Background: an optimization exercise with open tools, aiming at small area and a short achievable clock period. Do not read the settings as production practice.
Where RTL was checked, it was by simulation tests only, not by an equivalence proof against the original.
The series may have gaps, and a smaller design here may also do less where the tests do not look.
No functional check of the RTL was part of runs 20 to 22.
Power figures rest on the tool's default switching activity, not on a simulated workload.

run_1/pdn.png
Drawn at 3 px/µm. Pins as bars on the die edge. Tap cells in gray.
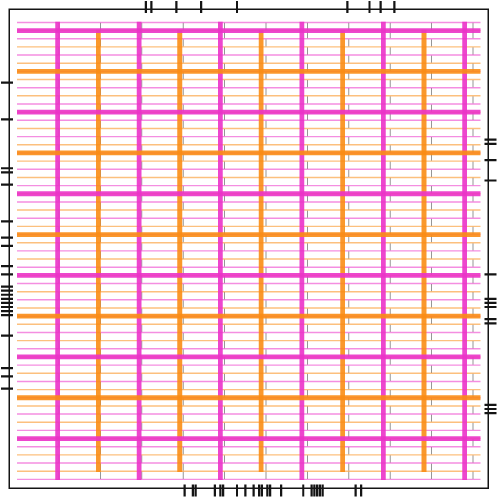
run_1/cell_classes.png
Drawn at 2 px/µm.
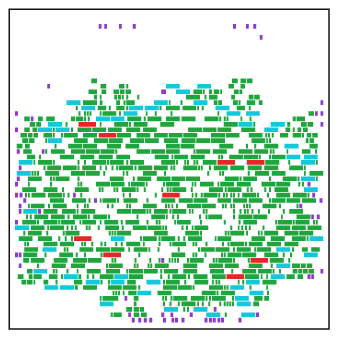
run_1/clock_map.png
Drawn at 4 px/µm.
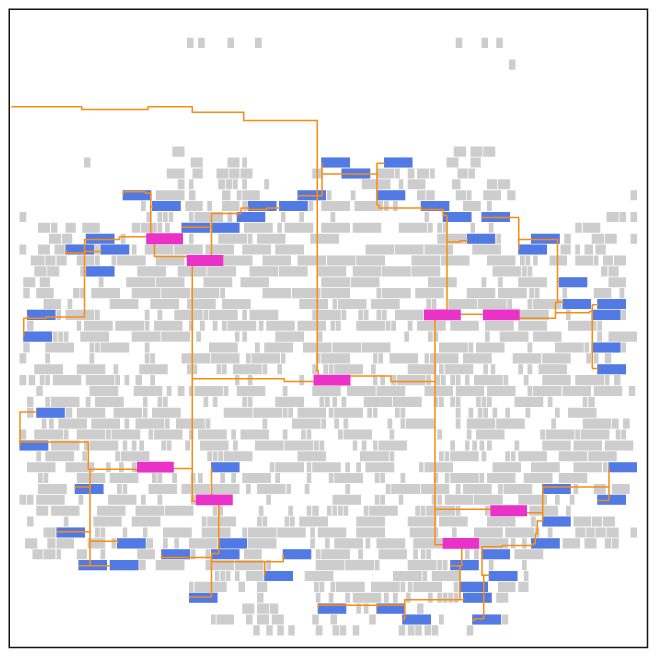
run_1/metal_stack.png
Drawn at 3 px/µm.
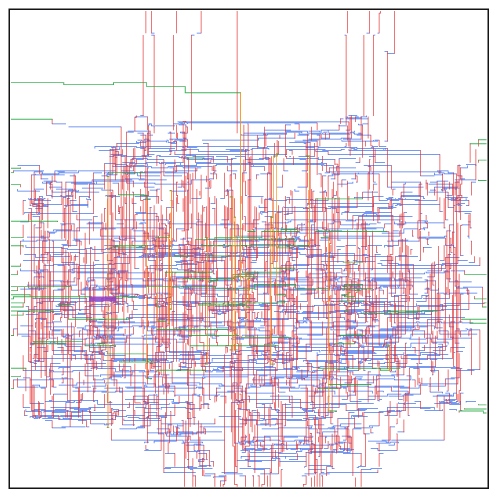
==> flow/design.v <==
module mac(input clk, input rst, input [15:0] x, input [15:0] y, output [31:0] acc);
reg r0_0;
reg r1_0;
reg r2_0;
reg r3_0;
reg r4_0;
reg r5_0;
reg r6_0;
reg r6_1;
reg r7_0;
reg r7_1;
reg r8_0;
reg r8_1;
reg r9_0;
reg r9_1;
reg r10_0;
reg r10_1;
reg r11_0;
reg r11_1;
reg r12_0;
reg r12_1;
reg r13_0;
reg r13_1;
reg r14_0;
reg r14_1;
reg r15_0;
reg r15_1;
reg r16_0;
reg r16_1;
reg r17_0;
reg r17_1;
reg r18_0;
reg r18_1;
reg r19_0;
reg r19_1;
reg r20_0;
reg r20_1;
reg r21_0;
reg r21_1;
reg r22_0;
reg r22_1;
reg r23_0;
reg r23_1;
reg r24_0;
reg r24_1;
reg r25_0;
reg r25_1;
reg r26_0;
reg r26_1;
reg r27_0;
reg r27_1;
reg r28_0;
reg r28_1;
reg r29_0;
reg r29_1;
reg r30_0;
reg r30_1;
reg r31_0;
reg rci;
wire p1;
wire p2;
wire p3;
wire p4;
wire p5;
wire p6;
wire p7;
wire p8;
wire p9;
wire p10;
wire p11;
wire p12;
wire p13;
wire p14;
wire p15;
wire p16;
wire p17;
wire p18;
wire p19;
wire p20;
wire p21;
wire p22;
wire p23;
wire p24;
wire p25;
wire p26;
wire p27;
wire p28;
wire p29;
wire p30;
wire p31;
wire p32;
wire p33;
wire p34;
wire p35;
wire p36;
wire p37;
wire p38;
wire p39;
wire p40;
wire p41;
wire p42;
wire p43;
wire p44;
wire p45;
wire p46;
wire p47;
wire p48;
wire p49;
wire p50;
wire p51;
wire p52;
wire p53;
wire p54;
wire p55;
wire p56;
wire p57;
wire p58;
wire p59;
wire p60;
wire p61;
wire p62;
wire p63;
wire p64;
wire p65;
wire p66;
wire p67;
wire p68;
wire p69;
wire p70;
wire p71;
wire p72;
wire p73;
wire p74;
wire p75;
wire p76;
wire p77;
wire p78;
wire p79;
wire p80;
wire p81;
wire p82;
wire p83;
wire p84;
wire p85;
wire p86;
wire p87;
wire p88;
wire p89;
wire p90;
wire p91;
wire p92;
wire p93;
wire p94;
wire p95;
wire p96;
wire p97;
wire p98;
wire p99;
wire p100;
wire p101;
wire p102;
wire p103;
wire p104;
wire p105;
wire p106;
wire p107;
wire p108;
wire p109;
wire p110;
wire p111;
wire p112;
wire p113;
wire p114;
wire p115;
wire p116;
wire p117;
wire p118;
wire p119;
wire p120;
wire p121;
wire p122;
wire p123;
wire p124;
wire p125;
wire p126;
wire p127;
wire p128;
wire p129;
wire p130;
wire p131;
wire p132;
wire p133;
wire p134;
wire p135;
wire p136;
wire p137;
wire p138;
wire p139;
wire p140;
wire p141;
wire p142;
wire p143;
wire p144;
wire p145;
wire p146;
wire p147;
wire p148;
wire p149;
wire p150;
wire p151;
wire p152;
wire p153;
wire p154;
wire p155;
wire p156;
wire p157;
wire p158;
wire p159;
wire p160;
wire p161;
wire p162;
wire p163;
wire p164;
wire p165;
wire p166;
wire p167;
wire p168;
wire p169;
wire p170;
wire p171;
wire p172;
wire p173;
wire p174;
wire p175;
wire p176;
wire p177;
wire p178;
wire p179;
wire p180;
wire p181;
wire p182;
wire p183;
wire p184;
wire p185;
wire p186;
wire p187;
wire p188;
wire p189;
wire p190;
wire p191;
wire p192;
wire p193;
wire p194;
wire p195;
wire p196;
wire p197;
wire p198;
wire p199;
wire p200;
wire p201;
wire p202;
wire p203;
wire p204;
wire p205;
wire p206;
wire p207;
wire p208;
wire p209;
wire p210;
wire p211;
wire p212;
wire p213;
wire p214;
wire p215;
wire p216;
wire p217;
wire p218;
wire p219;
wire p220;
wire p221;
wire p222;
wire p223;
wire p224;
wire p225;
wire p226;
wire p227;
wire p228;
wire p229;
wire p230;
wire p231;
wire p232;
wire p233;
wire p234;
wire p235;
wire p236;
wire p237;
wire p238;
wire p239;
wire p240;
wire p241;
wire p242;
wire p243;
wire p244;
wire p245;
wire p246;
wire p247;
wire p248;
wire p249;
wire p250;
wire p251;
wire p252;
wire p253;
wire p254;
wire p255;
wire p256;
wire s257;
wire c258;
wire s259;
wire c260;
wire s261;
wire c262;
wire s263;
wire c264;
wire s265;
wire c266;
wire s267;
wire c268;
wire s269;
wire c270;
wire s271;
wire c272;
wire s273;
wire c274;
wire s275;
wire c276;
wire s277;
wire c278;
wire s279;
wire c280;
wire s281;
wire c282;
wire s283;
wire c284;
wire s285;
wire c286;
wire s287;
wire c288;
wire s289;
wire c290;
wire s291;
wire c292;
wire s293;
wire c294;
wire s295;
wire c296;
wire s297;
wire c298;
wire s299;
wire c300;
wire s301;
wire c302;
wire s303;
wire c304;
wire s305;
wire c306;
wire s307;
wire c308;
wire s309;
wire c310;
wire s311;
wire c312;
wire s313;
wire c314;
wire s315;
wire c316;
wire s317;
wire c318;
wire s319;
wire c320;
wire s321;
wire c322;
wire s323;
wire c324;
wire s325;
wire c326;
wire s327;
wire c328;
wire s329;
wire c330;
wire s331;
wire c332;
wire s333;
wire c334;
wire s335;
wire c336;
wire s337;
wire c338;
wire s339;
wire c340;
wire s341;
wire c342;
wire s343;
wire c344;
wire s345;
wire c346;
wire s347;
wire c348;
wire s349;
wire c350;
wire s351;
wire c352;
wire s353;
wire c354;
wire s355;
wire c356;
wire s357;
wire c358;
wire s359;
wire c360;
wire s361;
wire c362;
wire s363;
wire c364;
wire s365;
wire c366;
wire s367;
wire c368;
wire s369;
wire c370;
wire s371;
wire c372;
wire s373;
wire c374;
wire s375;
wire c376;
wire s377;
wire c378;
wire s379;
wire c380;
wire s381;
wire c382;
wire s383;
wire c384;
wire s385;
wire c386;
wire s387;
wire c388;
wire s389;
wire c390;
wire s391;
wire c392;
wire s393;
wire c394;
wire s395;
wire c396;
wire s397;
wire c398;
wire s399;
wire c400;
wire s401;
wire c402;
wire s403;
wire c404;
wire s405;
wire c406;
wire s407;
wire c408;
wire s409;
wire c410;
wire s411;
wire c412;
wire s413;
wire c414;
wire s415;
wire c416;
wire s417;
wire c418;
wire s419;
wire c420;
wire s421;
wire c422;
wire s423;
wire c424;
wire s425;
wire c426;
wire s427;
wire c428;
wire s429;
wire c430;
wire s431;
wire c432;
wire s433;
wire c434;
wire s435;
wire c436;
wire s437;
wire c438;
wire s439;
wire c440;
wire s441;
wire c442;
wire s443;
wire c444;
wire s445;
wire c446;
wire s447;
wire c448;
wire s449;
wire c450;
wire s451;
wire c452;
wire s453;
wire c454;
wire s455;
wire c456;
wire s457;
wire c458;
wire s459;
wire c460;
wire s461;
wire c462;
wire s463;
wire c464;
wire s465;
wire c466;
wire s467;
wire c468;
wire s469;
wire c470;
wire s471;
wire c472;
wire s473;
wire c474;
wire s475;
wire c476;
wire s477;
wire c478;
wire s479;
wire c480;
wire s481;
wire c482;
wire s483;
wire c484;
wire s485;
wire c486;
wire s487;
wire c488;
wire s489;
wire c490;
wire s491;
wire c492;
wire s493;
wire c494;
wire s495;
wire c496;
wire s497;
wire c498;
wire s499;
wire c500;
wire s501;
wire c502;
wire s503;
wire c504;
wire s505;
wire c506;
wire s507;
wire c508;
wire s509;
wire c510;
wire s511;
wire c512;
wire s513;
wire c514;
wire s515;
wire c516;
wire s517;
wire c518;
wire s519;
wire c520;
wire s521;
wire c522;
wire s523;
wire c524;
wire s525;
wire c526;
wire s527;
wire c528;
wire s529;
wire c530;
wire s531;
wire c532;
wire s533;
wire c534;
wire s535;
wire c536;
wire s537;
wire c538;
wire s539;
wire c540;
wire s541;
wire c542;
wire s543;
wire c544;
wire s545;
wire c546;
wire s547;
wire c548;
wire s549;
wire c550;
wire s551;
wire c552;
wire s553;
wire c554;
wire s555;
wire c556;
wire s557;
wire c558;
wire s559;
wire c560;
wire s561;
wire c562;
wire s563;
wire c564;
wire s565;
wire c566;
wire s567;
wire c568;
wire s569;
wire c570;
wire s571;
wire c572;
wire s573;
wire c574;
wire s575;
wire c576;
wire s577;
wire c578;
wire s579;
wire c580;
wire s581;
wire c582;
wire s583;
wire c584;
wire s585;
wire c586;
wire s587;
wire c588;
wire s589;
wire c590;
wire s591;
wire c592;
wire s593;
wire c594;
wire s595;
wire c596;
wire s597;
wire c598;
wire s599;
wire c600;
wire s601;
wire c602;
wire s603;
wire c604;
wire s605;
wire c606;
wire s607;
wire c608;
wire s609;
wire c610;
wire s611;
wire c612;
wire s613;
wire c614;
wire s615;
wire c616;
wire s617;
wire c618;
wire s619;
wire c620;
wire s621;
wire c622;
wire s623;
wire c624;
wire s625;
wire c626;
wire s627;
wire c628;
wire s629;
wire c630;
wire s631;
wire c632;
wire s633;
wire c634;
wire s635;
wire c636;
wire s637;
wire c638;
wire s639;
wire c640;
wire s641;
wire c642;
wire s643;
wire c644;
wire s645;
wire c646;
wire s647;
wire c648;
wire s649;
wire c650;
wire s651;
wire c652;
wire s653;
wire c654;
wire s655;
wire c656;
wire s657;
wire c658;
wire s659;
wire c660;
wire s661;
wire c662;
wire s663;
wire c664;
wire s665;
wire c666;
wire s667;
wire c668;
wire s669;
wire c670;
wire s671;
wire c672;
wire s673;
wire c674;
wire s675;
wire c676;
wire s677;
wire c678;
wire s679;
wire c680;
wire s681;
wire c682;
wire s683;
wire c684;
wire s685;
wire c686;
wire s687;
wire c688;
wire s689;
wire c690;
wire s691;
wire c692;
wire s693;
wire c694;
wire s695;
wire c696;
wire s697;
wire c698;
wire s699;
wire c700;
wire s701;
wire c702;
wire s703;
wire c704;
wire s705;
wire c706;
wire s707;
wire c708;
wire s709;
wire c710;
wire s711;
wire c712;
wire s713;
wire c714;
wire s715;
wire c716;
wire s717;
wire c718;
wire s719;
wire c720;
wire s721;
wire c722;
wire s723;
wire c724;
wire s725;
wire c726;
wire s727;
wire c728;
wire s729;
wire c730;
wire s731;
wire c732;
wire s733;
wire c734;
wire s735;
wire c736;
wire s737;
wire c738;
wire s739;
wire c740;
wire s741;
wire c742;
wire s743;
wire c744;
wire s745;
wire c746;
wire s747;
wire c748;
wire s749;
wire c750;
wire s751;
wire c752;
wire s753;
wire c754;
wire s755;
wire c756;
wire s757;
wire c758;
wire s759;
wire c760;
wire s761;
wire c762;
wire s763;
wire c764;
wire s765;
wire c766;
wire s767;
wire c768;
wire s769;
wire c770;
wire s771;
wire c772;
wire s773;
wire c774;
wire s775;
wire c776;
wire s777;
wire c778;
wire s779;
wire c780;
wire s781;
wire c782;
wire s783;
wire c784;
wire s785;
wire c786;
wire s787;
wire c788;
wire s789;
wire c790;
wire s791;
wire c792;
wire s793;
wire c794;
wire s795;
wire c796;
wire s797;
wire c798;
wire s799;
wire c800;
wire s801;
wire c802;
wire x803;
wire x804;
wire [15:0] xg = x;
wire r0_0_f = ~r0_0;
wire r1_0_f = ~r1_0;
wire r2_0_f = ~r2_0;
wire r3_0_f = ~r3_0;
wire r4_0_f = ~r4_0;
wire r5_0_f = ~r5_0;
wire r6_0_f = ~r6_0;
wire r6_1_f = ~r6_1;
wire r7_0_f = ~r7_0;
wire r7_1_f = ~r7_1;
wire r8_0_f = ~r8_0;
wire r8_1_f = ~r8_1;
wire r9_0_f = ~r9_0;
wire r9_1_f = ~r9_1;
wire r10_0_f = ~r10_0;
wire r10_1_f = ~r10_1;
wire r11_0_f = ~r11_0;
wire r11_1_f = ~r11_1;
wire r12_0_f = ~r12_0;
wire r12_1_f = ~r12_1;
wire r13_0_f = ~r13_0;
wire r13_1_f = ~r13_1;
wire r14_0_f = ~r14_0;
wire r14_1_f = ~r14_1;
wire r15_0_f = ~r15_0;
wire r15_1_f = ~r15_1;
wire r16_0_f = ~r16_0;
wire r16_1_f = ~r16_1;
wire r17_0_f = ~r17_0;
wire r17_1_f = ~r17_1;
wire r18_0_f = ~r18_0;
wire r18_1_f = ~r18_1;
wire r19_0_f = ~r19_0;
wire r19_1_f = ~r19_1;
wire r20_0_f = ~r20_0;
wire r20_1_f = ~r20_1;
wire r21_0_f = ~r21_0;
wire r21_1_f = ~r21_1;
wire r22_0_f = ~r22_0;
wire r22_1_f = ~r22_1;
wire r23_0_f = ~r23_0;
wire r23_1_f = ~r23_1;
wire r24_0_f = ~r24_0;
wire r24_1_f = ~r24_1;
wire r25_0_f = ~r25_0;
wire r25_1_f = ~r25_1;
wire r26_0_f = ~r26_0;
wire r26_1_f = ~r26_1;
wire r27_0_f = ~r27_0;
wire r27_1_f = ~r27_1;
wire r28_0_f = ~r28_0;
wire r28_1_f = ~r28_1;
wire r29_0_f = ~r29_0;
wire r29_1_f = ~r29_1;
wire r30_0_f = ~r30_0;
wire r30_1_f = ~r30_1;
wire r31_0_f = ~r31_0;
wire rci_f = ~rci;
assign p1 = ~(xg[0] & y[0]);
assign p2 = ~(xg[0] & y[1]);
assign p3 = ~(xg[0] & y[2]);
assign p4 = ~(xg[0] & y[3]);
assign p5 = ~(xg[0] & y[4]);
assign p6 = ~(xg[0] & y[5]);
assign p7 = ~(xg[0] & y[6]);
assign p8 = ~(xg[0] & y[7]);
assign p9 = ~(xg[0] & y[8]);
assign p10 = ~(xg[0] & y[9]);
assign p11 = ~(xg[0] & y[10]);
assign p12 = ~(xg[0] & y[11]);
assign p13 = ~(xg[0] & y[12]);
assign p14 = ~(xg[0] & y[13]);
assign p15 = ~(xg[0] & y[14]);
assign p16 = ~(xg[0] & y[15]);
assign p17 = ~(xg[1] & y[0]);
assign p18 = ~(xg[1] & y[1]);
assign p19 = ~(xg[1] & y[2]);
assign p20 = ~(xg[1] & y[3]);
assign p21 = ~(xg[1] & y[4]);
assign p22 = ~(xg[1] & y[5]);
assign p23 = ~(xg[1] & y[6]);
assign p24 = ~(xg[1] & y[7]);
assign p25 = ~(xg[1] & y[8]);
assign p26 = ~(xg[1] & y[9]);
assign p27 = ~(xg[1] & y[10]);
assign p28 = ~(xg[1] & y[11]);
assign p29 = ~(xg[1] & y[12]);
assign p30 = ~(xg[1] & y[13]);
assign p31 = ~(xg[1] & y[14]);
assign p32 = ~(xg[1] & y[15]);
assign p33 = ~(xg[2] & y[0]);
assign p34 = ~(xg[2] & y[1]);
assign p35 = ~(xg[2] & y[2]);
assign p36 = ~(xg[2] & y[3]);
assign p37 = ~(xg[2] & y[4]);
assign p38 = ~(xg[2] & y[5]);
assign p39 = ~(xg[2] & y[6]);
assign p40 = ~(xg[2] & y[7]);
assign p41 = ~(xg[2] & y[8]);
assign p42 = ~(xg[2] & y[9]);
assign p43 = ~(xg[2] & y[10]);
assign p44 = ~(xg[2] & y[11]);
assign p45 = ~(xg[2] & y[12]);
assign p46 = ~(xg[2] & y[13]);
assign p47 = ~(xg[2] & y[14]);
assign p48 = ~(xg[2] & y[15]);
assign p49 = ~(xg[3] & y[0]);
assign p50 = ~(xg[3] & y[1]);
assign p51 = ~(xg[3] & y[2]);
assign p52 = ~(xg[3] & y[3]);
assign p53 = ~(xg[3] & y[4]);
assign p54 = ~(xg[3] & y[5]);
assign p55 = ~(xg[3] & y[6]);
assign p56 = ~(xg[3] & y[7]);
assign p57 = ~(xg[3] & y[8]);
assign p58 = ~(xg[3] & y[9]);
assign p59 = ~(xg[3] & y[10]);
assign p60 = ~(xg[3] & y[11]);
assign p61 = ~(xg[3] & y[12]);
assign p62 = ~(xg[3] & y[13]);
assign p63 = ~(xg[3] & y[14]);
assign p64 = ~(xg[3] & y[15]);
assign p65 = ~(xg[4] & y[0]);
assign p66 = ~(xg[4] & y[1]);
assign p67 = ~(xg[4] & y[2]);
assign p68 = ~(xg[4] & y[3]);
assign p69 = ~(xg[4] & y[4]);
assign p70 = ~(xg[4] & y[5]);
assign p71 = ~(xg[4] & y[6]);
assign p72 = ~(xg[4] & y[7]);
assign p73 = ~(xg[4] & y[8]);
assign p74 = ~(xg[4] & y[9]);
assign p75 = ~(xg[4] & y[10]);
assign p76 = ~(xg[4] & y[11]);
assign p77 = ~(xg[4] & y[12]);
assign p78 = ~(xg[4] & y[13]);
assign p79 = ~(xg[4] & y[14]);
assign p80 = ~(xg[4] & y[15]);
assign p81 = ~(xg[5] & y[0]);
assign p82 = ~(xg[5] & y[1]);
assign p83 = ~(xg[5] & y[2]);
assign p84 = ~(xg[5] & y[3]);
assign p85 = ~(xg[5] & y[4]);
assign p86 = ~(xg[5] & y[5]);
assign p87 = ~(xg[5] & y[6]);
assign p88 = ~(xg[5] & y[7]);
assign p89 = ~(xg[5] & y[8]);
assign p90 = ~(xg[5] & y[9]);
assign p91 = ~(xg[5] & y[10]);
assign p92 = ~(xg[5] & y[11]);
assign p93 = ~(xg[5] & y[12]);
assign p94 = ~(xg[5] & y[13]);
assign p95 = ~(xg[5] & y[14]);
assign p96 = ~(xg[5] & y[15]);
assign p97 = ~(xg[6] & y[0]);
assign p98 = ~(xg[6] & y[1]);
assign p99 = ~(xg[6] & y[2]);
assign p100 = ~(xg[6] & y[3]);
assign p101 = ~(xg[6] & y[4]);
assign p102 = ~(xg[6] & y[5]);
assign p103 = ~(xg[6] & y[6]);
assign p104 = ~(xg[6] & y[7]);
assign p105 = ~(xg[6] & y[8]);
assign p106 = ~(xg[6] & y[9]);
assign p107 = ~(xg[6] & y[10]);
assign p108 = ~(xg[6] & y[11]);
assign p109 = ~(xg[6] & y[12]);
assign p110 = ~(xg[6] & y[13]);
assign p111 = ~(xg[6] & y[14]);
assign p112 = ~(xg[6] & y[15]);
assign p113 = ~(xg[7] & y[0]);
assign p114 = ~(xg[7] & y[1]);
assign p115 = ~(xg[7] & y[2]);
assign p116 = ~(xg[7] & y[3]);
assign p117 = ~(xg[7] & y[4]);
assign p118 = ~(xg[7] & y[5]);
assign p119 = ~(xg[7] & y[6]);
assign p120 = ~(xg[7] & y[7]);
assign p121 = ~(xg[7] & y[8]);
assign p122 = ~(xg[7] & y[9]);
assign p123 = ~(xg[7] & y[10]);
assign p124 = ~(xg[7] & y[11]);
assign p125 = ~(xg[7] & y[12]);
assign p126 = ~(xg[7] & y[13]);
assign p127 = ~(xg[7] & y[14]);
assign p128 = ~(xg[7] & y[15]);
assign p129 = ~(xg[8] & y[0]);
assign p130 = ~(xg[8] & y[1]);
assign p131 = ~(xg[8] & y[2]);
assign p132 = ~(xg[8] & y[3]);
assign p133 = ~(xg[8] & y[4]);
assign p134 = ~(xg[8] & y[5]);
assign p135 = ~(xg[8] & y[6]);
assign p136 = ~(xg[8] & y[7]);
assign p137 = ~(xg[8] & y[8]);
assign p138 = ~(xg[8] & y[9]);
assign p139 = ~(xg[8] & y[10]);
assign p140 = ~(xg[8] & y[11]);
assign p141 = ~(xg[8] & y[12]);
assign p142 = ~(xg[8] & y[13]);
assign p143 = ~(xg[8] & y[14]);
assign p144 = ~(xg[8] & y[15]);
assign p145 = ~(xg[9] & y[0]);
assign p146 = ~(xg[9] & y[1]);
assign p147 = ~(xg[9] & y[2]);
assign p148 = ~(xg[9] & y[3]);
assign p149 = ~(xg[9] & y[4]);
assign p150 = ~(xg[9] & y[5]);
assign p151 = ~(xg[9] & y[6]);
assign p152 = ~(xg[9] & y[7]);
assign p153 = ~(xg[9] & y[8]);
assign p154 = ~(xg[9] & y[9]);
assign p155 = ~(xg[9] & y[10]);
assign p156 = ~(xg[9] & y[11]);
assign p157 = ~(xg[9] & y[12]);
assign p158 = ~(xg[9] & y[13]);
assign p159 = ~(xg[9] & y[14]);
assign p160 = ~(xg[9] & y[15]);
assign p161 = ~(xg[10] & y[0]);
assign p162 = ~(xg[10] & y[1]);
assign p163 = ~(xg[10] & y[2]);
assign p164 = ~(xg[10] & y[3]);
assign p165 = ~(xg[10] & y[4]);
assign p166 = ~(xg[10] & y[5]);
assign p167 = ~(xg[10] & y[6]);
assign p168 = ~(xg[10] & y[7]);
assign p169 = ~(xg[10] & y[8]);
assign p170 = ~(xg[10] & y[9]);
assign p171 = ~(xg[10] & y[10]);
assign p172 = ~(xg[10] & y[11]);
assign p173 = ~(xg[10] & y[12]);
assign p174 = ~(xg[10] & y[13]);
assign p175 = ~(xg[10] & y[14]);
assign p176 = ~(xg[10] & y[15]);
assign p177 = ~(xg[11] & y[0]);
assign p178 = ~(xg[11] & y[1]);
assign p179 = ~(xg[11] & y[2]);
assign p180 = ~(xg[11] & y[3]);
assign p181 = ~(xg[11] & y[4]);
assign p182 = ~(xg[11] & y[5]);
assign p183 = ~(xg[11] & y[6]);
assign p184 = ~(xg[11] & y[7]);
assign p185 = ~(xg[11] & y[8]);
assign p186 = ~(xg[11] & y[9]);
assign p187 = ~(xg[11] & y[10]);
assign p188 = ~(xg[11] & y[11]);
assign p189 = ~(xg[11] & y[12]);
assign p190 = ~(xg[11] & y[13]);
assign p191 = ~(xg[11] & y[14]);
assign p192 = ~(xg[11] & y[15]);
assign p193 = ~(xg[12] & y[0]);
assign p194 = ~(xg[12] & y[1]);
assign p195 = ~(xg[12] & y[2]);
assign p196 = ~(xg[12] & y[3]);
assign p197 = ~(xg[12] & y[4]);
assign p198 = ~(xg[12] & y[5]);
assign p199 = ~(xg[12] & y[6]);
assign p200 = ~(xg[12] & y[7]);
assign p201 = ~(xg[12] & y[8]);
assign p202 = ~(xg[12] & y[9]);
assign p203 = ~(xg[12] & y[10]);
assign p204 = ~(xg[12] & y[11]);
assign p205 = ~(xg[12] & y[12]);
assign p206 = ~(xg[12] & y[13]);
assign p207 = ~(xg[12] & y[14]);
assign p208 = ~(xg[12] & y[15]);
assign p209 = ~(xg[13] & y[0]);
assign p210 = ~(xg[13] & y[1]);
assign p211 = ~(xg[13] & y[2]);
assign p212 = ~(xg[13] & y[3]);
assign p213 = ~(xg[13] & y[4]);
assign p214 = ~(xg[13] & y[5]);
assign p215 = ~(xg[13] & y[6]);
assign p216 = ~(xg[13] & y[7]);
assign p217 = ~(xg[13] & y[8]);
assign p218 = ~(xg[13] & y[9]);
assign p219 = ~(xg[13] & y[10]);
assign p220 = ~(xg[13] & y[11]);
assign p221 = ~(xg[13] & y[12]);
assign p222 = ~(xg[13] & y[13]);
assign p223 = ~(xg[13] & y[14]);
assign p224 = ~(xg[13] & y[15]);
assign p225 = ~(xg[14] & y[0]);
assign p226 = ~(xg[14] & y[1]);
assign p227 = ~(xg[14] & y[2]);
assign p228 = ~(xg[14] & y[3]);
assign p229 = ~(xg[14] & y[4]);
assign p230 = ~(xg[14] & y[5]);
assign p231 = ~(xg[14] & y[6]);
assign p232 = ~(xg[14] & y[7]);
assign p233 = ~(xg[14] & y[8]);
assign p234 = ~(xg[14] & y[9]);
assign p235 = ~(xg[14] & y[10]);
assign p236 = ~(xg[14] & y[11]);
assign p237 = ~(xg[14] & y[12]);
assign p238 = ~(xg[14] & y[13]);
assign p239 = ~(xg[14] & y[14]);
assign p240 = ~(xg[14] & y[15]);
assign p241 = ~(xg[15] & y[0]);
assign p242 = ~(xg[15] & y[1]);
assign p243 = ~(xg[15] & y[2]);
assign p244 = ~(xg[15] & y[3]);
assign p245 = ~(xg[15] & y[4]);
assign p246 = ~(xg[15] & y[5]);
assign p247 = ~(xg[15] & y[6]);
assign p248 = ~(xg[15] & y[7]);
assign p249 = ~(xg[15] & y[8]);
assign p250 = ~(xg[15] & y[9]);
assign p251 = ~(xg[15] & y[10]);
assign p252 = ~(xg[15] & y[11]);
assign p253 = ~(xg[15] & y[12]);
assign p254 = ~(xg[15] & y[13]);
assign p255 = ~(xg[15] & y[14]);
assign p256 = ~(xg[15] & y[15]);
fa us257 (r0_0_f, p1, 1'b1, s257, c258);
fa us259 (r1_0_f, p17, p2, s259, c260);
fa us261 (c258, s259, 1'b1, s261, c262);
fa us263 (r2_0_f, p18, p3, s263, c264);
fa us265 (p33, c260, s263, s265, c266);
fa us267 (c262, s265, 1'b1, s267, c268);
fa us269 (r3_0_f, p19, p34, s269, c270);
fa us271 (p4, p49, c264, s271, c272);
fa us273 (s269, c266, s271, s273, c274);
fa us275 (c268, s273, 1'b1, s275, c276);
fa us277 (r4_0_f, p20, p35, s277, c278);
fa us279 (p5, p50, p65, s279, c280);
fa us281 (c270, s277, s279, s281, c282);
fa us283 (c272, s281, c274, s283, c284);
fa us285 (c276, s283, 1'b1, s285, c286);
fa us287 (r5_0_f, p21, p36, s287, c288);
fa us289 (p51, p6, p66, s289, c290);
fa us291 (p81, c278, c280, s291, c292);
fa us293 (s287, s289, c282, s293, c294);
fa us295 (s291, s293, c284, s295, c296);
fa us297 (c286, s295, 1'b1, s297, c298);
fa us299 (r6_0_f, r6_1_f, rci_f, s299, c300);
fa us301 (r11_0_f, r11_1_f, 1'b1, s301, c302);
fa us303 (r12_0_f, r12_1_f, p103, s303, c304);
fa us305 (p118, p13, 1'b1, s305, c306);
fa us307 (r13_0_f, r13_1_f, p104, s307, c308);
fa us309 (p119, p134, p14, s309, c310);
fa us311 (p149, p164, 1'b1, s311, c312);
fa us313 (r14_0_f, r14_1_f, p105, s313, c314);
fa us315 (p120, p135, p15, s315, c316);
fa us317 (p150, p165, p180, s317, c318);
fa us319 (p195, p210, 1'b1, s319, c320);
fa us321 (r15_0_f, r15_1_f, p106, s321, c322);
fa us323 (p121, p136, p151, s323, c324);
fa us325 (p16, p166, p181, s325, c326);
fa us327 (p196, p211, p226, s327, c328);
fa us329 (p241, p31, 1'b1, s329, c330);
fa us331 (r16_0_f, r16_1_f, p107, s331, c332);
fa us333 (p122, p137, p152, s333, c334);
fa us335 (p167, p182, p197, s335, c336);
fa us337 (p212, p227, p242, s337, c338);
fa us339 (p32, p47, 1'b1, s339, c340);
fa us341 (r17_0_f, r17_1_f, p108, s341, c342);
fa us343 (p123, p138, p153, s343, c344);
fa us345 (p168, p183, p198, s345, c346);
fa us347 (p213, p228, p243, s347, c348);
fa us349 (r18_0_f, r18_1_f, p109, s349, c350);
fa us351 (p124, p139, p154, s351, c352);
fa us353 (p169, p184, p199, s353, c354);
fa us355 (r19_0_f, r19_1_f, p110, s355, c356);
fa us357 (p125, p140, p155, s357, c358);
fa us359 (r20_0_f, r20_1_f, p111, s359, c360);
fa us361 (s299, p22, p37, s361, c362);
fa us363 (p52, p67, p7, s363, c364);
fa us365 (r7_0_f, r7_1_f, c300, s365, c366);
fa us367 (p113, p23, p38, s367, c368);
fa us369 (r8_0_f, r8_1_f, p114, s369, c370);
fa us371 (p129, p24, p39, s371, c372);
fa us373 (r9_0_f, r9_1_f, p10, s373, c374);
fa us375 (p100, p115, p130, s375, c376);
fa us377 (p145, p25, 1'b1, s377, c378);
fa us379 (r10_0_f, r10_1_f, p101, s379, c380);
fa us381 (p11, p116, p131, s381, c382);
fa us383 (p146, p161, p26, s383, c384);
fa us385 (p41, p56, 1'b1, s385, c386);
fa us387 (s301, p102, p117, s387, c388);
fa us389 (p12, p132, p147, s389, c390);
fa us391 (p162, p177, p27, s391, c392);
fa us393 (p42, p57, p72, s393, c394);
fa us395 (c302, p133, p148, s395, c396);
fa us397 (p163, p178, p193, s397, c398);
fa us399 (p28, p43, p58, s399, c400);
fa us401 (p73, p88, s303, s401, c402);
fa us403 (p179, p194, p209, s403, c404);
fa us405 (p29, p44, p59, s405, c406);
fa us407 (p74, p89, c304, s407, c408);
fa us409 (c306, s307, s309, s409, c410);
fa us411 (p225, p30, p45, s411, c412);
fa us413 (p60, p75, p90, s413, c414);
fa us415 (c308, c310, c312, s415, c416);
fa us417 (s313, s315, s317, s417, c418);
fa us419 (p46, p61, p76, s419, c420);
fa us421 (p91, c314, c316, s421, c422);
fa us423 (c318, c320, s321, s423, c424);
fa us425 (s323, s325, s327, s425, c426);
fa us427 (p62, p77, p92, s427, c428);
fa us429 (c322, c324, c326, s429, c430);
fa us431 (c328, c330, s331, s431, c432);
fa us433 (s333, s335, s337, s433, c434);
fa us435 (p48, p63, p78, s435, c436);
fa us437 (p93, c332, c334, s437, c438);
fa us439 (c336, c338, c340, s439, c440);
fa us441 (s341, s343, s345, s441, c442);
fa us443 (p214, p229, p244, s443, c444);
fa us445 (p64, p79, p94, s445, c446);
fa us447 (c342, c344, c346, s447, c448);
fa us449 (c348, s349, s351, s449, c450);
fa us451 (p170, p185, p200, s451, c452);
fa us453 (p215, p230, p245, s453, c454);
fa us455 (p80, p95, c350, s455, c456);
fa us457 (c352, c354, s355, s457, c458);
fa us459 (p126, p141, p156, s459, c460);
fa us461 (p171, p186, p201, s461, c462);
fa us463 (p216, p231, p246, s463, c464);
fa us465 (p96, c356, c358, s465, c466);
fa us467 (r21_0_f, r21_1_f, p112, s467, c468);
fa us469 (p127, p142, p157, s469, c470);
fa us471 (p172, p187, p202, s471, c472);
fa us473 (p217, p232, p247, s473, c474);
fa us475 (r22_0_f, r22_1_f, p128, s475, c476);
fa us477 (p143, p158, p173, s477, c478);
fa us479 (p188, p203, p218, s479, c480);
fa us481 (r23_0_f, r23_1_f, p144, s481, c482);
fa us483 (p159, p174, p189, s483, c484);
fa us485 (r24_0_f, r24_1_f, p160, s485, c486);
fa us487 (p82, p97, c288, s487, c488);
fa us489 (c290, s361, 1'b1, s489, c490);
fa us491 (s365, p53, p68, s491, c492);
fa us493 (p8, p83, p98, s493, c494);
fa us495 (c362, c364, 1'b1, s495, c496);
fa us497 (c366, p54, p69, s497, c498);
fa us499 (p84, p9, p99, s499, c500);
fa us501 (c368, s369, s371, s501, c502);
fa us503 (p40, p55, p70, s503, c504);
fa us505 (p85, c370, c372, s505, c506);
fa us507 (s373, s375, s377, s507, c508);
fa us509 (p71, p86, c374, s509, c510);
fa us511 (c376, c378, s379, s511, c512);
fa us513 (s381, s383, s385, s513, c514);
fa us515 (p87, c380, c382, s515, c516);
fa us517 (c384, c386, s387, s517, c518);
fa us519 (s389, s391, s393, s519, c520);
fa us521 (c388, c390, c392, s521, c522);
fa us523 (c394, s305, s395, s523, c524);
fa us525 (s397, s399, s401, s525, c526);
fa us527 (c396, c398, c400, s527, c528);
fa us529 (s311, s403, s405, s529, c530);
fa us531 (c402, s407, s409, s531, c532);
fa us533 (c404, c406, s319, s533, c534);
fa us535 (s411, s413, c408, s535, c536);
fa us537 (c410, s415, s417, s537, c538);
fa us539 (c412, c414, s329, s539, c540);
fa us541 (s419, c416, c418, s541, c542);
fa us543 (s421, s423, s425, s543, c544);
fa us545 (c420, s339, s427, s545, c546);
fa us547 (c422, c424, c426, s547, c548);
fa us549 (s429, s431, s433, s549, c550);
fa us551 (c428, s347, s435, s551, c552);
fa us553 (c430, c432, c434, s553, c554);
fa us555 (s437, s439, s441, s555, c556);
fa us557 (c436, s353, s443, s557, c558);
fa us559 (s445, c438, c440, s559, c560);
fa us561 (c442, s447, s449, s561, c562);
fa us563 (c444, c446, s357, s563, c564);
fa us565 (s451, s453, c448, s565, c566);
fa us567 (c450, s455, s457, s567, c568);
fa us569 (c452, c454, s359, s569, c570);
fa us571 (s459, s461, s463, s571, c572);
fa us573 (c456, c458, s465, s573, c574);
fa us575 (c360, c460, c462, s575, c576);
fa us577 (c464, s467, s469, s577, c578);
fa us579 (s471, s473, c466, s579, c580);
fa us581 (p233, p248, c468, s581, c582);
fa us583 (c470, c472, c474, s583, c584);
fa us585 (s475, s477, s479, s585, c586);
fa us587 (p204, p219, p234, s587, c588);
fa us589 (p249, c476, c478, s589, c590);
fa us591 (c480, s481, s483, s591, c592);
fa us593 (p175, p190, p205, s593, c594);
fa us595 (p220, p235, p250, s595, c596);
fa us597 (c482, c484, s485, s597, c598);
fa us599 (r25_0_f, r25_1_f, p176, s599, c600);
fa us601 (p191, p206, p221, s601, c602);
fa us603 (p236, p251, c486, s603, c604);
fa us605 (r26_0_f, r26_1_f, p192, s605, c606);
fa us607 (p207, p222, p237, s607, c608);
fa us609 (r27_0_f, r27_1_f, p208, s609, c610);
fa us611 (s363, c292, s487, s611, c612);
fa us613 (s367, s491, s493, s613, c614);
fa us615 (c488, c490, 1'b1, s615, c616);
fa us617 (c492, c494, s497, s617, c618);
fa us619 (s499, c496, s501, s619, c620);
fa us621 (c498, c500, s503, s621, c622);
fa us623 (c502, s505, s507, s623, c624);
fa us625 (c504, c506, c508, s625, c626);
fa us627 (s509, s511, s513, s627, c628);
fa us629 (c510, c512, c514, s629, c630);
fa us631 (s515, s517, s519, s631, c632);
fa us633 (c516, c518, c520, s633, c634);
fa us635 (s521, s523, s525, s635, c636);
fa us637 (c522, c524, s527, s637, c638);
fa us639 (s529, c526, s531, s639, c640);
fa us641 (c528, c530, s533, s641, c642);
fa us643 (s535, c532, s537, s643, c644);
fa us645 (c534, s539, c536, s645, c646);
fa us647 (c538, s541, s543, s647, c648);
fa us649 (c540, s545, c542, s649, c650);
fa us651 (c544, s547, s549, s651, c652);
fa us653 (c546, s551, c548, s653, c654);
fa us655 (c550, s553, s555, s655, c656);
fa us657 (c552, s557, c554, s657, c658);
fa us659 (s559, c556, s561, s659, c660);
fa us661 (c558, s563, c560, s661, c662);
fa us663 (s565, c562, s567, s663, c664);
fa us665 (c564, s569, s571, s665, c666);
fa us667 (c566, c568, s573, s667, c668);
fa us669 (c570, c572, s575, s669, c670);
fa us671 (s577, c574, s579, s671, c672);
fa us673 (c576, c578, s581, s673, c674);
fa us675 (s583, s585, c580, s675, c676);
fa us677 (s587, c582, c584, s677, c678);
fa us679 (c586, s589, s591, s679, c680);
fa us681 (c588, s593, s595, s681, c682);
fa us683 (c590, c592, s597, s683, c684);
fa us685 (c594, c596, s599, s685, c686);
fa us687 (s601, c598, s603, s687, c688);
fa us689 (p252, c600, c602, s689, c690);
fa us691 (s605, s607, c604, s691, c692);
fa us693 (p223, p238, p253, s693, c694);
fa us695 (c606, c608, s609, s695, c696);
fa us697 (r28_0_f, r28_1_f, p224, s697, c698);
fa us699 (p239, p254, c610, s699, c700);
fa us701 (r29_0_f, r29_1_f, p240, s701, c702);
fa us703 (s489, c294, 1'b1, s703, c704);
fa us705 (s495, s613, c612, s705, c706);
fa us707 (c614, s617, c616, s707, c708);
fa us709 (c618, s621, c620, s709, c710);
fa us711 (c622, c624, s625, s711, c712);
fa us713 (c626, c628, s629, s713, c714);
fa us715 (c630, c632, s633, s715, c716);
fa us717 (c634, s637, c636, s717, c718);
fa us719 (c638, s641, c640, s719, c720);
fa us721 (c642, s645, c644, s721, c722);
fa us723 (c646, s649, c648, s723, c724);
fa us725 (c650, s653, c652, s725, c726);
fa us727 (c654, s657, c656, s727, c728);
fa us729 (c658, s661, c660, s729, c730);
fa us731 (s665, c662, c664, s731, c732);
fa us733 (c666, s669, c668, s733, c734);
fa us735 (c670, s673, c672, s735, c736);
fa us737 (c674, s677, s679, s737, c738);
fa us739 (s681, c678, c680, s739, c740);
fa us741 (c682, s685, c684, s741, c742);
fa us743 (c686, s689, c688, s743, c744);
fa us745 (s693, c690, s695, s745, c746);
fa us747 (c694, s697, c696, s747, c748);
fa us749 (p255, c698, s701, s749, c750);
fa us751 (r30_0_f, r30_1_f, p256, s751, c752);
fa us753 (s611, s703, 1'b1, s753, c754);
fa us755 (s615, c704, s705, s755, c756);
fa us757 (s619, c706, s707, s757, c758);
fa us759 (s623, c708, s709, s759, c760);
fa us761 (s627, c710, s711, s761, c762);
fa us763 (s631, c712, s713, s763, c764);
fa us765 (c714, s715, s635, s765, c766);
fa us767 (c716, s639, s717, s767, c768);
fa us769 (s643, c718, s719, s769, c770);
fa us771 (s647, c720, s721, s771, c772);
fa us773 (s651, c722, s723, s773, c774);
fa us775 (s655, c724, s725, s775, c776);
fa us777 (s659, c726, s727, s777, c778);
fa us779 (s663, c728, s729, s779, c780);
fa us781 (s667, c730, s731, s781, c782);
fa us783 (s671, c732, s733, s783, c784);
fa us785 (s675, c734, s735, s785, c786);
fa us787 (c676, s737, c736, s787, c788);
fa us789 (s683, c738, s739, s789, c790);
fa us791 (s687, c740, s741, s791, c792);
fa us793 (s691, c742, s743, s793, c794);
fa us795 (c692, s745, c744, s795, c796);
fa us797 (s699, c746, s747, s797, c798);
fa us799 (c700, s749, c748, s799, c800);
fa us801 (c702, s751, c750, s801, c802);
assign x803 = ~(r31_0_f ^ c752);
assign x804 = ~(x803 ^ c802);
always @(posedge clk) begin
  r0_0 <= ~(rst | s257);
  r1_0 <= ~(rst | s261);
  r2_0 <= ~(rst | s267);
  r3_0 <= ~(rst | s275);
  r4_0 <= ~(rst | s285);
  r5_0 <= ~(rst | s297);
  r6_0 <= ~(rst | c296);
  r6_1 <= ~(rst | s753);
  r7_0 <= ~(rst | c754);
  r7_1 <= ~(rst | s755);
  r8_0 <= ~(rst | c756);
  r8_1 <= ~(rst | s757);
  r9_0 <= ~(rst | c758);
  r9_1 <= ~(rst | s759);
  r10_0 <= ~(rst | c760);
  r10_1 <= ~(rst | s761);
  r11_0 <= ~(rst | c762);
  r11_1 <= ~(rst | s763);
  r12_0 <= ~(rst | c764);
  r12_1 <= ~(rst | s765);
  r13_0 <= ~(rst | c766);
  r13_1 <= ~(rst | s767);
  r14_0 <= ~(rst | c768);
  r14_1 <= ~(rst | s769);
  r15_0 <= ~(rst | c770);
  r15_1 <= ~(rst | s771);
  r16_0 <= ~(rst | c772);
  r16_1 <= ~(rst | s773);
  r17_0 <= ~(rst | c774);
  r17_1 <= ~(rst | s775);
  r18_0 <= ~(rst | c776);
  r18_1 <= ~(rst | s777);
  r19_0 <= ~(rst | c778);
  r19_1 <= ~(rst | s779);
  r20_0 <= ~(rst | c780);
  r20_1 <= ~(rst | s781);
  r21_0 <= ~(rst | c782);
  r21_1 <= ~(rst | s783);
  r22_0 <= ~(rst | c784);
  r22_1 <= ~(rst | s785);
  r23_0 <= ~(rst | c786);
  r23_1 <= ~(rst | s787);
  r24_0 <= ~(rst | s789);
  r24_1 <= ~(rst | c788);
  r25_0 <= ~(rst | c790);
  r25_1 <= ~(rst | s791);
  r26_0 <= ~(rst | c792);
  r26_1 <= ~(rst | s793);
  r27_0 <= ~(rst | c794);
  r27_1 <= ~(rst | s795);
  r28_0 <= ~(rst | s797);
  r28_1 <= ~(rst | c796);
  r29_0 <= ~(rst | c798);
  r29_1 <= ~(rst | s799);
  r30_0 <= ~(rst | s801);
  r30_1 <= ~(rst | c800);
  r31_0 <= ~(rst | x804);
  rci <= ~(rst | c298);
end
assign acc[0] = r0_0;
assign acc[1] = r1_0;
assign acc[2] = r2_0;
assign acc[3] = r3_0;
assign acc[4] = r4_0;
assign acc[5] = r5_0;
wire [25:0] ra = {r31_0, r30_0, r29_0, r28_0, r27_0, r26_0, r25_0, r24_0, r23_0, r22_0, r21_0, r20_0, r19_0, r18_0, r17_0, r16_0, r15_0, r14_0, r13_0, r12_0, r11_0, r10_0, r9_0, r8_0, r7_0, r6_0};
wire [25:0] rb = {1'b0, r30_1, r29_1, r28_1, r27_1, r26_1, r25_1, r24_1, r23_1, r22_1, r21_1, r20_1, r19_1, r18_1, r17_1, r16_1, r15_1, r14_1, r13_1, r12_1, r11_1, r10_1, r9_1, r8_1, r7_1, r6_1};
addn u_add (ra, rb, rci, acc[31:6]);
endmodule
module addn(input [25:0] a, input [25:0] b, input ci, output [25:0] s);
wire [25:0] g, p, c;
pgen u_pg (a, b, g, p);
pfx u_pfx (g, p, ci, c);
assign s = p ^ c;
endmodule
module pgen(input [25:0] a, input [25:0] b, output [25:0] g, output [25:0] p);
assign g = a & b;
assign p = a ^ b;
endmodule
module pfx(input [25:0] g, input [25:0] p, input ci, output [25:0] c);
wire gc0 = g[0] | (p[0] & ci);
wire G1 = g[1] | (p[1] & gc0);
wire G2 = g[3] | (p[3] & g[2]);
wire P2 = p[3] & p[2];
wire G3 = g[5] | (p[5] & g[4]);
wire P3 = p[5] & p[4];
wire G4 = g[7] | (p[7] & g[6]);
wire P4 = p[7] & p[6];
wire G5 = g[9] | (p[9] & g[8]);
wire P5 = p[9] & p[8];
wire G6 = g[11] | (p[11] & g[10]);
wire P6 = p[11] & p[10];
wire G7 = g[13] | (p[13] & g[12]);
wire P7 = p[13] & p[12];
wire G8 = g[15] | (p[15] & g[14]);
wire P8 = p[15] & p[14];
wire G9 = g[17] | (p[17] & g[16]);
wire P9 = p[17] & p[16];
wire G10 = g[19] | (p[19] & g[18]);
wire P10 = p[19] & p[18];
wire G11 = g[21] | (p[21] & g[20]);
wire P11 = p[21] & p[20];
wire G12 = g[23] | (p[23] & g[22]);
wire P12 = p[23] & p[22];
wire G13 = g[25] | (p[25] & g[24]);
wire P13 = p[25] & p[24];
wire G14 = g[2] | (p[2] & G1);
wire G15 = G2 | (P2 & G1);
wire G16 = g[6] | (p[6] & G3);
wire P16 = p[6] & P3;
wire G17 = G4 | (P4 & G3);
wire P17 = P4 & P3;
wire G18 = g[10] | (p[10] & G5);
wire P18 = p[10] & P5;
wire G19 = G6 | (P6 & G5);
wire P19 = P6 & P5;
wire G20 = g[14] | (p[14] & G7);
wire P20 = p[14] & P7;
wire G21 = G8 | (P8 & G7);
wire P21 = P8 & P7;
wire G22 = g[18] | (p[18] & G9);
wire P22 = p[18] & P9;
wire G23 = G10 | (P10 & G9);
wire P23 = P10 & P9;
wire G24 = g[22] | (p[22] & G11);
wire P24 = p[22] & P11;
wire G25 = G12 | (P12 & G11);
wire P25 = P12 & P11;
wire G26 = g[4] | (p[4] & G15);
wire G27 = G3 | (P3 & G15);
wire G28 = G16 | (P16 & G15);
wire G29 = G17 | (P17 & G15);
wire G30 = g[12] | (p[12] & G19);
wire P30 = p[12] & P19;
wire G31 = G7 | (P7 & G19);
wire P31 = P7 & P19;
wire G32 = G20 | (P20 & G19);
wire P32 = P20 & P19;
wire G33 = G21 | (P21 & G19);
wire P33 = P21 & P19;
wire G34 = g[20] | (p[20] & G23);
wire P34 = p[20] & P23;
wire G35 = G11 | (P11 & G23);
wire P35 = P11 & P23;
wire G36 = G24 | (P24 & G23);
wire P36 = P24 & P23;
wire G37 = G25 | (P25 & G23);
wire P37 = P25 & P23;
wire G38 = g[8] | (p[8] & G29);
wire G39 = G5 | (P5 & G29);
wire G40 = G18 | (P18 & G29);
wire G41 = G19 | (P19 & G29);
wire G42 = G30 | (P30 & G29);
wire G43 = G31 | (P31 & G29);
wire G44 = G32 | (P32 & G29);
wire G45 = G33 | (P33 & G29);
wire G46 = g[24] | (p[24] & G37);
wire P46 = p[24] & P37;
wire G47 = G13 | (P13 & G37);
wire P47 = P13 & P37;
wire G48 = g[16] | (p[16] & G45);
wire G49 = G9 | (P9 & G45);
wire G50 = G22 | (P22 & G45);
wire G51 = G23 | (P23 & G45);
wire G52 = G34 | (P34 & G45);
wire G53 = G35 | (P35 & G45);
wire G54 = G36 | (P36 & G45);
wire G55 = G37 | (P37 & G45);
wire G56 = G46 | (P46 & G45);
wire G57 = G47 | (P47 & G45);
assign c[0] = ci;
assign c[1] = gc0;
assign c[2] = G1;
assign c[3] = G14;
assign c[4] = G15;
assign c[5] = G26;
assign c[6] = G27;
assign c[7] = G28;
assign c[8] = G29;
assign c[9] = G38;
assign c[10] = G39;
assign c[11] = G40;
assign c[12] = G41;
assign c[13] = G42;
assign c[14] = G43;
assign c[15] = G44;
assign c[16] = G45;
assign c[17] = G48;
assign c[18] = G49;
assign c[19] = G50;
assign c[20] = G51;
assign c[21] = G52;
assign c[22] = G53;
assign c[23] = G54;
assign c[24] = G55;
assign c[25] = G56;
endmodule
module fa(input a, input b, input c, output s, output co);
assign s = a ^ b ^ c;
assign co = (a & b) | (a & c) | (b & c);
endmodule
==> flow/flow/run.sh <==
#!/bin/bash
# Layout: the standard ORFS flow (standard.sh, standard synthesis), with
#  - timing repair aimed at a setup slack of SETUP_MARGIN ns, so the resizer
#    works on the real critical paths even though the clock period is loose,
#  - port buffers of a small cell (every port still gets its own buffer),
#  - a clock tree without dummy balancing loads.
# Each tool's output goes to standard.log here and ORFS's own logs in orfs/logs.
set -euo pipefail
M=$(cat flow/margin)
cat >> config.mk <<EOC
export SETUP_SLACK_MARGIN = $M
export BUFFER_PORTS_ARGS = -buffer_cell sky130_fd_sc_hd__buf_2
export CTS_ARGS = -sink_clustering_enable -repair_clock_nets -dont_use_dummy_load
EOC
bash standard.sh > standard.log 2>&1
==> flow/flow/margin <==
11
==> flow/standard.sh <==
#!/bin/bash
# synth_recipe.tcl (not shown) runs the flow's synth.tcl, then flattens the netlist and writes it again
# the make line also repeats each setting of config.mk as NAME=value (left out here)
make -C /OpenROAD-flow-scripts/flow DESIGN_CONFIG=/design/flow/config.mk WORK_HOME=/design/flow/orfs CLKGATE_MAP_FILE= SYNTH_SCRIPT=/design/flow/synth_recipe.tcl "${@:-finish}"
==> flow/config.mk <==
export PLATFORM = sky130hd
export DESIGN_NAME = mac
export DESIGN_NICKNAME = mac
export VERILOG_FILES = /design/flow/design.v
export SDC_FILE = /design/flow/constraint.sdc
export NUM_CORES = 4
export LEC_CHECK = 0
export CAP_MARGIN = 20
export CORE_MARGIN = 2
export CORE_UTILIZATION = 40
export SLEW_MARGIN = 20
export SYNTH_HIERARCHICAL = 1
export SYNTH_MINIMUM_KEEP_SIZE = 0
export SETUP_SLACK_MARGIN = 11
export BUFFER_PORTS_ARGS = -buffer_cell sky130_fd_sc_hd__buf_2
export CTS_ARGS = -sink_clustering_enable -repair_clock_nets -dont_use_dummy_load
==> flow/constraint.sdc <==
create_clock -name core_clock -period 18.0 [get_ports {clk}]
set_input_delay 3.6000 -clock core_clock [delete_from_list [all_inputs] [get_ports {clk}]]
set_output_delay 3.6000 -clock core_clock [all_outputs]
set_load 0.01 [all_outputs]
==> results.yml, run 1 <==
outcome:
  status: "finished clean"
routing:
  drc: 0
  met1_length_um: 10100
  highest_layer: "met5"
  met3WireLength_um: 1050
synth:
  ys.warnings.count: 7
  synth_most_common_cell: "fa_1"
  ys_seq_area_share_pct: 12.1
  synth_adder_area_share_pct: 60.1
  synth_top_family_by_area: "adder cells"
  syn_avg_cell_area_um2: 10.4
  ys.flop_type: "dfxtp_1"
  yosysTopAreaCellShare_pct: 56.7
  synthSimpleGateAreaFrac_pct: 13.2
  ys_top_cells_by_count: "fa_1, nand2_1, inv_1, nor2_1, dfxtp_1"
  synthDistinctLibCells: 34
worst_setup_path:
  crit_type: "in2reg"
  end_kind: "flop"
  reg2reg_from: "r11_0$_DFF_P_"
  path_depth: 9
  critPathSlowestCell: "fa_1"
  cp.required_ns: 18.20
  cp_max_fo: 16
  r2r_slack_ns: 14.47
cells_and_area:
  nonClkBufAreaFrac_pct: 3.26
  multi_input_area_um2: 7720
  dominant_cells: "multi-input gates"
  layout_common_cells: "fa_1, nand2_1, buf_2, nor2_1, inv_1"
  clock_area_share_pct: 2.24
  final_common_cell: "fa_1"
  drive_gt1_share_pct: 8.65
  clkbuf_count: 9
  multi_input_area_share_pct: 76.8
  inv_count: 59
sta:
  slew_headroom_pct: 48.8
  hold_ws_ns: 0.627
  setup_viol: 0
  setup_ws_ns: 11.16
  setup_tns_ns: 0
  fin_crit_sh_pct: 38.0
  rsz0062_at_grt: "false"
power:
  seq-power_uw: 224
  swShare_pct: 47.3
  internal-power_uw: 925
  powerComb_uw: 1390
  p_per_area_nw_per_um2: 174
clock_network:
  cts-root-buf: "clkbuf_16"
  cts_buffer_depth: 2
  postCtsSetupRepairBufs: 0
  post_cts_resize_count: 0
global_route:
  grt_use_met3_pct: 3.02
  overflow: 0
  grt_first_pass_wirelength_um: 38500
  grt_max_degree: 59
placement:
  hpwl_um: 18200
  gp_congestion: 0.857
die:
  io_pins: 66
hold_path:
  min_to: "r31_0$_DFF_P_"
  holdPathStages: 2
## Picture notes: pdn.png
Orange marks VDD. Magenta marks VSS.
11 straps on met4. 319 tap cells. 11 straps on met5. 66 signal pins sit on the boundary.

## Picture notes: cell_classes.png
Purple marks other buffers and delay cells, cells 65, share of their area 3.4%. Green marks all other logic, cells 781, share of their area 82%. Red marks cells driving clock nets, cells 9, share of their area 2.3%. Cyan marks flip-flops, cells 58, share of their area 12%.
# rows: 56
Final Instance Area: 10,100 µm²
sequential cell area share: 11.6%
Core Box Area: 23,500 µm²

## Picture notes: clock_map.png
Orange marks clock wires, length 1,050 µm. Blue marks flip-flops, count 58. Magenta marks cells driving clock nets, count 9.
There are 10 routed clock nets. Position of the flops: all over the die.
clk pwr: 144 µW
Clock power frac: 8.2%
clk_skew: 0.0136 ns
clock latency on the worst-skew pair: 0.34 ns

## Picture notes: metal_stack.png
Red marks met2, wire length 11,100 µm. Blue marks met1, wire length 10,100 µm. Purple marks met5, wire length 7.40 µm. Orange marks met4, wire length 716 µm. Green marks met3, wire length 1,050 µm.
global-route usage over all layers: 19.8%
Routed WL: 23,000 µm
WL/cell: 18.7 µm
vias: 6,189

==> inputs of run 2 (changes only) <==
==> flow/flow/run.sh (replaced) <==
#!/bin/bash
# Layout: the standard ORFS flow (standard.sh, standard synthesis), with
#  - timing repair aimed at a setup slack of flow/margin ns, so the resizer
#    works on the real critical paths even though the clock period is loose,
#  - port buffers placed by flow/ports.tcl (every port gets its own buffer,
#    a stronger one on the inputs, which each drive 16 gates),
#  - a clock tree without dummy balancing loads and with the buffers in flow/cts.
# standard.log here holds make's output; ORFS's own logs are in orfs/logs.
set -euo pipefail
M=$(cat flow/margin)
CTS_EXTRA=$(cat flow/cts 2>/dev/null || true)
cat >> config.mk <<EOC
export SETUP_SLACK_MARGIN = $M
export DONT_BUFFER_PORTS = 1
export PRE_GLOBAL_PLACE_TCL = $PWD/flow/ports.tcl
export CTS_ARGS = -sink_clustering_enable -repair_clock_nets -dont_use_dummy_load $CTS_EXTRA
EOC
bash standard.sh > standard.log 2>&1
==> flow/flow/cts (new file) <==

==> flow/flow/ports.tcl (new file) <==
# Buffer every input and output port (run before global placement).
puts "Perform port buffering (flow/ports.tcl)..."
buffer_ports -inputs -buffer_cell sky130_fd_sc_hd__buf_4
buffer_ports -outputs -buffer_cell sky130_fd_sc_hd__buf_1
--- a/flow/config.mk
+++ b/flow/config.mk
@@ -12,5 +12,6 @@
 export SYNTH_HIERARCHICAL = 1
 export SYNTH_MINIMUM_KEEP_SIZE = 0
 export SETUP_SLACK_MARGIN = 11
-export BUFFER_PORTS_ARGS = -buffer_cell sky130_fd_sc_hd__buf_2
-export CTS_ARGS = -sink_clustering_enable -repair_clock_nets -dont_use_dummy_load
+export DONT_BUFFER_PORTS = 1
+export PRE_GLOBAL_PLACE_TCL = /design/flow/flow/ports.tcl
+export CTS_ARGS = -sink_clustering_enable -repair_clock_nets -dont_use_dummy_load 
run_2/cell_classes.png
Drawn at 2 px/µm.
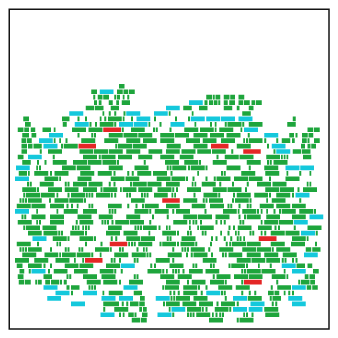
Red marks cells driving clock nets, cells 9, share of their area 2.4%. Green marks all other logic, cells 781, share of their area 85%. Cyan marks flip-flops, cells 58, share of their area 12%.

run_2/clock_map.png
Drawn at 4 px/µm.
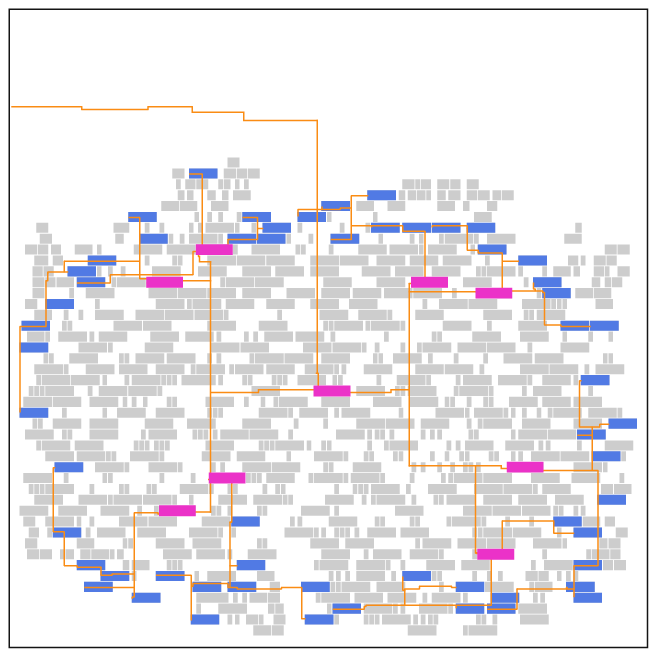
Magenta marks cells driving clock nets, count 9. Blue marks flip-flops, count 58. Orange marks clock wires, length 1,150 µm.
There are 10 routed clock nets.

==> run 2 against run 1 <==
Global-route usage rose by 0.16 points. Maximum frequency rose by 2.6%. Critical path type is now reg2out. Non-clock buffer count fell by 65. Power fell by 4.4%. Critical endpoint is now acc[31]. Clock skew fell by 0.0025 ns. Largest cell class unchanged. Largest power group unchanged.
==> results.yml, run 2 <==
power:
  peakVddDrop_mv: 0.0987
  p_clk_share_pct: 8.7
  powerComb_uw: 1300
  p_switching_uw: 794
  seq-power_uw: 227
  comb_power_share_pct: 77.7
  internal-power_uw: 882
  p_per_area_nw_per_um2: 172
  clk-power_uw: 146
  swShare_pct: 47.4
hold_path:
  worstHoldStart: "r31_0$_DFF_P_"
  holdPathStages: 2
  min_to: "r31_0$_DFF_P_"
routing:
  via_count: 5962
  drc: 0
  post_drt_wl_per_cell_um: 19.5
  met3WireLength_um: 1290
  drt-pass1-iter-count: 5
  ant_nets: 0
  met1_length_um: 9540
  totalWireLength_um: 22800
  highest_layer: "met4"
placement:
  hpwl_um: 18000
  portBuffers: 32
  gp_congestion: 0.840
  dpl_cell_area_um2: 9490
synth:
  ys.flop_type: "dfxtp_1"
  ys.warnings.count: 7
  synth_seq_cells: 58
  yosysTopAreaCellShare_pct: 56.7
  synth_adder_area_share_pct: 60.1
  synth_top_family_by_area: "adder cells"
  ys_top_cells_by_count: "fa_1, nand2_1, inv_1, nor2_1, dfxtp_1"
  synthDistinctLibCells: 34
  synth_most_common_cell: "fa_1"
  syn_avg_cell_area_um2: 10.4
  synthSimpleGateAreaFrac_pct: 13.2
  ys_seq_area_share_pct: 12.1
  synth-compound-area-share_pct: 3.39
  syn-cell-area_um2: 9630
  synth_largest_area_cell: "fa_1"
cells_and_area:
  clkbuf_count: 9
  dominant_cells: "multi-input gates"
  finalInstanceArea_um2: 9720
  layout_common_cells: "fa_1, nand2_1, nor2_1, inv_1, dfxtp_1"
  fillers: 2349
  final_common_cell: "fa_1"
  drive_gt1_share_pct: 1.65
  multi_input_area_share_pct: 79.4
  register_area_um2: 1160
  layout.nets: 1183
  nonClkBufAreaFrac_pct: 0
  clock_area_share_pct: 2.32
  seq_area_share_pct: 11.9
  inv_count: 59
  multi_input_area_um2: 7720
sta:
  skew_ns: 0.0111
  slew_headroom_pct: 58.2
  setup_tns_ns: 0
  setup_ws_ns: 11.33
  rsz0062_at_grt: "false"
  fin_crit_ns: 6.67
  hold_ws_ns: 0.639
  setup_viol: 0
  fin_crit_sh_pct: 37.0
die:
  die_h_um: 159
  io_pins: 66
  core_area_um2: 23500
  rows: 56
  die_w_um: 159
  start_util_pct: 40.9
worst_setup_path:
  cp_max_fo: 4
  path_cells: "ha_1 > nand4_1 > or2_1 > o22ai_1 > nor4_1 > o21ai_1 > o31a_1 > xor2_1"
  crit_start: "r20_0$_DFF_P_"
  cp_top_family: "simple AND/OR/NAND/NOR gates"
  path_depth: 8
  crit_type: "reg2out"
  cp.required_ns: 14.40
  r2r_slack_ns: 14.46
  reg2reg_depth: 8
  reg2reg_from: "r11_0$_DFF_P_"
  critPathSlowestCell: "nor4_1"
  end_kind: "primary output"
outcome:
  status: "finished clean"
clock_network:
  post_cts_resize_count: 0
  postCtsSetupRepairBufs: 0
  cts_sinks: 58
  clock_latency_ns: 0.35
  cts_buffer_depth: 2
  cts-root-buf: "clkbuf_16"
global_route:
  grt_usage_pct: 19.9
  grt_use_met3_pct: 3.65
  grt_max_degree: 59
  grt_first_pass_wirelength_um: 38700
  overflow: 0
run_2/cts_layout.png
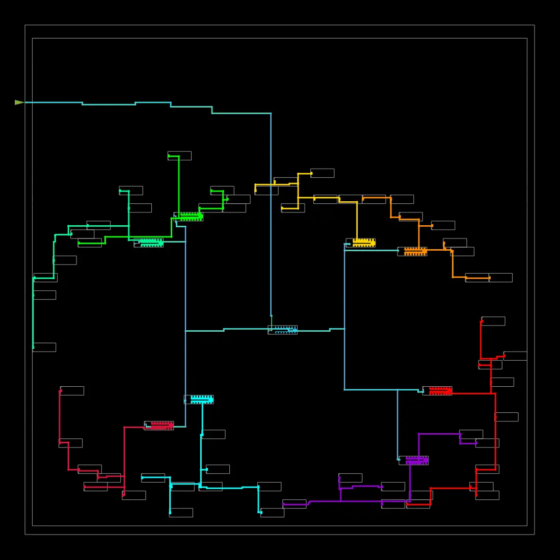
CTS Buf Count: 9
H-tree levels: 3

==> inputs of run 3 (changes only) <==
==> flow/flow/margin (replaced) <==
11.5
--- a/flow/config.mk
+++ b/flow/config.mk
@@ -11,7 +11,7 @@
 export SLEW_MARGIN = 20
 export SYNTH_HIERARCHICAL = 1
 export SYNTH_MINIMUM_KEEP_SIZE = 0
-export SETUP_SLACK_MARGIN = 11
+export SETUP_SLACK_MARGIN = 11.5
 export DONT_BUFFER_PORTS = 1
 export PRE_GLOBAL_PLACE_TCL = /design/flow/flow/ports.tcl
 export CTS_ARGS = -sink_clustering_enable -repair_clock_nets -dont_use_dummy_load 
==> run 3 against run 2 <==
Still clean on timing, DRC and antenna. First-iteration DRC count rose by 14%. Maximum frequency rose by 4.3%. Hold slack got worse by 0.015 ns. Non-clock buffer count rose by 2. Critical endpoint is now acc[27]. Largest power group unchanged.
==> results.yml, run 3 <==
cells_and_area:
  layout.nets: 1185
  register_area_um2: 1160
  nonClkBufAreaFrac_pct: 0.151
  multi_input_area_um2: 7920
  dominant_cells: "multi-input gates"
  clkbuf_count: 9
  nNonClkBuffers: 2
  fin_cells: 1169
  finalInstanceArea_um2: 9940
  multi_input_area_share_pct: 79.7
  final_common_cell: "nand2_1"
  layout_common_cells: "nand2_1, fa_1, nor2_1, inv_1, dfxtp_1"
  drive_gt1_share_pct: 9.41
  inv_count: 59
  fillers: 2317
  clock_area_share_pct: 2.27
  nMultiInputCombCells: 722
die:
  rows: 56
  start_util_pct: 40.9
  core_area_um2: 23500
  die_area_um2: 25300
  die_w_um: 159
  io_pins: 66
  die_h_um: 159
synth:
  synth_seq_cells: 58
  synth_adder_area_share_pct: 60.1
  ys_top_cells_by_count: "fa_1, nand2_1, inv_1, nor2_1, dfxtp_1"
  ys_seq_area_share_pct: 12.1
  ys.warnings.count: 7
  synthSimpleGateAreaFrac_pct: 13.2
  ys.flop_type: "dfxtp_1"
  synth_most_common_cell: "fa_1"
  async_reset_ff_share_pct: 0
  synthDistinctLibCells: 34
  synth_largest_area_cell: "fa_1"
  syn-cell-area_um2: 9630
  synth-compound-area-share_pct: 3.39
  yosysTopAreaCellShare_pct: 56.7
  syn_avg_cell_area_um2: 10.4
  synth_top_family_by_area: "adder cells"
clock_network:
  cts_buffer_depth: 2
  post_cts_resize_count: 4
  cts-htree-levels: 3
  numCtsBuffers: 9
  postCtsSetupRepairBufs: 0
worst_setup_path:
  cp_max_fo: 4
  cp.required_ns: 14.40
  end_kind: "primary output"
  critPathSlowestCell: "ha_1"
  r2r_end: "r13_1$_DFF_P_"
  cp_data_arrival_time_ns: 2.79
  reg2reg_depth: 8
  crit_start: "r18_0$_DFF_P_"
  reg2reg_from: "r11_0$_DFF_P_"
  crit_type: "reg2out"
  crit_buf_inv: 0
  cp_top_family: "simple AND/OR/NAND/NOR gates"
  path_cells: "ha_1 > nand4_1 > or2_4 > o22ai_2 > or3_4 > o21a_1 > a21o_1 > xor2_1"
  path_depth: 8
  r2r_slack_ns: 14.43
  slowest_delay_ns: 0.35
global_route:
  grt_first_pass_wirelength_um: 38900
  use_met1_pct: 26.6
  grt_max_degree: 59
  overflow: 0
  grt_use_met3_pct: 3.78
  grt_util_met2_pct: 33.3
  grt_usage_pct: 20.0
power:
  p_total_uw: 1730
  powerComb_uw: 1360
  p_per_area_nw_per_um2: 174
  internal-power_uw: 922
  comb_power_share_pct: 78.6
  p_switching_uw: 810
  peakVddDrop_mv: 0.0829
  swShare_pct: 46.8
  seq-power_uw: 227
placement:
  portBuffers: 32
  gp_congestion: 0.869
  dpl_cell_area_um2: 9640
  hpwl_um: 18400
hold_path:
  min_to: "r31_0$_DFF_P_"
  holdPathStages: 2
  holdCritPathClass: "reg2reg"
  worstHoldStart: "r31_0$_DFF_P_"
outcome:
  status: "finished clean"
routing:
  totalWireLength_um: 23200
  drt_iter0_markers: 355
  drt-pass1-iter-count: 5
  met3WireLength_um: 1280
  ant_nets: 0
  highest_layer: "met4"
  post_drt_wl_per_cell_um: 19.8
  met1_length_um: 9740
  via_count: 6030
  drc: 0
sta:
  setup_ws_ns: 11.61
  hold_ws_ns: 0.624
  fin_crit_sh_pct: 35.5
  fin_crit_ns: 6.39
  setup_tns_ns: 0
  rsz0062_at_grt: "true"
  setup_viol: 0
run_3/cts_layout.png
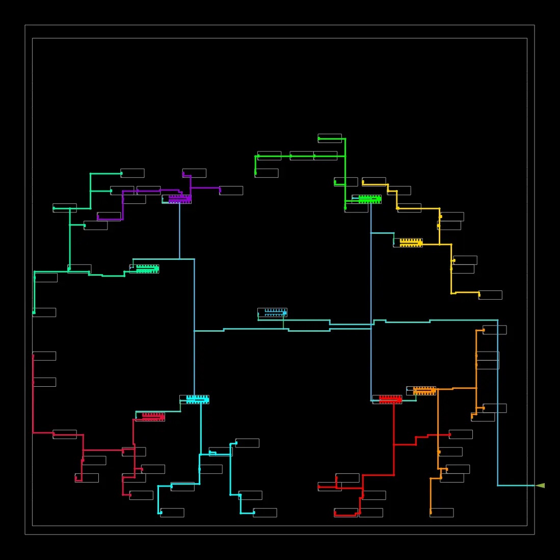
clk sink count: 58
num sequential: 58
root buffer cell: clkbuf_16

run_3/clock_map.png
Drawn at 4 px/µm.
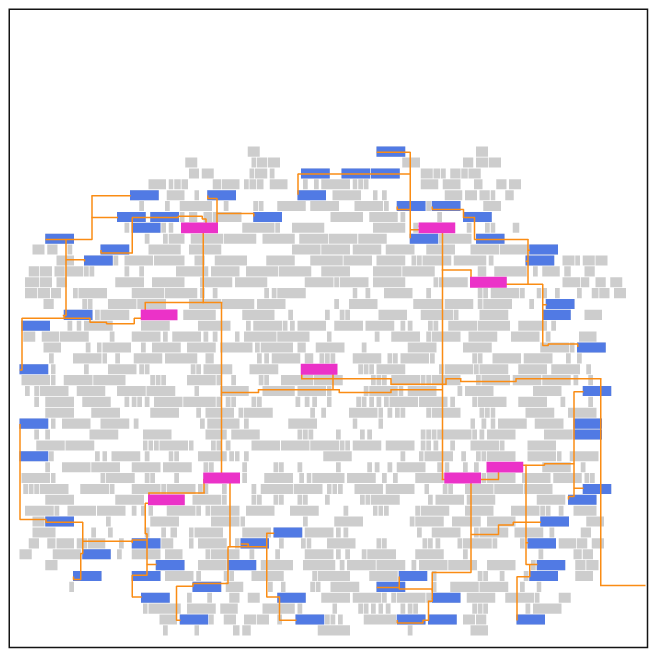
Orange marks clock wires, length 1,140 µm. Magenta marks cells driving clock nets, count 9. Blue marks flip-flops, count 58.
Position of the flops: all over the die. There are 10 routed clock nets.
clock latency on the worst-skew pair: 0.35 ns
clk pwr: 145 µW
Clock power frac: 8.4%
clk_skew: 0.0148 ns

run_3/cell_classes.png
Drawn at 2 px/µm.
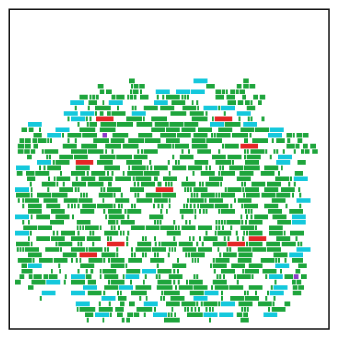
Green marks all other logic, cells 781, share of their area 85%. Purple marks other buffers and delay cells, cells 2, share of their area 0.16%. Cyan marks flip-flops, cells 58, share of their area 12%. Red marks cells driving clock nets, cells 9, share of their area 2.4%.
final core utilization: 42.2%
sequential cell area share: 11.7%

==> inputs of run 4 (changes only) <==
==> flow/flow/margin (replaced) <==
11.7
--- a/flow/config.mk
+++ b/flow/config.mk
@@ -11,7 +11,7 @@
 export SLEW_MARGIN = 20
 export SYNTH_HIERARCHICAL = 1
 export SYNTH_MINIMUM_KEEP_SIZE = 0
-export SETUP_SLACK_MARGIN = 11.5
+export SETUP_SLACK_MARGIN = 11.7
 export DONT_BUFFER_PORTS = 1
 export PRE_GLOBAL_PLACE_TCL = /design/flow/flow/ports.tcl
 export CTS_ARGS = -sink_clustering_enable -repair_clock_nets -dont_use_dummy_load 
run_4/clock_map.png
Drawn at 4 px/µm.
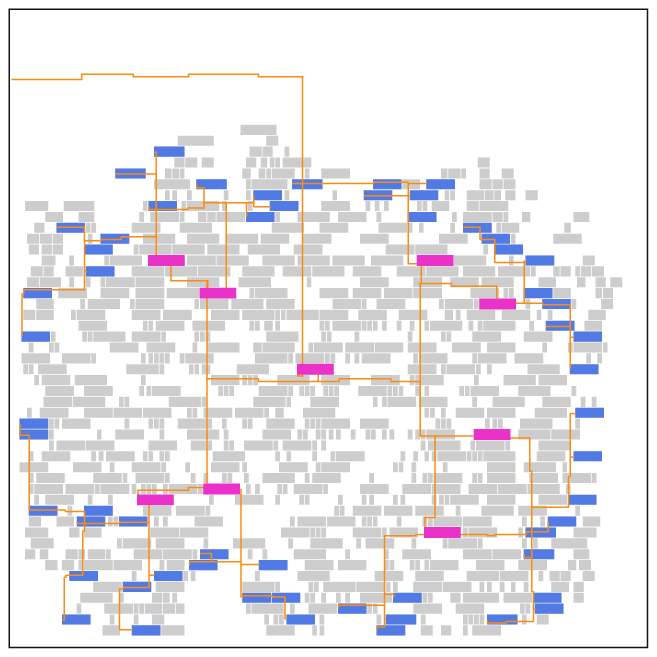
Magenta marks cells driving clock nets, count 9. Blue marks flip-flops, count 58. Orange marks clock wires, length 1,140 µm.
There are 10 routed clock nets.
Clock power frac: 8.1%
clk_skew: 0.0181 ns

run_4/cell_classes.png
Drawn at 2 px/µm.
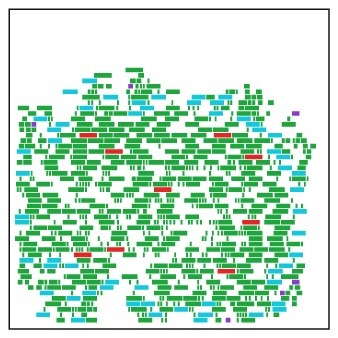
Purple marks other buffers and delay cells, cells 6, share of their area 0.54%. Green marks all other logic, cells 781, share of their area 85%. Red marks cells driving clock nets, cells 9, share of their area 2.3%. Cyan marks flip-flops, cells 58, share of their area 12%.
Final Instance Area: 10,200 µm²
sequential cell area share: 11.5%
final core utilization: 43.3%

==> run 4 against run 3 <==
Final cell count up 0.34%. Sequential share of layout area is 0.19 points lower. Critical endpoint is now r18_1$_DFF_P_. Die area is the same. Synthesized cell count stayed put. Register-to-register slack hardly changed. Critical path depth stayed put.
==> results.yml, run 4 <==
global_route:
  grt_max_degree: 59
  grt_usage_pct: 20.3
  grt_first_pass_wirelength_um: 39000
  use_met1_pct: 26.2
  grt_use_met3_pct: 4.40
  grt_util_met2_pct: 33.6
routing:
  drc: 0
  drt_iter0_markers: 399
  totalWireLength_um: 23600
  drt-pass1-iter-count: 6
  highest_layer: "met4"
  via_count: 5981
  met3WireLength_um: 1520
  met1_length_um: 9510
  post_drt_wl_per_cell_um: 20.1
worst_setup_path:
  crit_buf_inv: 0
  r2r_slack_ns: 14.43
  cp_max_fo: 16
  end_kind: "flop"
  cp.required_ns: 18.27
  r2r_end: "r13_1$_DFF_P_"
  crit_type: "in2reg"
  cp_data_arrival_time_ns: 6.57
  slowest_delay_ns: 0.59
  path_cells: "nand2_8 > fa_1 > fa_2 > fa_2 > fa_2 > fa_2 > fa_1 > nor2_1"
  crit_start: "y[11]"
  path_depth: 8
  cp-start-kind: "input port"
  reg2reg_from: "r11_0$_DFF_P_"
  reg2reg_depth: 8
  critPathSlowestCell: "fa_2"
  cp_top_family: "adder cells"
cells_and_area:
  clkbuf_count: 9
  nNonClkBuffers: 6
  n_antenna_cell: 0
  nMultiInputCombCells: 722
  multi_input_area_share_pct: 79.7
  layout.nets: 1189
  fillers: 2296
  multi_input_area_um2: 8120
  final_common_cell: "nand2_1"
  layout_common_cells: "nand2_1, fa_1, fa_2, nor2_1, inv_1"
  dominant_cells: "multi-input gates"
  synthToLayoutAreaGrowth_pct: 5.79
  clock_area_share_pct: 2.21
  fin_cells: 1173
  inv_count: 59
  drive_gt1_share_pct: 15.2
  nonClkBufAreaFrac_pct: 0.516
  nFlopsAndLatches: 58
synth:
  ys_seq_area_share_pct: 12.1
  syn_avg_cell_area_um2: 10.4
  synth_largest_area_cell: "fa_1"
  synth_adder_area_share_pct: 60.1
  async_reset_ff_share_pct: 0
  ys.warnings.count: 7
  synthSimpleGateAreaFrac_pct: 13.2
  yosysTopAreaCellShare_pct: 56.7
  synth_top_family_by_area: "adder cells"
  syn-cell-area_um2: 9630
  ys_top_cells_by_count: "fa_1, nand2_1, inv_1, nor2_1, dfxtp_1"
  synthDistinctLibCells: 34
  synth_most_common_cell: "fa_1"
  synth-compound-area-share_pct: 3.39
  synth_seq_cells: 58
  ys.flop_type: "dfxtp_1"
job:
  cap_violations: 0
clock_network:
  clk_pin_slew_ns: 0.06
  post_cts_resize_count: 24
  cts-root-buf: "clkbuf_16"
  cts_sinks: 58
  numCtsBuffers: 9
  cts_buffer_depth: 2
  postCtsSetupRepairBufs: 3
  cts-htree-levels: 3
  clock_latency_ns: 0.35
power:
  internal-power_uw: 959
  powerComb_uw: 1410
  clk-power_uw: 145
  seq-power_uw: 233
  p_total_uw: 1790
  p_switching_uw: 834
  p_per_area_nw_per_um2: 176
  swShare_pct: 46.5
  comb_power_share_pct: 78.9
placement:
  dpl_cell_area_um2: 9690
  hpwl_um: 18500
  gp_congestion: 0.836
die:
  core_area_um2: 23500
  io_pins: 66
  rows: 56
  start_util_pct: 40.9
  die_area_um2: 25300
sta:
  setup_tns_ns: 0
  fin_crit_ns: 6.30
  rsz0062_at_grt: "true"
  setup_ws_ns: 11.70
  setup_viol: 0
  hold_ws_ns: 0.636
  fin_crit_sh_pct: 35.0
outcome:
  status: "finished clean"
hold_path:
  holdPathStages: 2
  holdCritPathClass: "reg2reg"
  worstHoldStart: "r31_0$_DFF_P_"
  min_to: "r31_0$_DFF_P_"
run_4/pdn.png
Drawn at 3 px/µm. Pins as bars on the die edge. Tap cells in gray.
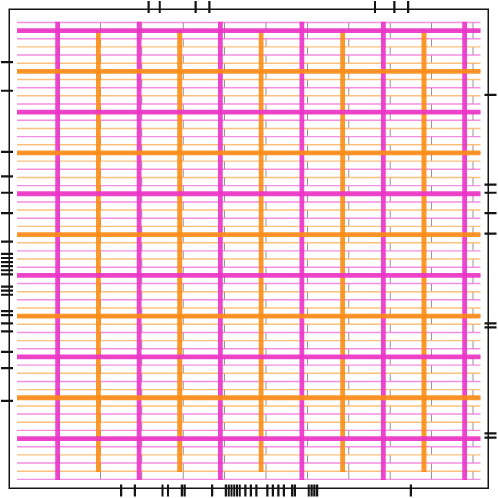
Orange marks VDD. Magenta marks VSS.
57 met1 rails follow the rows. 66 signal pins sit on the boundary. 319 tap cells. The core has 56 rows. 11 straps on met5.
Horiz. Die Dim: 159 µm
worst vdd ir: 0.0905 mV

==> inputs of run 5 (changes only) <==
==> flow/flow/cts (replaced) <==
-buf_list sky130_fd_sc_hd__clkbuf_4 -root_buf sky130_fd_sc_hd__clkbuf_4 -sink_clustering_size 30
==> flow/flow/margin (replaced) <==
11
--- a/flow/config.mk
+++ b/flow/config.mk
@@ -11,7 +11,7 @@
 export SLEW_MARGIN = 20
 export SYNTH_HIERARCHICAL = 1
 export SYNTH_MINIMUM_KEEP_SIZE = 0
-export SETUP_SLACK_MARGIN = 11.7
+export SETUP_SLACK_MARGIN = 11
 export DONT_BUFFER_PORTS = 1
 export PRE_GLOBAL_PLACE_TCL = /design/flow/flow/ports.tcl
-export CTS_ARGS = -sink_clustering_enable -repair_clock_nets -dont_use_dummy_load 
+export CTS_ARGS = -sink_clustering_enable -repair_clock_nets -dont_use_dummy_load -buf_list sky130_fd_sc_hd__clkbuf_4 -root_buf sky130_fd_sc_hd__clkbuf_4 -sink_clustering_size 30
==> run 5 against run 4 <==
Still clean on timing, DRC and antenna. Maximum frequency down 7.6%. Die area unchanged. Clock skew up 0.016 ns. Cell area down 6.1%. Largest cell class unchanged. Largest power group unchanged. Highest routed layer unchanged.
==> results.yml, run 5 <==
worst_setup_path:
  r2r_slack_ns: 14.43
  path_cells: "ha_1 > a21oi_1 > o21a_1 > o22ai_1 > nor4_1 > o21ai_1 > o31a_1 > xor2_1"
  reg2reg_depth: 8
  cp-start-kind: "flop"
  cp_max_fo: 4
  crit_buf_inv: 0
  r2r_end: "r12_1$_DFF_P_"
  cp_data_arrival_time_ns: 3.22
  cp.required_ns: 14.40
  crit_start: "r11_0$_DFF_P_"
  slowest_delay_ns: 0.63
sta:
  setup_ws_ns: 11.18
  hold_ws_ns: 0.645
  fin_crit_ns: 6.82
  setup_viol: 0
synth:
  ys_top_cells_by_count: "fa_1, nand2_1, inv_1, nor2_1, dfxtp_1"
  synth_largest_area_cell: "fa_1"
  synthDistinctLibCells: 34
  async_reset_ff_share_pct: 0
  synthSimpleGateAreaFrac_pct: 13.2
  synth_top_family_by_area: "adder cells"
  ys_seq_area_share_pct: 12.1
  ys.warnings.count: 7
  synth_most_common_cell: "fa_1"
  synth_adder_area_share_pct: 60.1
  syn-cell-area_um2: 9630
placement:
  gp_congestion: 0.840
  hpwl_um: 18000
  dpl_cell_area_um2: 9490
cells_and_area:
  n_antenna_cell: 2
  clock_area_share_pct: 0.706
  nonClkBufAreaFrac_pct: 0
  multi_input_area_share_pct: 80.6
  nNonClkBuffers: 0
  fillers: 2367
  multi_input_area_um2: 7720
die:
  io_pins: 66
  die_area_um2: 25300
  rows: 56
  die_w_um: 159
clock_network:
  post_cts_resize_count: 1
  clk_pin_slew_ns: 0.12
  numCtsBuffers: 9
  postCtsSetupRepairBufs: 0
  cts_sinks: 58
outcome:
  status: "finished clean"
power:
  internal-power_uw: 815
  peakVddDrop_mv: 0.0967
  comb_power_share_pct: 81.3
  powerComb_uw: 1300
routing:
  drt-pass1-iter-count: 5
hold_path:
  min_to: "r31_0$_DFF_P_"
  holdPathStages: 2
  worstHoldStart: "r31_0$_DFF_P_"
global_route:
  grt_use_met3_pct: 3.86
  use_met1_pct: 26.0
  grt_first_pass_wirelength_um: 38600
  grt_max_degree: 59
run_5/metal_stack.png
Drawn at 3 px/µm.
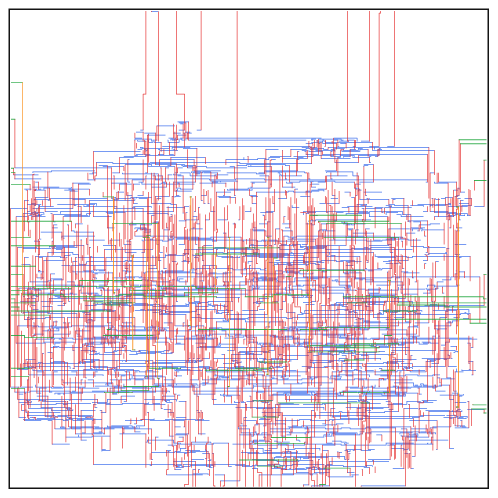
Red marks met2, wire length 11,300 µm. Orange marks met4, wire length 586 µm. Green marks met3, wire length 1,180 µm. Blue marks met1, wire length 9,590 µm.
vias: 5,928
WL/cell: 19.3 µm
global-route usage over all layers: 19.8%
Routed WL: 22,600 µm

run_5/cts_layout.png
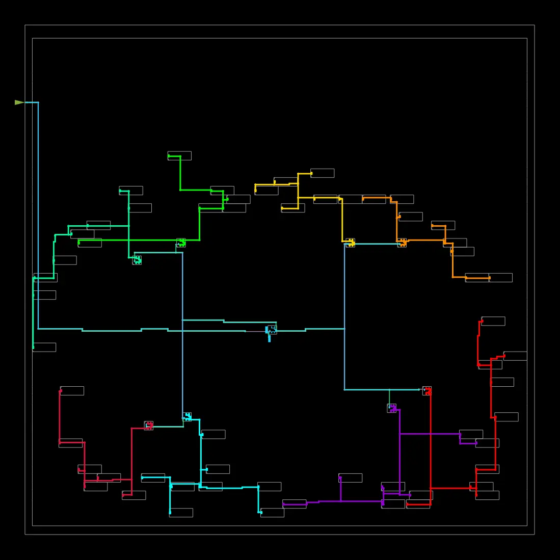
root buffer cell: clkbuf_4

run_5/cell_classes.png
Drawn at 2 px/µm.
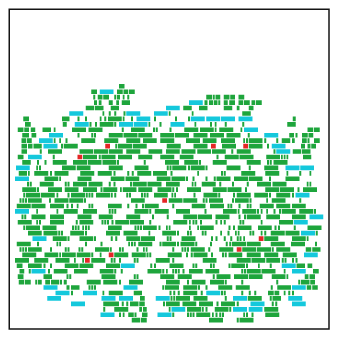
Red marks cells driving clock nets, cells 9, share of their area 0.74%. Cyan marks flip-flops, cells 58, share of their area 13%. Green marks all other logic, cells 781, share of their area 87%.
sequential cell area share: 12.1%
Final Instance Area: 9570 µm²
final core utilization: 40.7%

==> inputs of run 6 (changes only) <==
==> flow/flow/run.sh (replaced) <==
#!/bin/bash
# Layout: the standard ORFS flow (standard.sh, standard synthesis), with
#  - timing repair aimed at a setup slack of flow/margin ns, so the resizer
#    works on the real critical paths even though the clock period is loose
#    (no gate cloning, so each port keeps exactly one buffer),
#  - the standard port buffering (every port gets its own buffer), with the
#    buffer cell in flow/portbuf,
#  - a clock tree without dummy balancing loads, extra CTS options in flow/cts.
# standard.log here holds make's output; ORFS's own logs are in orfs/logs.
set -euo pipefail
M=$(cat flow/margin)
PB=$(cat flow/portbuf)
CTS_EXTRA=$(cat flow/cts 2>/dev/null || true)
cat >> config.mk <<EOC
export SETUP_SLACK_MARGIN = $M
export SKIP_GATE_CLONING = 1
export BUFFER_PORTS_ARGS = -buffer_cell $PB
export CTS_ARGS = -sink_clustering_enable -repair_clock_nets -dont_use_dummy_load $CTS_EXTRA
EOC
bash standard.sh > standard.log 2>&1
==> flow/flow/cts (replaced) <==

==> flow/flow/margin (replaced) <==
11.5
==> flow/flow/portbuf (new file) <==
sky130_fd_sc_hd__buf_2
==> flow/config.mk (replaced) <==
export PLATFORM = sky130hd
export DESIGN_NAME = mac
export DESIGN_NICKNAME = mac
export VERILOG_FILES = /design/flow/design.v
export SDC_FILE = /design/flow/constraint.sdc
export NUM_CORES = 4
export LEC_CHECK = 0
export CAP_MARGIN = 20
export CORE_MARGIN = 2
export CORE_UTILIZATION = 40
export SLEW_MARGIN = 20
export SYNTH_HIERARCHICAL = 1
export SYNTH_MINIMUM_KEEP_SIZE = 0
export SETUP_SLACK_MARGIN = 11.5
export SKIP_GATE_CLONING = 1
export BUFFER_PORTS_ARGS = -buffer_cell sky130_fd_sc_hd__buf_2
export CTS_ARGS = -sink_clustering_enable -repair_clock_nets -dont_use_dummy_load 
removed: flow/flow/ports.tcl
==> run 6 against run 5 <==
Combinational power up 16%. Die area unchanged. Sequential share of layout area down 1.7 points. Clock-buffer cell count unchanged. Synthesized cell count unchanged. Register-to-register slack worse by 0.05 ns. Maximum frequency up 4.3%. Cell area up 16%.
==> results.yml, run 6 <==
cells_and_area:
  layout.nets: 1282
  clkbuf_count: 9
  multi_input_area_um2: 8050
  inv_count: 59
  clock_area_share_pct: 2.03
  seq_area_share_pct: 10.5
  nNonClkBuffers: 99
  nMultiInputCombCells: 722
  synthToLayoutAreaGrowth_pct: 15.3
  finalInstanceArea_um2: 11100
  fillers: 2192
  final_util_pct: 47.2
  multi_input_area_share_pct: 72.5
  n_antenna_cell: 1
  nonClkBufAreaFrac_pct: 9.43
  nFlopsAndLatches: 58
  final_common_cell: "nand2_1"
  register_area_um2: 1160
clock_network:
  clk_pin_slew_ns: 0.04
  post_cts_resize_count: 121
  cts-htree-levels: 3
  clock_latency_ns: 0.35
  numCtsBuffers: 9
  cts_buffer_depth: 2
  postCtsSetupRepairBufs: 30
  cts_sinks: 58
  hold_buffers: 0
  cts-root-buf: "clkbuf_16"
hold_path:
  worstHoldStart: "r0_0$_DFF_P_"
  holdPathStages: 3
  min_to: "r0_0$_DFF_P_"
  holdCritPathClass: "reg2reg"
synth:
  synth_adder_area_share_pct: 60.1
  syn-cell-area_um2: 9630
  synth_edf_count: 0
  async_reset_ff_share_pct: 0
  synth_largest_area_cell: "fa_1"
  ys_seq_area_share_pct: 12.1
  synthSimpleGateAreaFrac_pct: 13.2
  ys.warnings.count: 7
  synthDistinctLibCells: 34
  ys_top_cells_by_count: "fa_1, nand2_1, inv_1, nor2_1, dfxtp_1"
  synth-compound-area-share_pct: 3.39
  synth_top_family_by_area: "adder cells"
  synth_xor_area_share_pct: 2.60
  syn_avg_cell_area_um2: 10.4
  synth_most_common_cell: "fa_1"
worst_setup_path:
  end_kind: "flop"
  path_depth: 9
  r2r_end: "r13_1$_DFF_P_"
  cp_max_fo: 16
  crit_path_end: "r17_1$_DFF_P_"
  cp_data_arrival_time_ns: 6.74
  path_cells: "buf_12 > nand2_2 > fa_1 > fa_2 > fa_2 > fa_2 > fa_1 > fa_1 > nor2_1"
  reg2reg_depth: 8
  crit_buf_inv: 1
  slowest_delay_ns: 0.58
  reg2reg_from: "r11_0$_DFF_P_"
  cp-start-kind: "input port"
  r2r_slack_ns: 14.38
  crit_start: "x[13]"
  cp.required_ns: 18.20
die:
  core_area_um2: 23500
  start_util_pct: 40.9
  die_area_um2: 25300
  rows: 56
  die_h_um: 159
  die_w_um: 159
  io_pins: 66
sta:
  hold_ws_ns: 0.631
  worstMarginPinSlew_ns: 0.651
  slew_headroom_pct: 56.6
  hold_violations: 0
  setup_tns_ns: 0
  fin_crit_ns: 6.54
  fin_crit_sh_pct: 36.3
  setup_ws_ns: 11.46
  setup_viol: 0
outcome:
  status: "finished clean"
power:
  p_per_area_nw_per_um2: 169
  top_power_group: "combinational logic"
  p_leak_uw: 0.00435
  internal-power_uw: 1010
  clk-power_uw: 146
  peakVddDrop_mv: 0.0812
  p_switching_uw: 874
  comb_power_share_pct: 80.2
  powerComb_uw: 1510
global_route:
  grt_max_degree: 59
  grt_first_pass_wirelength_um: 39600
  use_met1_pct: 26.4
  grt-busiest-layer: "met2"
  grt_use_met3_pct: 4.01
  overflow: 0
  grt_usage_pct: 20.7
  grt_util_met2_pct: 35.2
placement:
  dpl_cell_area_um2: 9970
  hpwl_um: 18600
  portBuffers: 65
  gp_congestion: 0.860
routing:
  post_drt_wl_per_cell_um: 19.4
  vias_per_cell: 5.04
  totalWireLength_um: 24600
  via_count: 6391
  drt-pass1-iter-count: 7
run_6/cell_classes.png
Drawn at 2 px/µm.
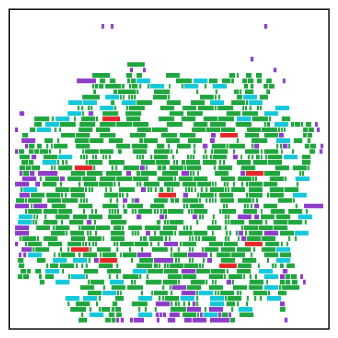
Purple marks other buffers and delay cells, cells 99, share of their area 9.8%. Green marks all other logic, cells 781, share of their area 77%. Red marks cells driving clock nets, cells 9, share of their area 2.1%. Cyan marks flip-flops, cells 58, share of their area 11%.

run_6/pdn.png
Drawn at 3 px/µm. Pins as bars on the die edge. Tap cells in gray.
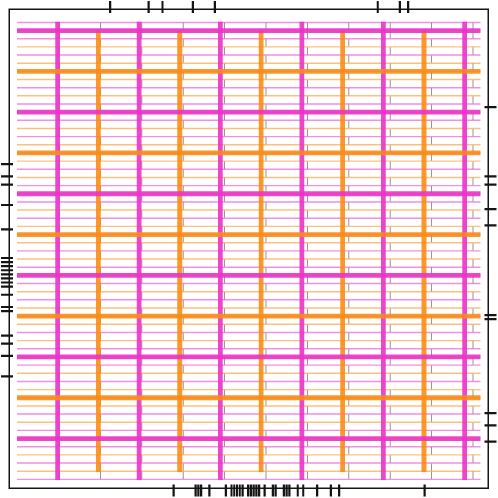
Magenta marks VSS. Orange marks VDD.
The core has 56 rows. 57 met1 rails follow the rows. 11 straps on met4.

run_6/clock_map.png
Drawn at 4 px/µm.
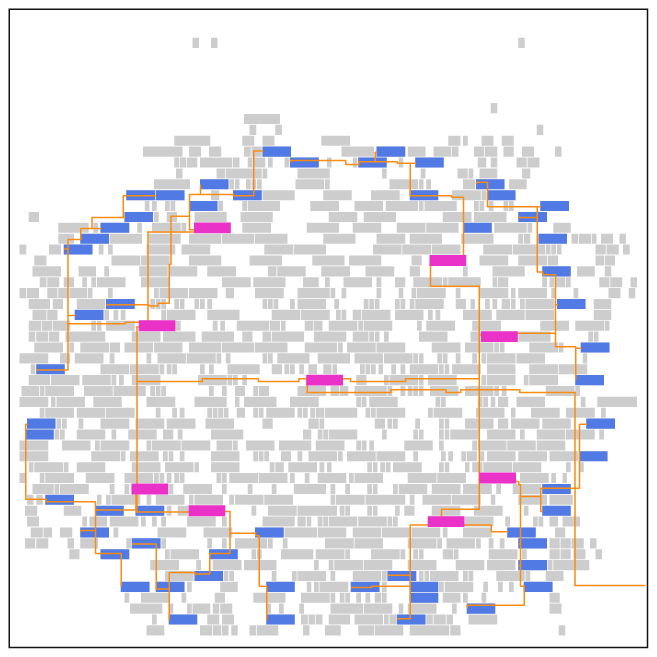
Magenta marks cells driving clock nets, count 9. Blue marks flip-flops, count 58. Orange marks clock wires, length 1,130 µm.
Position of the flops: all over the die.

==> inputs of run 7 (changes only) <==
==> flow/flow/portbuf (replaced) <==
sky130_fd_sc_hd__buf_1
--- a/flow/config.mk
+++ b/flow/config.mk
@@ -13,5 +13,5 @@
 export SYNTH_MINIMUM_KEEP_SIZE = 0
 export SETUP_SLACK_MARGIN = 11.5
 export SKIP_GATE_CLONING = 1
-export BUFFER_PORTS_ARGS = -buffer_cell sky130_fd_sc_hd__buf_2
+export BUFFER_PORTS_ARGS = -buffer_cell sky130_fd_sc_hd__buf_1
 export CTS_ARGS = -sink_clustering_enable -repair_clock_nets -dont_use_dummy_load 
==> run 7 against run 6 <==
Still clean. Maximum frequency down 0.55%. Clock skew up 0.00097 ns. First-iteration DRC count up 18%. Synthesized area unchanged. Final cell count up 1.2%. Flip-flop and latch count unchanged. Combinational power about the same. Wire length up 1.5%. Register-to-register slack better by 0.05 ns. Critical path type unchanged. Largest cell class unchanged.
==> results.yml, run 7 <==
outcome:
  status: "finished clean"
cells_and_area:
  final_common_cell: "nand2_1"
  clkbuf_count: 9
  multi_input_area_share_pct: 73.4
  register_area_um2: 1160
  inv_count: 59
  nMultiInputCombCells: 722
  fillers: 2251
  n_antenna_cell: 1
  clock_area_share_pct: 2.06
  layout.nets: 1297
  nonClkBufAreaFrac_pct: 8.18
  multi_input_area_um2: 8020
  synthToLayoutAreaGrowth_pct: 13.4
  nFlopsAndLatches: 58
  nNonClkBuffers: 114
worst_setup_path:
  cp_max_fo: 6
  crit_buf_inv: 3
  cp.required_ns: 18.21
  r2r_end: "r13_1$_DFF_P_"
  crit_path_end: "r14_1$_DFF_P_"
  path_cells: "buf_2 > buf_12 > buf_4 > nand2_1 > fa_2 > fa_2 > fa_1 > fa_2 > fa_1 > fa_2 > nor2_1"
  cp_data_arrival_time_ns: 6.78
  cp-start-kind: "input port"
  reg2reg_depth: 8
  crit_start: "y[12]"
  reg2reg_from: "r11_0$_DFF_P_"
  end_kind: "flop"
  critPathSlowestCell: "fa_2"
  r2r_slack_ns: 14.43
sta:
  setup_ws_ns: 11.43
  setup_viol: 0
  hold_ws_ns: 0.633
  fin_crit_sh_pct: 36.5
  fin_crit_ns: 6.57
  hold_violations: 0
  worstMarginPinSlew_ns: 0.664
  setup_tns_ns: 0
routing:
  post_drt_wl_per_cell_um: 19.5
  totalWireLength_um: 25000
  drt-pass1-iter-count: 5
  via_count: 6488
global_route:
  overflow: 0
  grt_usage_pct: 20.8
  grt_max_degree: 59
  grt_first_pass_wirelength_um: 40100
  grt_use_met3_pct: 4.51
  antenna_found_initial: 2
  use_met1_pct: 27.3
  grt_util_met2_pct: 34.6
  grt-busiest-layer: "met2"
power:
  p_leak_uw: 0.00421
  top_power_group: "combinational logic"
  clk-power_uw: 145
  internal-power_uw: 980
  powerComb_uw: 1480
  seq-power_uw: 225
  p_per_area_nw_per_um2: 169
  p_switching_uw: 867
  peakVddDrop_mv: 0.0791
clock_network:
  postCtsSetupRepairBufs: 26
  clk_pin_slew_ns: 0.05
  cts_sinks: 58
  hold_buffers: 0
  post_cts_resize_count: 133
  cts_buffer_depth: 2
  clock_latency_ns: 0.35
  numCtsBuffers: 9
die:
  core_area_um2: 23500
  io_pins: 66
  die_w_um: 159
  die_h_um: 159
  rows: 56
  start_util_pct: 40.9
  die_area_um2: 25300
synth:
  syn-cell-area_um2: 9630
  synth_largest_area_cell: "fa_1"
  syn_avg_cell_area_um2: 10.4
  synth-compound-area-share_pct: 3.39
  async_reset_ff_share_pct: 0
  synth_xor_area_share_pct: 2.60
  ys_top_cells_by_count: "fa_1, nand2_1, inv_1, nor2_1, dfxtp_1"
  synthDistinctLibCells: 34
  synth_edf_count: 0
  ys_seq_area_share_pct: 12.1
  synth_adder_area_share_pct: 60.1
  synthSimpleGateAreaFrac_pct: 13.2
  synth_top_family_by_area: "adder cells"
  synth_most_common_cell: "fa_1"
placement:
  gp_congestion: 0.859
  portBuffers: 65
  dpl_cell_area_um2: 9970
  hpwl_um: 18700
hold_path:
  worstHoldStart: "r31_0$_DFF_P_"
  holdPathStages: 2
  min_to: "r31_0$_DFF_P_"
run_7/clock_map.png
Drawn at 4 px/µm.
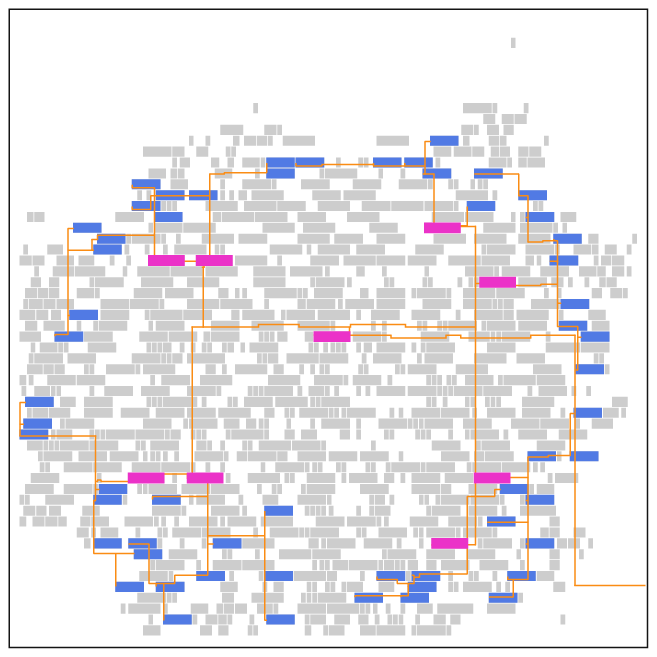
Blue marks flip-flops, count 58. Magenta marks cells driving clock nets, count 9. Orange marks clock wires, length 1,110 µm.
There are 10 routed clock nets. Position of the flops: all over the die.

run_7/cell_classes.png
Drawn at 2 px/µm.
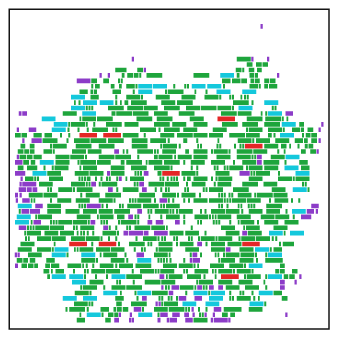
Green marks all other logic, cells 781, share of their area 78%. Cyan marks flip-flops, cells 58, share of their area 11%. Purple marks other buffers and delay cells, cells 114, share of their area 8.5%. Red marks cells driving clock nets, cells 9, share of their area 2.1%.
final core utilization: 46.4%
Final Instance Area: 10,900 µm²
sequential cell area share: 10.6%

run_7/cts_layout.png
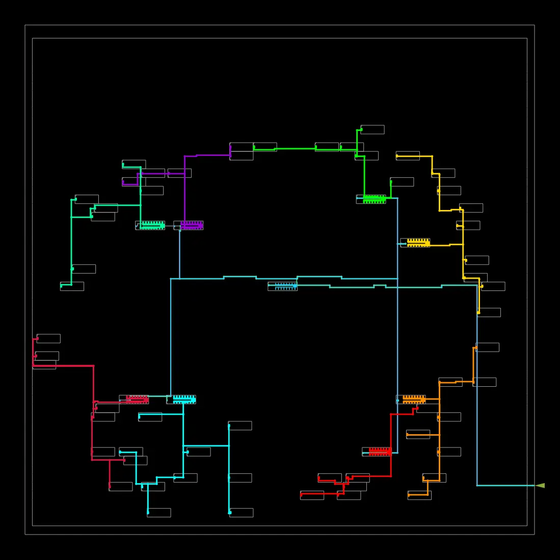
root buffer cell: clkbuf_16

==> inputs of run 8 (changes only) <==
==> flow/flow/margin (replaced) <==
11.0
--- a/flow/config.mk
+++ b/flow/config.mk
@@ -11,7 +11,7 @@
 export SLEW_MARGIN = 20
 export SYNTH_HIERARCHICAL = 1
 export SYNTH_MINIMUM_KEEP_SIZE = 0
-export SETUP_SLACK_MARGIN = 11.5
+export SETUP_SLACK_MARGIN = 11.0
 export SKIP_GATE_CLONING = 1
 export BUFFER_PORTS_ARGS = -buffer_cell sky130_fd_sc_hd__buf_1
 export CTS_ARGS = -sink_clustering_enable -repair_clock_nets -dont_use_dummy_load 
==> run 8 against run 7 <==
First-iteration DRC count is 10% lower. Hold slack better by 0.0038 ns. Critical path type unchanged. Final cell count fell by 3.3%. Still clean on timing, DRC and antenna. Power shrank 6.1%. Synthesized cell count unchanged. Register-to-register slack gained 0.02 ns.
==> results.yml, run 8 <==
worst_setup_path:
  r2r_slack_ns: 14.45
  cp-start-kind: "input port"
  cp.required_ns: 18.20
  r2r_end: "r12_1$_DFF_P_"
  crit_start: "x[9]"
  end_kind: "flop"
  path_cells: "clkdlybuf4s18_2 > nand2_1 > fa_1 > fa_1 > fa_1 > fa_1 > fa_1 > fa_1 > nor2_1"
  reg2reg_from: "r11_0$_DFF_P_"
  reg2reg_depth: 8
  critPathSlowestCell: "fa_1"
  crit_path_end: "r17_1$_DFF_P_"
  crit_buf_inv: 1
  crit_type: "in2reg"
  cp_max_fo: 16
die:
  start_util_pct: 40.9
  die_area_um2: 25300
  die_w_um: 159
  io_pins: 66
  rows: 56
  die_h_um: 159
placement:
  hpwl_um: 18100
  gp_congestion: 0.860
  dpl_cell_area_um2: 9790
  portBuffers: 65
cells_and_area:
  inv_count: 59
  final_common_cell: "fa_1"
  fillers: 2322
  clkbuf_count: 9
  n_antenna_cell: 1
  nFlopsAndLatches: 58
  multi_input_area_um2: 7720
  nMultiInputCombCells: 722
  nonClkBufAreaFrac_pct: 3.73
  multi_input_area_share_pct: 76.4
  nNonClkBuffers: 72
  clock_area_share_pct: 2.23
  synthToLayoutAreaGrowth_pct: 4.88
  layout.nets: 1255
  register_area_um2: 1160
clock_network:
  hold_buffers: 0
  postCtsSetupRepairBufs: 0
  cts_buffer_depth: 2
  clk_pin_slew_ns: 0.05
  post_cts_resize_count: 39
  numCtsBuffers: 9
  cts-root-buf: "clkbuf_16"
  cts_sinks: 58
sta:
  hold_ws_ns: 0.636
  fin_crit_sh_pct: 38.4
  worstMarginPinSlew_ns: 1.07
  fin_crit_ns: 6.90
  hold_violations: 0
  setup_tns_ns: 0
  setup_ws_ns: 11.10
synth:
  syn-cell-area_um2: 9630
  synthMuxAreaShare_pct: 0
  synth_most_common_cell: "fa_1"
  synth_largest_area_cell: "fa_1"
  synthCells: 923
  async_reset_ff_share_pct: 0
  synth_edf_count: 0
  ys_seq_area_share_pct: 12.1
  synth_adder_area_share_pct: 60.1
  syn_avg_cell_area_um2: 10.4
  ys_top_cells_by_count: "fa_1, nand2_1, inv_1, nor2_1, dfxtp_1"
  synth_xor_area_share_pct: 2.60
global_route:
  grt_use_met3_pct: 4.25
  grt_util_met2_pct: 33.8
  antenna_found_initial: 1
  overflow: 0
  grt_first_pass_wirelength_um: 39400
  grt_usage_pct: 20.4
  grt-busiest-layer: "met2"
power:
  p_per_area_nw_per_um2: 172
  top_power_group: "combinational logic"
  p_switching_uw: 828
  p_leak_uw: 0.00393
  powerComb_uw: 1370
  seq-power_uw: 224
  peakVddDrop_mv: 0.101
routing:
  via_count: 6307
  drt-pass1-iter-count: 4
  post_drt_wl_per_cell_um: 19.0
  met1_length_um: 9880
hold_path:
  holdPathStages: 2
  worstHoldStart: "r31_0$_DFF_P_"
  min_to: "r31_0$_DFF_P_"
outcome:
  status: "finished clean"
run_8/clock_map.png
Drawn at 4 px/µm.
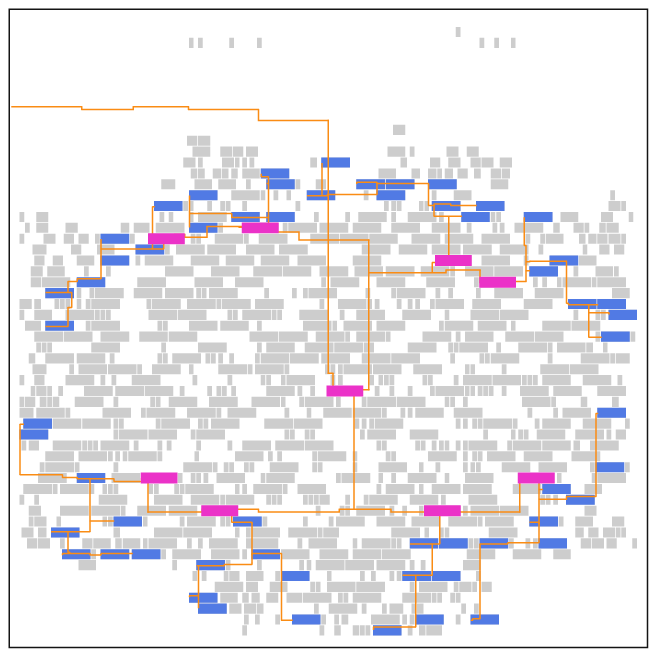
Blue marks flip-flops, count 58. Orange marks clock wires, length 1,040 µm. Magenta marks cells driving clock nets, count 9.
There are 10 routed clock nets.
clock latency on the worst-skew pair: 0.34 ns
clk pwr: 142 µW
Clock power frac: 8.2%
clk_skew: 0.0116 ns

run_8/metal_stack.png
Drawn at 3 px/µm.
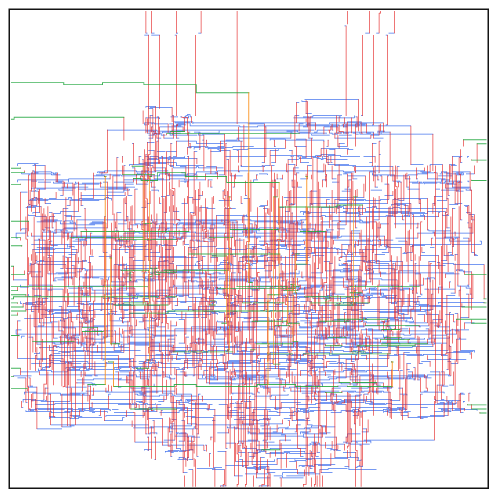
Blue marks met1, wire length 9,880 µm. Green marks met3, wire length 1,310 µm. Red marks met2, wire length 11,700 µm. Orange marks met4, wire length 587 µm.

run_8/cell_classes.png
Drawn at 2 px/µm.
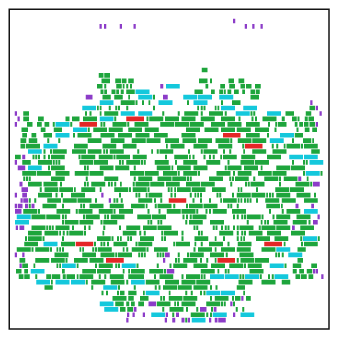
Purple marks other buffers and delay cells, cells 72, share of their area 3.9%. Red marks cells driving clock nets, cells 9, share of their area 2.3%. Green marks all other logic, cells 781, share of their area 82%. Cyan marks flip-flops, cells 58, share of their area 12%.
sequential cell area share: 11.5%
Final Instance Area: 10,100 µm²
final core utilization: 42.9%

==> inputs of run 9 (changes only) <==
==> flow/flow/margin (replaced) <==
11.2
--- a/flow/config.mk
+++ b/flow/config.mk
@@ -11,7 +11,7 @@
 export SLEW_MARGIN = 20
 export SYNTH_HIERARCHICAL = 1
 export SYNTH_MINIMUM_KEEP_SIZE = 0
-export SETUP_SLACK_MARGIN = 11.0
+export SETUP_SLACK_MARGIN = 11.2
 export SKIP_GATE_CLONING = 1
 export BUFFER_PORTS_ARGS = -buffer_cell sky130_fd_sc_hd__buf_1
 export CTS_ARGS = -sink_clustering_enable -repair_clock_nets -dont_use_dummy_load 
==> run 9 against run 8 <==
Wire length is 0.29% lower. Final cell count grew 0.56%. Worst setup slack improved by 0.17 ns. First-iteration DRC count is 3.8% lower.
==> results.yml, run 9 <==
clock_network:
  numCtsBuffers: 9
  cts-root-buf: "clkbuf_16"
  post_cts_resize_count: 48
  cts_sinks: 58
  hold_buffers: 0
  clk_pin_slew_ns: 0.04
  clock_latency_ns: 0.34
  postCtsSetupRepairBufs: 0
  cts_buffer_depth: 2
synth:
  ys_seq_area_share_pct: 12.1
  async_reset_ff_share_pct: 0
  synthCells: 923
  synth_seq_cells: 58
  ys_top_cells_by_count: "fa_1, nand2_1, inv_1, nor2_1, dfxtp_1"
  synth_adder_area_share_pct: 60.1
  synthMuxAreaShare_pct: 0
  synth_xor_area_share_pct: 2.60
  syn_avg_cell_area_um2: 10.4
  synth_edf_count: 0
  synth_largest_area_cell: "fa_1"
  syn-cell-area_um2: 9630
  synth_most_common_cell: "fa_1"
power:
  internal-power_uw: 930
  powerComb_uw: 1410
  p_per_area_nw_per_um2: 174
  p_clk_share_pct: 8.2
  power_frac_seq_pct: 12.6
  p_leak_uw: 0.00395
  clk-power_uw: 146
  p_switching_uw: 845
  top_power_group: "combinational logic"
  seq-power_uw: 224
worst_setup_path:
  reg2reg_depth: 8
  end_kind: "flop"
  crit_path_end: "r20_1$_DFF_P_"
  critPathSlowestCell: "fa_1"
  crit_start: "x[7]"
  r2r_end: "r13_1$_DFF_P_"
  cp-start-kind: "input port"
  cp_top_family: "adder cells"
  path_cells: "buf_1 > buf_4 > nand2_1 > fa_2 > fa_1 > fa_1 > fa_1 > fa_1 > fa_1 > nor2_1"
  cp.required_ns: 18.18
  crit_buf_inv: 2
  crit_type: "in2reg"
  slowest_delay_ns: 0.53
  r2r_slack_ns: 14.45
  crit_path_frequent_cell: "fa_1"
  cp_max_fo: 16
sta:
  setup_tns_ns: 0
  skew_ns: 0.0127
  maxSlewViolCount: 0
  fin_crit_ns: 6.73
  worstMarginPinSlew_ns: 0.666
  setup_ws_ns: 11.27
  fin_crit_sh_pct: 37.4
  hold_violations: 0
  hold_ws_ns: 0.627
die:
  rows: 56
  start_util_pct: 40.9
  core_area_um2: 23500
  die_w_um: 159
  io_pins: 66
  die_h_um: 159
  die_area_um2: 25300
global_route:
  grt_usage_pct: 20.1
  grt_first_pass_wirelength_um: 38800
  grt_use_met3_pct: 3.62
  grt_util_met2_pct: 34.4
  antenna_found_initial: 1
  grt-busiest-layer: "met2"
  overflow: 0
hold_path:
  min_to: "r0_0$_DFF_P_"
  holdCritPathClass: "reg2reg"
  worstHoldStart: "r0_0$_DFF_P_"
  holdPathStages: 3
cells_and_area:
  n_antenna_cell: 1
  final_util_pct: 43.3
  multi_input_area_um2: 7760
  fillers: 2315
  register_area_um2: 1160
  layout.nets: 1262
  finalInstanceArea_um2: 10200
  clock_area_share_pct: 2.21
  multi_input_area_share_pct: 76.2
  inv_count: 59
  final_common_cell: "nand2_1"
  nFlopsAndLatches: 58
  nMultiInputCombCells: 722
  synthToLayoutAreaGrowth_pct: 5.73
  nNonClkBuffers: 79
  seq_area_share_pct: 11.4
  clkbuf_count: 9
  nonClkBufAreaFrac_pct: 4.09
routing:
  post_drt_wl_per_cell_um: 18.8
  via_count: 6256
  vias_per_cell: 5.02
  totalWireLength_um: 23400
  met1_length_um: 9850
outcome:
  status: "finished clean"
placement:
  gp_congestion: 0.831
  dp.cells: 1237
  hpwl_um: 18300
  dpl_cell_area_um2: 9880
  portBuffers: 65
run_9/cts_layout.png
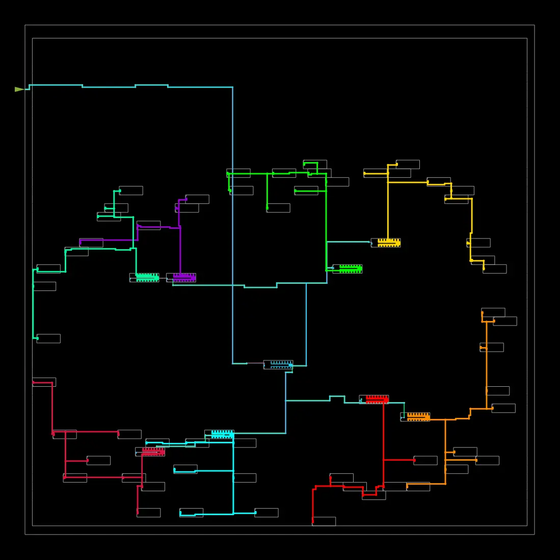

run_9/clock_map.png
Drawn at 4 px/µm.
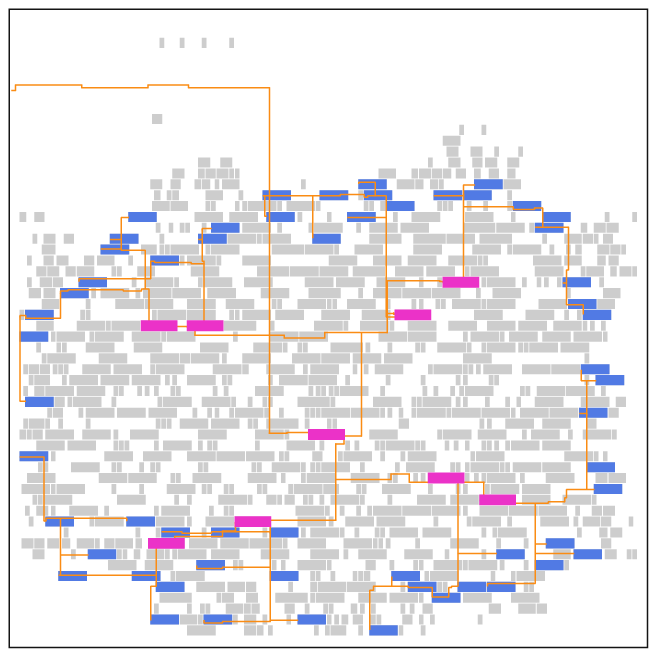
Orange marks clock wires, length 1,190 µm. Magenta marks cells driving clock nets, count 9. Blue marks flip-flops, count 58.
Position of the flops: all over the die.

run_9/metal_stack.png
Drawn at 3 px/µm.
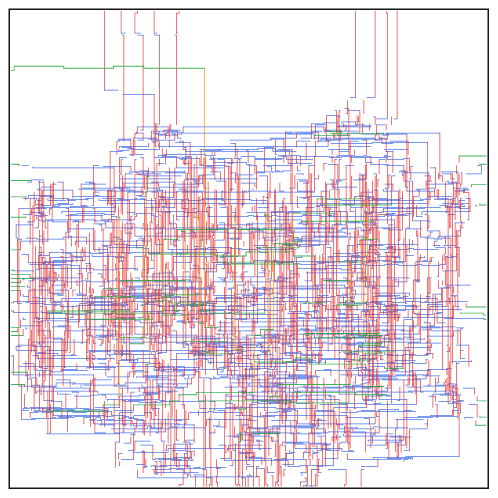
Blue marks met1, wire length 9,850 µm. Orange marks met4, wire length 551 µm. Red marks met2, wire length 11,900 µm. Green marks met3, wire length 1,120 µm.

==> inputs of run 10 (changes only) <==
==> flow/flow/margin (replaced) <==
11.3
--- a/flow/config.mk
+++ b/flow/config.mk
@@ -11,7 +11,7 @@
 export SLEW_MARGIN = 20
 export SYNTH_HIERARCHICAL = 1
 export SYNTH_MINIMUM_KEEP_SIZE = 0
-export SETUP_SLACK_MARGIN = 11.2
+export SETUP_SLACK_MARGIN = 11.3
 export SKIP_GATE_CLONING = 1
 export BUFFER_PORTS_ARGS = -buffer_cell sky130_fd_sc_hd__buf_1
 export CTS_ARGS = -sink_clustering_enable -repair_clock_nets -dont_use_dummy_load 
==> run 10 against run 9 <==
Largest power group unchanged. Register-to-register slack hardly changed. Clock-buffer cell count is the same. Wire length rose by 2.5%. Flip-flop and latch count unchanged. Combinational power hardly changed. Power rose by 0.54%. Non-clock buffer count increased by 16. Critical endpoint is now r17_1$_DFF_P_. Synthesized area unchanged.
==> results.yml, run 10 <==
worst_setup_path:
  crit_buf_inv: 1
  crit_type: "in2reg"
  crit_start: "x[11]"
  reg2reg_depth: 8
  r2r_slack_ns: 14.44
  cp_max_fo: 16
  slowest_delay_ns: 0.58
power:
  power_frac_seq_pct: 12.5
  internal-power_uw: 937
  powerComb_uw: 1410
  p_leak_uw: 0.00406
  p_clk_share_pct: 8.2
  p_per_area_nw_per_um2: 171
cells_and_area:
  clock_area_share_pct: 2.16
  nMultiInputCombCells: 722
  nNonClkBuffers: 95
  nonClkBufAreaFrac_pct: 5.89
  inv_count: 59
  fillers: 2266
  layout.nets: 1278
  multi_input_area_share_pct: 74.8
  register_area_um2: 1160
  nFlopsAndLatches: 58
  multi_input_area_um2: 7800
die:
  die_w_um: 159
  die_area_um2: 25300
  io_pins: 66
  start_util_pct: 40.9
  rows: 56
  core_area_um2: 23500
  die_h_um: 159
clock_network:
  hold_buffers: 0
  clock_latency_ns: 0.34
  cts_sinks: 58
  cts-root-buf: "clkbuf_16"
  post_cts_resize_count: 79
  clk_pin_slew_ns: 0.05
sta:
  setup_ws_ns: 11.32
  worstMarginPinSlew_ns: 0.656
  hold_violations: 0
  hold_ws_ns: 0.630
  setup_tns_ns: 0
  fin_crit_sh_pct: 37.1
  fin_crit_ns: 6.68
synth:
  synth_edf_count: 0
  ys_seq_area_share_pct: 12.1
  synth_xor_area_share_pct: 2.60
  synth_most_common_cell: "fa_1"
  syn_avg_cell_area_um2: 10.4
global_route:
  grt-busiest-layer: "met2"
  grt_util_met2_pct: 34.9
  overflow: 0
  grt_use_met3_pct: 3.23
  grt_usage_pct: 20.4
  grt_first_pass_wirelength_um: 39400
placement:
  gp_congestion: 0.835
  dp.cells: 1232
hold_path:
  holdPathStages: 2
  holdCritPathClass: "reg2reg"
outcome:
  status: "finished clean"
run_10/cts_layout.png
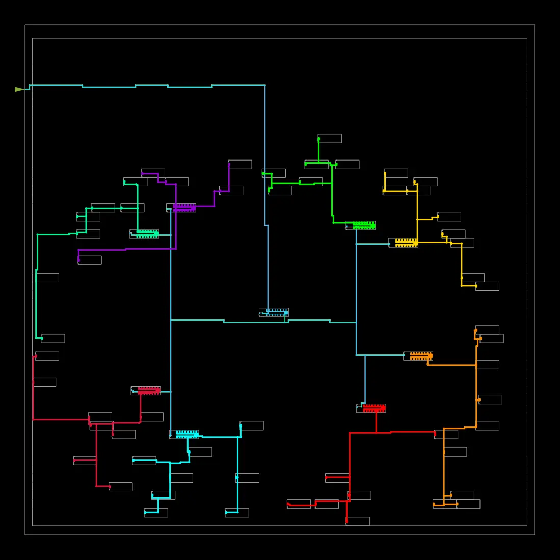

run_10/clock_map.png
Drawn at 4 px/µm.
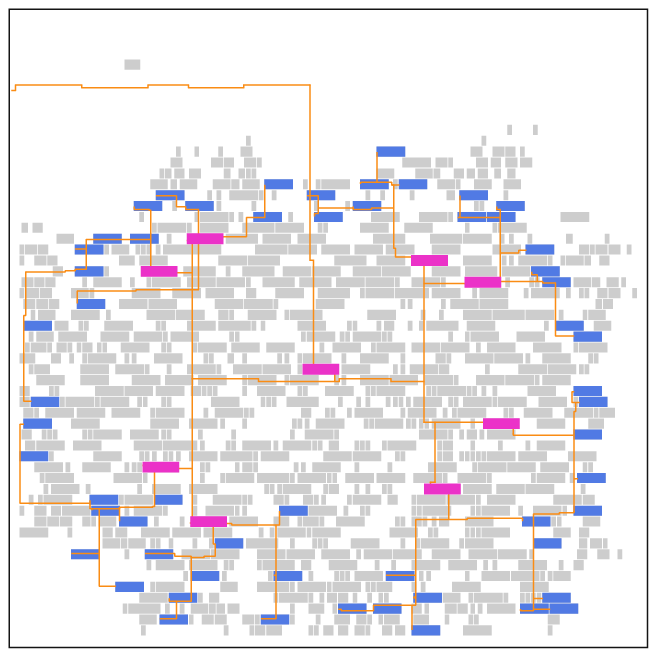
Blue marks flip-flops, count 58. Orange marks clock wires, length 1,150 µm. Magenta marks cells driving clock nets, count 9.
There are 10 routed clock nets. Position of the flops: all over the die.
clk pwr: 146 µW
clk_skew: 0.00743 ns

run_10/cell_classes.png
Drawn at 2 px/µm.
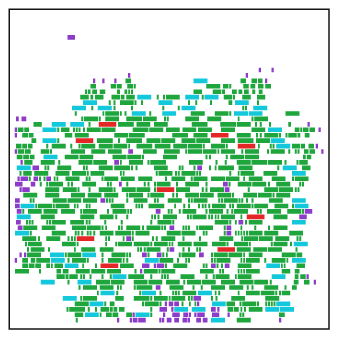
Green marks all other logic, cells 781, share of their area 80%. Purple marks other buffers and delay cells, cells 95, share of their area 6.1%. Red marks cells driving clock nets, cells 9, share of their area 2.2%. Cyan marks flip-flops, cells 58, share of their area 12%.
final core utilization: 44.2%
Final Instance Area: 10,400 µm²
sequential cell area share: 11.1%

run_10/metal_stack.png
Drawn at 3 px/µm.
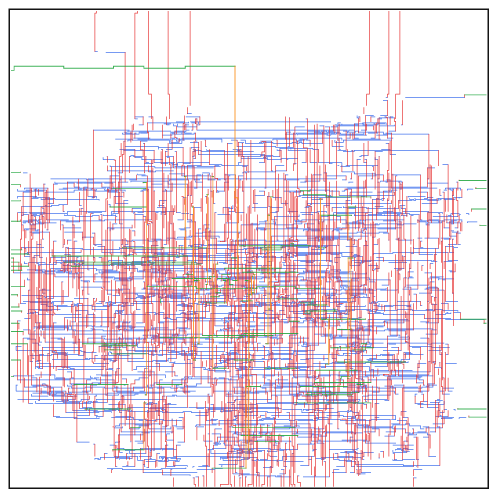

==> inputs of run 11 (changes only) <==
==> flow/flow/cts (replaced) <==
-buf_list sky130_fd_sc_hd__clkbuf_4 -root_buf sky130_fd_sc_hd__clkbuf_8
==> flow/flow/margin (replaced) <==
11.1
--- a/flow/config.mk
+++ b/flow/config.mk
@@ -11,7 +11,7 @@
 export SLEW_MARGIN = 20
 export SYNTH_HIERARCHICAL = 1
 export SYNTH_MINIMUM_KEEP_SIZE = 0
-export SETUP_SLACK_MARGIN = 11.3
+export SETUP_SLACK_MARGIN = 11.1
 export SKIP_GATE_CLONING = 1
 export BUFFER_PORTS_ARGS = -buffer_cell sky130_fd_sc_hd__buf_1
-export CTS_ARGS = -sink_clustering_enable -repair_clock_nets -dont_use_dummy_load 
+export CTS_ARGS = -sink_clustering_enable -repair_clock_nets -dont_use_dummy_load -buf_list sky130_fd_sc_hd__clkbuf_4 -root_buf sky130_fd_sc_hd__clkbuf_8
run_11/metal_stack.png
Drawn at 3 px/µm.
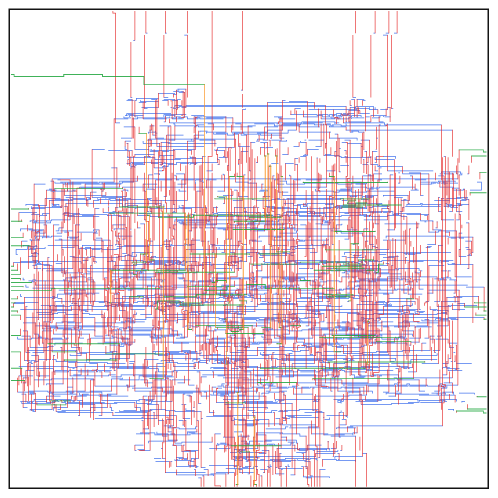
Blue marks met1, wire length 10,000 µm. Orange marks met4, wire length 760 µm. Green marks met3, wire length 1,190 µm. Red marks met2, wire length 11,900 µm.

run_11/cell_classes.png
Drawn at 2 px/µm.
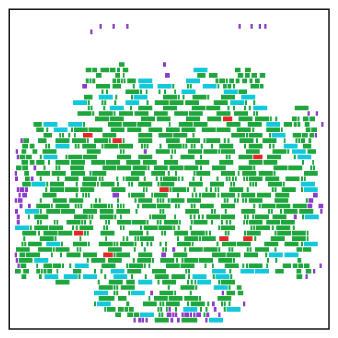
Green marks all other logic, cells 781, share of their area 83%. Red marks cells driving clock nets, cells 9, share of their area 1.3%. Cyan marks flip-flops, cells 58, share of their area 12%. Purple marks other buffers and delay cells, cells 73, share of their area 3.7%.

==> run 11 against run 10 <==
First-iteration DRC count grew 9.0%. Critical path type unchanged. Largest cell class unchanged. Utilization decreased by 1.8 points. Power is 4.8% lower. Worst setup slack lost 0.14 ns. Synthesized cell count did not move. Critical path depth down 1. Maximum frequency fell by 2.0%. Via count decreased by 1.1%.
==> results.yml, run 11 <==
synth:
  synthMuxAreaShare_pct: 0
  synthDistinctLibCells: 34
  synth_most_common_cell: "fa_1"
  synth_edf_count: 0
  synthSimpleGateAreaFrac_pct: 13.2
  yosysTopAreaCellShare_pct: 56.7
  synth_largest_area_cell: "fa_1"
  ys_seq_area_share_pct: 12.1
  synth_seq_cells: 58
  ys_top_cells_by_count: "fa_1, nand2_1, inv_1, nor2_1, dfxtp_1"
  synth_xor_area_share_pct: 2.60
  synth_adder_area_share_pct: 60.1
  syn_avg_cell_area_um2: 10.4
  syn-cell-area_um2: 9630
placement:
  portBuffers: 65
  dp.cells: 1231
  gp_congestion: 0.808
  dpl_cell_area_um2: 9800
cells_and_area:
  finalInstanceArea_um2: 9990
  final_common_cell: "fa_1"
  final_util_pct: 42.4
  register_area_um2: 1160
  nNonClkBuffers: 73
  nonClkBufAreaFrac_pct: 3.54
  inv_count: 59
  dominant_cells: "multi-input gates"
  fin_cells: 1240
  nMultiInputCombCells: 722
  clock_area_share_pct: 1.24
  seq_area_share_pct: 11.6
  n_antenna_cell: 0
  fillers: 2352
  synthToLayoutAreaGrowth_pct: 3.74
  multi_input_area_share_pct: 77.4
  multi_input_area_um2: 7730
  layout.nets: 1256
  nFlopsAndLatches: 58
  layout_common_cells: "fa_1, nand2_1, nor2_1, inv_1, dfxtp_1"
worst_setup_path:
  reg2reg_depth: 8
  cp-start-kind: "input port"
  r2r_slack_ns: 14.44
  crit_path_frequent_cell: "fa_1"
  crit_path_end: "r16_1$_DFF_P_"
  cp_max_fo: 16
  crit_type: "in2reg"
  slowest_delay_ns: 0.67
  reg2reg_from: "r11_0$_DFF_P_"
  critPathSlowestCell: "clkdlybuf4s15_1"
  cp.required_ns: 18.22
  cp_top_family: "adder cells"
  crit_start: "x[3]"
  crit_buf_inv: 1
  cp_data_arrival_time_ns: 7.04
global_route:
  grt_max_degree: 59
  use_met1_pct: 26.8
  grt_use_met3_pct: 3.96
  grt-busiest-layer: "met2"
  grt_first_pass_wirelength_um: 39900
  grt_util_met2_pct: 34.1
  grt_usage_pct: 20.5
  overflow: 0
clock_network:
  cts-root-buf: "clkbuf_8"
  clk_pin_slew_ns: 0.06
  post_cts_resize_count: 45
  clock_latency_ns: 0.36
  hold_buffers: 0
  cts_buffer_depth: 2
  cts_tree: "done"
  cts_sinks: 58
  cts-htree-levels: 3
power:
  p_switching_uw: 830
  p_clk_share_pct: 5.6
  power_frac_seq_pct: 13.2
  swShare_pct: 48.9
  internal-power_uw: 869
  p_per_area_nw_per_um2: 170
  p_leak_uw: 0.00389
  peakVddDrop_mv: 0.0729
  powerComb_uw: 1380
  clk-power_uw: 95.4
routing:
  met3WireLength_um: 1190
  post_drt_wl_per_cell_um: 19.3
  highest_layer: "met4"
  routed-wl-met2_um: 11900
  totalWireLength_um: 23900
  ant_nets: 0
  met1_length_um: 10000
sta:
  worstMarginPinSlew_ns: 0.768
  fin_crit_sh_pct: 37.9
  skew_ns: 0.0110
  fmaxAchievable_mhz: 147
  setup_ws_ns: 11.18
  hold_violations: 0
  setup_viol: 0
  fin_crit_ns: 6.82
  setup_tns_ns: 0
  hold_ws_ns: 0.624
  slew_headroom_pct: 48.8
die:
  die_w_um: 159
  die_area_um2: 25300
  start_util_pct: 40.9
  rows: 56
  io_pins: 66
  core_area_um2: 23500
  die_h_um: 159
  taps: 319
hold_path:
  holdPathStages: 3
  holdCritPathClass: "reg2reg"
outcome:
  status: "finished clean"
run_11/pdn.png
Drawn at 3 px/µm. Pins as bars on the die edge. Tap cells in gray.
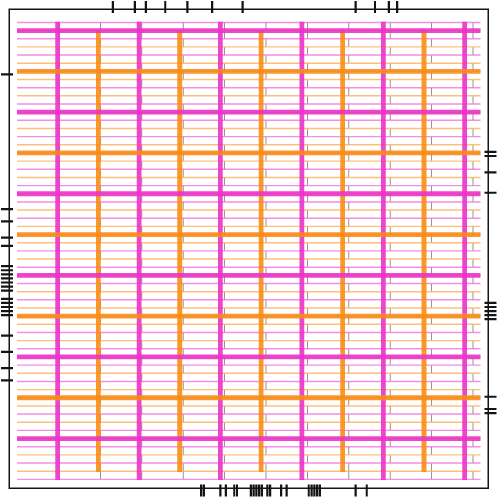
Magenta marks VSS. Orange marks VDD.
11 straps on met5. 11 straps on met4. 319 tap cells. The core has 56 rows. 66 signal pins sit on the boundary.

==> inputs of run 12 (changes only) <==
==> flow/flow/margin (replaced) <==
11.2
--- a/flow/config.mk
+++ b/flow/config.mk
@@ -11,7 +11,7 @@
 export SLEW_MARGIN = 20
 export SYNTH_HIERARCHICAL = 1
 export SYNTH_MINIMUM_KEEP_SIZE = 0
-export SETUP_SLACK_MARGIN = 11.1
+export SETUP_SLACK_MARGIN = 11.2
 export SKIP_GATE_CLONING = 1
 export BUFFER_PORTS_ARGS = -buffer_cell sky130_fd_sc_hd__buf_1
 export CTS_ARGS = -sink_clustering_enable -repair_clock_nets -dont_use_dummy_load -buf_list sky130_fd_sc_hd__clkbuf_4 -root_buf sky130_fd_sc_hd__clkbuf_8
==> run 12 against run 11 <==
Final cell count increased by 0.65%. Sequential power about the same. Critical path type unchanged. Highest routed layer unchanged. Critical endpoint is now r20_1$_DFF_P_. Largest cell class unchanged. Die area unchanged.
==> results.yml, run 12 <==
outcome:
  status: "finished clean"
sta:
  setup_tns_ns: 0
  fin_crit_ns: 6.68
  fin_crit_sh_pct: 37.1
  worstMarginPinSlew_ns: 0.654
  fmaxAchievable_mhz: 150
  skew_ns: 0.0207
  hold_ws_ns: 0.630
  hold_violations: 0
  maxSlewViolCount: 0
cells_and_area:
  multi_input_area_um2: 7770
  n_antenna_cell: 2
  fin_cells: 1248
  synthToLayoutAreaGrowth_pct: 4.87
  nMultiInputCombCells: 722
  nonClkBufAreaFrac_pct: 4.15
  layout_common_cells: "nand2_1, fa_1, nor2_1, inv_1, dfxtp_1"
  nNonClkBuffers: 79
  clkbuf_count: 9
  clock_area_share_pct: 1.23
  layout.nets: 1262
  fillers: 2332
  final_util_pct: 42.9
  register_area_um2: 1160
  final_common_cell: "nand2_1"
  nFlopsAndLatches: 58
  inv_count: 59
  seq_area_share_pct: 11.5
  multi_input_area_share_pct: 76.9
  dominant_cells: "multi-input gates"
synth:
  synth_most_common_cell: "fa_1"
  synth_xor_area_share_pct: 2.60
  synth_seq_cells: 58
  synthMuxAreaShare_pct: 0
  synth_top_family_by_area: "adder cells"
  synthSimpleGateAreaFrac_pct: 13.2
  syn_avg_cell_area_um2: 10.4
  synth_adder_area_share_pct: 60.1
  ys_seq_area_share_pct: 12.1
  syn-cell-area_um2: 9630
  synthDistinctLibCells: 34
  synth_largest_area_cell: "fa_1"
  ys_top_cells_by_count: "fa_1, nand2_1, inv_1, nor2_1, dfxtp_1"
  synth_edf_count: 0
  yosysTopAreaCellShare_pct: 56.7
die:
  io_pins: 66
  start_util_pct: 40.9
  taps: 319
  die_area_um2: 25300
  rows: 56
placement:
  dp.cells: 1237
  gp_congestion: 0.831
  dpl_cell_area_um2: 9880
  portBuffers: 65
routing:
  totalWireLength_um: 23400
  routed-wl-met2_um: 11900
  highest_layer: "met4"
  met1_length_um: 9570
  post_drt_wl_per_cell_um: 18.7
  drt-pass1-iter-count: 4
  met3WireLength_um: 1260
  ant_nets: 0
global_route:
  grt_use_met3_pct: 3.07
  grt_max_degree: 59
  grt_usage_pct: 20.1
  grt-busiest-layer: "met2"
  grt_first_pass_wirelength_um: 38800
  overflow: 0
  grt_util_met2_pct: 34.6
  use_met1_pct: 26.0
  antenna_found_initial: 1
worst_setup_path:
  reg2reg_depth: 8
  cp-start-kind: "input port"
  crit_path_end: "r20_1$_DFF_P_"
  cp_max_fo: 16
  crit_buf_inv: 1
  slowest_delay_ns: 0.54
  r2r_slack_ns: 14.45
  cp_data_arrival_time_ns: 6.89
  cp_top_family: "adder cells"
  crit_path_frequent_cell: "fa_1"
  crit_start: "y[8]"
  reg2reg_from: "r11_0$_DFF_P_"
  cp.required_ns: 18.21
  critPathSlowestCell: "fa_1"
hold_path:
  holdPathStages: 3
  holdCritPathClass: "reg2reg"
power:
  comb_power_share_pct: 81.5
  p_per_area_nw_per_um2: 171
  internal-power_uw: 889
  power_frac_seq_pct: 12.9
  p_switching_uw: 841
  swShare_pct: 48.6
  powerComb_uw: 1410
  p_leak_uw: 0.00390
clock_network:
  cts_sinks: 58
  cts_tree: "done"
  hold_buffers: 0
  post_cts_resize_count: 45
  cts_buffer_depth: 2
  clk_pin_slew_ns: 0.06
  cts-htree-levels: 3
run_12/pdn.png
Drawn at 3 px/µm. Pins as bars on the die edge. Tap cells in gray.
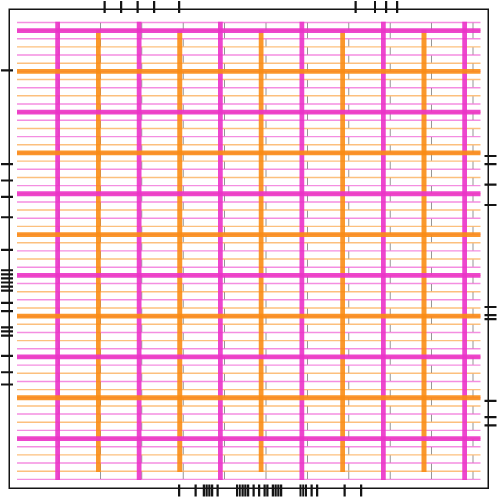
Orange marks VDD. Magenta marks VSS.
319 tap cells. The core has 56 rows.
worst vdd ir: 0.0799 mV
Die H: 159 µm

run_12/cts_layout.png
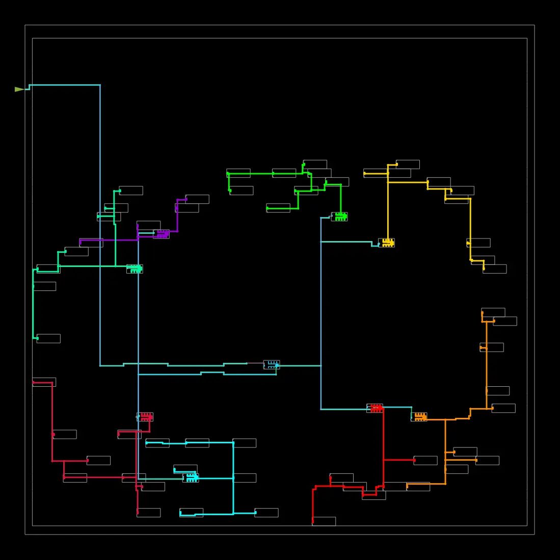
root buffer cell: clkbuf_8

run_12/clock_map.png
Drawn at 4 px/µm.
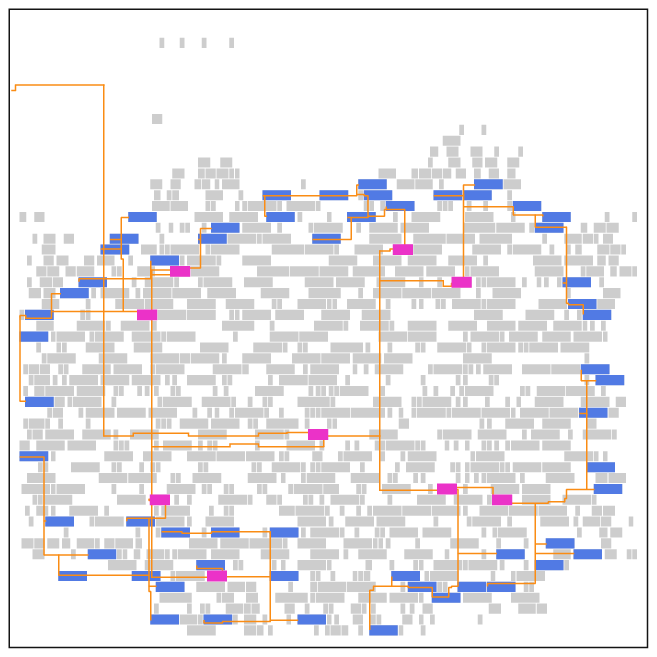
Orange marks clock wires, length 1,160 µm. Blue marks flip-flops, count 58. Magenta marks cells driving clock nets, count 9.
There are 10 routed clock nets.
clk pwr: 96.3 µW
clock latency on the worst-skew pair: 0.37 ns
Clock power frac: 5.6%

==> inputs of run 13 (changes only) <==
--- a/flow/config.mk
+++ b/flow/config.mk
@@ -8,6 +8,7 @@
 export CAP_MARGIN = 20
 export CORE_MARGIN = 2
 export CORE_UTILIZATION = 40
+export PLACE_DENSITY = 0.75
 export SLEW_MARGIN = 20
 export SYNTH_HIERARCHICAL = 1
 export SYNTH_MINIMUM_KEEP_SIZE = 0
run_13/pdn.png
Drawn at 3 px/µm. Pins as bars on the die edge. Tap cells in gray.
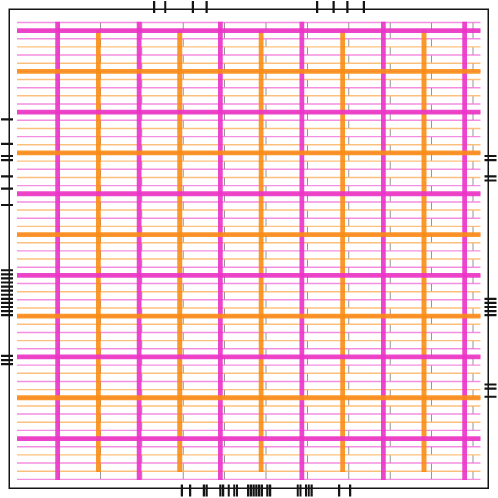
Magenta marks VSS. Orange marks VDD.
The core has 56 rows. 66 signal pins sit on the boundary. 11 straps on met4. 57 met1 rails follow the rows. 319 tap cells.
worst vdd ir: 0.0936 mV

run_13/cts_layout.png
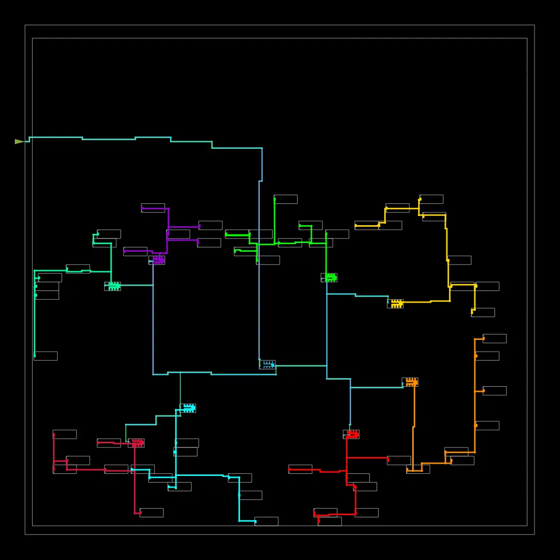

==> run 13 against run 12 <==
Still clean. Register-to-register slack lost 0.07 ns. Utilization fell by 0.34 points. Via count is 3.8% higher. Critical path type unchanged. Largest power group unchanged.
==> results.yml, run 13 <==
global_route:
  overflow: 0
  grt_util_met2_pct: 31.5
  grt-busiest-layer: "met2"
  grt_usage_pct: 19.3
power:
  p_clk_share_pct: 5.5
  internal-power_uw: 885
  swShare_pct: 48.8
  p_leak_uw: 0.00388
  p_per_area_nw_per_um2: 172
routing:
  met3WireLength_um: 1820
  routed-wl-met2_um: 11000
  totalWireLength_um: 22700
  ant_nets: 0
  highest_layer: "met5"
  post_drt_wl_per_cell_um: 18.4
  met1_length_um: 8910
worst_setup_path:
  cp_top_family: "adder cells"
  cp-start-kind: "input port"
  cp.required_ns: 18.23
  crit_path_end: "r16_1$_DFF_P_"
sta:
  maxSlewViolCount: 0
  skew_ns: 0.0159
  fin_crit_ns: 6.71
  fmaxAchievable_mhz: 149
  hold_violations: 0
die:
  die_area_um2: 25300
  start_util_pct: 40.9
  io_pins: 66
  taps: 319
  die_h_um: 159
synth:
  yosysTopAreaCellShare_pct: 56.7
  synth_xor_area_share_pct: 2.60
  ys_seq_area_share_pct: 12.1
  synth_edf_count: 0
  synth_adder_area_share_pct: 60.1
  syn-cell-area_um2: 9630
  synth_seq_cells: 58
clock_network:
  cts_tree: "done"
  cts-root-buf: "clkbuf_8"
  clk_pin_slew_ns: 0.07
  cts_sinks: 58
placement:
  portBuffers: 65
hold_path:
  holdCritPathClass: "reg2reg"
cells_and_area:
  nMultiInputCombCells: 722
  n_antenna_cell: 0
  nonClkBufAreaFrac_pct: 3.57
  nNonClkBuffers: 71
  register_area_um2: 1160
  final_common_cell: "nand2_1"
  dominant_cells: "multi-input gates"
  fillers: 2274
  multi_input_area_share_pct: 77.4
outcome:
  status: "finished clean"
run_13/cell_classes.png
Drawn at 2 px/µm.
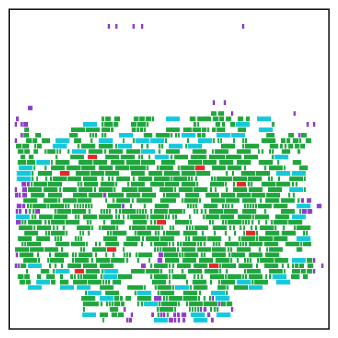
Purple marks other buffers and delay cells, cells 71, share of their area 3.7%. Cyan marks flip-flops, cells 58, share of their area 12%. Green marks all other logic, cells 781, share of their area 83%. Red marks cells driving clock nets, cells 9, share of their area 1.3%.
Final Instance Area: 10,000 µm²
sequential cell area share: 11.6%
final core utilization: 42.6%

run_13/metal_stack.png
Drawn at 3 px/µm.
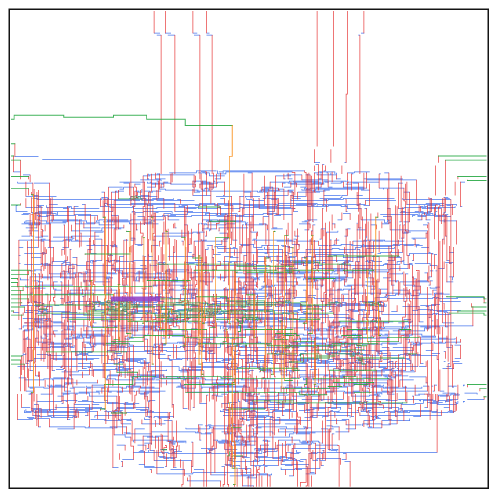

==> inputs of run 14 (changes only) <==
--- a/flow/config.mk
+++ b/flow/config.mk
@@ -7,8 +7,8 @@
 export LEC_CHECK = 0
 export CAP_MARGIN = 20
 export CORE_MARGIN = 2
-export CORE_UTILIZATION = 40
-export PLACE_DENSITY = 0.75
+export CORE_UTILIZATION = 70
+export PLACE_DENSITY = 0.8
 export SLEW_MARGIN = 20
 export SYNTH_HIERARCHICAL = 1
 export SYNTH_MINIMUM_KEEP_SIZE = 0
run_14/metal_stack.png
Drawn at 4 px/µm.
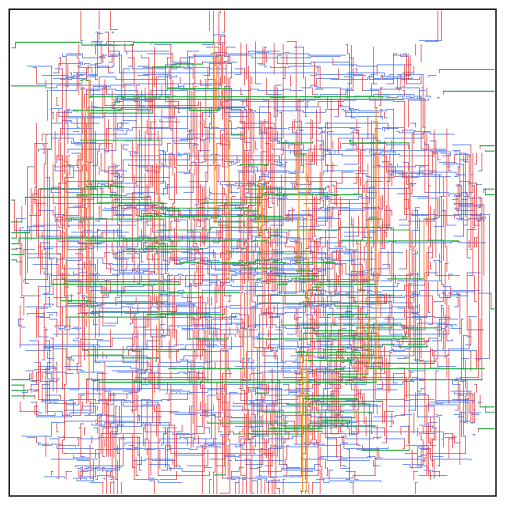
Red marks met2, wire length 10,300 µm. Orange marks met4, wire length 894 µm. Blue marks met1, wire length 8,120 µm. Green marks met3, wire length 2,220 µm.
vias: 6,297
Routed WL: 21,500 µm
WL/cell: 19.6 µm
global-route usage over all layers: 33.5%

run_14/pdn.png
Drawn at 4 px/µm. Pins as bars on the die edge. Tap cells in gray.
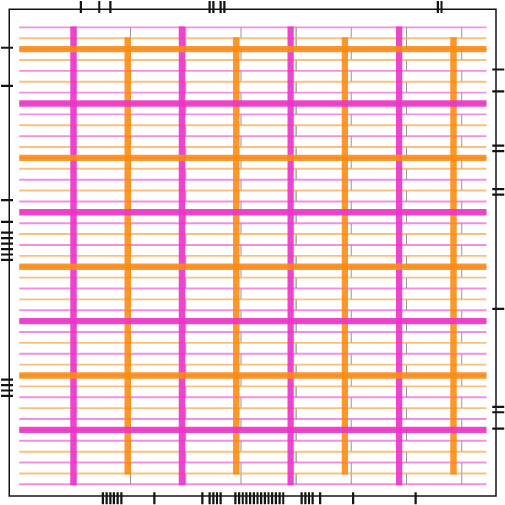
Orange marks VDD. Magenta marks VSS.
176 tap cells. The core has 42 rows. 8 straps on met4.

==> run 14 against run 13 <==
Cell area is 1.8% lower. Die area shrank 42%. Critical endpoint is now r18_1$_DFF_P_. Critical path depth did not move. Final cell count fell by 11%. Largest power group unchanged. Non-clock buffer count unchanged. Synthesized area did not move. Power shrank 0.80%. Maximum frequency barely moved. Sequential share of layout area rose by 0.22 points. Flip-flop and latch count unchanged. Worst setup slack got worse by 0.0052 ns. Clock power shrank 1%.
==> results.yml, run 14 <==
synth:
  synth_adder_area_share_pct: 60.1
  synth_xor_area_share_pct: 2.60
  syn-cell-area_um2: 9630
  synth_edf_count: 0
  synth_seq_cells: 58
  ys_seq_area_share_pct: 12.1
cells_and_area:
  dominant_cells: "multi-input gates"
  register_area_um2: 1160
  final_util_pct: 73.7
  seq_area_share_pct: 11.8
  finalInstanceArea_um2: 9840
  nonClkBufAreaFrac_pct: 3.50
  final_common_cell: "nand2_1"
  multi_input_area_share_pct: 78.9
routing:
  routed-wl-met2_um: 10300
  ant_nets: 0
  met3WireLength_um: 2220
  vias_per_cell: 5.75
  met1_length_um: 8120
die:
  taps: 176
  die_area_um2: 14700
  io_pins: 66
  start_util_pct: 72.2
  die_h_um: 121
power:
  peakVddDrop_mv: 0.117
  p_leak_uw: 0.00388
  p_clk_share_pct: 5.4
  p_per_area_nw_per_um2: 174
  swShare_pct: 48.5
worst_setup_path:
  cp.required_ns: 18.21
  cp_top_family: "adder cells"
  cp-start-kind: "input port"
outcome:
  status: "finished clean"
sta:
  skew_ns: 0.0208
  hold_violations: 0
  fin_crit_ns: 6.71
  fmaxAchievable_mhz: 149
  maxSlewViolCount: 0
global_route:
  overflow: 0
clock_network:
  cts-root-buf: "clkbuf_8"
  clk_pin_slew_ns: 0.05
hold_path:
  holdCritPathClass: "reg2reg"
run_14/cts_layout.png
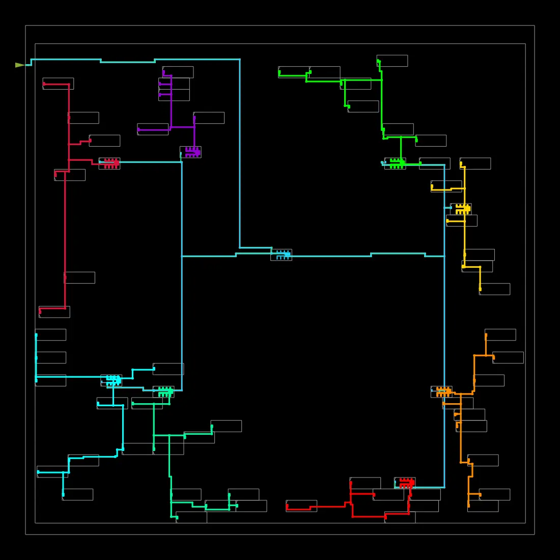

==> inputs of run 15 (changes only) <==
==> flow/flow/margin (replaced) <==
11.25
--- a/flow/config.mk
+++ b/flow/config.mk
@@ -7,12 +7,12 @@
 export LEC_CHECK = 0
 export CAP_MARGIN = 20
 export CORE_MARGIN = 2
-export CORE_UTILIZATION = 70
-export PLACE_DENSITY = 0.8
+export CORE_UTILIZATION = 40
+export PLACE_DENSITY = 0.75
 export SLEW_MARGIN = 20
 export SYNTH_HIERARCHICAL = 1
 export SYNTH_MINIMUM_KEEP_SIZE = 0
-export SETUP_SLACK_MARGIN = 11.2
+export SETUP_SLACK_MARGIN = 11.25
 export SKIP_GATE_CLONING = 1
 export BUFFER_PORTS_ARGS = -buffer_cell sky130_fd_sc_hd__buf_1
 export CTS_ARGS = -sink_clustering_enable -repair_clock_nets -dont_use_dummy_load -buf_list sky130_fd_sc_hd__clkbuf_4 -root_buf sky130_fd_sc_hd__clkbuf_8
==> run 15 against run 14 <==
Hold slack improved by 0.0037 ns. First-iteration DRC count rose by 34%. Power grew 1.3%. Flip-flop and latch count unchanged. Cell area grew 2.4%. Largest power group unchanged. Largest cell class unchanged.
==> results.yml, run 15 <==
sta:
  setup_tns_ns: 0
  hold_ws_ns: 0.632
  fin_crit_ns: 6.70
  fmaxAchievable_mhz: 149
  maxSlewViolCount: 0
  hold_violations: 0
  setup_viol: 0
power:
  p_leak_uw: 0.00389
  swShare_pct: 48.7
  p_switching_uw: 845
  powerComb_uw: 1420
  seq-power_uw: 224
  peakVddDrop_mv: 0.0966
  p_per_area_nw_per_um2: 172
synth:
  synth-compound-area-share_pct: 3.39
  syn-cell-area_um2: 9630
  synth_xor_area_share_pct: 2.60
  ys_seq_area_share_pct: 12.1
  synth_seq_cells: 58
  synth_edf_count: 0
  synth_adder_area_share_pct: 60.1
outcome:
  status: "finished clean"
cells_and_area:
  register_area_um2: 1160
  nNonClkBuffers: 71
  multi_input_area_share_pct: 77.2
  seq_area_share_pct: 11.5
  finalInstanceArea_um2: 10100
  final_common_cell: "nand2_1"
  dominant_cells: "multi-input gates"
  inv_count: 59
  nonClkBufAreaFrac_pct: 3.89
  final_util_pct: 42.8
  layout_common_cells: "nand2_1, fa_1, nor2_1, inv_1, dfxtp_1"
global_route:
  grt_usage_pct: 19.9
  grt_pass1_vias: 7525
  grt_first_pass_wirelength_um: 38700
  use_met1_pct: 24.5
  overflow: 0
routing:
  routed-wl-met2_um: 11500
  met3WireLength_um: 1990
  met1_length_um: 8760
  via_count: 6517
  totalWireLength_um: 23400
  vias_per_cell: 5.26
  ant_nets: 0
  post_drt_wl_per_cell_um: 18.9
worst_setup_path:
  crit_type: "in2reg"
  cp.required_ns: 18.24
  path_cells: "clkbuf_4 > nand2_1 > fa_2 > fa_1 > fa_2 > fa_2 > fa_1 > fa_1 > nor2_1"
  cp_top_family: "adder cells"
  cp-start-kind: "input port"
  r2r_end: "r12_1$_DFF_P_"
placement:
  gp_congestion: 0.870
  portBuffers: 65
hold_path:
  worstHoldStart: "r31_0$_DFF_P_"
  holdCritPathClass: "reg2reg"
die:
  die_h_um: 159
  io_pins: 66
  taps: 319
  die_area_um2: 25300
  start_util_pct: 40.9
  rows: 56
clock_network:
  cts-root-buf: "clkbuf_8"
  clk_pin_slew_ns: 0.06
run_15/pdn.png
Drawn at 3 px/µm. Pins as bars on the die edge. Tap cells in gray.
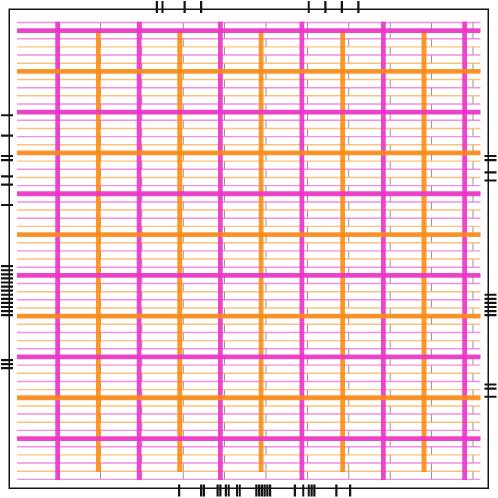
Magenta marks VSS. Orange marks VDD.
66 signal pins sit on the boundary. 57 met1 rails follow the rows. 11 straps on met4. 319 tap cells. 11 straps on met5.

run_15/cts_layout.png
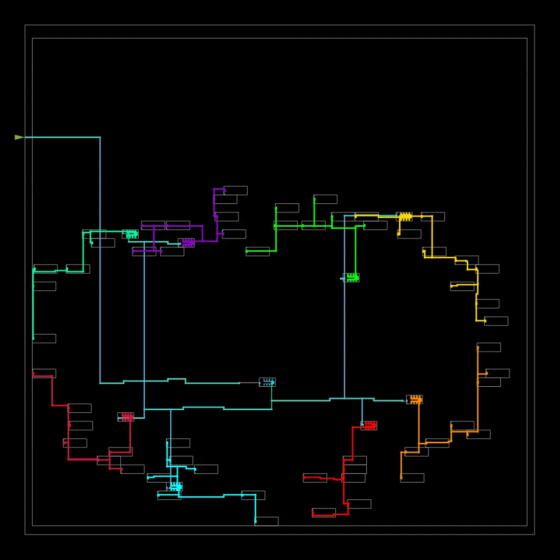

run_15/clock_map.png
Drawn at 4 px/µm.
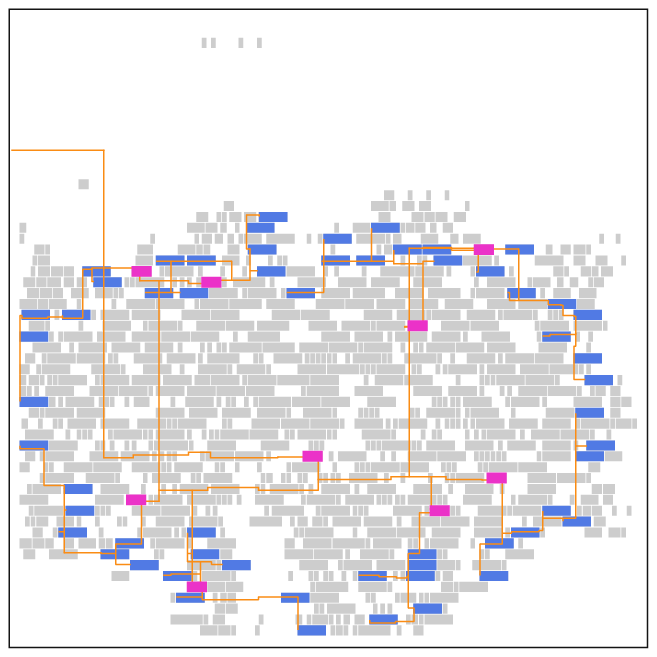
Magenta marks cells driving clock nets, count 9. Blue marks flip-flops, count 58. Orange marks clock wires, length 1,060 µm.
There are 10 routed clock nets.
Clock power frac: 5.5%
clk_skew: 0.0123 ns
clock latency on the worst-skew pair: 0.38 ns
clk pwr: 95.4 µW

==> inputs of run 16 (changes only) <==
==> flow/flow/cts (replaced) <==
-buf_list sky130_fd_sc_hd__clkbuf_4 -root_buf sky130_fd_sc_hd__clkbuf_8 -sink_clustering_size 30 -sink_clustering_max_diameter 300
==> flow/flow/margin (replaced) <==
11.2
==> flow/config.mk (replaced) <==
export PLATFORM = sky130hd
export DESIGN_NAME = mac
export DESIGN_NICKNAME = mac
export VERILOG_FILES = /design/flow/design.v
export SDC_FILE = /design/flow/constraint.sdc
export NUM_CORES = 4
export LEC_CHECK = 0
export CAP_MARGIN = 20
export CORE_MARGIN = 2
export CORE_UTILIZATION = 40
export SLEW_MARGIN = 20
export SYNTH_HIERARCHICAL = 1
export SYNTH_MINIMUM_KEEP_SIZE = 0
export SETUP_SLACK_MARGIN = 11.2
export SKIP_GATE_CLONING = 1
export BUFFER_PORTS_ARGS = -buffer_cell sky130_fd_sc_hd__buf_1
export CTS_ARGS = -sink_clustering_enable -repair_clock_nets -dont_use_dummy_load -buf_list sky130_fd_sc_hd__clkbuf_4 -root_buf sky130_fd_sc_hd__clkbuf_8 -sink_clustering_size 30 -sink_clustering_max_diameter 300
run_16/cell_classes.png
Drawn at 2 px/µm.
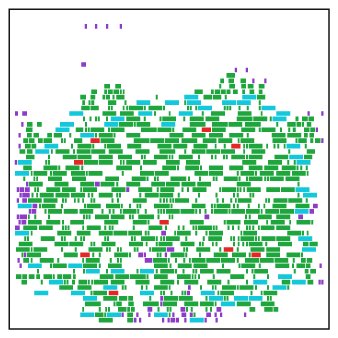
Purple marks other buffers and delay cells, cells 79, share of their area 4.3%. Red marks cells driving clock nets, cells 9, share of their area 1.3%. Cyan marks flip-flops, cells 58, share of their area 12%. Green marks all other logic, cells 781, share of their area 82%.
final core utilization: 42.9%
sequential cell area share: 11.5%
Final Instance Area: 10,100 µm²

run_16/metal_stack.png
Drawn at 3 px/µm.
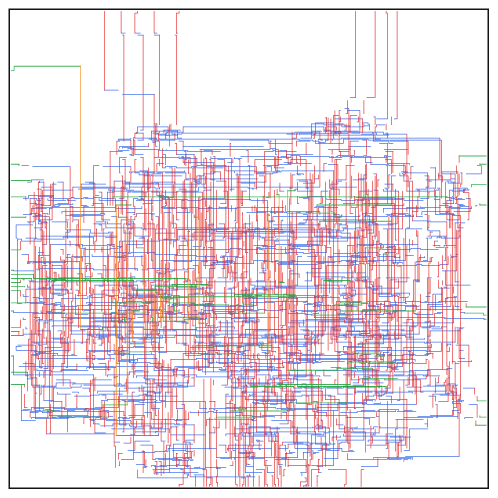
Orange marks met4, wire length 596 µm. Blue marks met1, wire length 9,570 µm. Green marks met3, wire length 1,260 µm. Red marks met2, wire length 11,900 µm.
Routed WL: 23,400 µm
vias: 6,244
global-route usage over all layers: 20.1%

==> run 16 against run 15 <==
Critical endpoint is now r20_1$_DFF_P_. Utilization up 0.10 points. Still clean on timing, DRC and antenna. Via count down 4.2%. Maximum frequency up 0.22%. Critical path type unchanged. Flip-flop and latch count unchanged. Sequential share of layout area about the same. Die area unchanged. Global-route usage up 0.17 points. Sequential power about the same. Wire length down 0.23%.
==> results.yml, run 16 <==
synth:
  synth_xor_area_share_pct: 2.60
  syn-cell-area_um2: 9630
  synth_edf_count: 0
  synth_top_family_by_area: "adder cells"
  ys_top_cells_by_count: "fa_1, nand2_1, inv_1, nor2_1, dfxtp_1"
  yosysTopAreaCellShare_pct: 56.7
  ys_seq_area_share_pct: 12.1
  synth_seq_cells: 58
  syn_avg_cell_area_um2: 10.4
  ys.warnings.count: 7
  synthDistinctLibCells: 34
  synth-compound-area-share_pct: 3.39
  async_reset_ff_share_pct: 0
  synth_adder_area_share_pct: 60.1
worst_setup_path:
  path_cells: "clkbuf_4 > nand2_1 > fa_1 > fa_1 > fa_1 > fa_1 > fa_1 > fa_1 > nor2_1"
  path_depth: 9
  cp_top_family: "adder cells"
  cp-start-kind: "input port"
  crit_path_frequent_cell: "fa_1"
  reg2reg_depth: 8
  crit_type: "in2reg"
  crit_path_end: "r20_1$_DFF_P_"
  crit_start: "y[8]"
  reg2reg_from: "r11_0$_DFF_P_"
  r2r_end: "r13_1$_DFF_P_"
  cp.required_ns: 18.21
die:
  start_util_pct: 40.9
  die_h_um: 159
  taps: 319
  die_w_um: 159
  rows: 56
  die_area_um2: 25300
  io_pins: 66
sta:
  fin_crit_ns: 6.68
  skew_ns: 0.0207
  hold_ws_ns: 0.630
  fmaxAchievable_mhz: 150
  hold_violations: 0
  rsz0062_at_grt: "false"
  maxSlewViolCount: 0
  setup_tns_ns: 0
  setup_ws_ns: 11.32
  setup_viol: 0
cells_and_area:
  register_area_um2: 1160
  multi_input_area_share_pct: 76.9
  clock_area_share_pct: 1.23
  nonClkBufAreaFrac_pct: 4.15
  nNonClkBuffers: 79
  dominant_cells: "multi-input gates"
  multi_input_area_um2: 7770
  layout_common_cells: "nand2_1, fa_1, nor2_1, inv_1, dfxtp_1"
  clkbuf_count: 9
  inv_count: 59
  nMultiInputCombCells: 722
  final_common_cell: "nand2_1"
power:
  powerComb_uw: 1410
  clk-power_uw: 96.3
  p_clk_share_pct: 5.6
  p_leak_uw: 0.00390
  internal-power_uw: 889
  p_per_area_nw_per_um2: 171
  seq-power_uw: 224
  swShare_pct: 48.6
  peakVddDrop_mv: 0.0799
  p_switching_uw: 841
hold_path:
  worstHoldStart: "r0_0$_DFF_P_"
  holdCritPathClass: "reg2reg"
  min_to: "r0_0$_DFF_P_"
outcome:
  status: "finished clean"
global_route:
  overflow: 0
  antenna_found_initial: 1
  grt_first_pass_wirelength_um: 38800
  grt_pass1_vias: 7128
  use_met1_pct: 26.0
  grt-busiest-layer: "met2"
placement:
  gp_congestion: 0.831
  portBuffers: 65
routing:
  met1_length_um: 9570
  ant_nets: 0
  drc: 0
  post_drt_wl_per_cell_um: 18.7
  met3WireLength_um: 1260
  routed-wl-met2_um: 11900
  vias_per_cell: 5.00
  highest_layer: "met4"
clock_network:
  clk_pin_slew_ns: 0.06
  cts-root-buf: "clkbuf_8"
  cts_buffer_depth: 2
  clock_latency_ns: 0.37
  numCtsBuffers: 9
  postCtsSetupRepairBufs: 0
==> inputs of run 17 (changes only) <==
==> flow/flow/cts (replaced) <==
-buf_list sky130_fd_sc_hd__clkbuf_16 -root_buf sky130_fd_sc_hd__clkbuf_16 -sink_clustering_size 60 -sink_clustering_max_diameter 500
--- a/flow/config.mk
+++ b/flow/config.mk
@@ -14,4 +14,4 @@
 export SETUP_SLACK_MARGIN = 11.2
 export SKIP_GATE_CLONING = 1
 export BUFFER_PORTS_ARGS = -buffer_cell sky130_fd_sc_hd__buf_1
-export CTS_ARGS = -sink_clustering_enable -repair_clock_nets -dont_use_dummy_load -buf_list sky130_fd_sc_hd__clkbuf_4 -root_buf sky130_fd_sc_hd__clkbuf_8 -sink_clustering_size 30 -sink_clustering_max_diameter 300
+export CTS_ARGS = -sink_clustering_enable -repair_clock_nets -dont_use_dummy_load -buf_list sky130_fd_sc_hd__clkbuf_16 -root_buf sky130_fd_sc_hd__clkbuf_16 -sink_clustering_size 60 -sink_clustering_max_diameter 500
run_17/cell_classes.png
Drawn at 2 px/µm.
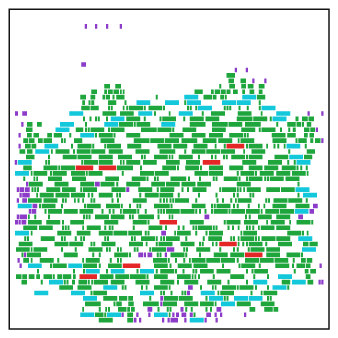
Red marks cells driving clock nets, cells 9, share of their area 2.3%. Purple marks other buffers and delay cells, cells 79, share of their area 4.3%. Cyan marks flip-flops, cells 58, share of their area 12%. Green marks all other logic, cells 781, share of their area 82%.

==> run 17 against run 16 <==
Clock power rose by 52%. Worst setup slack got worse by 0.054 ns. Via count rose by 0.19%. First-iteration DRC count rose by 3.5%. Register-to-register slack barely moved. Wire length rose by 0.33%. Final cell count barely moved. Die area did not move. Critical path type unchanged.
==> results.yml, run 17 <==
die:
  start_util_pct: 40.9
  io_pins: 66
  die_area_um2: 25300
  taps: 319
  rows: 56
  die_h_um: 159
cells_and_area:
  multi_input_area_um2: 7760
  clock_area_share_pct: 2.21
  nonClkBufAreaFrac_pct: 4.09
  nNonClkBuffers: 79
  dominant_cells: "multi-input gates"
  seq_area_share_pct: 11.4
  final_util_pct: 43.3
  multi_input_area_share_pct: 76.2
  final_common_cell: "nand2_1"
  nMultiInputCombCells: 722
  inv_count: 59
  clkbuf_count: 9
worst_setup_path:
  cp-start-kind: "input port"
  crit_type: "in2reg"
  cp.required_ns: 18.18
  path_cells: "buf_1 > buf_4 > nand2_1 > fa_2 > fa_1 > fa_1 > fa_1 > fa_1 > fa_1 > nor2_1"
  reg2reg_from: "r11_0$_DFF_P_"
  crit_path_end: "r20_1$_DFF_P_"
  path_depth: 10
  crit_start: "x[7]"
  crit_path_frequent_cell: "fa_1"
  cp_top_family: "adder cells"
  r2r_end: "r13_1$_DFF_P_"
synth:
  synthDistinctLibCells: 34
  async_reset_ff_share_pct: 0
  syn-cell-area_um2: 9630
  ys_seq_area_share_pct: 12.1
  ys.warnings.count: 7
  synth_top_family_by_area: "adder cells"
  ys_top_cells_by_count: "fa_1, nand2_1, inv_1, nor2_1, dfxtp_1"
  synth_adder_area_share_pct: 60.1
  synth_edf_count: 0
  synth-compound-area-share_pct: 3.39
  yosysTopAreaCellShare_pct: 56.7
power:
  swShare_pct: 47.6
  powerComb_uw: 1410
  p_clk_share_pct: 8.2
  p_per_area_nw_per_um2: 174
  clk-power_uw: 146
  internal-power_uw: 930
  seq-power_uw: 224
  p_leak_uw: 0.00395
sta:
  hold_violations: 0
  maxSlewViolCount: 0
  hold_ws_ns: 0.627
  fmaxAchievable_mhz: 148
  setup_tns_ns: 0
  skew_ns: 0.0127
  rsz0062_at_grt: "true"
  setup_viol: 0
  fin_crit_ns: 6.73
clock_network:
  clock_latency_ns: 0.34
  postCtsSetupRepairBufs: 0
  numCtsBuffers: 9
  cts-root-buf: "clkbuf_16"
global_route:
  use_met1_pct: 26.0
  grt-busiest-layer: "met2"
  antenna_found_initial: 1
  grt_first_pass_wirelength_um: 38800
  overflow: 0
  grt_usage_pct: 20.1
  grt_pass1_vias: 7144
routing:
  met3WireLength_um: 1120
  met1_length_um: 9850
  drc: 0
  routed-wl-met2_um: 11900
  highest_layer: "met4"
  totalWireLength_um: 23400
  vias_per_cell: 5.02
  post_drt_wl_per_cell_um: 18.8
outcome:
  status: "finished clean"
hold_path:
  worstHoldStart: "r0_0$_DFF_P_"
==> inputs of run 18 (changes only) <==
==> flow/flow/cts (replaced) <==
-buf_list sky130_fd_sc_hd__clkbuf_8 -root_buf sky130_fd_sc_hd__clkbuf_8 -sink_clustering_size 60 -sink_clustering_max_diameter 500
--- a/flow/config.mk
+++ b/flow/config.mk
@@ -14,4 +14,4 @@
 export SETUP_SLACK_MARGIN = 11.2
 export SKIP_GATE_CLONING = 1
 export BUFFER_PORTS_ARGS = -buffer_cell sky130_fd_sc_hd__buf_1
-export CTS_ARGS = -sink_clustering_enable -repair_clock_nets -dont_use_dummy_load -buf_list sky130_fd_sc_hd__clkbuf_16 -root_buf sky130_fd_sc_hd__clkbuf_16 -sink_clustering_size 60 -sink_clustering_max_diameter 500
+export CTS_ARGS = -sink_clustering_enable -repair_clock_nets -dont_use_dummy_load -buf_list sky130_fd_sc_hd__clkbuf_8 -root_buf sky130_fd_sc_hd__clkbuf_8 -sink_clustering_size 60 -sink_clustering_max_diameter 500
==> run 18 against run 17 <==
Hold slack better by 0.0025 ns. Flip-flop and latch count stayed put. Clock power is 34% lower. Global-route usage hardly changed. Utilization is 0.35 points lower. Cell area is 0.81% lower. Clock-buffer cell count stayed put. Critical path type unchanged. Largest cell class unchanged.
==> results.yml, run 18 <==
synth:
  synthCells: 923
  synth_edf_count: 0
  ys.warnings.count: 7
  ys_top_cells_by_count: "fa_1, nand2_1, inv_1, nor2_1, dfxtp_1"
  ys_seq_area_share_pct: 12.1
  synth_adder_area_share_pct: 60.1
  synth_top_family_by_area: "adder cells"
  yosysTopAreaCellShare_pct: 56.7
  synthDistinctLibCells: 34
  syn-cell-area_um2: 9630
die:
  die_h_um: 159
  io_pins: 66
  start_util_pct: 40.9
  rows: 56
routing:
  routed-wl-met2_um: 11900
  drc: 0
  vias_per_cell: 5.00
  met1_length_um: 9570
  totalWireLength_um: 23400
  post_drt_wl_per_cell_um: 18.7
  met3WireLength_um: 1260
  highest_layer: "met4"
power:
  p_per_area_nw_per_um2: 171
  p_clk_share_pct: 5.6
  p_leak_uw: 0.00390
  powerComb_uw: 1410
  seq-power_uw: 224
  swShare_pct: 48.6
  internal-power_uw: 889
  clk-power_uw: 96.3
outcome:
  status: "finished clean"
global_route:
  grt_usage_pct: 20.1
  use_met1_pct: 26.0
  grt_first_pass_wirelength_um: 38800
  grt-busiest-layer: "met2"
  grt_pass1_vias: 7128
cells_and_area:
  clkbuf_count: 9
  nMultiInputCombCells: 722
  nonClkBufAreaFrac_pct: 4.15
  nNonClkBuffers: 79
  multi_input_area_share_pct: 76.9
  final_util_pct: 42.9
  final_common_cell: "nand2_1"
  clock_area_share_pct: 1.23
  inv_count: 59
worst_setup_path:
  crit_start: "y[8]"
  crit_path_end: "r20_1$_DFF_P_"
  crit_path_frequent_cell: "fa_1"
  cp-start-kind: "input port"
  reg2reg_from: "r11_0$_DFF_P_"
  r2r_end: "r13_1$_DFF_P_"
  crit_type: "in2reg"
  path_cells: "clkbuf_4 > nand2_1 > fa_1 > fa_1 > fa_1 > fa_1 > fa_1 > fa_1 > nor2_1"
  cp_top_family: "adder cells"
sta:
  maxSlewViolCount: 0
  rsz0062_at_grt: "false"
  fin_crit_ns: 6.68
  skew_ns: 0.0207
  hold_violations: 0
clock_network:
  clock_latency_ns: 0.37
  cts-root-buf: "clkbuf_8"
hold_path:
  worstHoldStart: "r0_0$_DFF_P_"
==> inputs of run 19 (changes only) <==
==> flow/flow/cts (replaced) <==
-buf_list sky130_fd_sc_hd__clkbuf_8 -root_buf sky130_fd_sc_hd__clkbuf_8 -sink_clustering_size 30 -sink_clustering_max_diameter 500 -sink_buffer_max_cap_derate 1.0 -sink_clustering_levels 1
--- a/flow/config.mk
+++ b/flow/config.mk
@@ -14,4 +14,4 @@
 export SETUP_SLACK_MARGIN = 11.2
 export SKIP_GATE_CLONING = 1
 export BUFFER_PORTS_ARGS = -buffer_cell sky130_fd_sc_hd__buf_1
-export CTS_ARGS = -sink_clustering_enable -repair_clock_nets -dont_use_dummy_load -buf_list sky130_fd_sc_hd__clkbuf_8 -root_buf sky130_fd_sc_hd__clkbuf_8 -sink_clustering_size 60 -sink_clustering_max_diameter 500
+export CTS_ARGS = -sink_clustering_enable -repair_clock_nets -dont_use_dummy_load -buf_list sky130_fd_sc_hd__clkbuf_8 -root_buf sky130_fd_sc_hd__clkbuf_8 -sink_clustering_size 30 -sink_clustering_max_diameter 500 -sink_buffer_max_cap_derate 1.0 -sink_clustering_levels 1
==> run 19 against run 18 <==
Still clean. Synthesized area unchanged. Hold slack unchanged. Utilization stayed put. Clock-buffer cell count unchanged. Highest routed layer unchanged.
==> results.yml, run 19 <==
routing:
  highest_layer: "met4"
  drc: 0
  vias_per_cell: 5.00
  met3WireLength_um: 1260
  met1_length_um: 9570
  post_drt_wl_per_cell_um: 18.7
  routed-wl-met2_um: 11900
  totalWireLength_um: 23400
cells_and_area:
  final_common_cell: "nand2_1"
  clkbuf_count: 9
  inv_count: 59
  nNonClkBuffers: 79
  clock_area_share_pct: 1.23
  final_util_pct: 42.9
  nonClkBufAreaFrac_pct: 4.15
  dominant_cells: "multi-input gates"
  multi_input_area_share_pct: 76.9
die:
  die_h_um: 159
  rows: 56
  start_util_pct: 40.9
  io_pins: 66
outcome:
  status: "finished clean"
global_route:
  use_met1_pct: 26.0
  grt_max_degree: 59
  grt_pass1_vias: 7128
  grt_first_pass_wirelength_um: 38800
  grt_usage_pct: 20.1
synth:
  ys_seq_area_share_pct: 12.1
  synth_edf_count: 0
  synthCells: 923
  synth_adder_area_share_pct: 60.1
  ys.warnings.count: 7
  yosysTopAreaCellShare_pct: 56.7
  synthDistinctLibCells: 34
  synth_top_family_by_area: "adder cells"
  syn-cell-area_um2: 9630
  ys_top_cells_by_count: "fa_1, nand2_1, inv_1, nor2_1, dfxtp_1"
worst_setup_path:
  path_cells: "clkbuf_4 > nand2_1 > fa_1 > fa_1 > fa_1 > fa_1 > fa_1 > fa_1 > nor2_1"
  cp-start-kind: "input port"
  r2r_end: "r13_1$_DFF_P_"
  cp_top_family: "adder cells"
  crit_path_end: "r20_1$_DFF_P_"
  crit_path_frequent_cell: "fa_1"
  crit_type: "in2reg"
  reg2reg_from: "r11_0$_DFF_P_"
  crit_start: "y[8]"
sta:
  fin_crit_ns: 6.68
  hold_ws_ns: 0.630
  slew_headroom_pct: 56.4
  hold_violations: 0
  rsz0062_at_grt: "false"
  skew_ns: 0.0207
  maxSlewViolCount: 0
power:
  clk-power_uw: 96.3
  powerComb_uw: 1410
  p_clk_share_pct: 5.6
  seq-power_uw: 224
  p_leak_uw: 0.00390
  swShare_pct: 48.6
  internal-power_uw: 889
placement:
  dp_slack_ns: 10.44
clock_network:
  clock_latency_ns: 0.37
job:
  cap_violations: 0
hold_path:
  worstHoldStart: "r0_0$_DFF_P_"
==> inputs of run 20 (changes only) <==
--- a/flow/design.v
+++ b/flow/design.v
@@ -6,7 +6,7 @@
 reg r4_0;
 reg r5_0;
 reg r6_0;
-reg r6_1;
+wire r6_1 = 1'b0;
 reg r7_0;
 reg r7_1;
 reg r8_0;
@@ -855,12 +855,8 @@
 wire c796;
 wire s797;
 wire c798;
-wire s799;
-wire c800;
-wire s801;
-wire c802;
-wire x803;
-wire x804;
+wire x799;
+wire x800;
 wire [15:0] xg = x;
 wire r0_0_f = ~r0_0;
 wire r1_0_f = ~r1_0;
@@ -869,7 +865,6 @@
 wire r4_0_f = ~r4_0;
 wire r5_0_f = ~r5_0;
 wire r6_0_f = ~r6_0;
-wire r6_1_f = ~r6_1;
 wire r7_0_f = ~r7_0;
 wire r7_1_f = ~r7_1;
 wire r8_0_f = ~r8_0;
@@ -920,6 +915,7 @@
 wire r30_1_f = ~r30_1;
 wire r31_0_f = ~r31_0;
 wire rci_f = ~rci;
+wire r6_1_f = 1'b1;
 assign p1 = ~(xg[0] & y[0]);
 assign p2 = ~(xg[0] & y[1]);
 assign p3 = ~(xg[0] & y[2]);
@@ -1198,26 +1194,26 @@
 fa us295 (s291, s293, c284, s295, c296);
 fa us297 (c286, s295, 1'b1, s297, c298);
 fa us299 (r6_0_f, r6_1_f, rci_f, s299, c300);
-fa us301 (r11_0_f, r11_1_f, 1'b1, s301, c302);
+fa us301 (r11_0_f, r11_1_f, p102, s301, c302);
 fa us303 (r12_0_f, r12_1_f, p103, s303, c304);
-fa us305 (p118, p13, 1'b1, s305, c306);
+fa us305 (p118, p13, p133, s305, c306);
 fa us307 (r13_0_f, r13_1_f, p104, s307, c308);
 fa us309 (p119, p134, p14, s309, c310);
-fa us311 (p149, p164, 1'b1, s311, c312);
+fa us311 (p149, p164, p179, s311, c312);
 fa us313 (r14_0_f, r14_1_f, p105, s313, c314);
 fa us315 (p120, p135, p15, s315, c316);
 fa us317 (p150, p165, p180, s317, c318);
-fa us319 (p195, p210, 1'b1, s319, c320);
+fa us319 (p195, p210, p225, s319, c320);
 fa us321 (r15_0_f, r15_1_f, p106, s321, c322);
 fa us323 (p121, p136, p151, s323, c324);
 fa us325 (p16, p166, p181, s325, c326);
 fa us327 (p196, p211, p226, s327, c328);
-fa us329 (p241, p31, 1'b1, s329, c330);
+fa us329 (p241, p31, p46, s329, c330);
 fa us331 (r16_0_f, r16_1_f, p107, s331, c332);
 fa us333 (p122, p137, p152, s333, c334);
 fa us335 (p167, p182, p197, s335, c336);
 fa us337 (p212, p227, p242, s337, c338);
-fa us339 (p32, p47, 1'b1, s339, c340);
+fa us339 (p32, p47, p62, s339, c340);
 fa us341 (r17_0_f, r17_1_f, p108, s341, c342);
 fa us343 (p123, p138, p153, s343, c344);
 fa us345 (p168, p183, p198, s345, c346);
@@ -1236,35 +1232,35 @@
 fa us371 (p129, p24, p39, s371, c372);
 fa us373 (r9_0_f, r9_1_f, p10, s373, c374);
 fa us375 (p100, p115, p130, s375, c376);
-fa us377 (p145, p25, 1'b1, s377, c378);
+fa us377 (p145, p25, p40, s377, c378);
 fa us379 (r10_0_f, r10_1_f, p101, s379, c380);
 fa us381 (p11, p116, p131, s381, c382);
 fa us383 (p146, p161, p26, s383, c384);
-fa us385 (p41, p56, 1'b1, s385, c386);
-fa us387 (s301, p102, p117, s387, c388);
-fa us389 (p12, p132, p147, s389, c390);
-fa us391 (p162, p177, p27, s391, c392);
-fa us393 (p42, p57, p72, s393, c394);
-fa us395 (c302, p133, p148, s395, c396);
-fa us397 (p163, p178, p193, s397, c398);
-fa us399 (p28, p43, p58, s399, c400);
-fa us401 (p73, p88, s303, s401, c402);
-fa us403 (p179, p194, p209, s403, c404);
-fa us405 (p29, p44, p59, s405, c406);
-fa us407 (p74, p89, c304, s407, c408);
-fa us409 (c306, s307, s309, s409, c410);
-fa us411 (p225, p30, p45, s411, c412);
-fa us413 (p60, p75, p90, s413, c414);
-fa us415 (c308, c310, c312, s415, c416);
-fa us417 (s313, s315, s317, s417, c418);
-fa us419 (p46, p61, p76, s419, c420);
-fa us421 (p91, c314, c316, s421, c422);
-fa us423 (c318, c320, s321, s423, c424);
-fa us425 (s323, s325, s327, s425, c426);
-fa us427 (p62, p77, p92, s427, c428);
-fa us429 (c322, c324, c326, s429, c430);
-fa us431 (c328, c330, s331, s431, c432);
-fa us433 (s333, s335, s337, s433, c434);
+fa us385 (p41, p56, p71, s385, c386);
+fa us387 (p117, p12, p132, s387, c388);
+fa us389 (p147, p162, p177, s389, c390);
+fa us391 (p27, p42, p57, s391, c392);
+fa us393 (p72, p87, s301, s393, c394);
+fa us395 (p148, p163, p178, s395, c396);
+fa us397 (p193, p28, p43, s397, c398);
+fa us399 (p58, p73, p88, s399, c400);
+fa us401 (c302, s303, s305, s401, c402);
+fa us403 (p194, p209, p29, s403, c404);
+fa us405 (p44, p59, p74, s405, c406);
+fa us407 (p89, c304, c306, s407, c408);
+fa us409 (s307, s309, s311, s409, c410);
+fa us411 (p30, p45, p60, s411, c412);
+fa us413 (p75, p90, c308, s413, c414);
+fa us415 (c310, c312, s313, s415, c416);
+fa us417 (s315, s317, s319, s417, c418);
+fa us419 (p61, p76, p91, s419, c420);
+fa us421 (c314, c316, c318, s421, c422);
+fa us423 (c320, s321, s323, s423, c424);
+fa us425 (s325, s327, s329, s425, c426);
+fa us427 (p77, p92, c322, s427, c428);
+fa us429 (c324, c326, c328, s429, c430);
+fa us431 (c330, s331, s333, s431, c432);
+fa us433 (s335, s337, s339, s433, c434);
 fa us435 (p48, p63, p78, s435, c436);
 fa us437 (p93, c332, c334, s437, c438);
 fa us439 (c336, c338, c340, s439, c440);
@@ -1292,38 +1288,38 @@
 fa us483 (p159, p174, p189, s483, c484);
 fa us485 (r24_0_f, r24_1_f, p160, s485, c486);
 fa us487 (p82, p97, c288, s487, c488);
-fa us489 (c290, s361, 1'b1, s489, c490);
+fa us489 (c290, s361, s363, s489, c490);
 fa us491 (s365, p53, p68, s491, c492);
 fa us493 (p8, p83, p98, s493, c494);
-fa us495 (c362, c364, 1'b1, s495, c496);
+fa us495 (c362, c364, s367, s495, c496);
 fa us497 (c366, p54, p69, s497, c498);
 fa us499 (p84, p9, p99, s499, c500);
 fa us501 (c368, s369, s371, s501, c502);
-fa us503 (p40, p55, p70, s503, c504);
-fa us505 (p85, c370, c372, s505, c506);
-fa us507 (s373, s375, s377, s507, c508);
-fa us509 (p71, p86, c374, s509, c510);
-fa us511 (c376, c378, s379, s511, c512);
-fa us513 (s381, s383, s385, s513, c514);
-fa us515 (p87, c380, c382, s515, c516);
-fa us517 (c384, c386, s387, s517, c518);
-fa us519 (s389, s391, s393, s519, c520);
+fa us503 (p55, p70, p85, s503, c504);
+fa us505 (c370, c372, s373, s505, c506);
+fa us507 (s375, s377, 1'b1, s507, c508);
+fa us509 (p86, c374, c376, s509, c510);
+fa us511 (c378, s379, s381, s511, c512);
+fa us513 (s383, s385, 1'b1, s513, c514);
+fa us515 (c380, c382, c384, s515, c516);
+fa us517 (c386, s387, s389, s517, c518);
+fa us519 (s391, s393, 1'b1, s519, c520);
 fa us521 (c388, c390, c392, s521, c522);
-fa us523 (c394, s305, s395, s523, c524);
-fa us525 (s397, s399, s401, s525, c526);
+fa us523 (s395, s397, s399, s523, c524);
+fa us525 (c394, s401, 1'b1, s525, c526);
 fa us527 (c396, c398, c400, s527, c528);
-fa us529 (s311, s403, s405, s529, c530);
-fa us531 (c402, s407, s409, s531, c532);
-fa us533 (c404, c406, s319, s533, c534);
-fa us535 (s411, s413, c408, s535, c536);
-fa us537 (c410, s415, s417, s537, c538);
-fa us539 (c412, c414, s329, s539, c540);
-fa us541 (s419, c416, c418, s541, c542);
-fa us543 (s421, s423, s425, s543, c544);
-fa us545 (c420, s339, s427, s545, c546);
-fa us547 (c422, c424, c426, s547, c548);
-fa us549 (s429, s431, s433, s549, c550);
-fa us551 (c428, s347, s435, s551, c552);
+fa us529 (s403, s405, c402, s529, c530);
+fa us531 (s407, s409, 1'b1, s531, c532);
+fa us533 (c404, c406, s411, s533, c534);
+fa us535 (c408, c410, s413, s535, c536);
+fa us537 (s415, s417, 1'b1, s537, c538);
+fa us539 (c412, s419, c414, s539, c540);
+fa us541 (c416, c418, s421, s541, c542);
+fa us543 (s423, s425, 1'b1, s543, c544);
+fa us545 (c420, c422, c424, s545, c546);
+fa us547 (c426, s427, s429, s547, c548);
+fa us549 (s431, s433, 1'b1, s549, c550);
+fa us551 (s347, s435, c428, s551, c552);
 fa us553 (c430, c432, c434, s553, c554);
 fa us555 (s437, s439, s441, s555, c556);
 fa us557 (c436, s353, s443, s557, c558);
@@ -1353,104 +1349,102 @@
 fa us605 (r26_0_f, r26_1_f, p192, s605, c606);
 fa us607 (p207, p222, p237, s607, c608);
 fa us609 (r27_0_f, r27_1_f, p208, s609, c610);
-fa us611 (s363, c292, s487, s611, c612);
-fa us613 (s367, s491, s493, s613, c614);
-fa us615 (c488, c490, 1'b1, s615, c616);
-fa us617 (c492, c494, s497, s617, c618);
-fa us619 (s499, c496, s501, s619, c620);
-fa us621 (c498, c500, s503, s621, c622);
-fa us623 (c502, s505, s507, s623, c624);
-fa us625 (c504, c506, c508, s625, c626);
-fa us627 (s509, s511, s513, s627, c628);
-fa us629 (c510, c512, c514, s629, c630);
-fa us631 (s515, s517, s519, s631, c632);
-fa us633 (c516, c518, c520, s633, c634);
-fa us635 (s521, s523, s525, s635, c636);
-fa us637 (c522, c524, s527, s637, c638);
-fa us639 (s529, c526, s531, s639, c640);
-fa us641 (c528, c530, s533, s641, c642);
-fa us643 (s535, c532, s537, s643, c644);
-fa us645 (c534, s539, c536, s645, c646);
-fa us647 (c538, s541, s543, s647, c648);
-fa us649 (c540, s545, c542, s649, c650);
-fa us651 (c544, s547, s549, s651, c652);
-fa us653 (c546, s551, c548, s653, c654);
-fa us655 (c550, s553, s555, s655, c656);
-fa us657 (c552, s557, c554, s657, c658);
-fa us659 (s559, c556, s561, s659, c660);
-fa us661 (c558, s563, c560, s661, c662);
-fa us663 (s565, c562, s567, s663, c664);
-fa us665 (c564, s569, s571, s665, c666);
-fa us667 (c566, c568, s573, s667, c668);
-fa us669 (c570, c572, s575, s669, c670);
-fa us671 (s577, c574, s579, s671, c672);
-fa us673 (c576, c578, s581, s673, c674);
-fa us675 (s583, s585, c580, s675, c676);
-fa us677 (s587, c582, c584, s677, c678);
-fa us679 (c586, s589, s591, s679, c680);
-fa us681 (c588, s593, s595, s681, c682);
-fa us683 (c590, c592, s597, s683, c684);
-fa us685 (c594, c596, s599, s685, c686);
-fa us687 (s601, c598, s603, s687, c688);
-fa us689 (p252, c600, c602, s689, c690);
-fa us691 (s605, s607, c604, s691, c692);
-fa us693 (p223, p238, p253, s693, c694);
-fa us695 (c606, c608, s609, s695, c696);
-fa us697 (r28_0_f, r28_1_f, p224, s697, c698);
-fa us699 (p239, p254, c610, s699, c700);
-fa us701 (r29_0_f, r29_1_f, p240, s701, c702);
-fa us703 (s489, c294, 1'b1, s703, c704);
-fa us705 (s495, s613, c612, s705, c706);
-fa us707 (c614, s617, c616, s707, c708);
-fa us709 (c618, s621, c620, s709, c710);
-fa us711 (c622, c624, s625, s711, c712);
-fa us713 (c626, c628, s629, s713, c714);
-fa us715 (c630, c632, s633, s715, c716);
-fa us717 (c634, s637, c636, s717, c718);
-fa us719 (c638, s641, c640, s719, c720);
-fa us721 (c642, s645, c644, s721, c722);
-fa us723 (c646, s649, c648, s723, c724);
-fa us725 (c650, s653, c652, s725, c726);
-fa us727 (c654, s657, c656, s727, c728);
-fa us729 (c658, s661, c660, s729, c730);
-fa us731 (s665, c662, c664, s731, c732);
-fa us733 (c666, s669, c668, s733, c734);
-fa us735 (c670, s673, c672, s735, c736);
-fa us737 (c674, s677, s679, s737, c738);
-fa us739 (s681, c678, c680, s739, c740);
-fa us741 (c682, s685, c684, s741, c742);
-fa us743 (c686, s689, c688, s743, c744);
-fa us745 (s693, c690, s695, s745, c746);
-fa us747 (c694, s697, c696, s747, c748);
-fa us749 (p255, c698, s701, s749, c750);
-fa us751 (r30_0_f, r30_1_f, p256, s751, c752);
-fa us753 (s611, s703, 1'b1, s753, c754);
-fa us755 (s615, c704, s705, s755, c756);
-fa us757 (s619, c706, s707, s757, c758);
-fa us759 (s623, c708, s709, s759, c760);
-fa us761 (s627, c710, s711, s761, c762);
-fa us763 (s631, c712, s713, s763, c764);
-fa us765 (c714, s715, s635, s765, c766);
-fa us767 (c716, s639, s717, s767, c768);
-fa us769 (s643, c718, s719, s769, c770);
-fa us771 (s647, c720, s721, s771, c772);
-fa us773 (s651, c722, s723, s773, c774);
-fa us775 (s655, c724, s725, s775, c776);
-fa us777 (s659, c726, s727, s777, c778);
-fa us779 (s663, c728, s729, s779, c780);
-fa us781 (s667, c730, s731, s781, c782);
-fa us783 (s671, c732, s733, s783, c784);
-fa us785 (s675, c734, s735, s785, c786);
-fa us787 (c676, s737, c736, s787, c788);
-fa us789 (s683, c738, s739, s789, c790);
-fa us791 (s687, c740, s741, s791, c792);
-fa us793 (s691, c742, s743, s793, c794);
-fa us795 (c692, s745, c744, s795, c796);
-fa us797 (s699, c746, s747, s797, c798);
-fa us799 (c700, s749, c748, s799, c800);
-fa us801 (c702, s751, c750, s801, c802);
-assign x803 = ~(r31_0_f ^ c752);
-assign x804 = ~(x803 ^ c802);
+fa us611 (c292, s487, s489, s611, c612);
+fa us613 (s491, s493, c488, s613, c614);
+fa us615 (c492, c494, s497, s615, c616);
+fa us617 (s499, c496, s501, s617, c618);
+fa us619 (c498, c500, s503, s619, c620);
+fa us621 (c502, s505, s507, s621, c622);
+fa us623 (c504, c506, c508, s623, c624);
+fa us625 (s509, s511, s513, s625, c626);
+fa us627 (c510, c512, c514, s627, c628);
+fa us629 (s515, s517, s519, s629, c630);
+fa us631 (c516, c518, s521, s631, c632);
+fa us633 (s523, c520, s525, s633, c634);
+fa us635 (c522, c524, s527, s635, c636);
+fa us637 (c526, s529, s531, s637, c638);
+fa us639 (c528, s533, c530, s639, c640);
+fa us641 (c532, s535, s537, s641, c642);
+fa us643 (c534, c536, s539, s643, c644);
+fa us645 (c538, s541, s543, s645, c646);
+fa us647 (c540, c542, c544, s647, c648);
+fa us649 (s545, s547, s549, s649, c650);
+fa us651 (c546, c548, s551, s651, c652);
+fa us653 (c550, s553, s555, s653, c654);
+fa us655 (s557, c552, c554, s655, c656);
+fa us657 (s559, c556, s561, s657, c658);
+fa us659 (c558, s563, c560, s659, c660);
+fa us661 (s565, c562, s567, s661, c662);
+fa us663 (c564, s569, s571, s663, c664);
+fa us665 (c566, c568, s573, s665, c666);
+fa us667 (c570, c572, s575, s667, c668);
+fa us669 (s577, c574, s579, s669, c670);
+fa us671 (c576, c578, s581, s671, c672);
+fa us673 (s583, s585, c580, s673, c674);
+fa us675 (s587, c582, c584, s675, c676);
+fa us677 (c586, s589, s591, s677, c678);
+fa us679 (c588, s593, s595, s679, c680);
+fa us681 (c590, c592, s597, s681, c682);
+fa us683 (c594, c596, s599, s683, c684);
+fa us685 (s601, c598, s603, s685, c686);
+fa us687 (p252, c600, c602, s687, c688);
+fa us689 (s605, s607, c604, s689, c690);
+fa us691 (p223, p238, p253, s691, c692);
+fa us693 (c606, c608, s609, s693, c694);
+fa us695 (r28_0_f, r28_1_f, p224, s695, c696);
+fa us697 (p239, p254, c610, s697, c698);
+fa us699 (r29_0_f, r29_1_f, p240, s699, c700);
+fa us701 (c490, s495, s613, s701, c702);
+fa us703 (s615, c614, s617, s703, c704);
+fa us705 (c616, s619, c618, s705, c706);
+fa us707 (c620, c622, s623, s707, c708);
+fa us709 (c624, c626, s627, s709, c710);
+fa us711 (c628, s631, c630, s711, c712);
+fa us713 (c632, s635, c634, s713, c714);
+fa us715 (c636, s639, c638, s715, c716);
+fa us717 (c640, s643, c642, s717, c718);
+fa us719 (c644, c646, s647, s719, c720);
+fa us721 (c648, s651, c650, s721, c722);
+fa us723 (c652, s655, c654, s723, c724);
+fa us725 (c656, s659, c658, s725, c726);
+fa us727 (s663, c660, c662, s727, c728);
+fa us729 (c664, s667, c666, s729, c730);
+fa us731 (c668, s671, c670, s731, c732);
+fa us733 (c672, s675, s677, s733, c734);
+fa us735 (s679, c676, c678, s735, c736);
+fa us737 (c680, s683, c682, s737, c738);
+fa us739 (c684, s687, c686, s739, c740);
+fa us741 (s691, c688, s693, s741, c742);
+fa us743 (c692, s695, c694, s743, c744);
+fa us745 (p255, c696, s699, s745, c746);
+fa us747 (r30_0_f, r30_1_f, p256, s747, c748);
+fa us749 (c294, s611, c296, s749, c750);
+fa us751 (c612, s701, 1'b1, s751, c752);
+fa us753 (c702, s703, 1'b1, s753, c754);
+fa us755 (s621, c704, s705, s755, c756);
+fa us757 (s625, c706, s707, s757, c758);
+fa us759 (c708, s709, s629, s759, c760);
+fa us761 (c710, s633, s711, s761, c762);
+fa us763 (s637, c712, s713, s763, c764);
+fa us765 (s641, c714, s715, s765, c766);
+fa us767 (s645, c716, s717, s767, c768);
+fa us769 (s649, c718, s719, s769, c770);
+fa us771 (s653, c720, s721, s771, c772);
+fa us773 (s657, c722, s723, s773, c774);
+fa us775 (s661, c724, s725, s775, c776);
+fa us777 (s665, c726, s727, s777, c778);
+fa us779 (s669, c728, s729, s779, c780);
+fa us781 (s673, c730, s731, s781, c782);
+fa us783 (c674, s733, c732, s783, c784);
+fa us785 (s681, c734, s735, s785, c786);
+fa us787 (s685, c736, s737, s787, c788);
+fa us789 (s689, c738, s739, s789, c790);
+fa us791 (c690, s741, c740, s791, c792);
+fa us793 (s697, c742, s743, s793, c794);
+fa us795 (c698, s745, c744, s795, c796);
+fa us797 (c700, s747, c746, s797, c798);
+assign x799 = ~(r31_0_f ^ c748);
+assign x800 = ~(x799 ^ c798);
 always @(posedge clk) begin
   r0_0 <= ~(rst | s257);
   r1_0 <= ~(rst | s261);
@@ -1458,57 +1452,56 @@
   r3_0 <= ~(rst | s275);
   r4_0 <= ~(rst | s285);
   r5_0 <= ~(rst | s297);
-  r6_0 <= ~(rst | c296);
-  r6_1 <= ~(rst | s753);
-  r7_0 <= ~(rst | c754);
-  r7_1 <= ~(rst | s755);
-  r8_0 <= ~(rst | c756);
-  r8_1 <= ~(rst | s757);
-  r9_0 <= ~(rst | c758);
-  r9_1 <= ~(rst | s759);
-  r10_0 <= ~(rst | c760);
-  r10_1 <= ~(rst | s761);
-  r11_0 <= ~(rst | c762);
-  r11_1 <= ~(rst | s763);
-  r12_0 <= ~(rst | c764);
-  r12_1 <= ~(rst | s765);
-  r13_0 <= ~(rst | c766);
-  r13_1 <= ~(rst | s767);
-  r14_0 <= ~(rst | c768);
-  r14_1 <= ~(rst | s769);
-  r15_0 <= ~(rst | c770);
-  r15_1 <= ~(rst | s771);
-  r16_0 <= ~(rst | c772);
-  r16_1 <= ~(rst | s773);
-  r17_0 <= ~(rst | c774);
-  r17_1 <= ~(rst | s775);
-  r18_0 <= ~(rst | c776);
-  r18_1 <= ~(rst | s777);
-  r19_0 <= ~(rst | c778);
-  r19_1 <= ~(rst | s779);
-  r20_0 <= ~(rst | c780);
-  r20_1 <= ~(rst | s781);
-  r21_0 <= ~(rst | c782);
-  r21_1 <= ~(rst | s783);
-  r22_0 <= ~(rst | c784);
-  r22_1 <= ~(rst | s785);
-  r23_0 <= ~(rst | c786);
-  r23_1 <= ~(rst | s787);
-  r24_0 <= ~(rst | s789);
-  r24_1 <= ~(rst | c788);
-  r25_0 <= ~(rst | c790);
-  r25_1 <= ~(rst | s791);
-  r26_0 <= ~(rst | c792);
-  r26_1 <= ~(rst | s793);
-  r27_0 <= ~(rst | c794);
-  r27_1 <= ~(rst | s795);
-  r28_0 <= ~(rst | s797);
-  r28_1 <= ~(rst | c796);
-  r29_0 <= ~(rst | c798);
-  r29_1 <= ~(rst | s799);
-  r30_0 <= ~(rst | s801);
-  r30_1 <= ~(rst | c800);
-  r31_0 <= ~(rst | x804);
+  r6_0 <= ~(rst | s749);
+  r7_0 <= ~(rst | s751);
+  r7_1 <= ~(rst | c750);
+  r8_0 <= ~(rst | c752);
+  r8_1 <= ~(rst | s753);
+  r9_0 <= ~(rst | c754);
+  r9_1 <= ~(rst | s755);
+  r10_0 <= ~(rst | c756);
+  r10_1 <= ~(rst | s757);
+  r11_0 <= ~(rst | c758);
+  r11_1 <= ~(rst | s759);
+  r12_0 <= ~(rst | c760);
+  r12_1 <= ~(rst | s761);
+  r13_0 <= ~(rst | c762);
+  r13_1 <= ~(rst | s763);
+  r14_0 <= ~(rst | c764);
+  r14_1 <= ~(rst | s765);
+  r15_0 <= ~(rst | c766);
+  r15_1 <= ~(rst | s767);
+  r16_0 <= ~(rst | c768);
+  r16_1 <= ~(rst | s769);
+  r17_0 <= ~(rst | c770);
+  r17_1 <= ~(rst | s771);
+  r18_0 <= ~(rst | c772);
+  r18_1 <= ~(rst | s773);
+  r19_0 <= ~(rst | c774);
+  r19_1 <= ~(rst | s775);
+  r20_0 <= ~(rst | c776);
+  r20_1 <= ~(rst | s777);
+  r21_0 <= ~(rst | c778);
+  r21_1 <= ~(rst | s779);
+  r22_0 <= ~(rst | c780);
+  r22_1 <= ~(rst | s781);
+  r23_0 <= ~(rst | c782);
+  r23_1 <= ~(rst | s783);
+  r24_0 <= ~(rst | s785);
+  r24_1 <= ~(rst | c784);
+  r25_0 <= ~(rst | c786);
+  r25_1 <= ~(rst | s787);
+  r26_0 <= ~(rst | c788);
+  r26_1 <= ~(rst | s789);
+  r27_0 <= ~(rst | c790);
+  r27_1 <= ~(rst | s791);
+  r28_0 <= ~(rst | s793);
+  r28_1 <= ~(rst | c792);
+  r29_0 <= ~(rst | c794);
+  r29_1 <= ~(rst | s795);
+  r30_0 <= ~(rst | s797);
+  r30_1 <= ~(rst | c796);
+  r31_0 <= ~(rst | x800);
   rci <= ~(rst | c298);
 end
 assign acc[0] = r0_0;
==> flow/flow/cts (replaced) <==
-buf_list sky130_fd_sc_hd__clkbuf_4 -root_buf sky130_fd_sc_hd__clkbuf_8
--- a/flow/config.mk
+++ b/flow/config.mk
@@ -14,4 +14,4 @@
 export SETUP_SLACK_MARGIN = 11.2
 export SKIP_GATE_CLONING = 1
 export BUFFER_PORTS_ARGS = -buffer_cell sky130_fd_sc_hd__buf_1
-export CTS_ARGS = -sink_clustering_enable -repair_clock_nets -dont_use_dummy_load -buf_list sky130_fd_sc_hd__clkbuf_8 -root_buf sky130_fd_sc_hd__clkbuf_8 -sink_clustering_size 30 -sink_clustering_max_diameter 500 -sink_buffer_max_cap_derate 1.0 -sink_clustering_levels 1
+export CTS_ARGS = -sink_clustering_enable -repair_clock_nets -dont_use_dummy_load -buf_list sky130_fd_sc_hd__clkbuf_4 -root_buf sky130_fd_sc_hd__clkbuf_8
run_20/pdn.png
Drawn at 3 px/µm. Pins as bars on the die edge. Tap cells in gray.
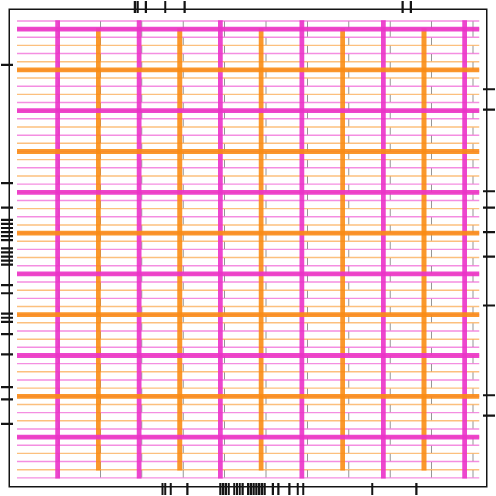
Magenta marks VSS. Orange marks VDD.
The core has 56 rows. 57 met1 rails follow the rows. 66 signal pins sit on the boundary. 11 straps on met4.
Die H: 159 µm
Horiz. Die Dim: 159 µm
Core Box Area: 23,500 µm²

run_20/cts_layout.png
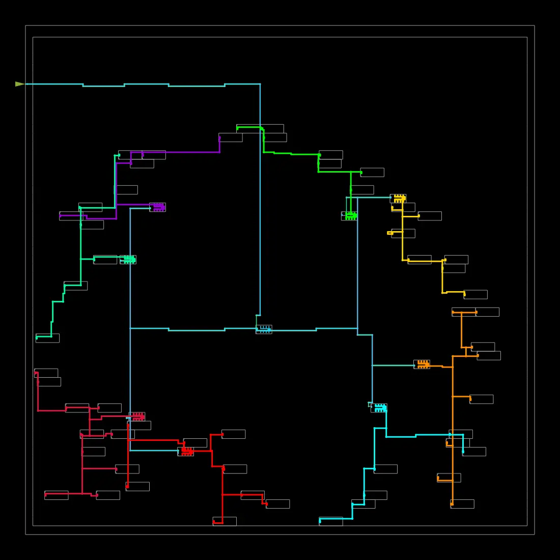
clk sink count: 57
num sequential: 57

run_20/cell_classes.png
Drawn at 2 px/µm.
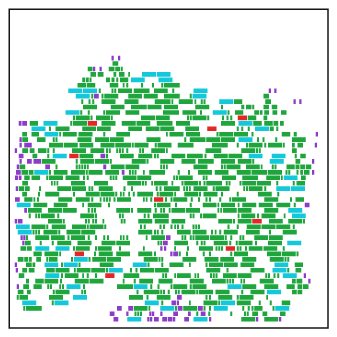
Green marks all other logic, cells 776, share of their area 83%. Red marks cells driving clock nets, cells 9, share of their area 1.3%. Cyan marks flip-flops, cells 57, share of their area 12%. Purple marks other buffers and delay cells, cells 77, share of their area 4.3%.
sequential cell area share: 11.4%
final core utilization: 42.8%

==> run 20 against run 19 <==
Wire length fell by 2.0%. Highest routed layer is now met5. Cell area fell by 0.56%. Still clean. Sequential share of layout area down 0.13 points. Largest cell class unchanged. Non-clock buffer count decreased by 2. Power fell by 1.2%. Utilization down 0.11 points. Flip-flop and latch count down 1. Synthesized area is 0.64% lower. Maximum frequency decreased by 0.86%. Critical path depth unchanged. Clock power rose by 2%.
==> results.yml, run 20 <==
outcome:
  status: "finished clean"
synth:
  syn-cell-area_um2: 9570
  synth_area_leaders: "fa_1, dfxtp_1, nand2_1, ha_1, buf_4"
  synth_top_family_by_area: "adder cells"
  synth_seq_cells: 57
  ys.flop_type: "dfxtp_1"
  ys_top_cells_by_count: "fa_1, nand2_1, inv_1, nor2_1, dfxtp_1"
  synth_xor_area_share_pct: 2.61
  synthMuxAreaShare_pct: 0
  synth_edf_count: 0
  synthCells: 918
  ys_seq_area_share_pct: 11.9
  ys.warnings.count: 7
  yosysTopAreaCellShare_pct: 56.7
  synth_adder_area_share_pct: 60.1
  synthDistinctLibCells: 34
sta:
  skew_ns: 0.0138
  hold_violations: 0
  rsz0062_at_grt: "false"
  setup_tns_ns: 0
  fmaxAchievable_mhz: 148
  slew_headroom_pct: 57.6
  hold_ws_ns: 0.631
  worstMarginPinSlew_ns: 0.635
  maxSlewViolCount: 0
  fin_crit_ns: 6.74
  setup_ws_ns: 11.26
worst_setup_path:
  slowest_delay_ns: 0.64
  r2r_end: "r7_0$_DFF_P_"
  reg2reg_depth: 8
  end_kind: "flop"
  cp.required_ns: 18.23
  reg2reg_from: "r6_0$_DFF_P_"
  r2r_slack_ns: 14.47
  cp-start-kind: "input port"
  path_cells: "buf_2 > nand2_1 > fa_1 > fa_2 > fa_2 > fa_2 > fa_1 > fa_1 > nor2_1"
  crit_path_end: "r17_1$_DFF_P_"
  crit_buf_inv: 1
  crit_start: "x[3]"
  critPathSlowestCell: "fa_2"
  crit_type: "in2reg"
  cp_top_family: "adder cells"
  cp_max_fo: 16
job:
  cap_violations: 0
global_route:
  grt-busiest-layer: "met2"
  grt_max_degree: 58
  grt_usage_pct: 20.4
  grt_use_met3_pct: 4.16
  use_met1_pct: 26.9
  grt_first_pass_wirelength_um: 38000
  grt_pass1_vias: 7085
cells_and_area:
  nNonClkBuffers: 77
  layout_common_cells: "nand2_1, fa_1, nor2_1, inv_1, dfxtp_1"
  nonClkBufAreaFrac_pct: 4.12
  final_common_cell: "nand2_1"
  clkbuf_count: 9
  dominant_cells: "multi-input gates"
  clock_area_share_pct: 1.23
  layout.nets: 1252
  finalInstanceArea_um2: 10000
  fillers: 2294
  multi_input_area_share_pct: 77.1
  inv_count: 58
  register_area_um2: 1140
routing:
  highest_layer: "met5"
  totalWireLength_um: 22900
  ant_nets: 0
  met3WireLength_um: 1530
  post_drt_wl_per_cell_um: 18.5
  drt_iter0_markers: 248
  drc: 0
  routed-wl-met2_um: 11500
  vias_per_cell: 5.01
  met1_length_um: 9470
hold_path:
  holdPathStages: 3
  worstHoldStart: "r0_0$_DFF_P_"
clock_network:
  postCtsSetupRepairBufs: 0
  cts_tree: "done"
  clock_latency_ns: 0.38
  hold_buffers: 0
  clk_pin_slew_ns: 0.07
die:
  io_pins: 66
  die_area_um2: 25200
  rows: 56
  taps: 319
  start_util_pct: 40.8
power:
  p_clk_share_pct: 5.7
  comb_power_share_pct: 81.4
  peakVddDrop_mv: 0.0850
  p_leak_uw: 0.00386
  top_power_group: "combinational logic"
  clk-power_uw: 98.0
  p_total_uw: 1710
  seq-power_uw: 219
  powerComb_uw: 1390
  internal-power_uw: 880
  swShare_pct: 48.5
placement:
  dp.cells: 1227
  dp_slack_ns: 10.39
  gp_congestion: 0.849
==> inputs of run 21 (changes only) <==
--- a/flow/config.mk
+++ b/flow/config.mk
@@ -8,6 +8,7 @@
 export CAP_MARGIN = 20
 export CORE_MARGIN = 2
 export CORE_UTILIZATION = 40
+export PLACE_DENSITY = 0.75
 export SLEW_MARGIN = 20
 export SYNTH_HIERARCHICAL = 1
 export SYNTH_MINIMUM_KEEP_SIZE = 0
==> run 21 against run 20 <==
Highest routed layer is now met4. Worst setup slack worse by 0.017 ns. Sequential share of layout area about the same. Via count up 3.0%. Combinational power about the same. Flip-flop and latch count unchanged. Register-to-register slack worse by 0.04 ns. Still clean on timing, DRC and antenna. Synthesized area unchanged. Non-clock buffer count down 4. Hold slack better by 0.0040 ns. Critical path type unchanged.
==> results.yml, run 21 <==
global_route:
  grt_pass1_vias: 7188
  grt_use_met3_pct: 5.14
  grt_max_degree: 58
  grt_usage_pct: 19.7
  grt_first_pass_wirelength_um: 37100
worst_setup_path:
  cp_top_family: "adder cells"
  critPathSlowestCell: "fa_1"
  crit_path_end: "r17_1$_DFF_P_"
  r2r_end: "r8_1$_DFF_P_"
  crit_buf_inv: 1
  crit_start: "y[2]"
  cp-start-kind: "input port"
  cp_max_fo: 16
  r2r_slack_ns: 14.43
  path_cells: "buf_2 > nand2_1 > fa_1 > fa_1 > fa_2 > fa_2 > fa_1 > fa_1 > nor2_1"
  crit_type: "in2reg"
  cp.required_ns: 18.22
  reg2reg_depth: 8
  end_kind: "flop"
die:
  core_area_um2: 23500
  die_w_um: 159
  die_area_um2: 25200
  start_util_pct: 40.8
  rows: 56
  io_pins: 66
synth:
  ys.warnings.count: 7
  syn-cell-area_um2: 9570
  ys_top_cells_by_count: "fa_1, nand2_1, inv_1, nor2_1, dfxtp_1"
  synthMuxAreaShare_pct: 0
  synth_top_family_by_area: "adder cells"
  synth_area_leaders: "fa_1, dfxtp_1, nand2_1, ha_1, buf_4"
  ys_seq_area_share_pct: 11.9
  synthDistinctLibCells: 34
  synth_adder_area_share_pct: 60.1
  synth_xor_area_share_pct: 2.61
  synth_edf_count: 0
  yosysTopAreaCellShare_pct: 56.7
cells_and_area:
  nNonClkBuffers: 73
  register_area_um2: 1140
  multi_input_area_share_pct: 77.2
  dominant_cells: "multi-input gates"
  nonClkBufAreaFrac_pct: 3.96
  nFlopsAndLatches: 57
  layout_common_cells: "nand2_1, fa_1, nor2_1, inv_1, dfxtp_1"
  fillers: 2181
  clkbuf_count: 9
  final_common_cell: "nand2_1"
  layout.nets: 1248
  inv_count: 58
  clock_area_share_pct: 1.24
sta:
  maxSlewViolCount: 0
  setup_ws_ns: 11.25
  fin_crit_ns: 6.75
  hold_violations: 0
  fmaxAchievable_mhz: 148
  setup_tns_ns: 0
  setup_viol: 0
  rsz0062_at_grt: "false"
  hold_ws_ns: 0.635
  worstMarginPinSlew_ns: 0.665
routing:
  highest_layer: "met4"
  met1_length_um: 8780
  routed-wl-met2_um: 10900
  ant_nets: 0
  drc: 0
  vias_per_cell: 5.18
clock_network:
  postCtsSetupRepairBufs: 0
  clk_pin_slew_ns: 0.06
  post_cts_resize_count: 47
  cts_sinks: 57
  hold_buffers: 0
  cts_tree: "done"
power:
  top_power_group: "combinational logic"
  seq-power_uw: 220
  peakVddDrop_mv: 0.0898
  internal-power_uw: 882
  powerComb_uw: 1410
  swShare_pct: 48.7
  p_leak_uw: 0.00385
  p_clk_share_pct: 5.5
  comb_power_share_pct: 81.8
placement:
  dp.cells: 1225
  gp_congestion: 0.901
  dp_slack_ns: 10.43
hold_path:
  worstHoldStart: "r31_0$_DFF_P_"
  holdPathStages: 2
outcome:
  status: "finished clean"
run_21/metal_stack.png
Drawn at 3 px/µm.
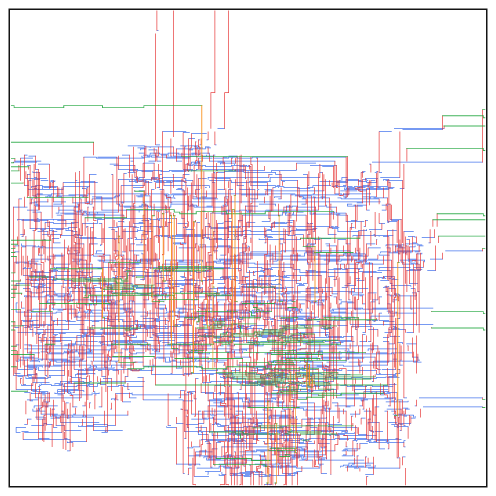
Orange marks met4, wire length 670 µm. Green marks met3, wire length 2,020 µm. Red marks met2, wire length 10,900 µm. Blue marks met1, wire length 8,780 µm.
Routed WL: 22,400 µm
vias: 6,388

run_21/cell_classes.png
Drawn at 2 px/µm.
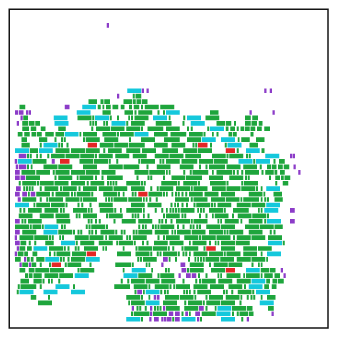
Cyan marks flip-flops, cells 57, share of their area 12%. Red marks cells driving clock nets, cells 9, share of their area 1.3%. Purple marks other buffers and delay cells, cells 73, share of their area 4.1%. Green marks all other logic, cells 776, share of their area 83%.
final core utilization: 42.6%
sequential cell area share: 11.4%
Final Instance Area: 10,000 µm²

run_21/clock_map.png
Drawn at 4 px/µm.
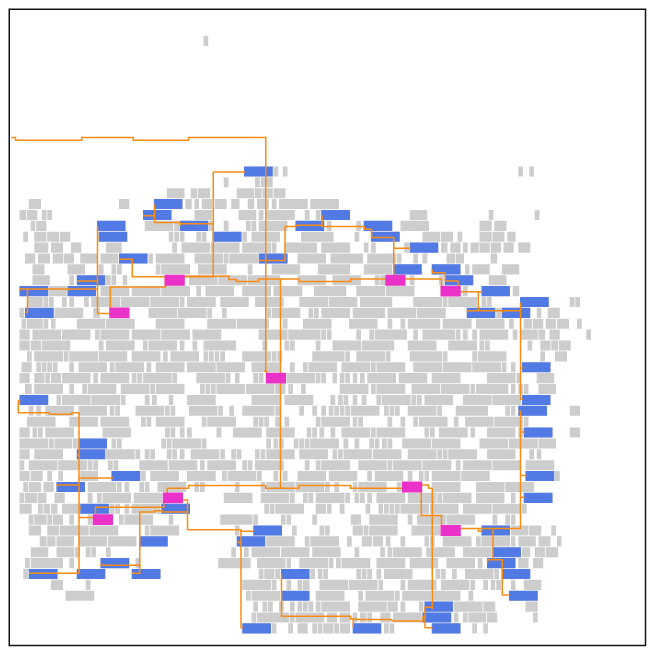
Orange marks clock wires, length 1,020 µm. Blue marks flip-flops, count 57. Magenta marks cells driving clock nets, count 9.
There are 10 routed clock nets.
clk pwr: 93.9 µW
clk_skew: 0.0108 ns
clock latency on the worst-skew pair: 0.36 ns

## Run 22: large edit since run 21, in outline
flow/design.v: 1648 -> 1267 lines; modules unchanged: 1
  mac: edited, 1516 -> 1114 lines
  addn: edited, 6 -> 6 lines
  pgen: edited, 4 -> 4 lines
  pfx: edited, 118 -> 132 lines
  benc: new, 4 lines
  bpp: new, 3 lines
==> module pfx as of run 22 <==
module pfx(input [27:0] g, input [27:0] p, input ci, output [27:0] c);
wire gc0 = g[0] | (p[0] & ci);
wire G1 = g[1] | (p[1] & gc0);
wire G2 = g[3] | (p[3] & g[2]);
wire P2 = p[3] & p[2];
wire G3 = g[5] | (p[5] & g[4]);
wire P3 = p[5] & p[4];
wire G4 = g[7] | (p[7] & g[6]);
wire P4 = p[7] & p[6];
wire G5 = g[9] | (p[9] & g[8]);
wire P5 = p[9] & p[8];
wire G6 = g[11] | (p[11] & g[10]);
wire P6 = p[11] & p[10];
wire G7 = g[13] | (p[13] & g[12]);
wire P7 = p[13] & p[12];
wire G8 = g[15] | (p[15] & g[14]);
wire P8 = p[15] & p[14];
wire G9 = g[17] | (p[17] & g[16]);
wire P9 = p[17] & p[16];
wire G10 = g[19] | (p[19] & g[18]);
wire P10 = p[19] & p[18];
wire G11 = g[21] | (p[21] & g[20]);
wire P11 = p[21] & p[20];
wire G12 = g[23] | (p[23] & g[22]);
wire P12 = p[23] & p[22];
wire G13 = g[25] | (p[25] & g[24]);
wire P13 = p[25] & p[24];
wire G14 = g[27] | (p[27] & g[26]);
wire P14 = p[27] & p[26];
wire G15 = g[2] | (p[2] & G1);
wire G16 = G2 | (P2 & G1);
wire G17 = g[6] | (p[6] & G3);
wire P17 = p[6] & P3;
wire G18 = G4 | (P4 & G3);
wire P18 = P4 & P3;
wire G19 = g[10] | (p[10] & G5);
wire P19 = p[10] & P5;
wire G20 = G6 | (P6 & G5);
wire P20 = P6 & P5;
wire G21 = g[14] | (p[14] & G7);
wire P21 = p[14] & P7;
wire G22 = G8 | (P8 & G7);
wire P22 = P8 & P7;
wire G23 = g[18] | (p[18] & G9);
wire P23 = p[18] & P9;
wire G24 = G10 | (P10 & G9);
wire P24 = P10 & P9;
wire G25 = g[22] | (p[22] & G11);
wire P25 = p[22] & P11;
wire G26 = G12 | (P12 & G11);
wire P26 = P12 & P11;
wire G27 = g[26] | (p[26] & G13);
wire P27 = p[26] & P13;
wire G28 = G14 | (P14 & G13);
wire P28 = P14 & P13;
wire G29 = g[4] | (p[4] & G16);
wire G30 = G3 | (P3 & G16);
wire G31 = G17 | (P17 & G16);
wire G32 = G18 | (P18 & G16);
wire G33 = g[12] | (p[12] & G20);
wire P33 = p[12] & P20;
wire G34 = G7 | (P7 & G20);
wire P34 = P7 & P20;
wire G35 = G21 | (P21 & G20);
wire P35 = P21 & P20;
wire G36 = G22 | (P22 & G20);
wire P36 = P22 & P20;
wire G37 = g[20] | (p[20] & G24);
wire P37 = p[20] & P24;
wire G38 = G11 | (P11 & G24);
wire P38 = P11 & P24;
wire G39 = G25 | (P25 & G24);
wire P39 = P25 & P24;
wire G40 = G26 | (P26 & G24);
wire P40 = P26 & P24;
wire G41 = g[8] | (p[8] & G32);
wire G42 = G5 | (P5 & G32);
wire G43 = G19 | (P19 & G32);
wire G44 = G20 | (P20 & G32);
wire G45 = G33 | (P33 & G32);
wire G46 = G34 | (P34 & G32);
wire G47 = G35 | (P35 & G32);
wire G48 = G36 | (P36 & G32);
wire G49 = g[24] | (p[24] & G40);
wire P49 = p[24] & P40;
wire G50 = G13 | (P13 & G40);
wire P50 = P13 & P40;
wire G51 = G27 | (P27 & G40);
wire P51 = P27 & P40;
wire G52 = G28 | (P28 & G40);
wire P52 = P28 & P40;
wire G53 = g[16] | (p[16] & G48);
wire G54 = G9 | (P9 & G48);
wire G55 = G23 | (P23 & G48);
wire G56 = G24 | (P24 & G48);
wire G57 = G37 | (P37 & G48);
wire G58 = G38 | (P38 & G48);
wire G59 = G39 | (P39 & G48);
wire G60 = G40 | (P40 & G48);
wire G61 = G49 | (P49 & G48);
wire G62 = G50 | (P50 & G48);
wire G63 = G51 | (P51 & G48);
wire G64 = G52 | (P52 & G48);
assign c[0] = ci;
assign c[1] = gc0;
assign c[2] = G1;
assign c[3] = G15;
assign c[4] = G16;
assign c[5] = G29;
assign c[6] = G30;
assign c[7] = G31;
assign c[8] = G32;
assign c[9] = G41;
assign c[10] = G42;
assign c[11] = G43;
assign c[12] = G44;
assign c[13] = G45;
assign c[14] = G46;
assign c[15] = G47;
assign c[16] = G48;
assign c[17] = G53;
assign c[18] = G54;
assign c[19] = G55;
assign c[20] = G56;
assign c[21] = G57;
assign c[22] = G58;
assign c[23] = G59;
assign c[24] = G60;
assign c[25] = G61;
assign c[26] = G62;
assign c[27] = G63;
endmodule
==> module bpp as of run 22 <==
module bpp(input x1, input x0, input one, input two, input neg, output pn);
assign pn = ~(((x1 & one) | (x0 & two)) ^ neg);
endmodule
==> module addn as of run 22 <==
module addn(input [27:0] a, input [27:0] b, input ci, output [27:0] s);
wire [27:0] g, p, c;
pgen u_pg (a, b, g, p);
pfx u_pfx (g, p, ci, c);
assign s = p ^ c;
endmodule
==> module pgen as of run 22 <==
module pgen(input [27:0] a, input [27:0] b, output [27:0] g, output [27:0] p);
assign g = a & b;
assign p = a ^ b;
endmodule
==> module benc as of run 22 <==
module benc(input y2, input y1, input y0, output one, output two);
assign one = y1 ^ y0;
assign two = (y2 & ~y1 & ~y0) | (~y2 & y1 & y0);
endmodule
--- a/flow/config.mk
+++ b/flow/config.mk
@@ -9,5 +9,4 @@
 export CORE_MARGIN = 2
 export CORE_UTILIZATION = 40
-export PLACE_DENSITY = 0.75
 export SLEW_MARGIN = 20
 export SYNTH_HIERARCHICAL = 1
run_22/cell_classes.png
Drawn at 2 px/µm.
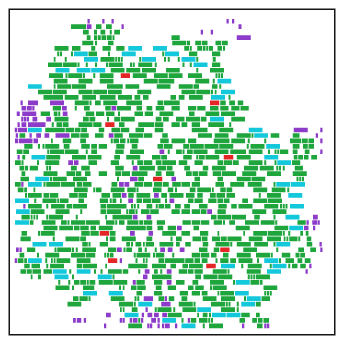
Purple marks other buffers and delay cells, cells 120, share of their area 7.4%. Red marks cells driving clock nets, cells 9, share of their area 1.1%. Green marks all other logic, cells 798, share of their area 81%. Cyan marks flip-flops, cells 60, share of their area 11%.
Core Box Area: 24,400 µm²
# rows: 57

run_22/pdn.png
Drawn at 3 px/µm. Pins as bars on the die edge. Tap cells in gray.
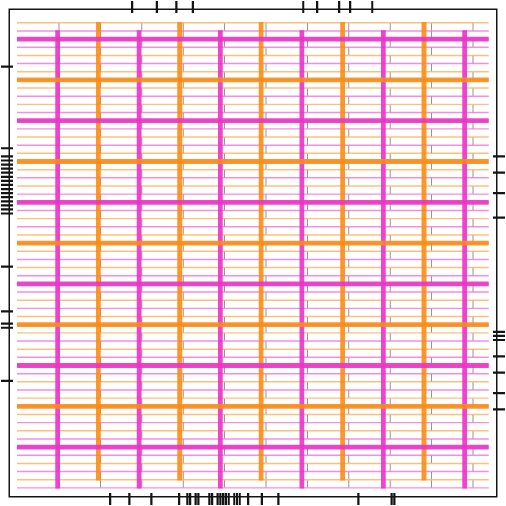
Orange marks VDD. Magenta marks VSS.
11 straps on met4. 58 met1 rails follow the rows. 66 signal pins sit on the boundary. 324 tap cells. The core has 57 rows.
Die H: 162 µm
worst vdd ir: 0.0994 mV
Horiz. Die Dim: 162 µm

==> run 22 against run 21 <==
Worst setup slack improved by 0.043 ns. Clock skew increased by 0.0064 ns. Clock-buffer cell count unchanged. Hold slack improved by 0.0078 ns. Maximum frequency increased by 0.63%. Combinational power increased by 14%. Largest cell class unchanged. Non-clock buffer count increased by 47.
==> results.yml, run 22 <==
cells_and_area:
  nNonClkBuffers: 120
  nFlopsAndLatches: 60
  finalInstanceArea_um2: 11400
  final_common_cell: "fa_1"
  clock_area_share_pct: 1.09
  dominant_cells: "multi-input gates"
  layout_common_cells: "fa_1, xor2_1, a22oi_2, inv_1, nor2_1"
  multi_input_area_share_pct: 75.4
  clkbuf_count: 9
  final_util_pct: 46.7
routing:
  drc: 0
  vias_per_cell: 5.14
  highest_layer: "met4"
  via_count: 6741
  totalWireLength_um: 25200
  routed-wl-met2_um: 12300
  met1_length_um: 11400
worst_setup_path:
  cp_max_fo: 5
  critPathSlowestCell: "ha_1"
  crit_type: "reg2out"
  r2r_end: "r21_1$_DFF_P_"
  path_cells: "ha_1 > a21o_1 > a21o_1 > a221o_1 > a21oi_4 > buf_12 > o31ai_4 > buf_4 > buf_4 > a31o_1 > a21o_1 > xor2_1 > clkbuf_2"
  crit_start: "r13_0$_DFF_P_"
  cp.required_ns: 14.40
synth:
  synthDistinctLibCells: 41
  ys.warnings.count: 7
  synth_xor_area_share_pct: 15.6
  yosysTopAreaCellShare_pct: 38.3
  syn-cell-area_um2: 9990
hold_path:
  worstHoldStart: "r0_0$_DFF_P_"
  holdPathStages: 3
power:
  comb_power_share_pct: 82.7
  powerComb_uw: 1610
  p_leak_uw: 0.00447
global_route:
  grt_use_met3_pct: 2.76
  grt_pass1_vias: 7385
  grt_usage_pct: 20.8
clock_network:
  postCtsSetupRepairBufs: 29
  clk_pin_slew_ns: 0.07
  post_cts_resize_count: 17
placement:
  dp_slack_ns: 10.02
  dp.cells: 1270
outcome:
  status: "finished clean"
sta:
  fmaxAchievable_mhz: 149
  setup_tns_ns: 0
run_22/clock_map.png
Drawn at 4 px/µm.
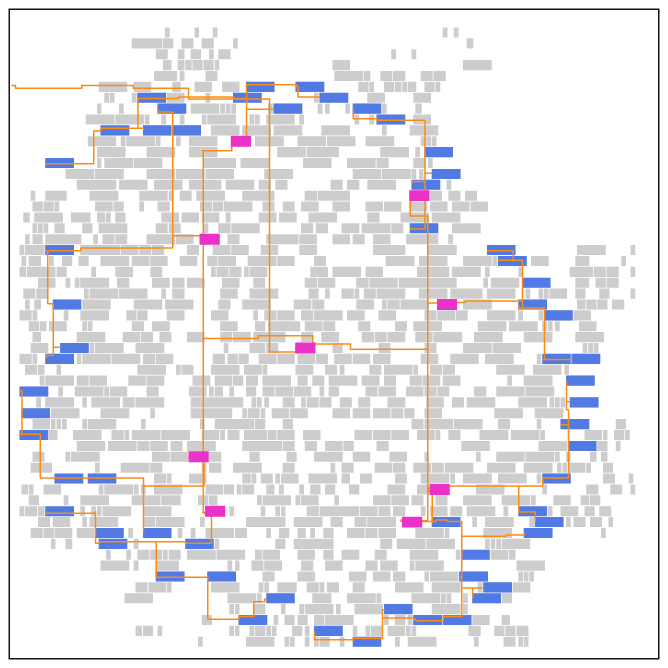
Magenta marks cells driving clock nets, count 9. Orange marks clock wires, length 1,150 µm. Blue marks flip-flops, count 60.
Position of the flops: all over the die.
clk_skew: 0.0172 ns
Clock power frac: 5.1%
clock latency on the worst-skew pair: 0.37 ns
clk pwr: 98.6 µW


==> layout pictures side by side <==
Clock tree branches.
image #1
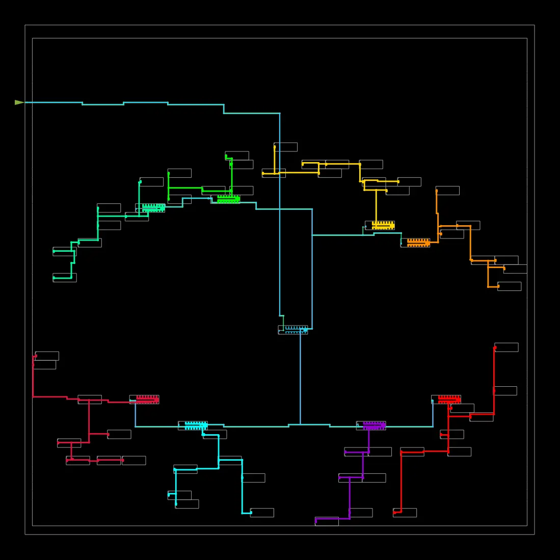
image #2
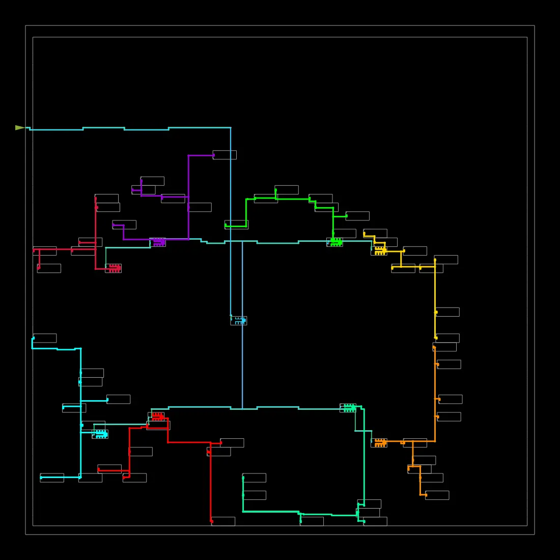
image #3
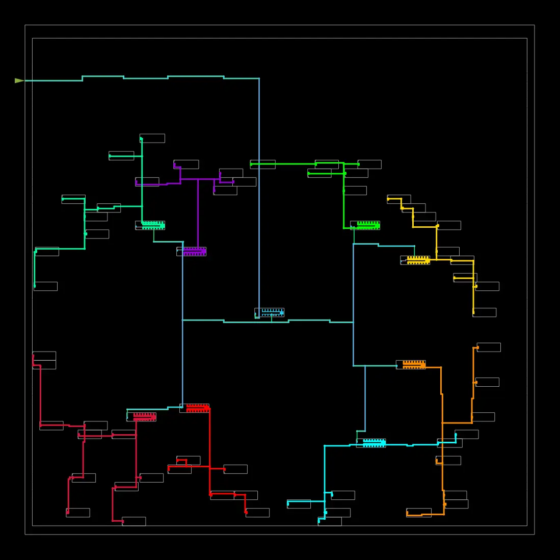
image #4
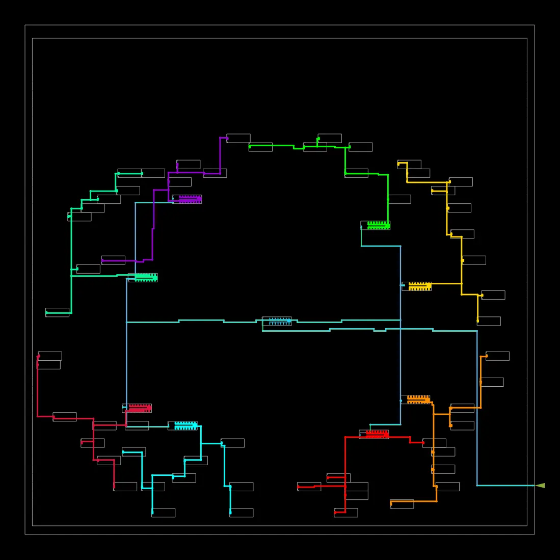
Image #4 is run 6.
Image #3 is run 4.
Image #1 is run 8.
Image #2 is run 21.


==> gallery <==
Wiring by layer.
Drawn at 3 px/µm.
shot_01.png
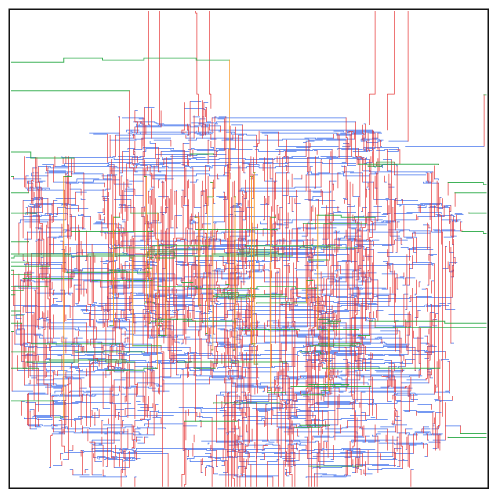
shot_02.png
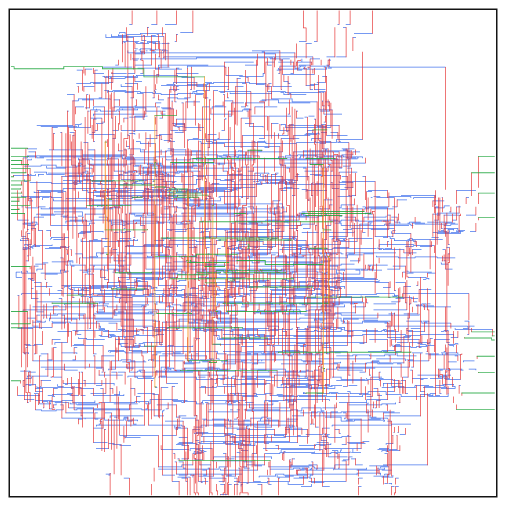
shot_03.png
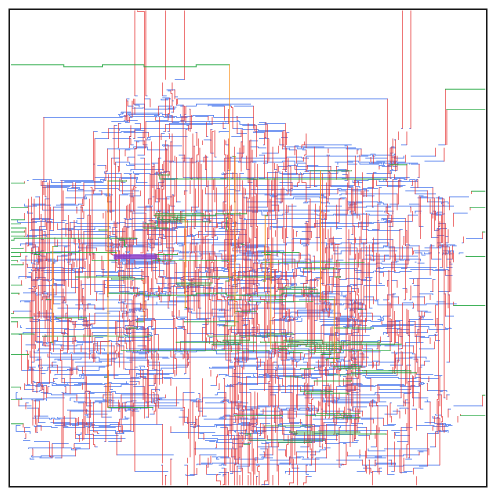
shot_04.png
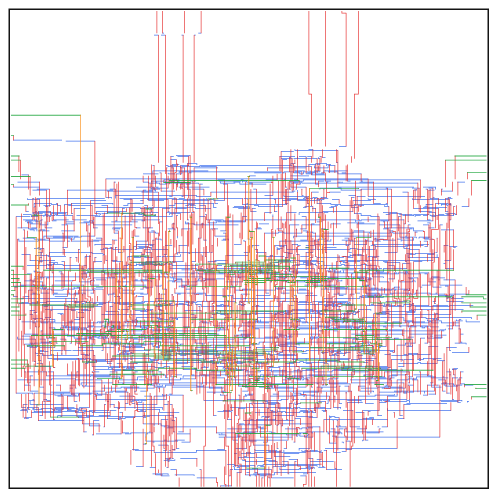
shot_01.png: run 4
shot_02.png: run 22
shot_04.png: run 15
shot_03.png: run 20

Key to shot_04.png:
Green marks met3, wire length 1,990 µm. Orange marks met4, wire length 1,170 µm. Blue marks met1, wire length 8,760 µm. Red marks met2, wire length 11,500 µm.

-- port drivers added, routing unchanged --
The results above use ideal ports. As a check the final layouts listed here were re-extracted and re-timed, cells and wires unchanged.
Step 1, drivers: a clkbuf_16 drives clk and a buf_2 each remaining input, both assumed.
Step 2 adds t to the input delays and takes it off the output delays; t is the mean of the earliest and latest rising clock arrival at the registers after step 1. Input paths then give back, and output paths get back, about the clock's delay inside the block.
Slacks: ideal ports / drivers / drivers and shift; pairs: ideal ports / drivers.
run	t (ns)	setup slack, ns	hold WS [ns]	worst register clock-pin slew, ns
run 1	0.377	11.157 / 11.135 / 10.803	0.627 / 0.627 / 0.627	0.05 / 0.05
run 2	0.385	11.332 / 11.277 / 10.892	0.639 / 0.639 / 0.639	0.06 / 0.06
run 3	0.386	11.605 / 11.300 / 10.914	0.624 / 0.624 / 0.624	0.05 / 0.05
run 4	0.388	11.701 / 11.225 / 10.837	0.636 / 0.636 / 0.636	0.06 / 0.06
run 5	0.485	11.181 / 11.137 / 10.896	0.645 / 0.645 / 0.645	0.12 / 0.12
run 6	0.389	11.461 / 11.435 / 11.046	0.631 / 0.631 / 0.631	0.05 / 0.05
run 7	0.388	11.425 / 11.440 / 11.053	0.633 / 0.633 / 0.633	0.06 / 0.06
run 8	0.383	11.095 / 11.099 / 10.716	0.636 / 0.636 / 0.636	0.05 / 0.05
run 9	0.382	11.266 / 11.272 / 10.890	0.627 / 0.627 / 0.627	0.05 / 0.05
run 10	0.387	11.324 / 11.346 / 10.959	0.630 / 0.630 / 0.630	0.05 / 0.05
run 11	0.400	11.185 / 11.165 / 10.765	0.624 / 0.624 / 0.624	0.06 / 0.06
run 12	0.405	11.320 / 11.326 / 10.932	0.630 / 0.630 / 0.630	0.07 / 0.07
run 13	0.396	11.291 / 11.311 / 10.915	0.628 / 0.628 / 0.628	0.07 / 0.07
run 14	0.398	11.286 / 11.276 / 10.878	0.628 / 0.628 / 0.628	0.07 / 0.07
run 15	0.415	11.305 / 11.323 / 10.908	0.632 / 0.632 / 0.632	0.07 / 0.07
run 16	0.405	11.320 / 11.326 / 10.932	0.630 / 0.630 / 0.630	0.07 / 0.07
run 17	0.382	11.266 / 11.272 / 10.890	0.627 / 0.627 / 0.627	0.05 / 0.05
run 18	0.405	11.320 / 11.326 / 10.932	0.630 / 0.630 / 0.630	0.07 / 0.07
run 19	0.405	11.320 / 11.326 / 10.932	0.630 / 0.630 / 0.630	0.07 / 0.07
run 20	0.413	11.262 / 11.237 / 10.823	0.631 / 0.631 / 0.631	0.08 / 0.08
run 21	0.394	11.245 / 11.258 / 10.865	0.635 / 0.635 / 0.635	0.06 / 0.06
run 22	0.409	11.288 / 11.246 / 10.898	0.643 / 0.643 / 0.643	0.07 / 0.07
After both steps setup and hold are still met in every run listed. The setup slack of run 4, which loses most, moves by -0.476 ns with the drivers and by -0.864 ns with both steps.
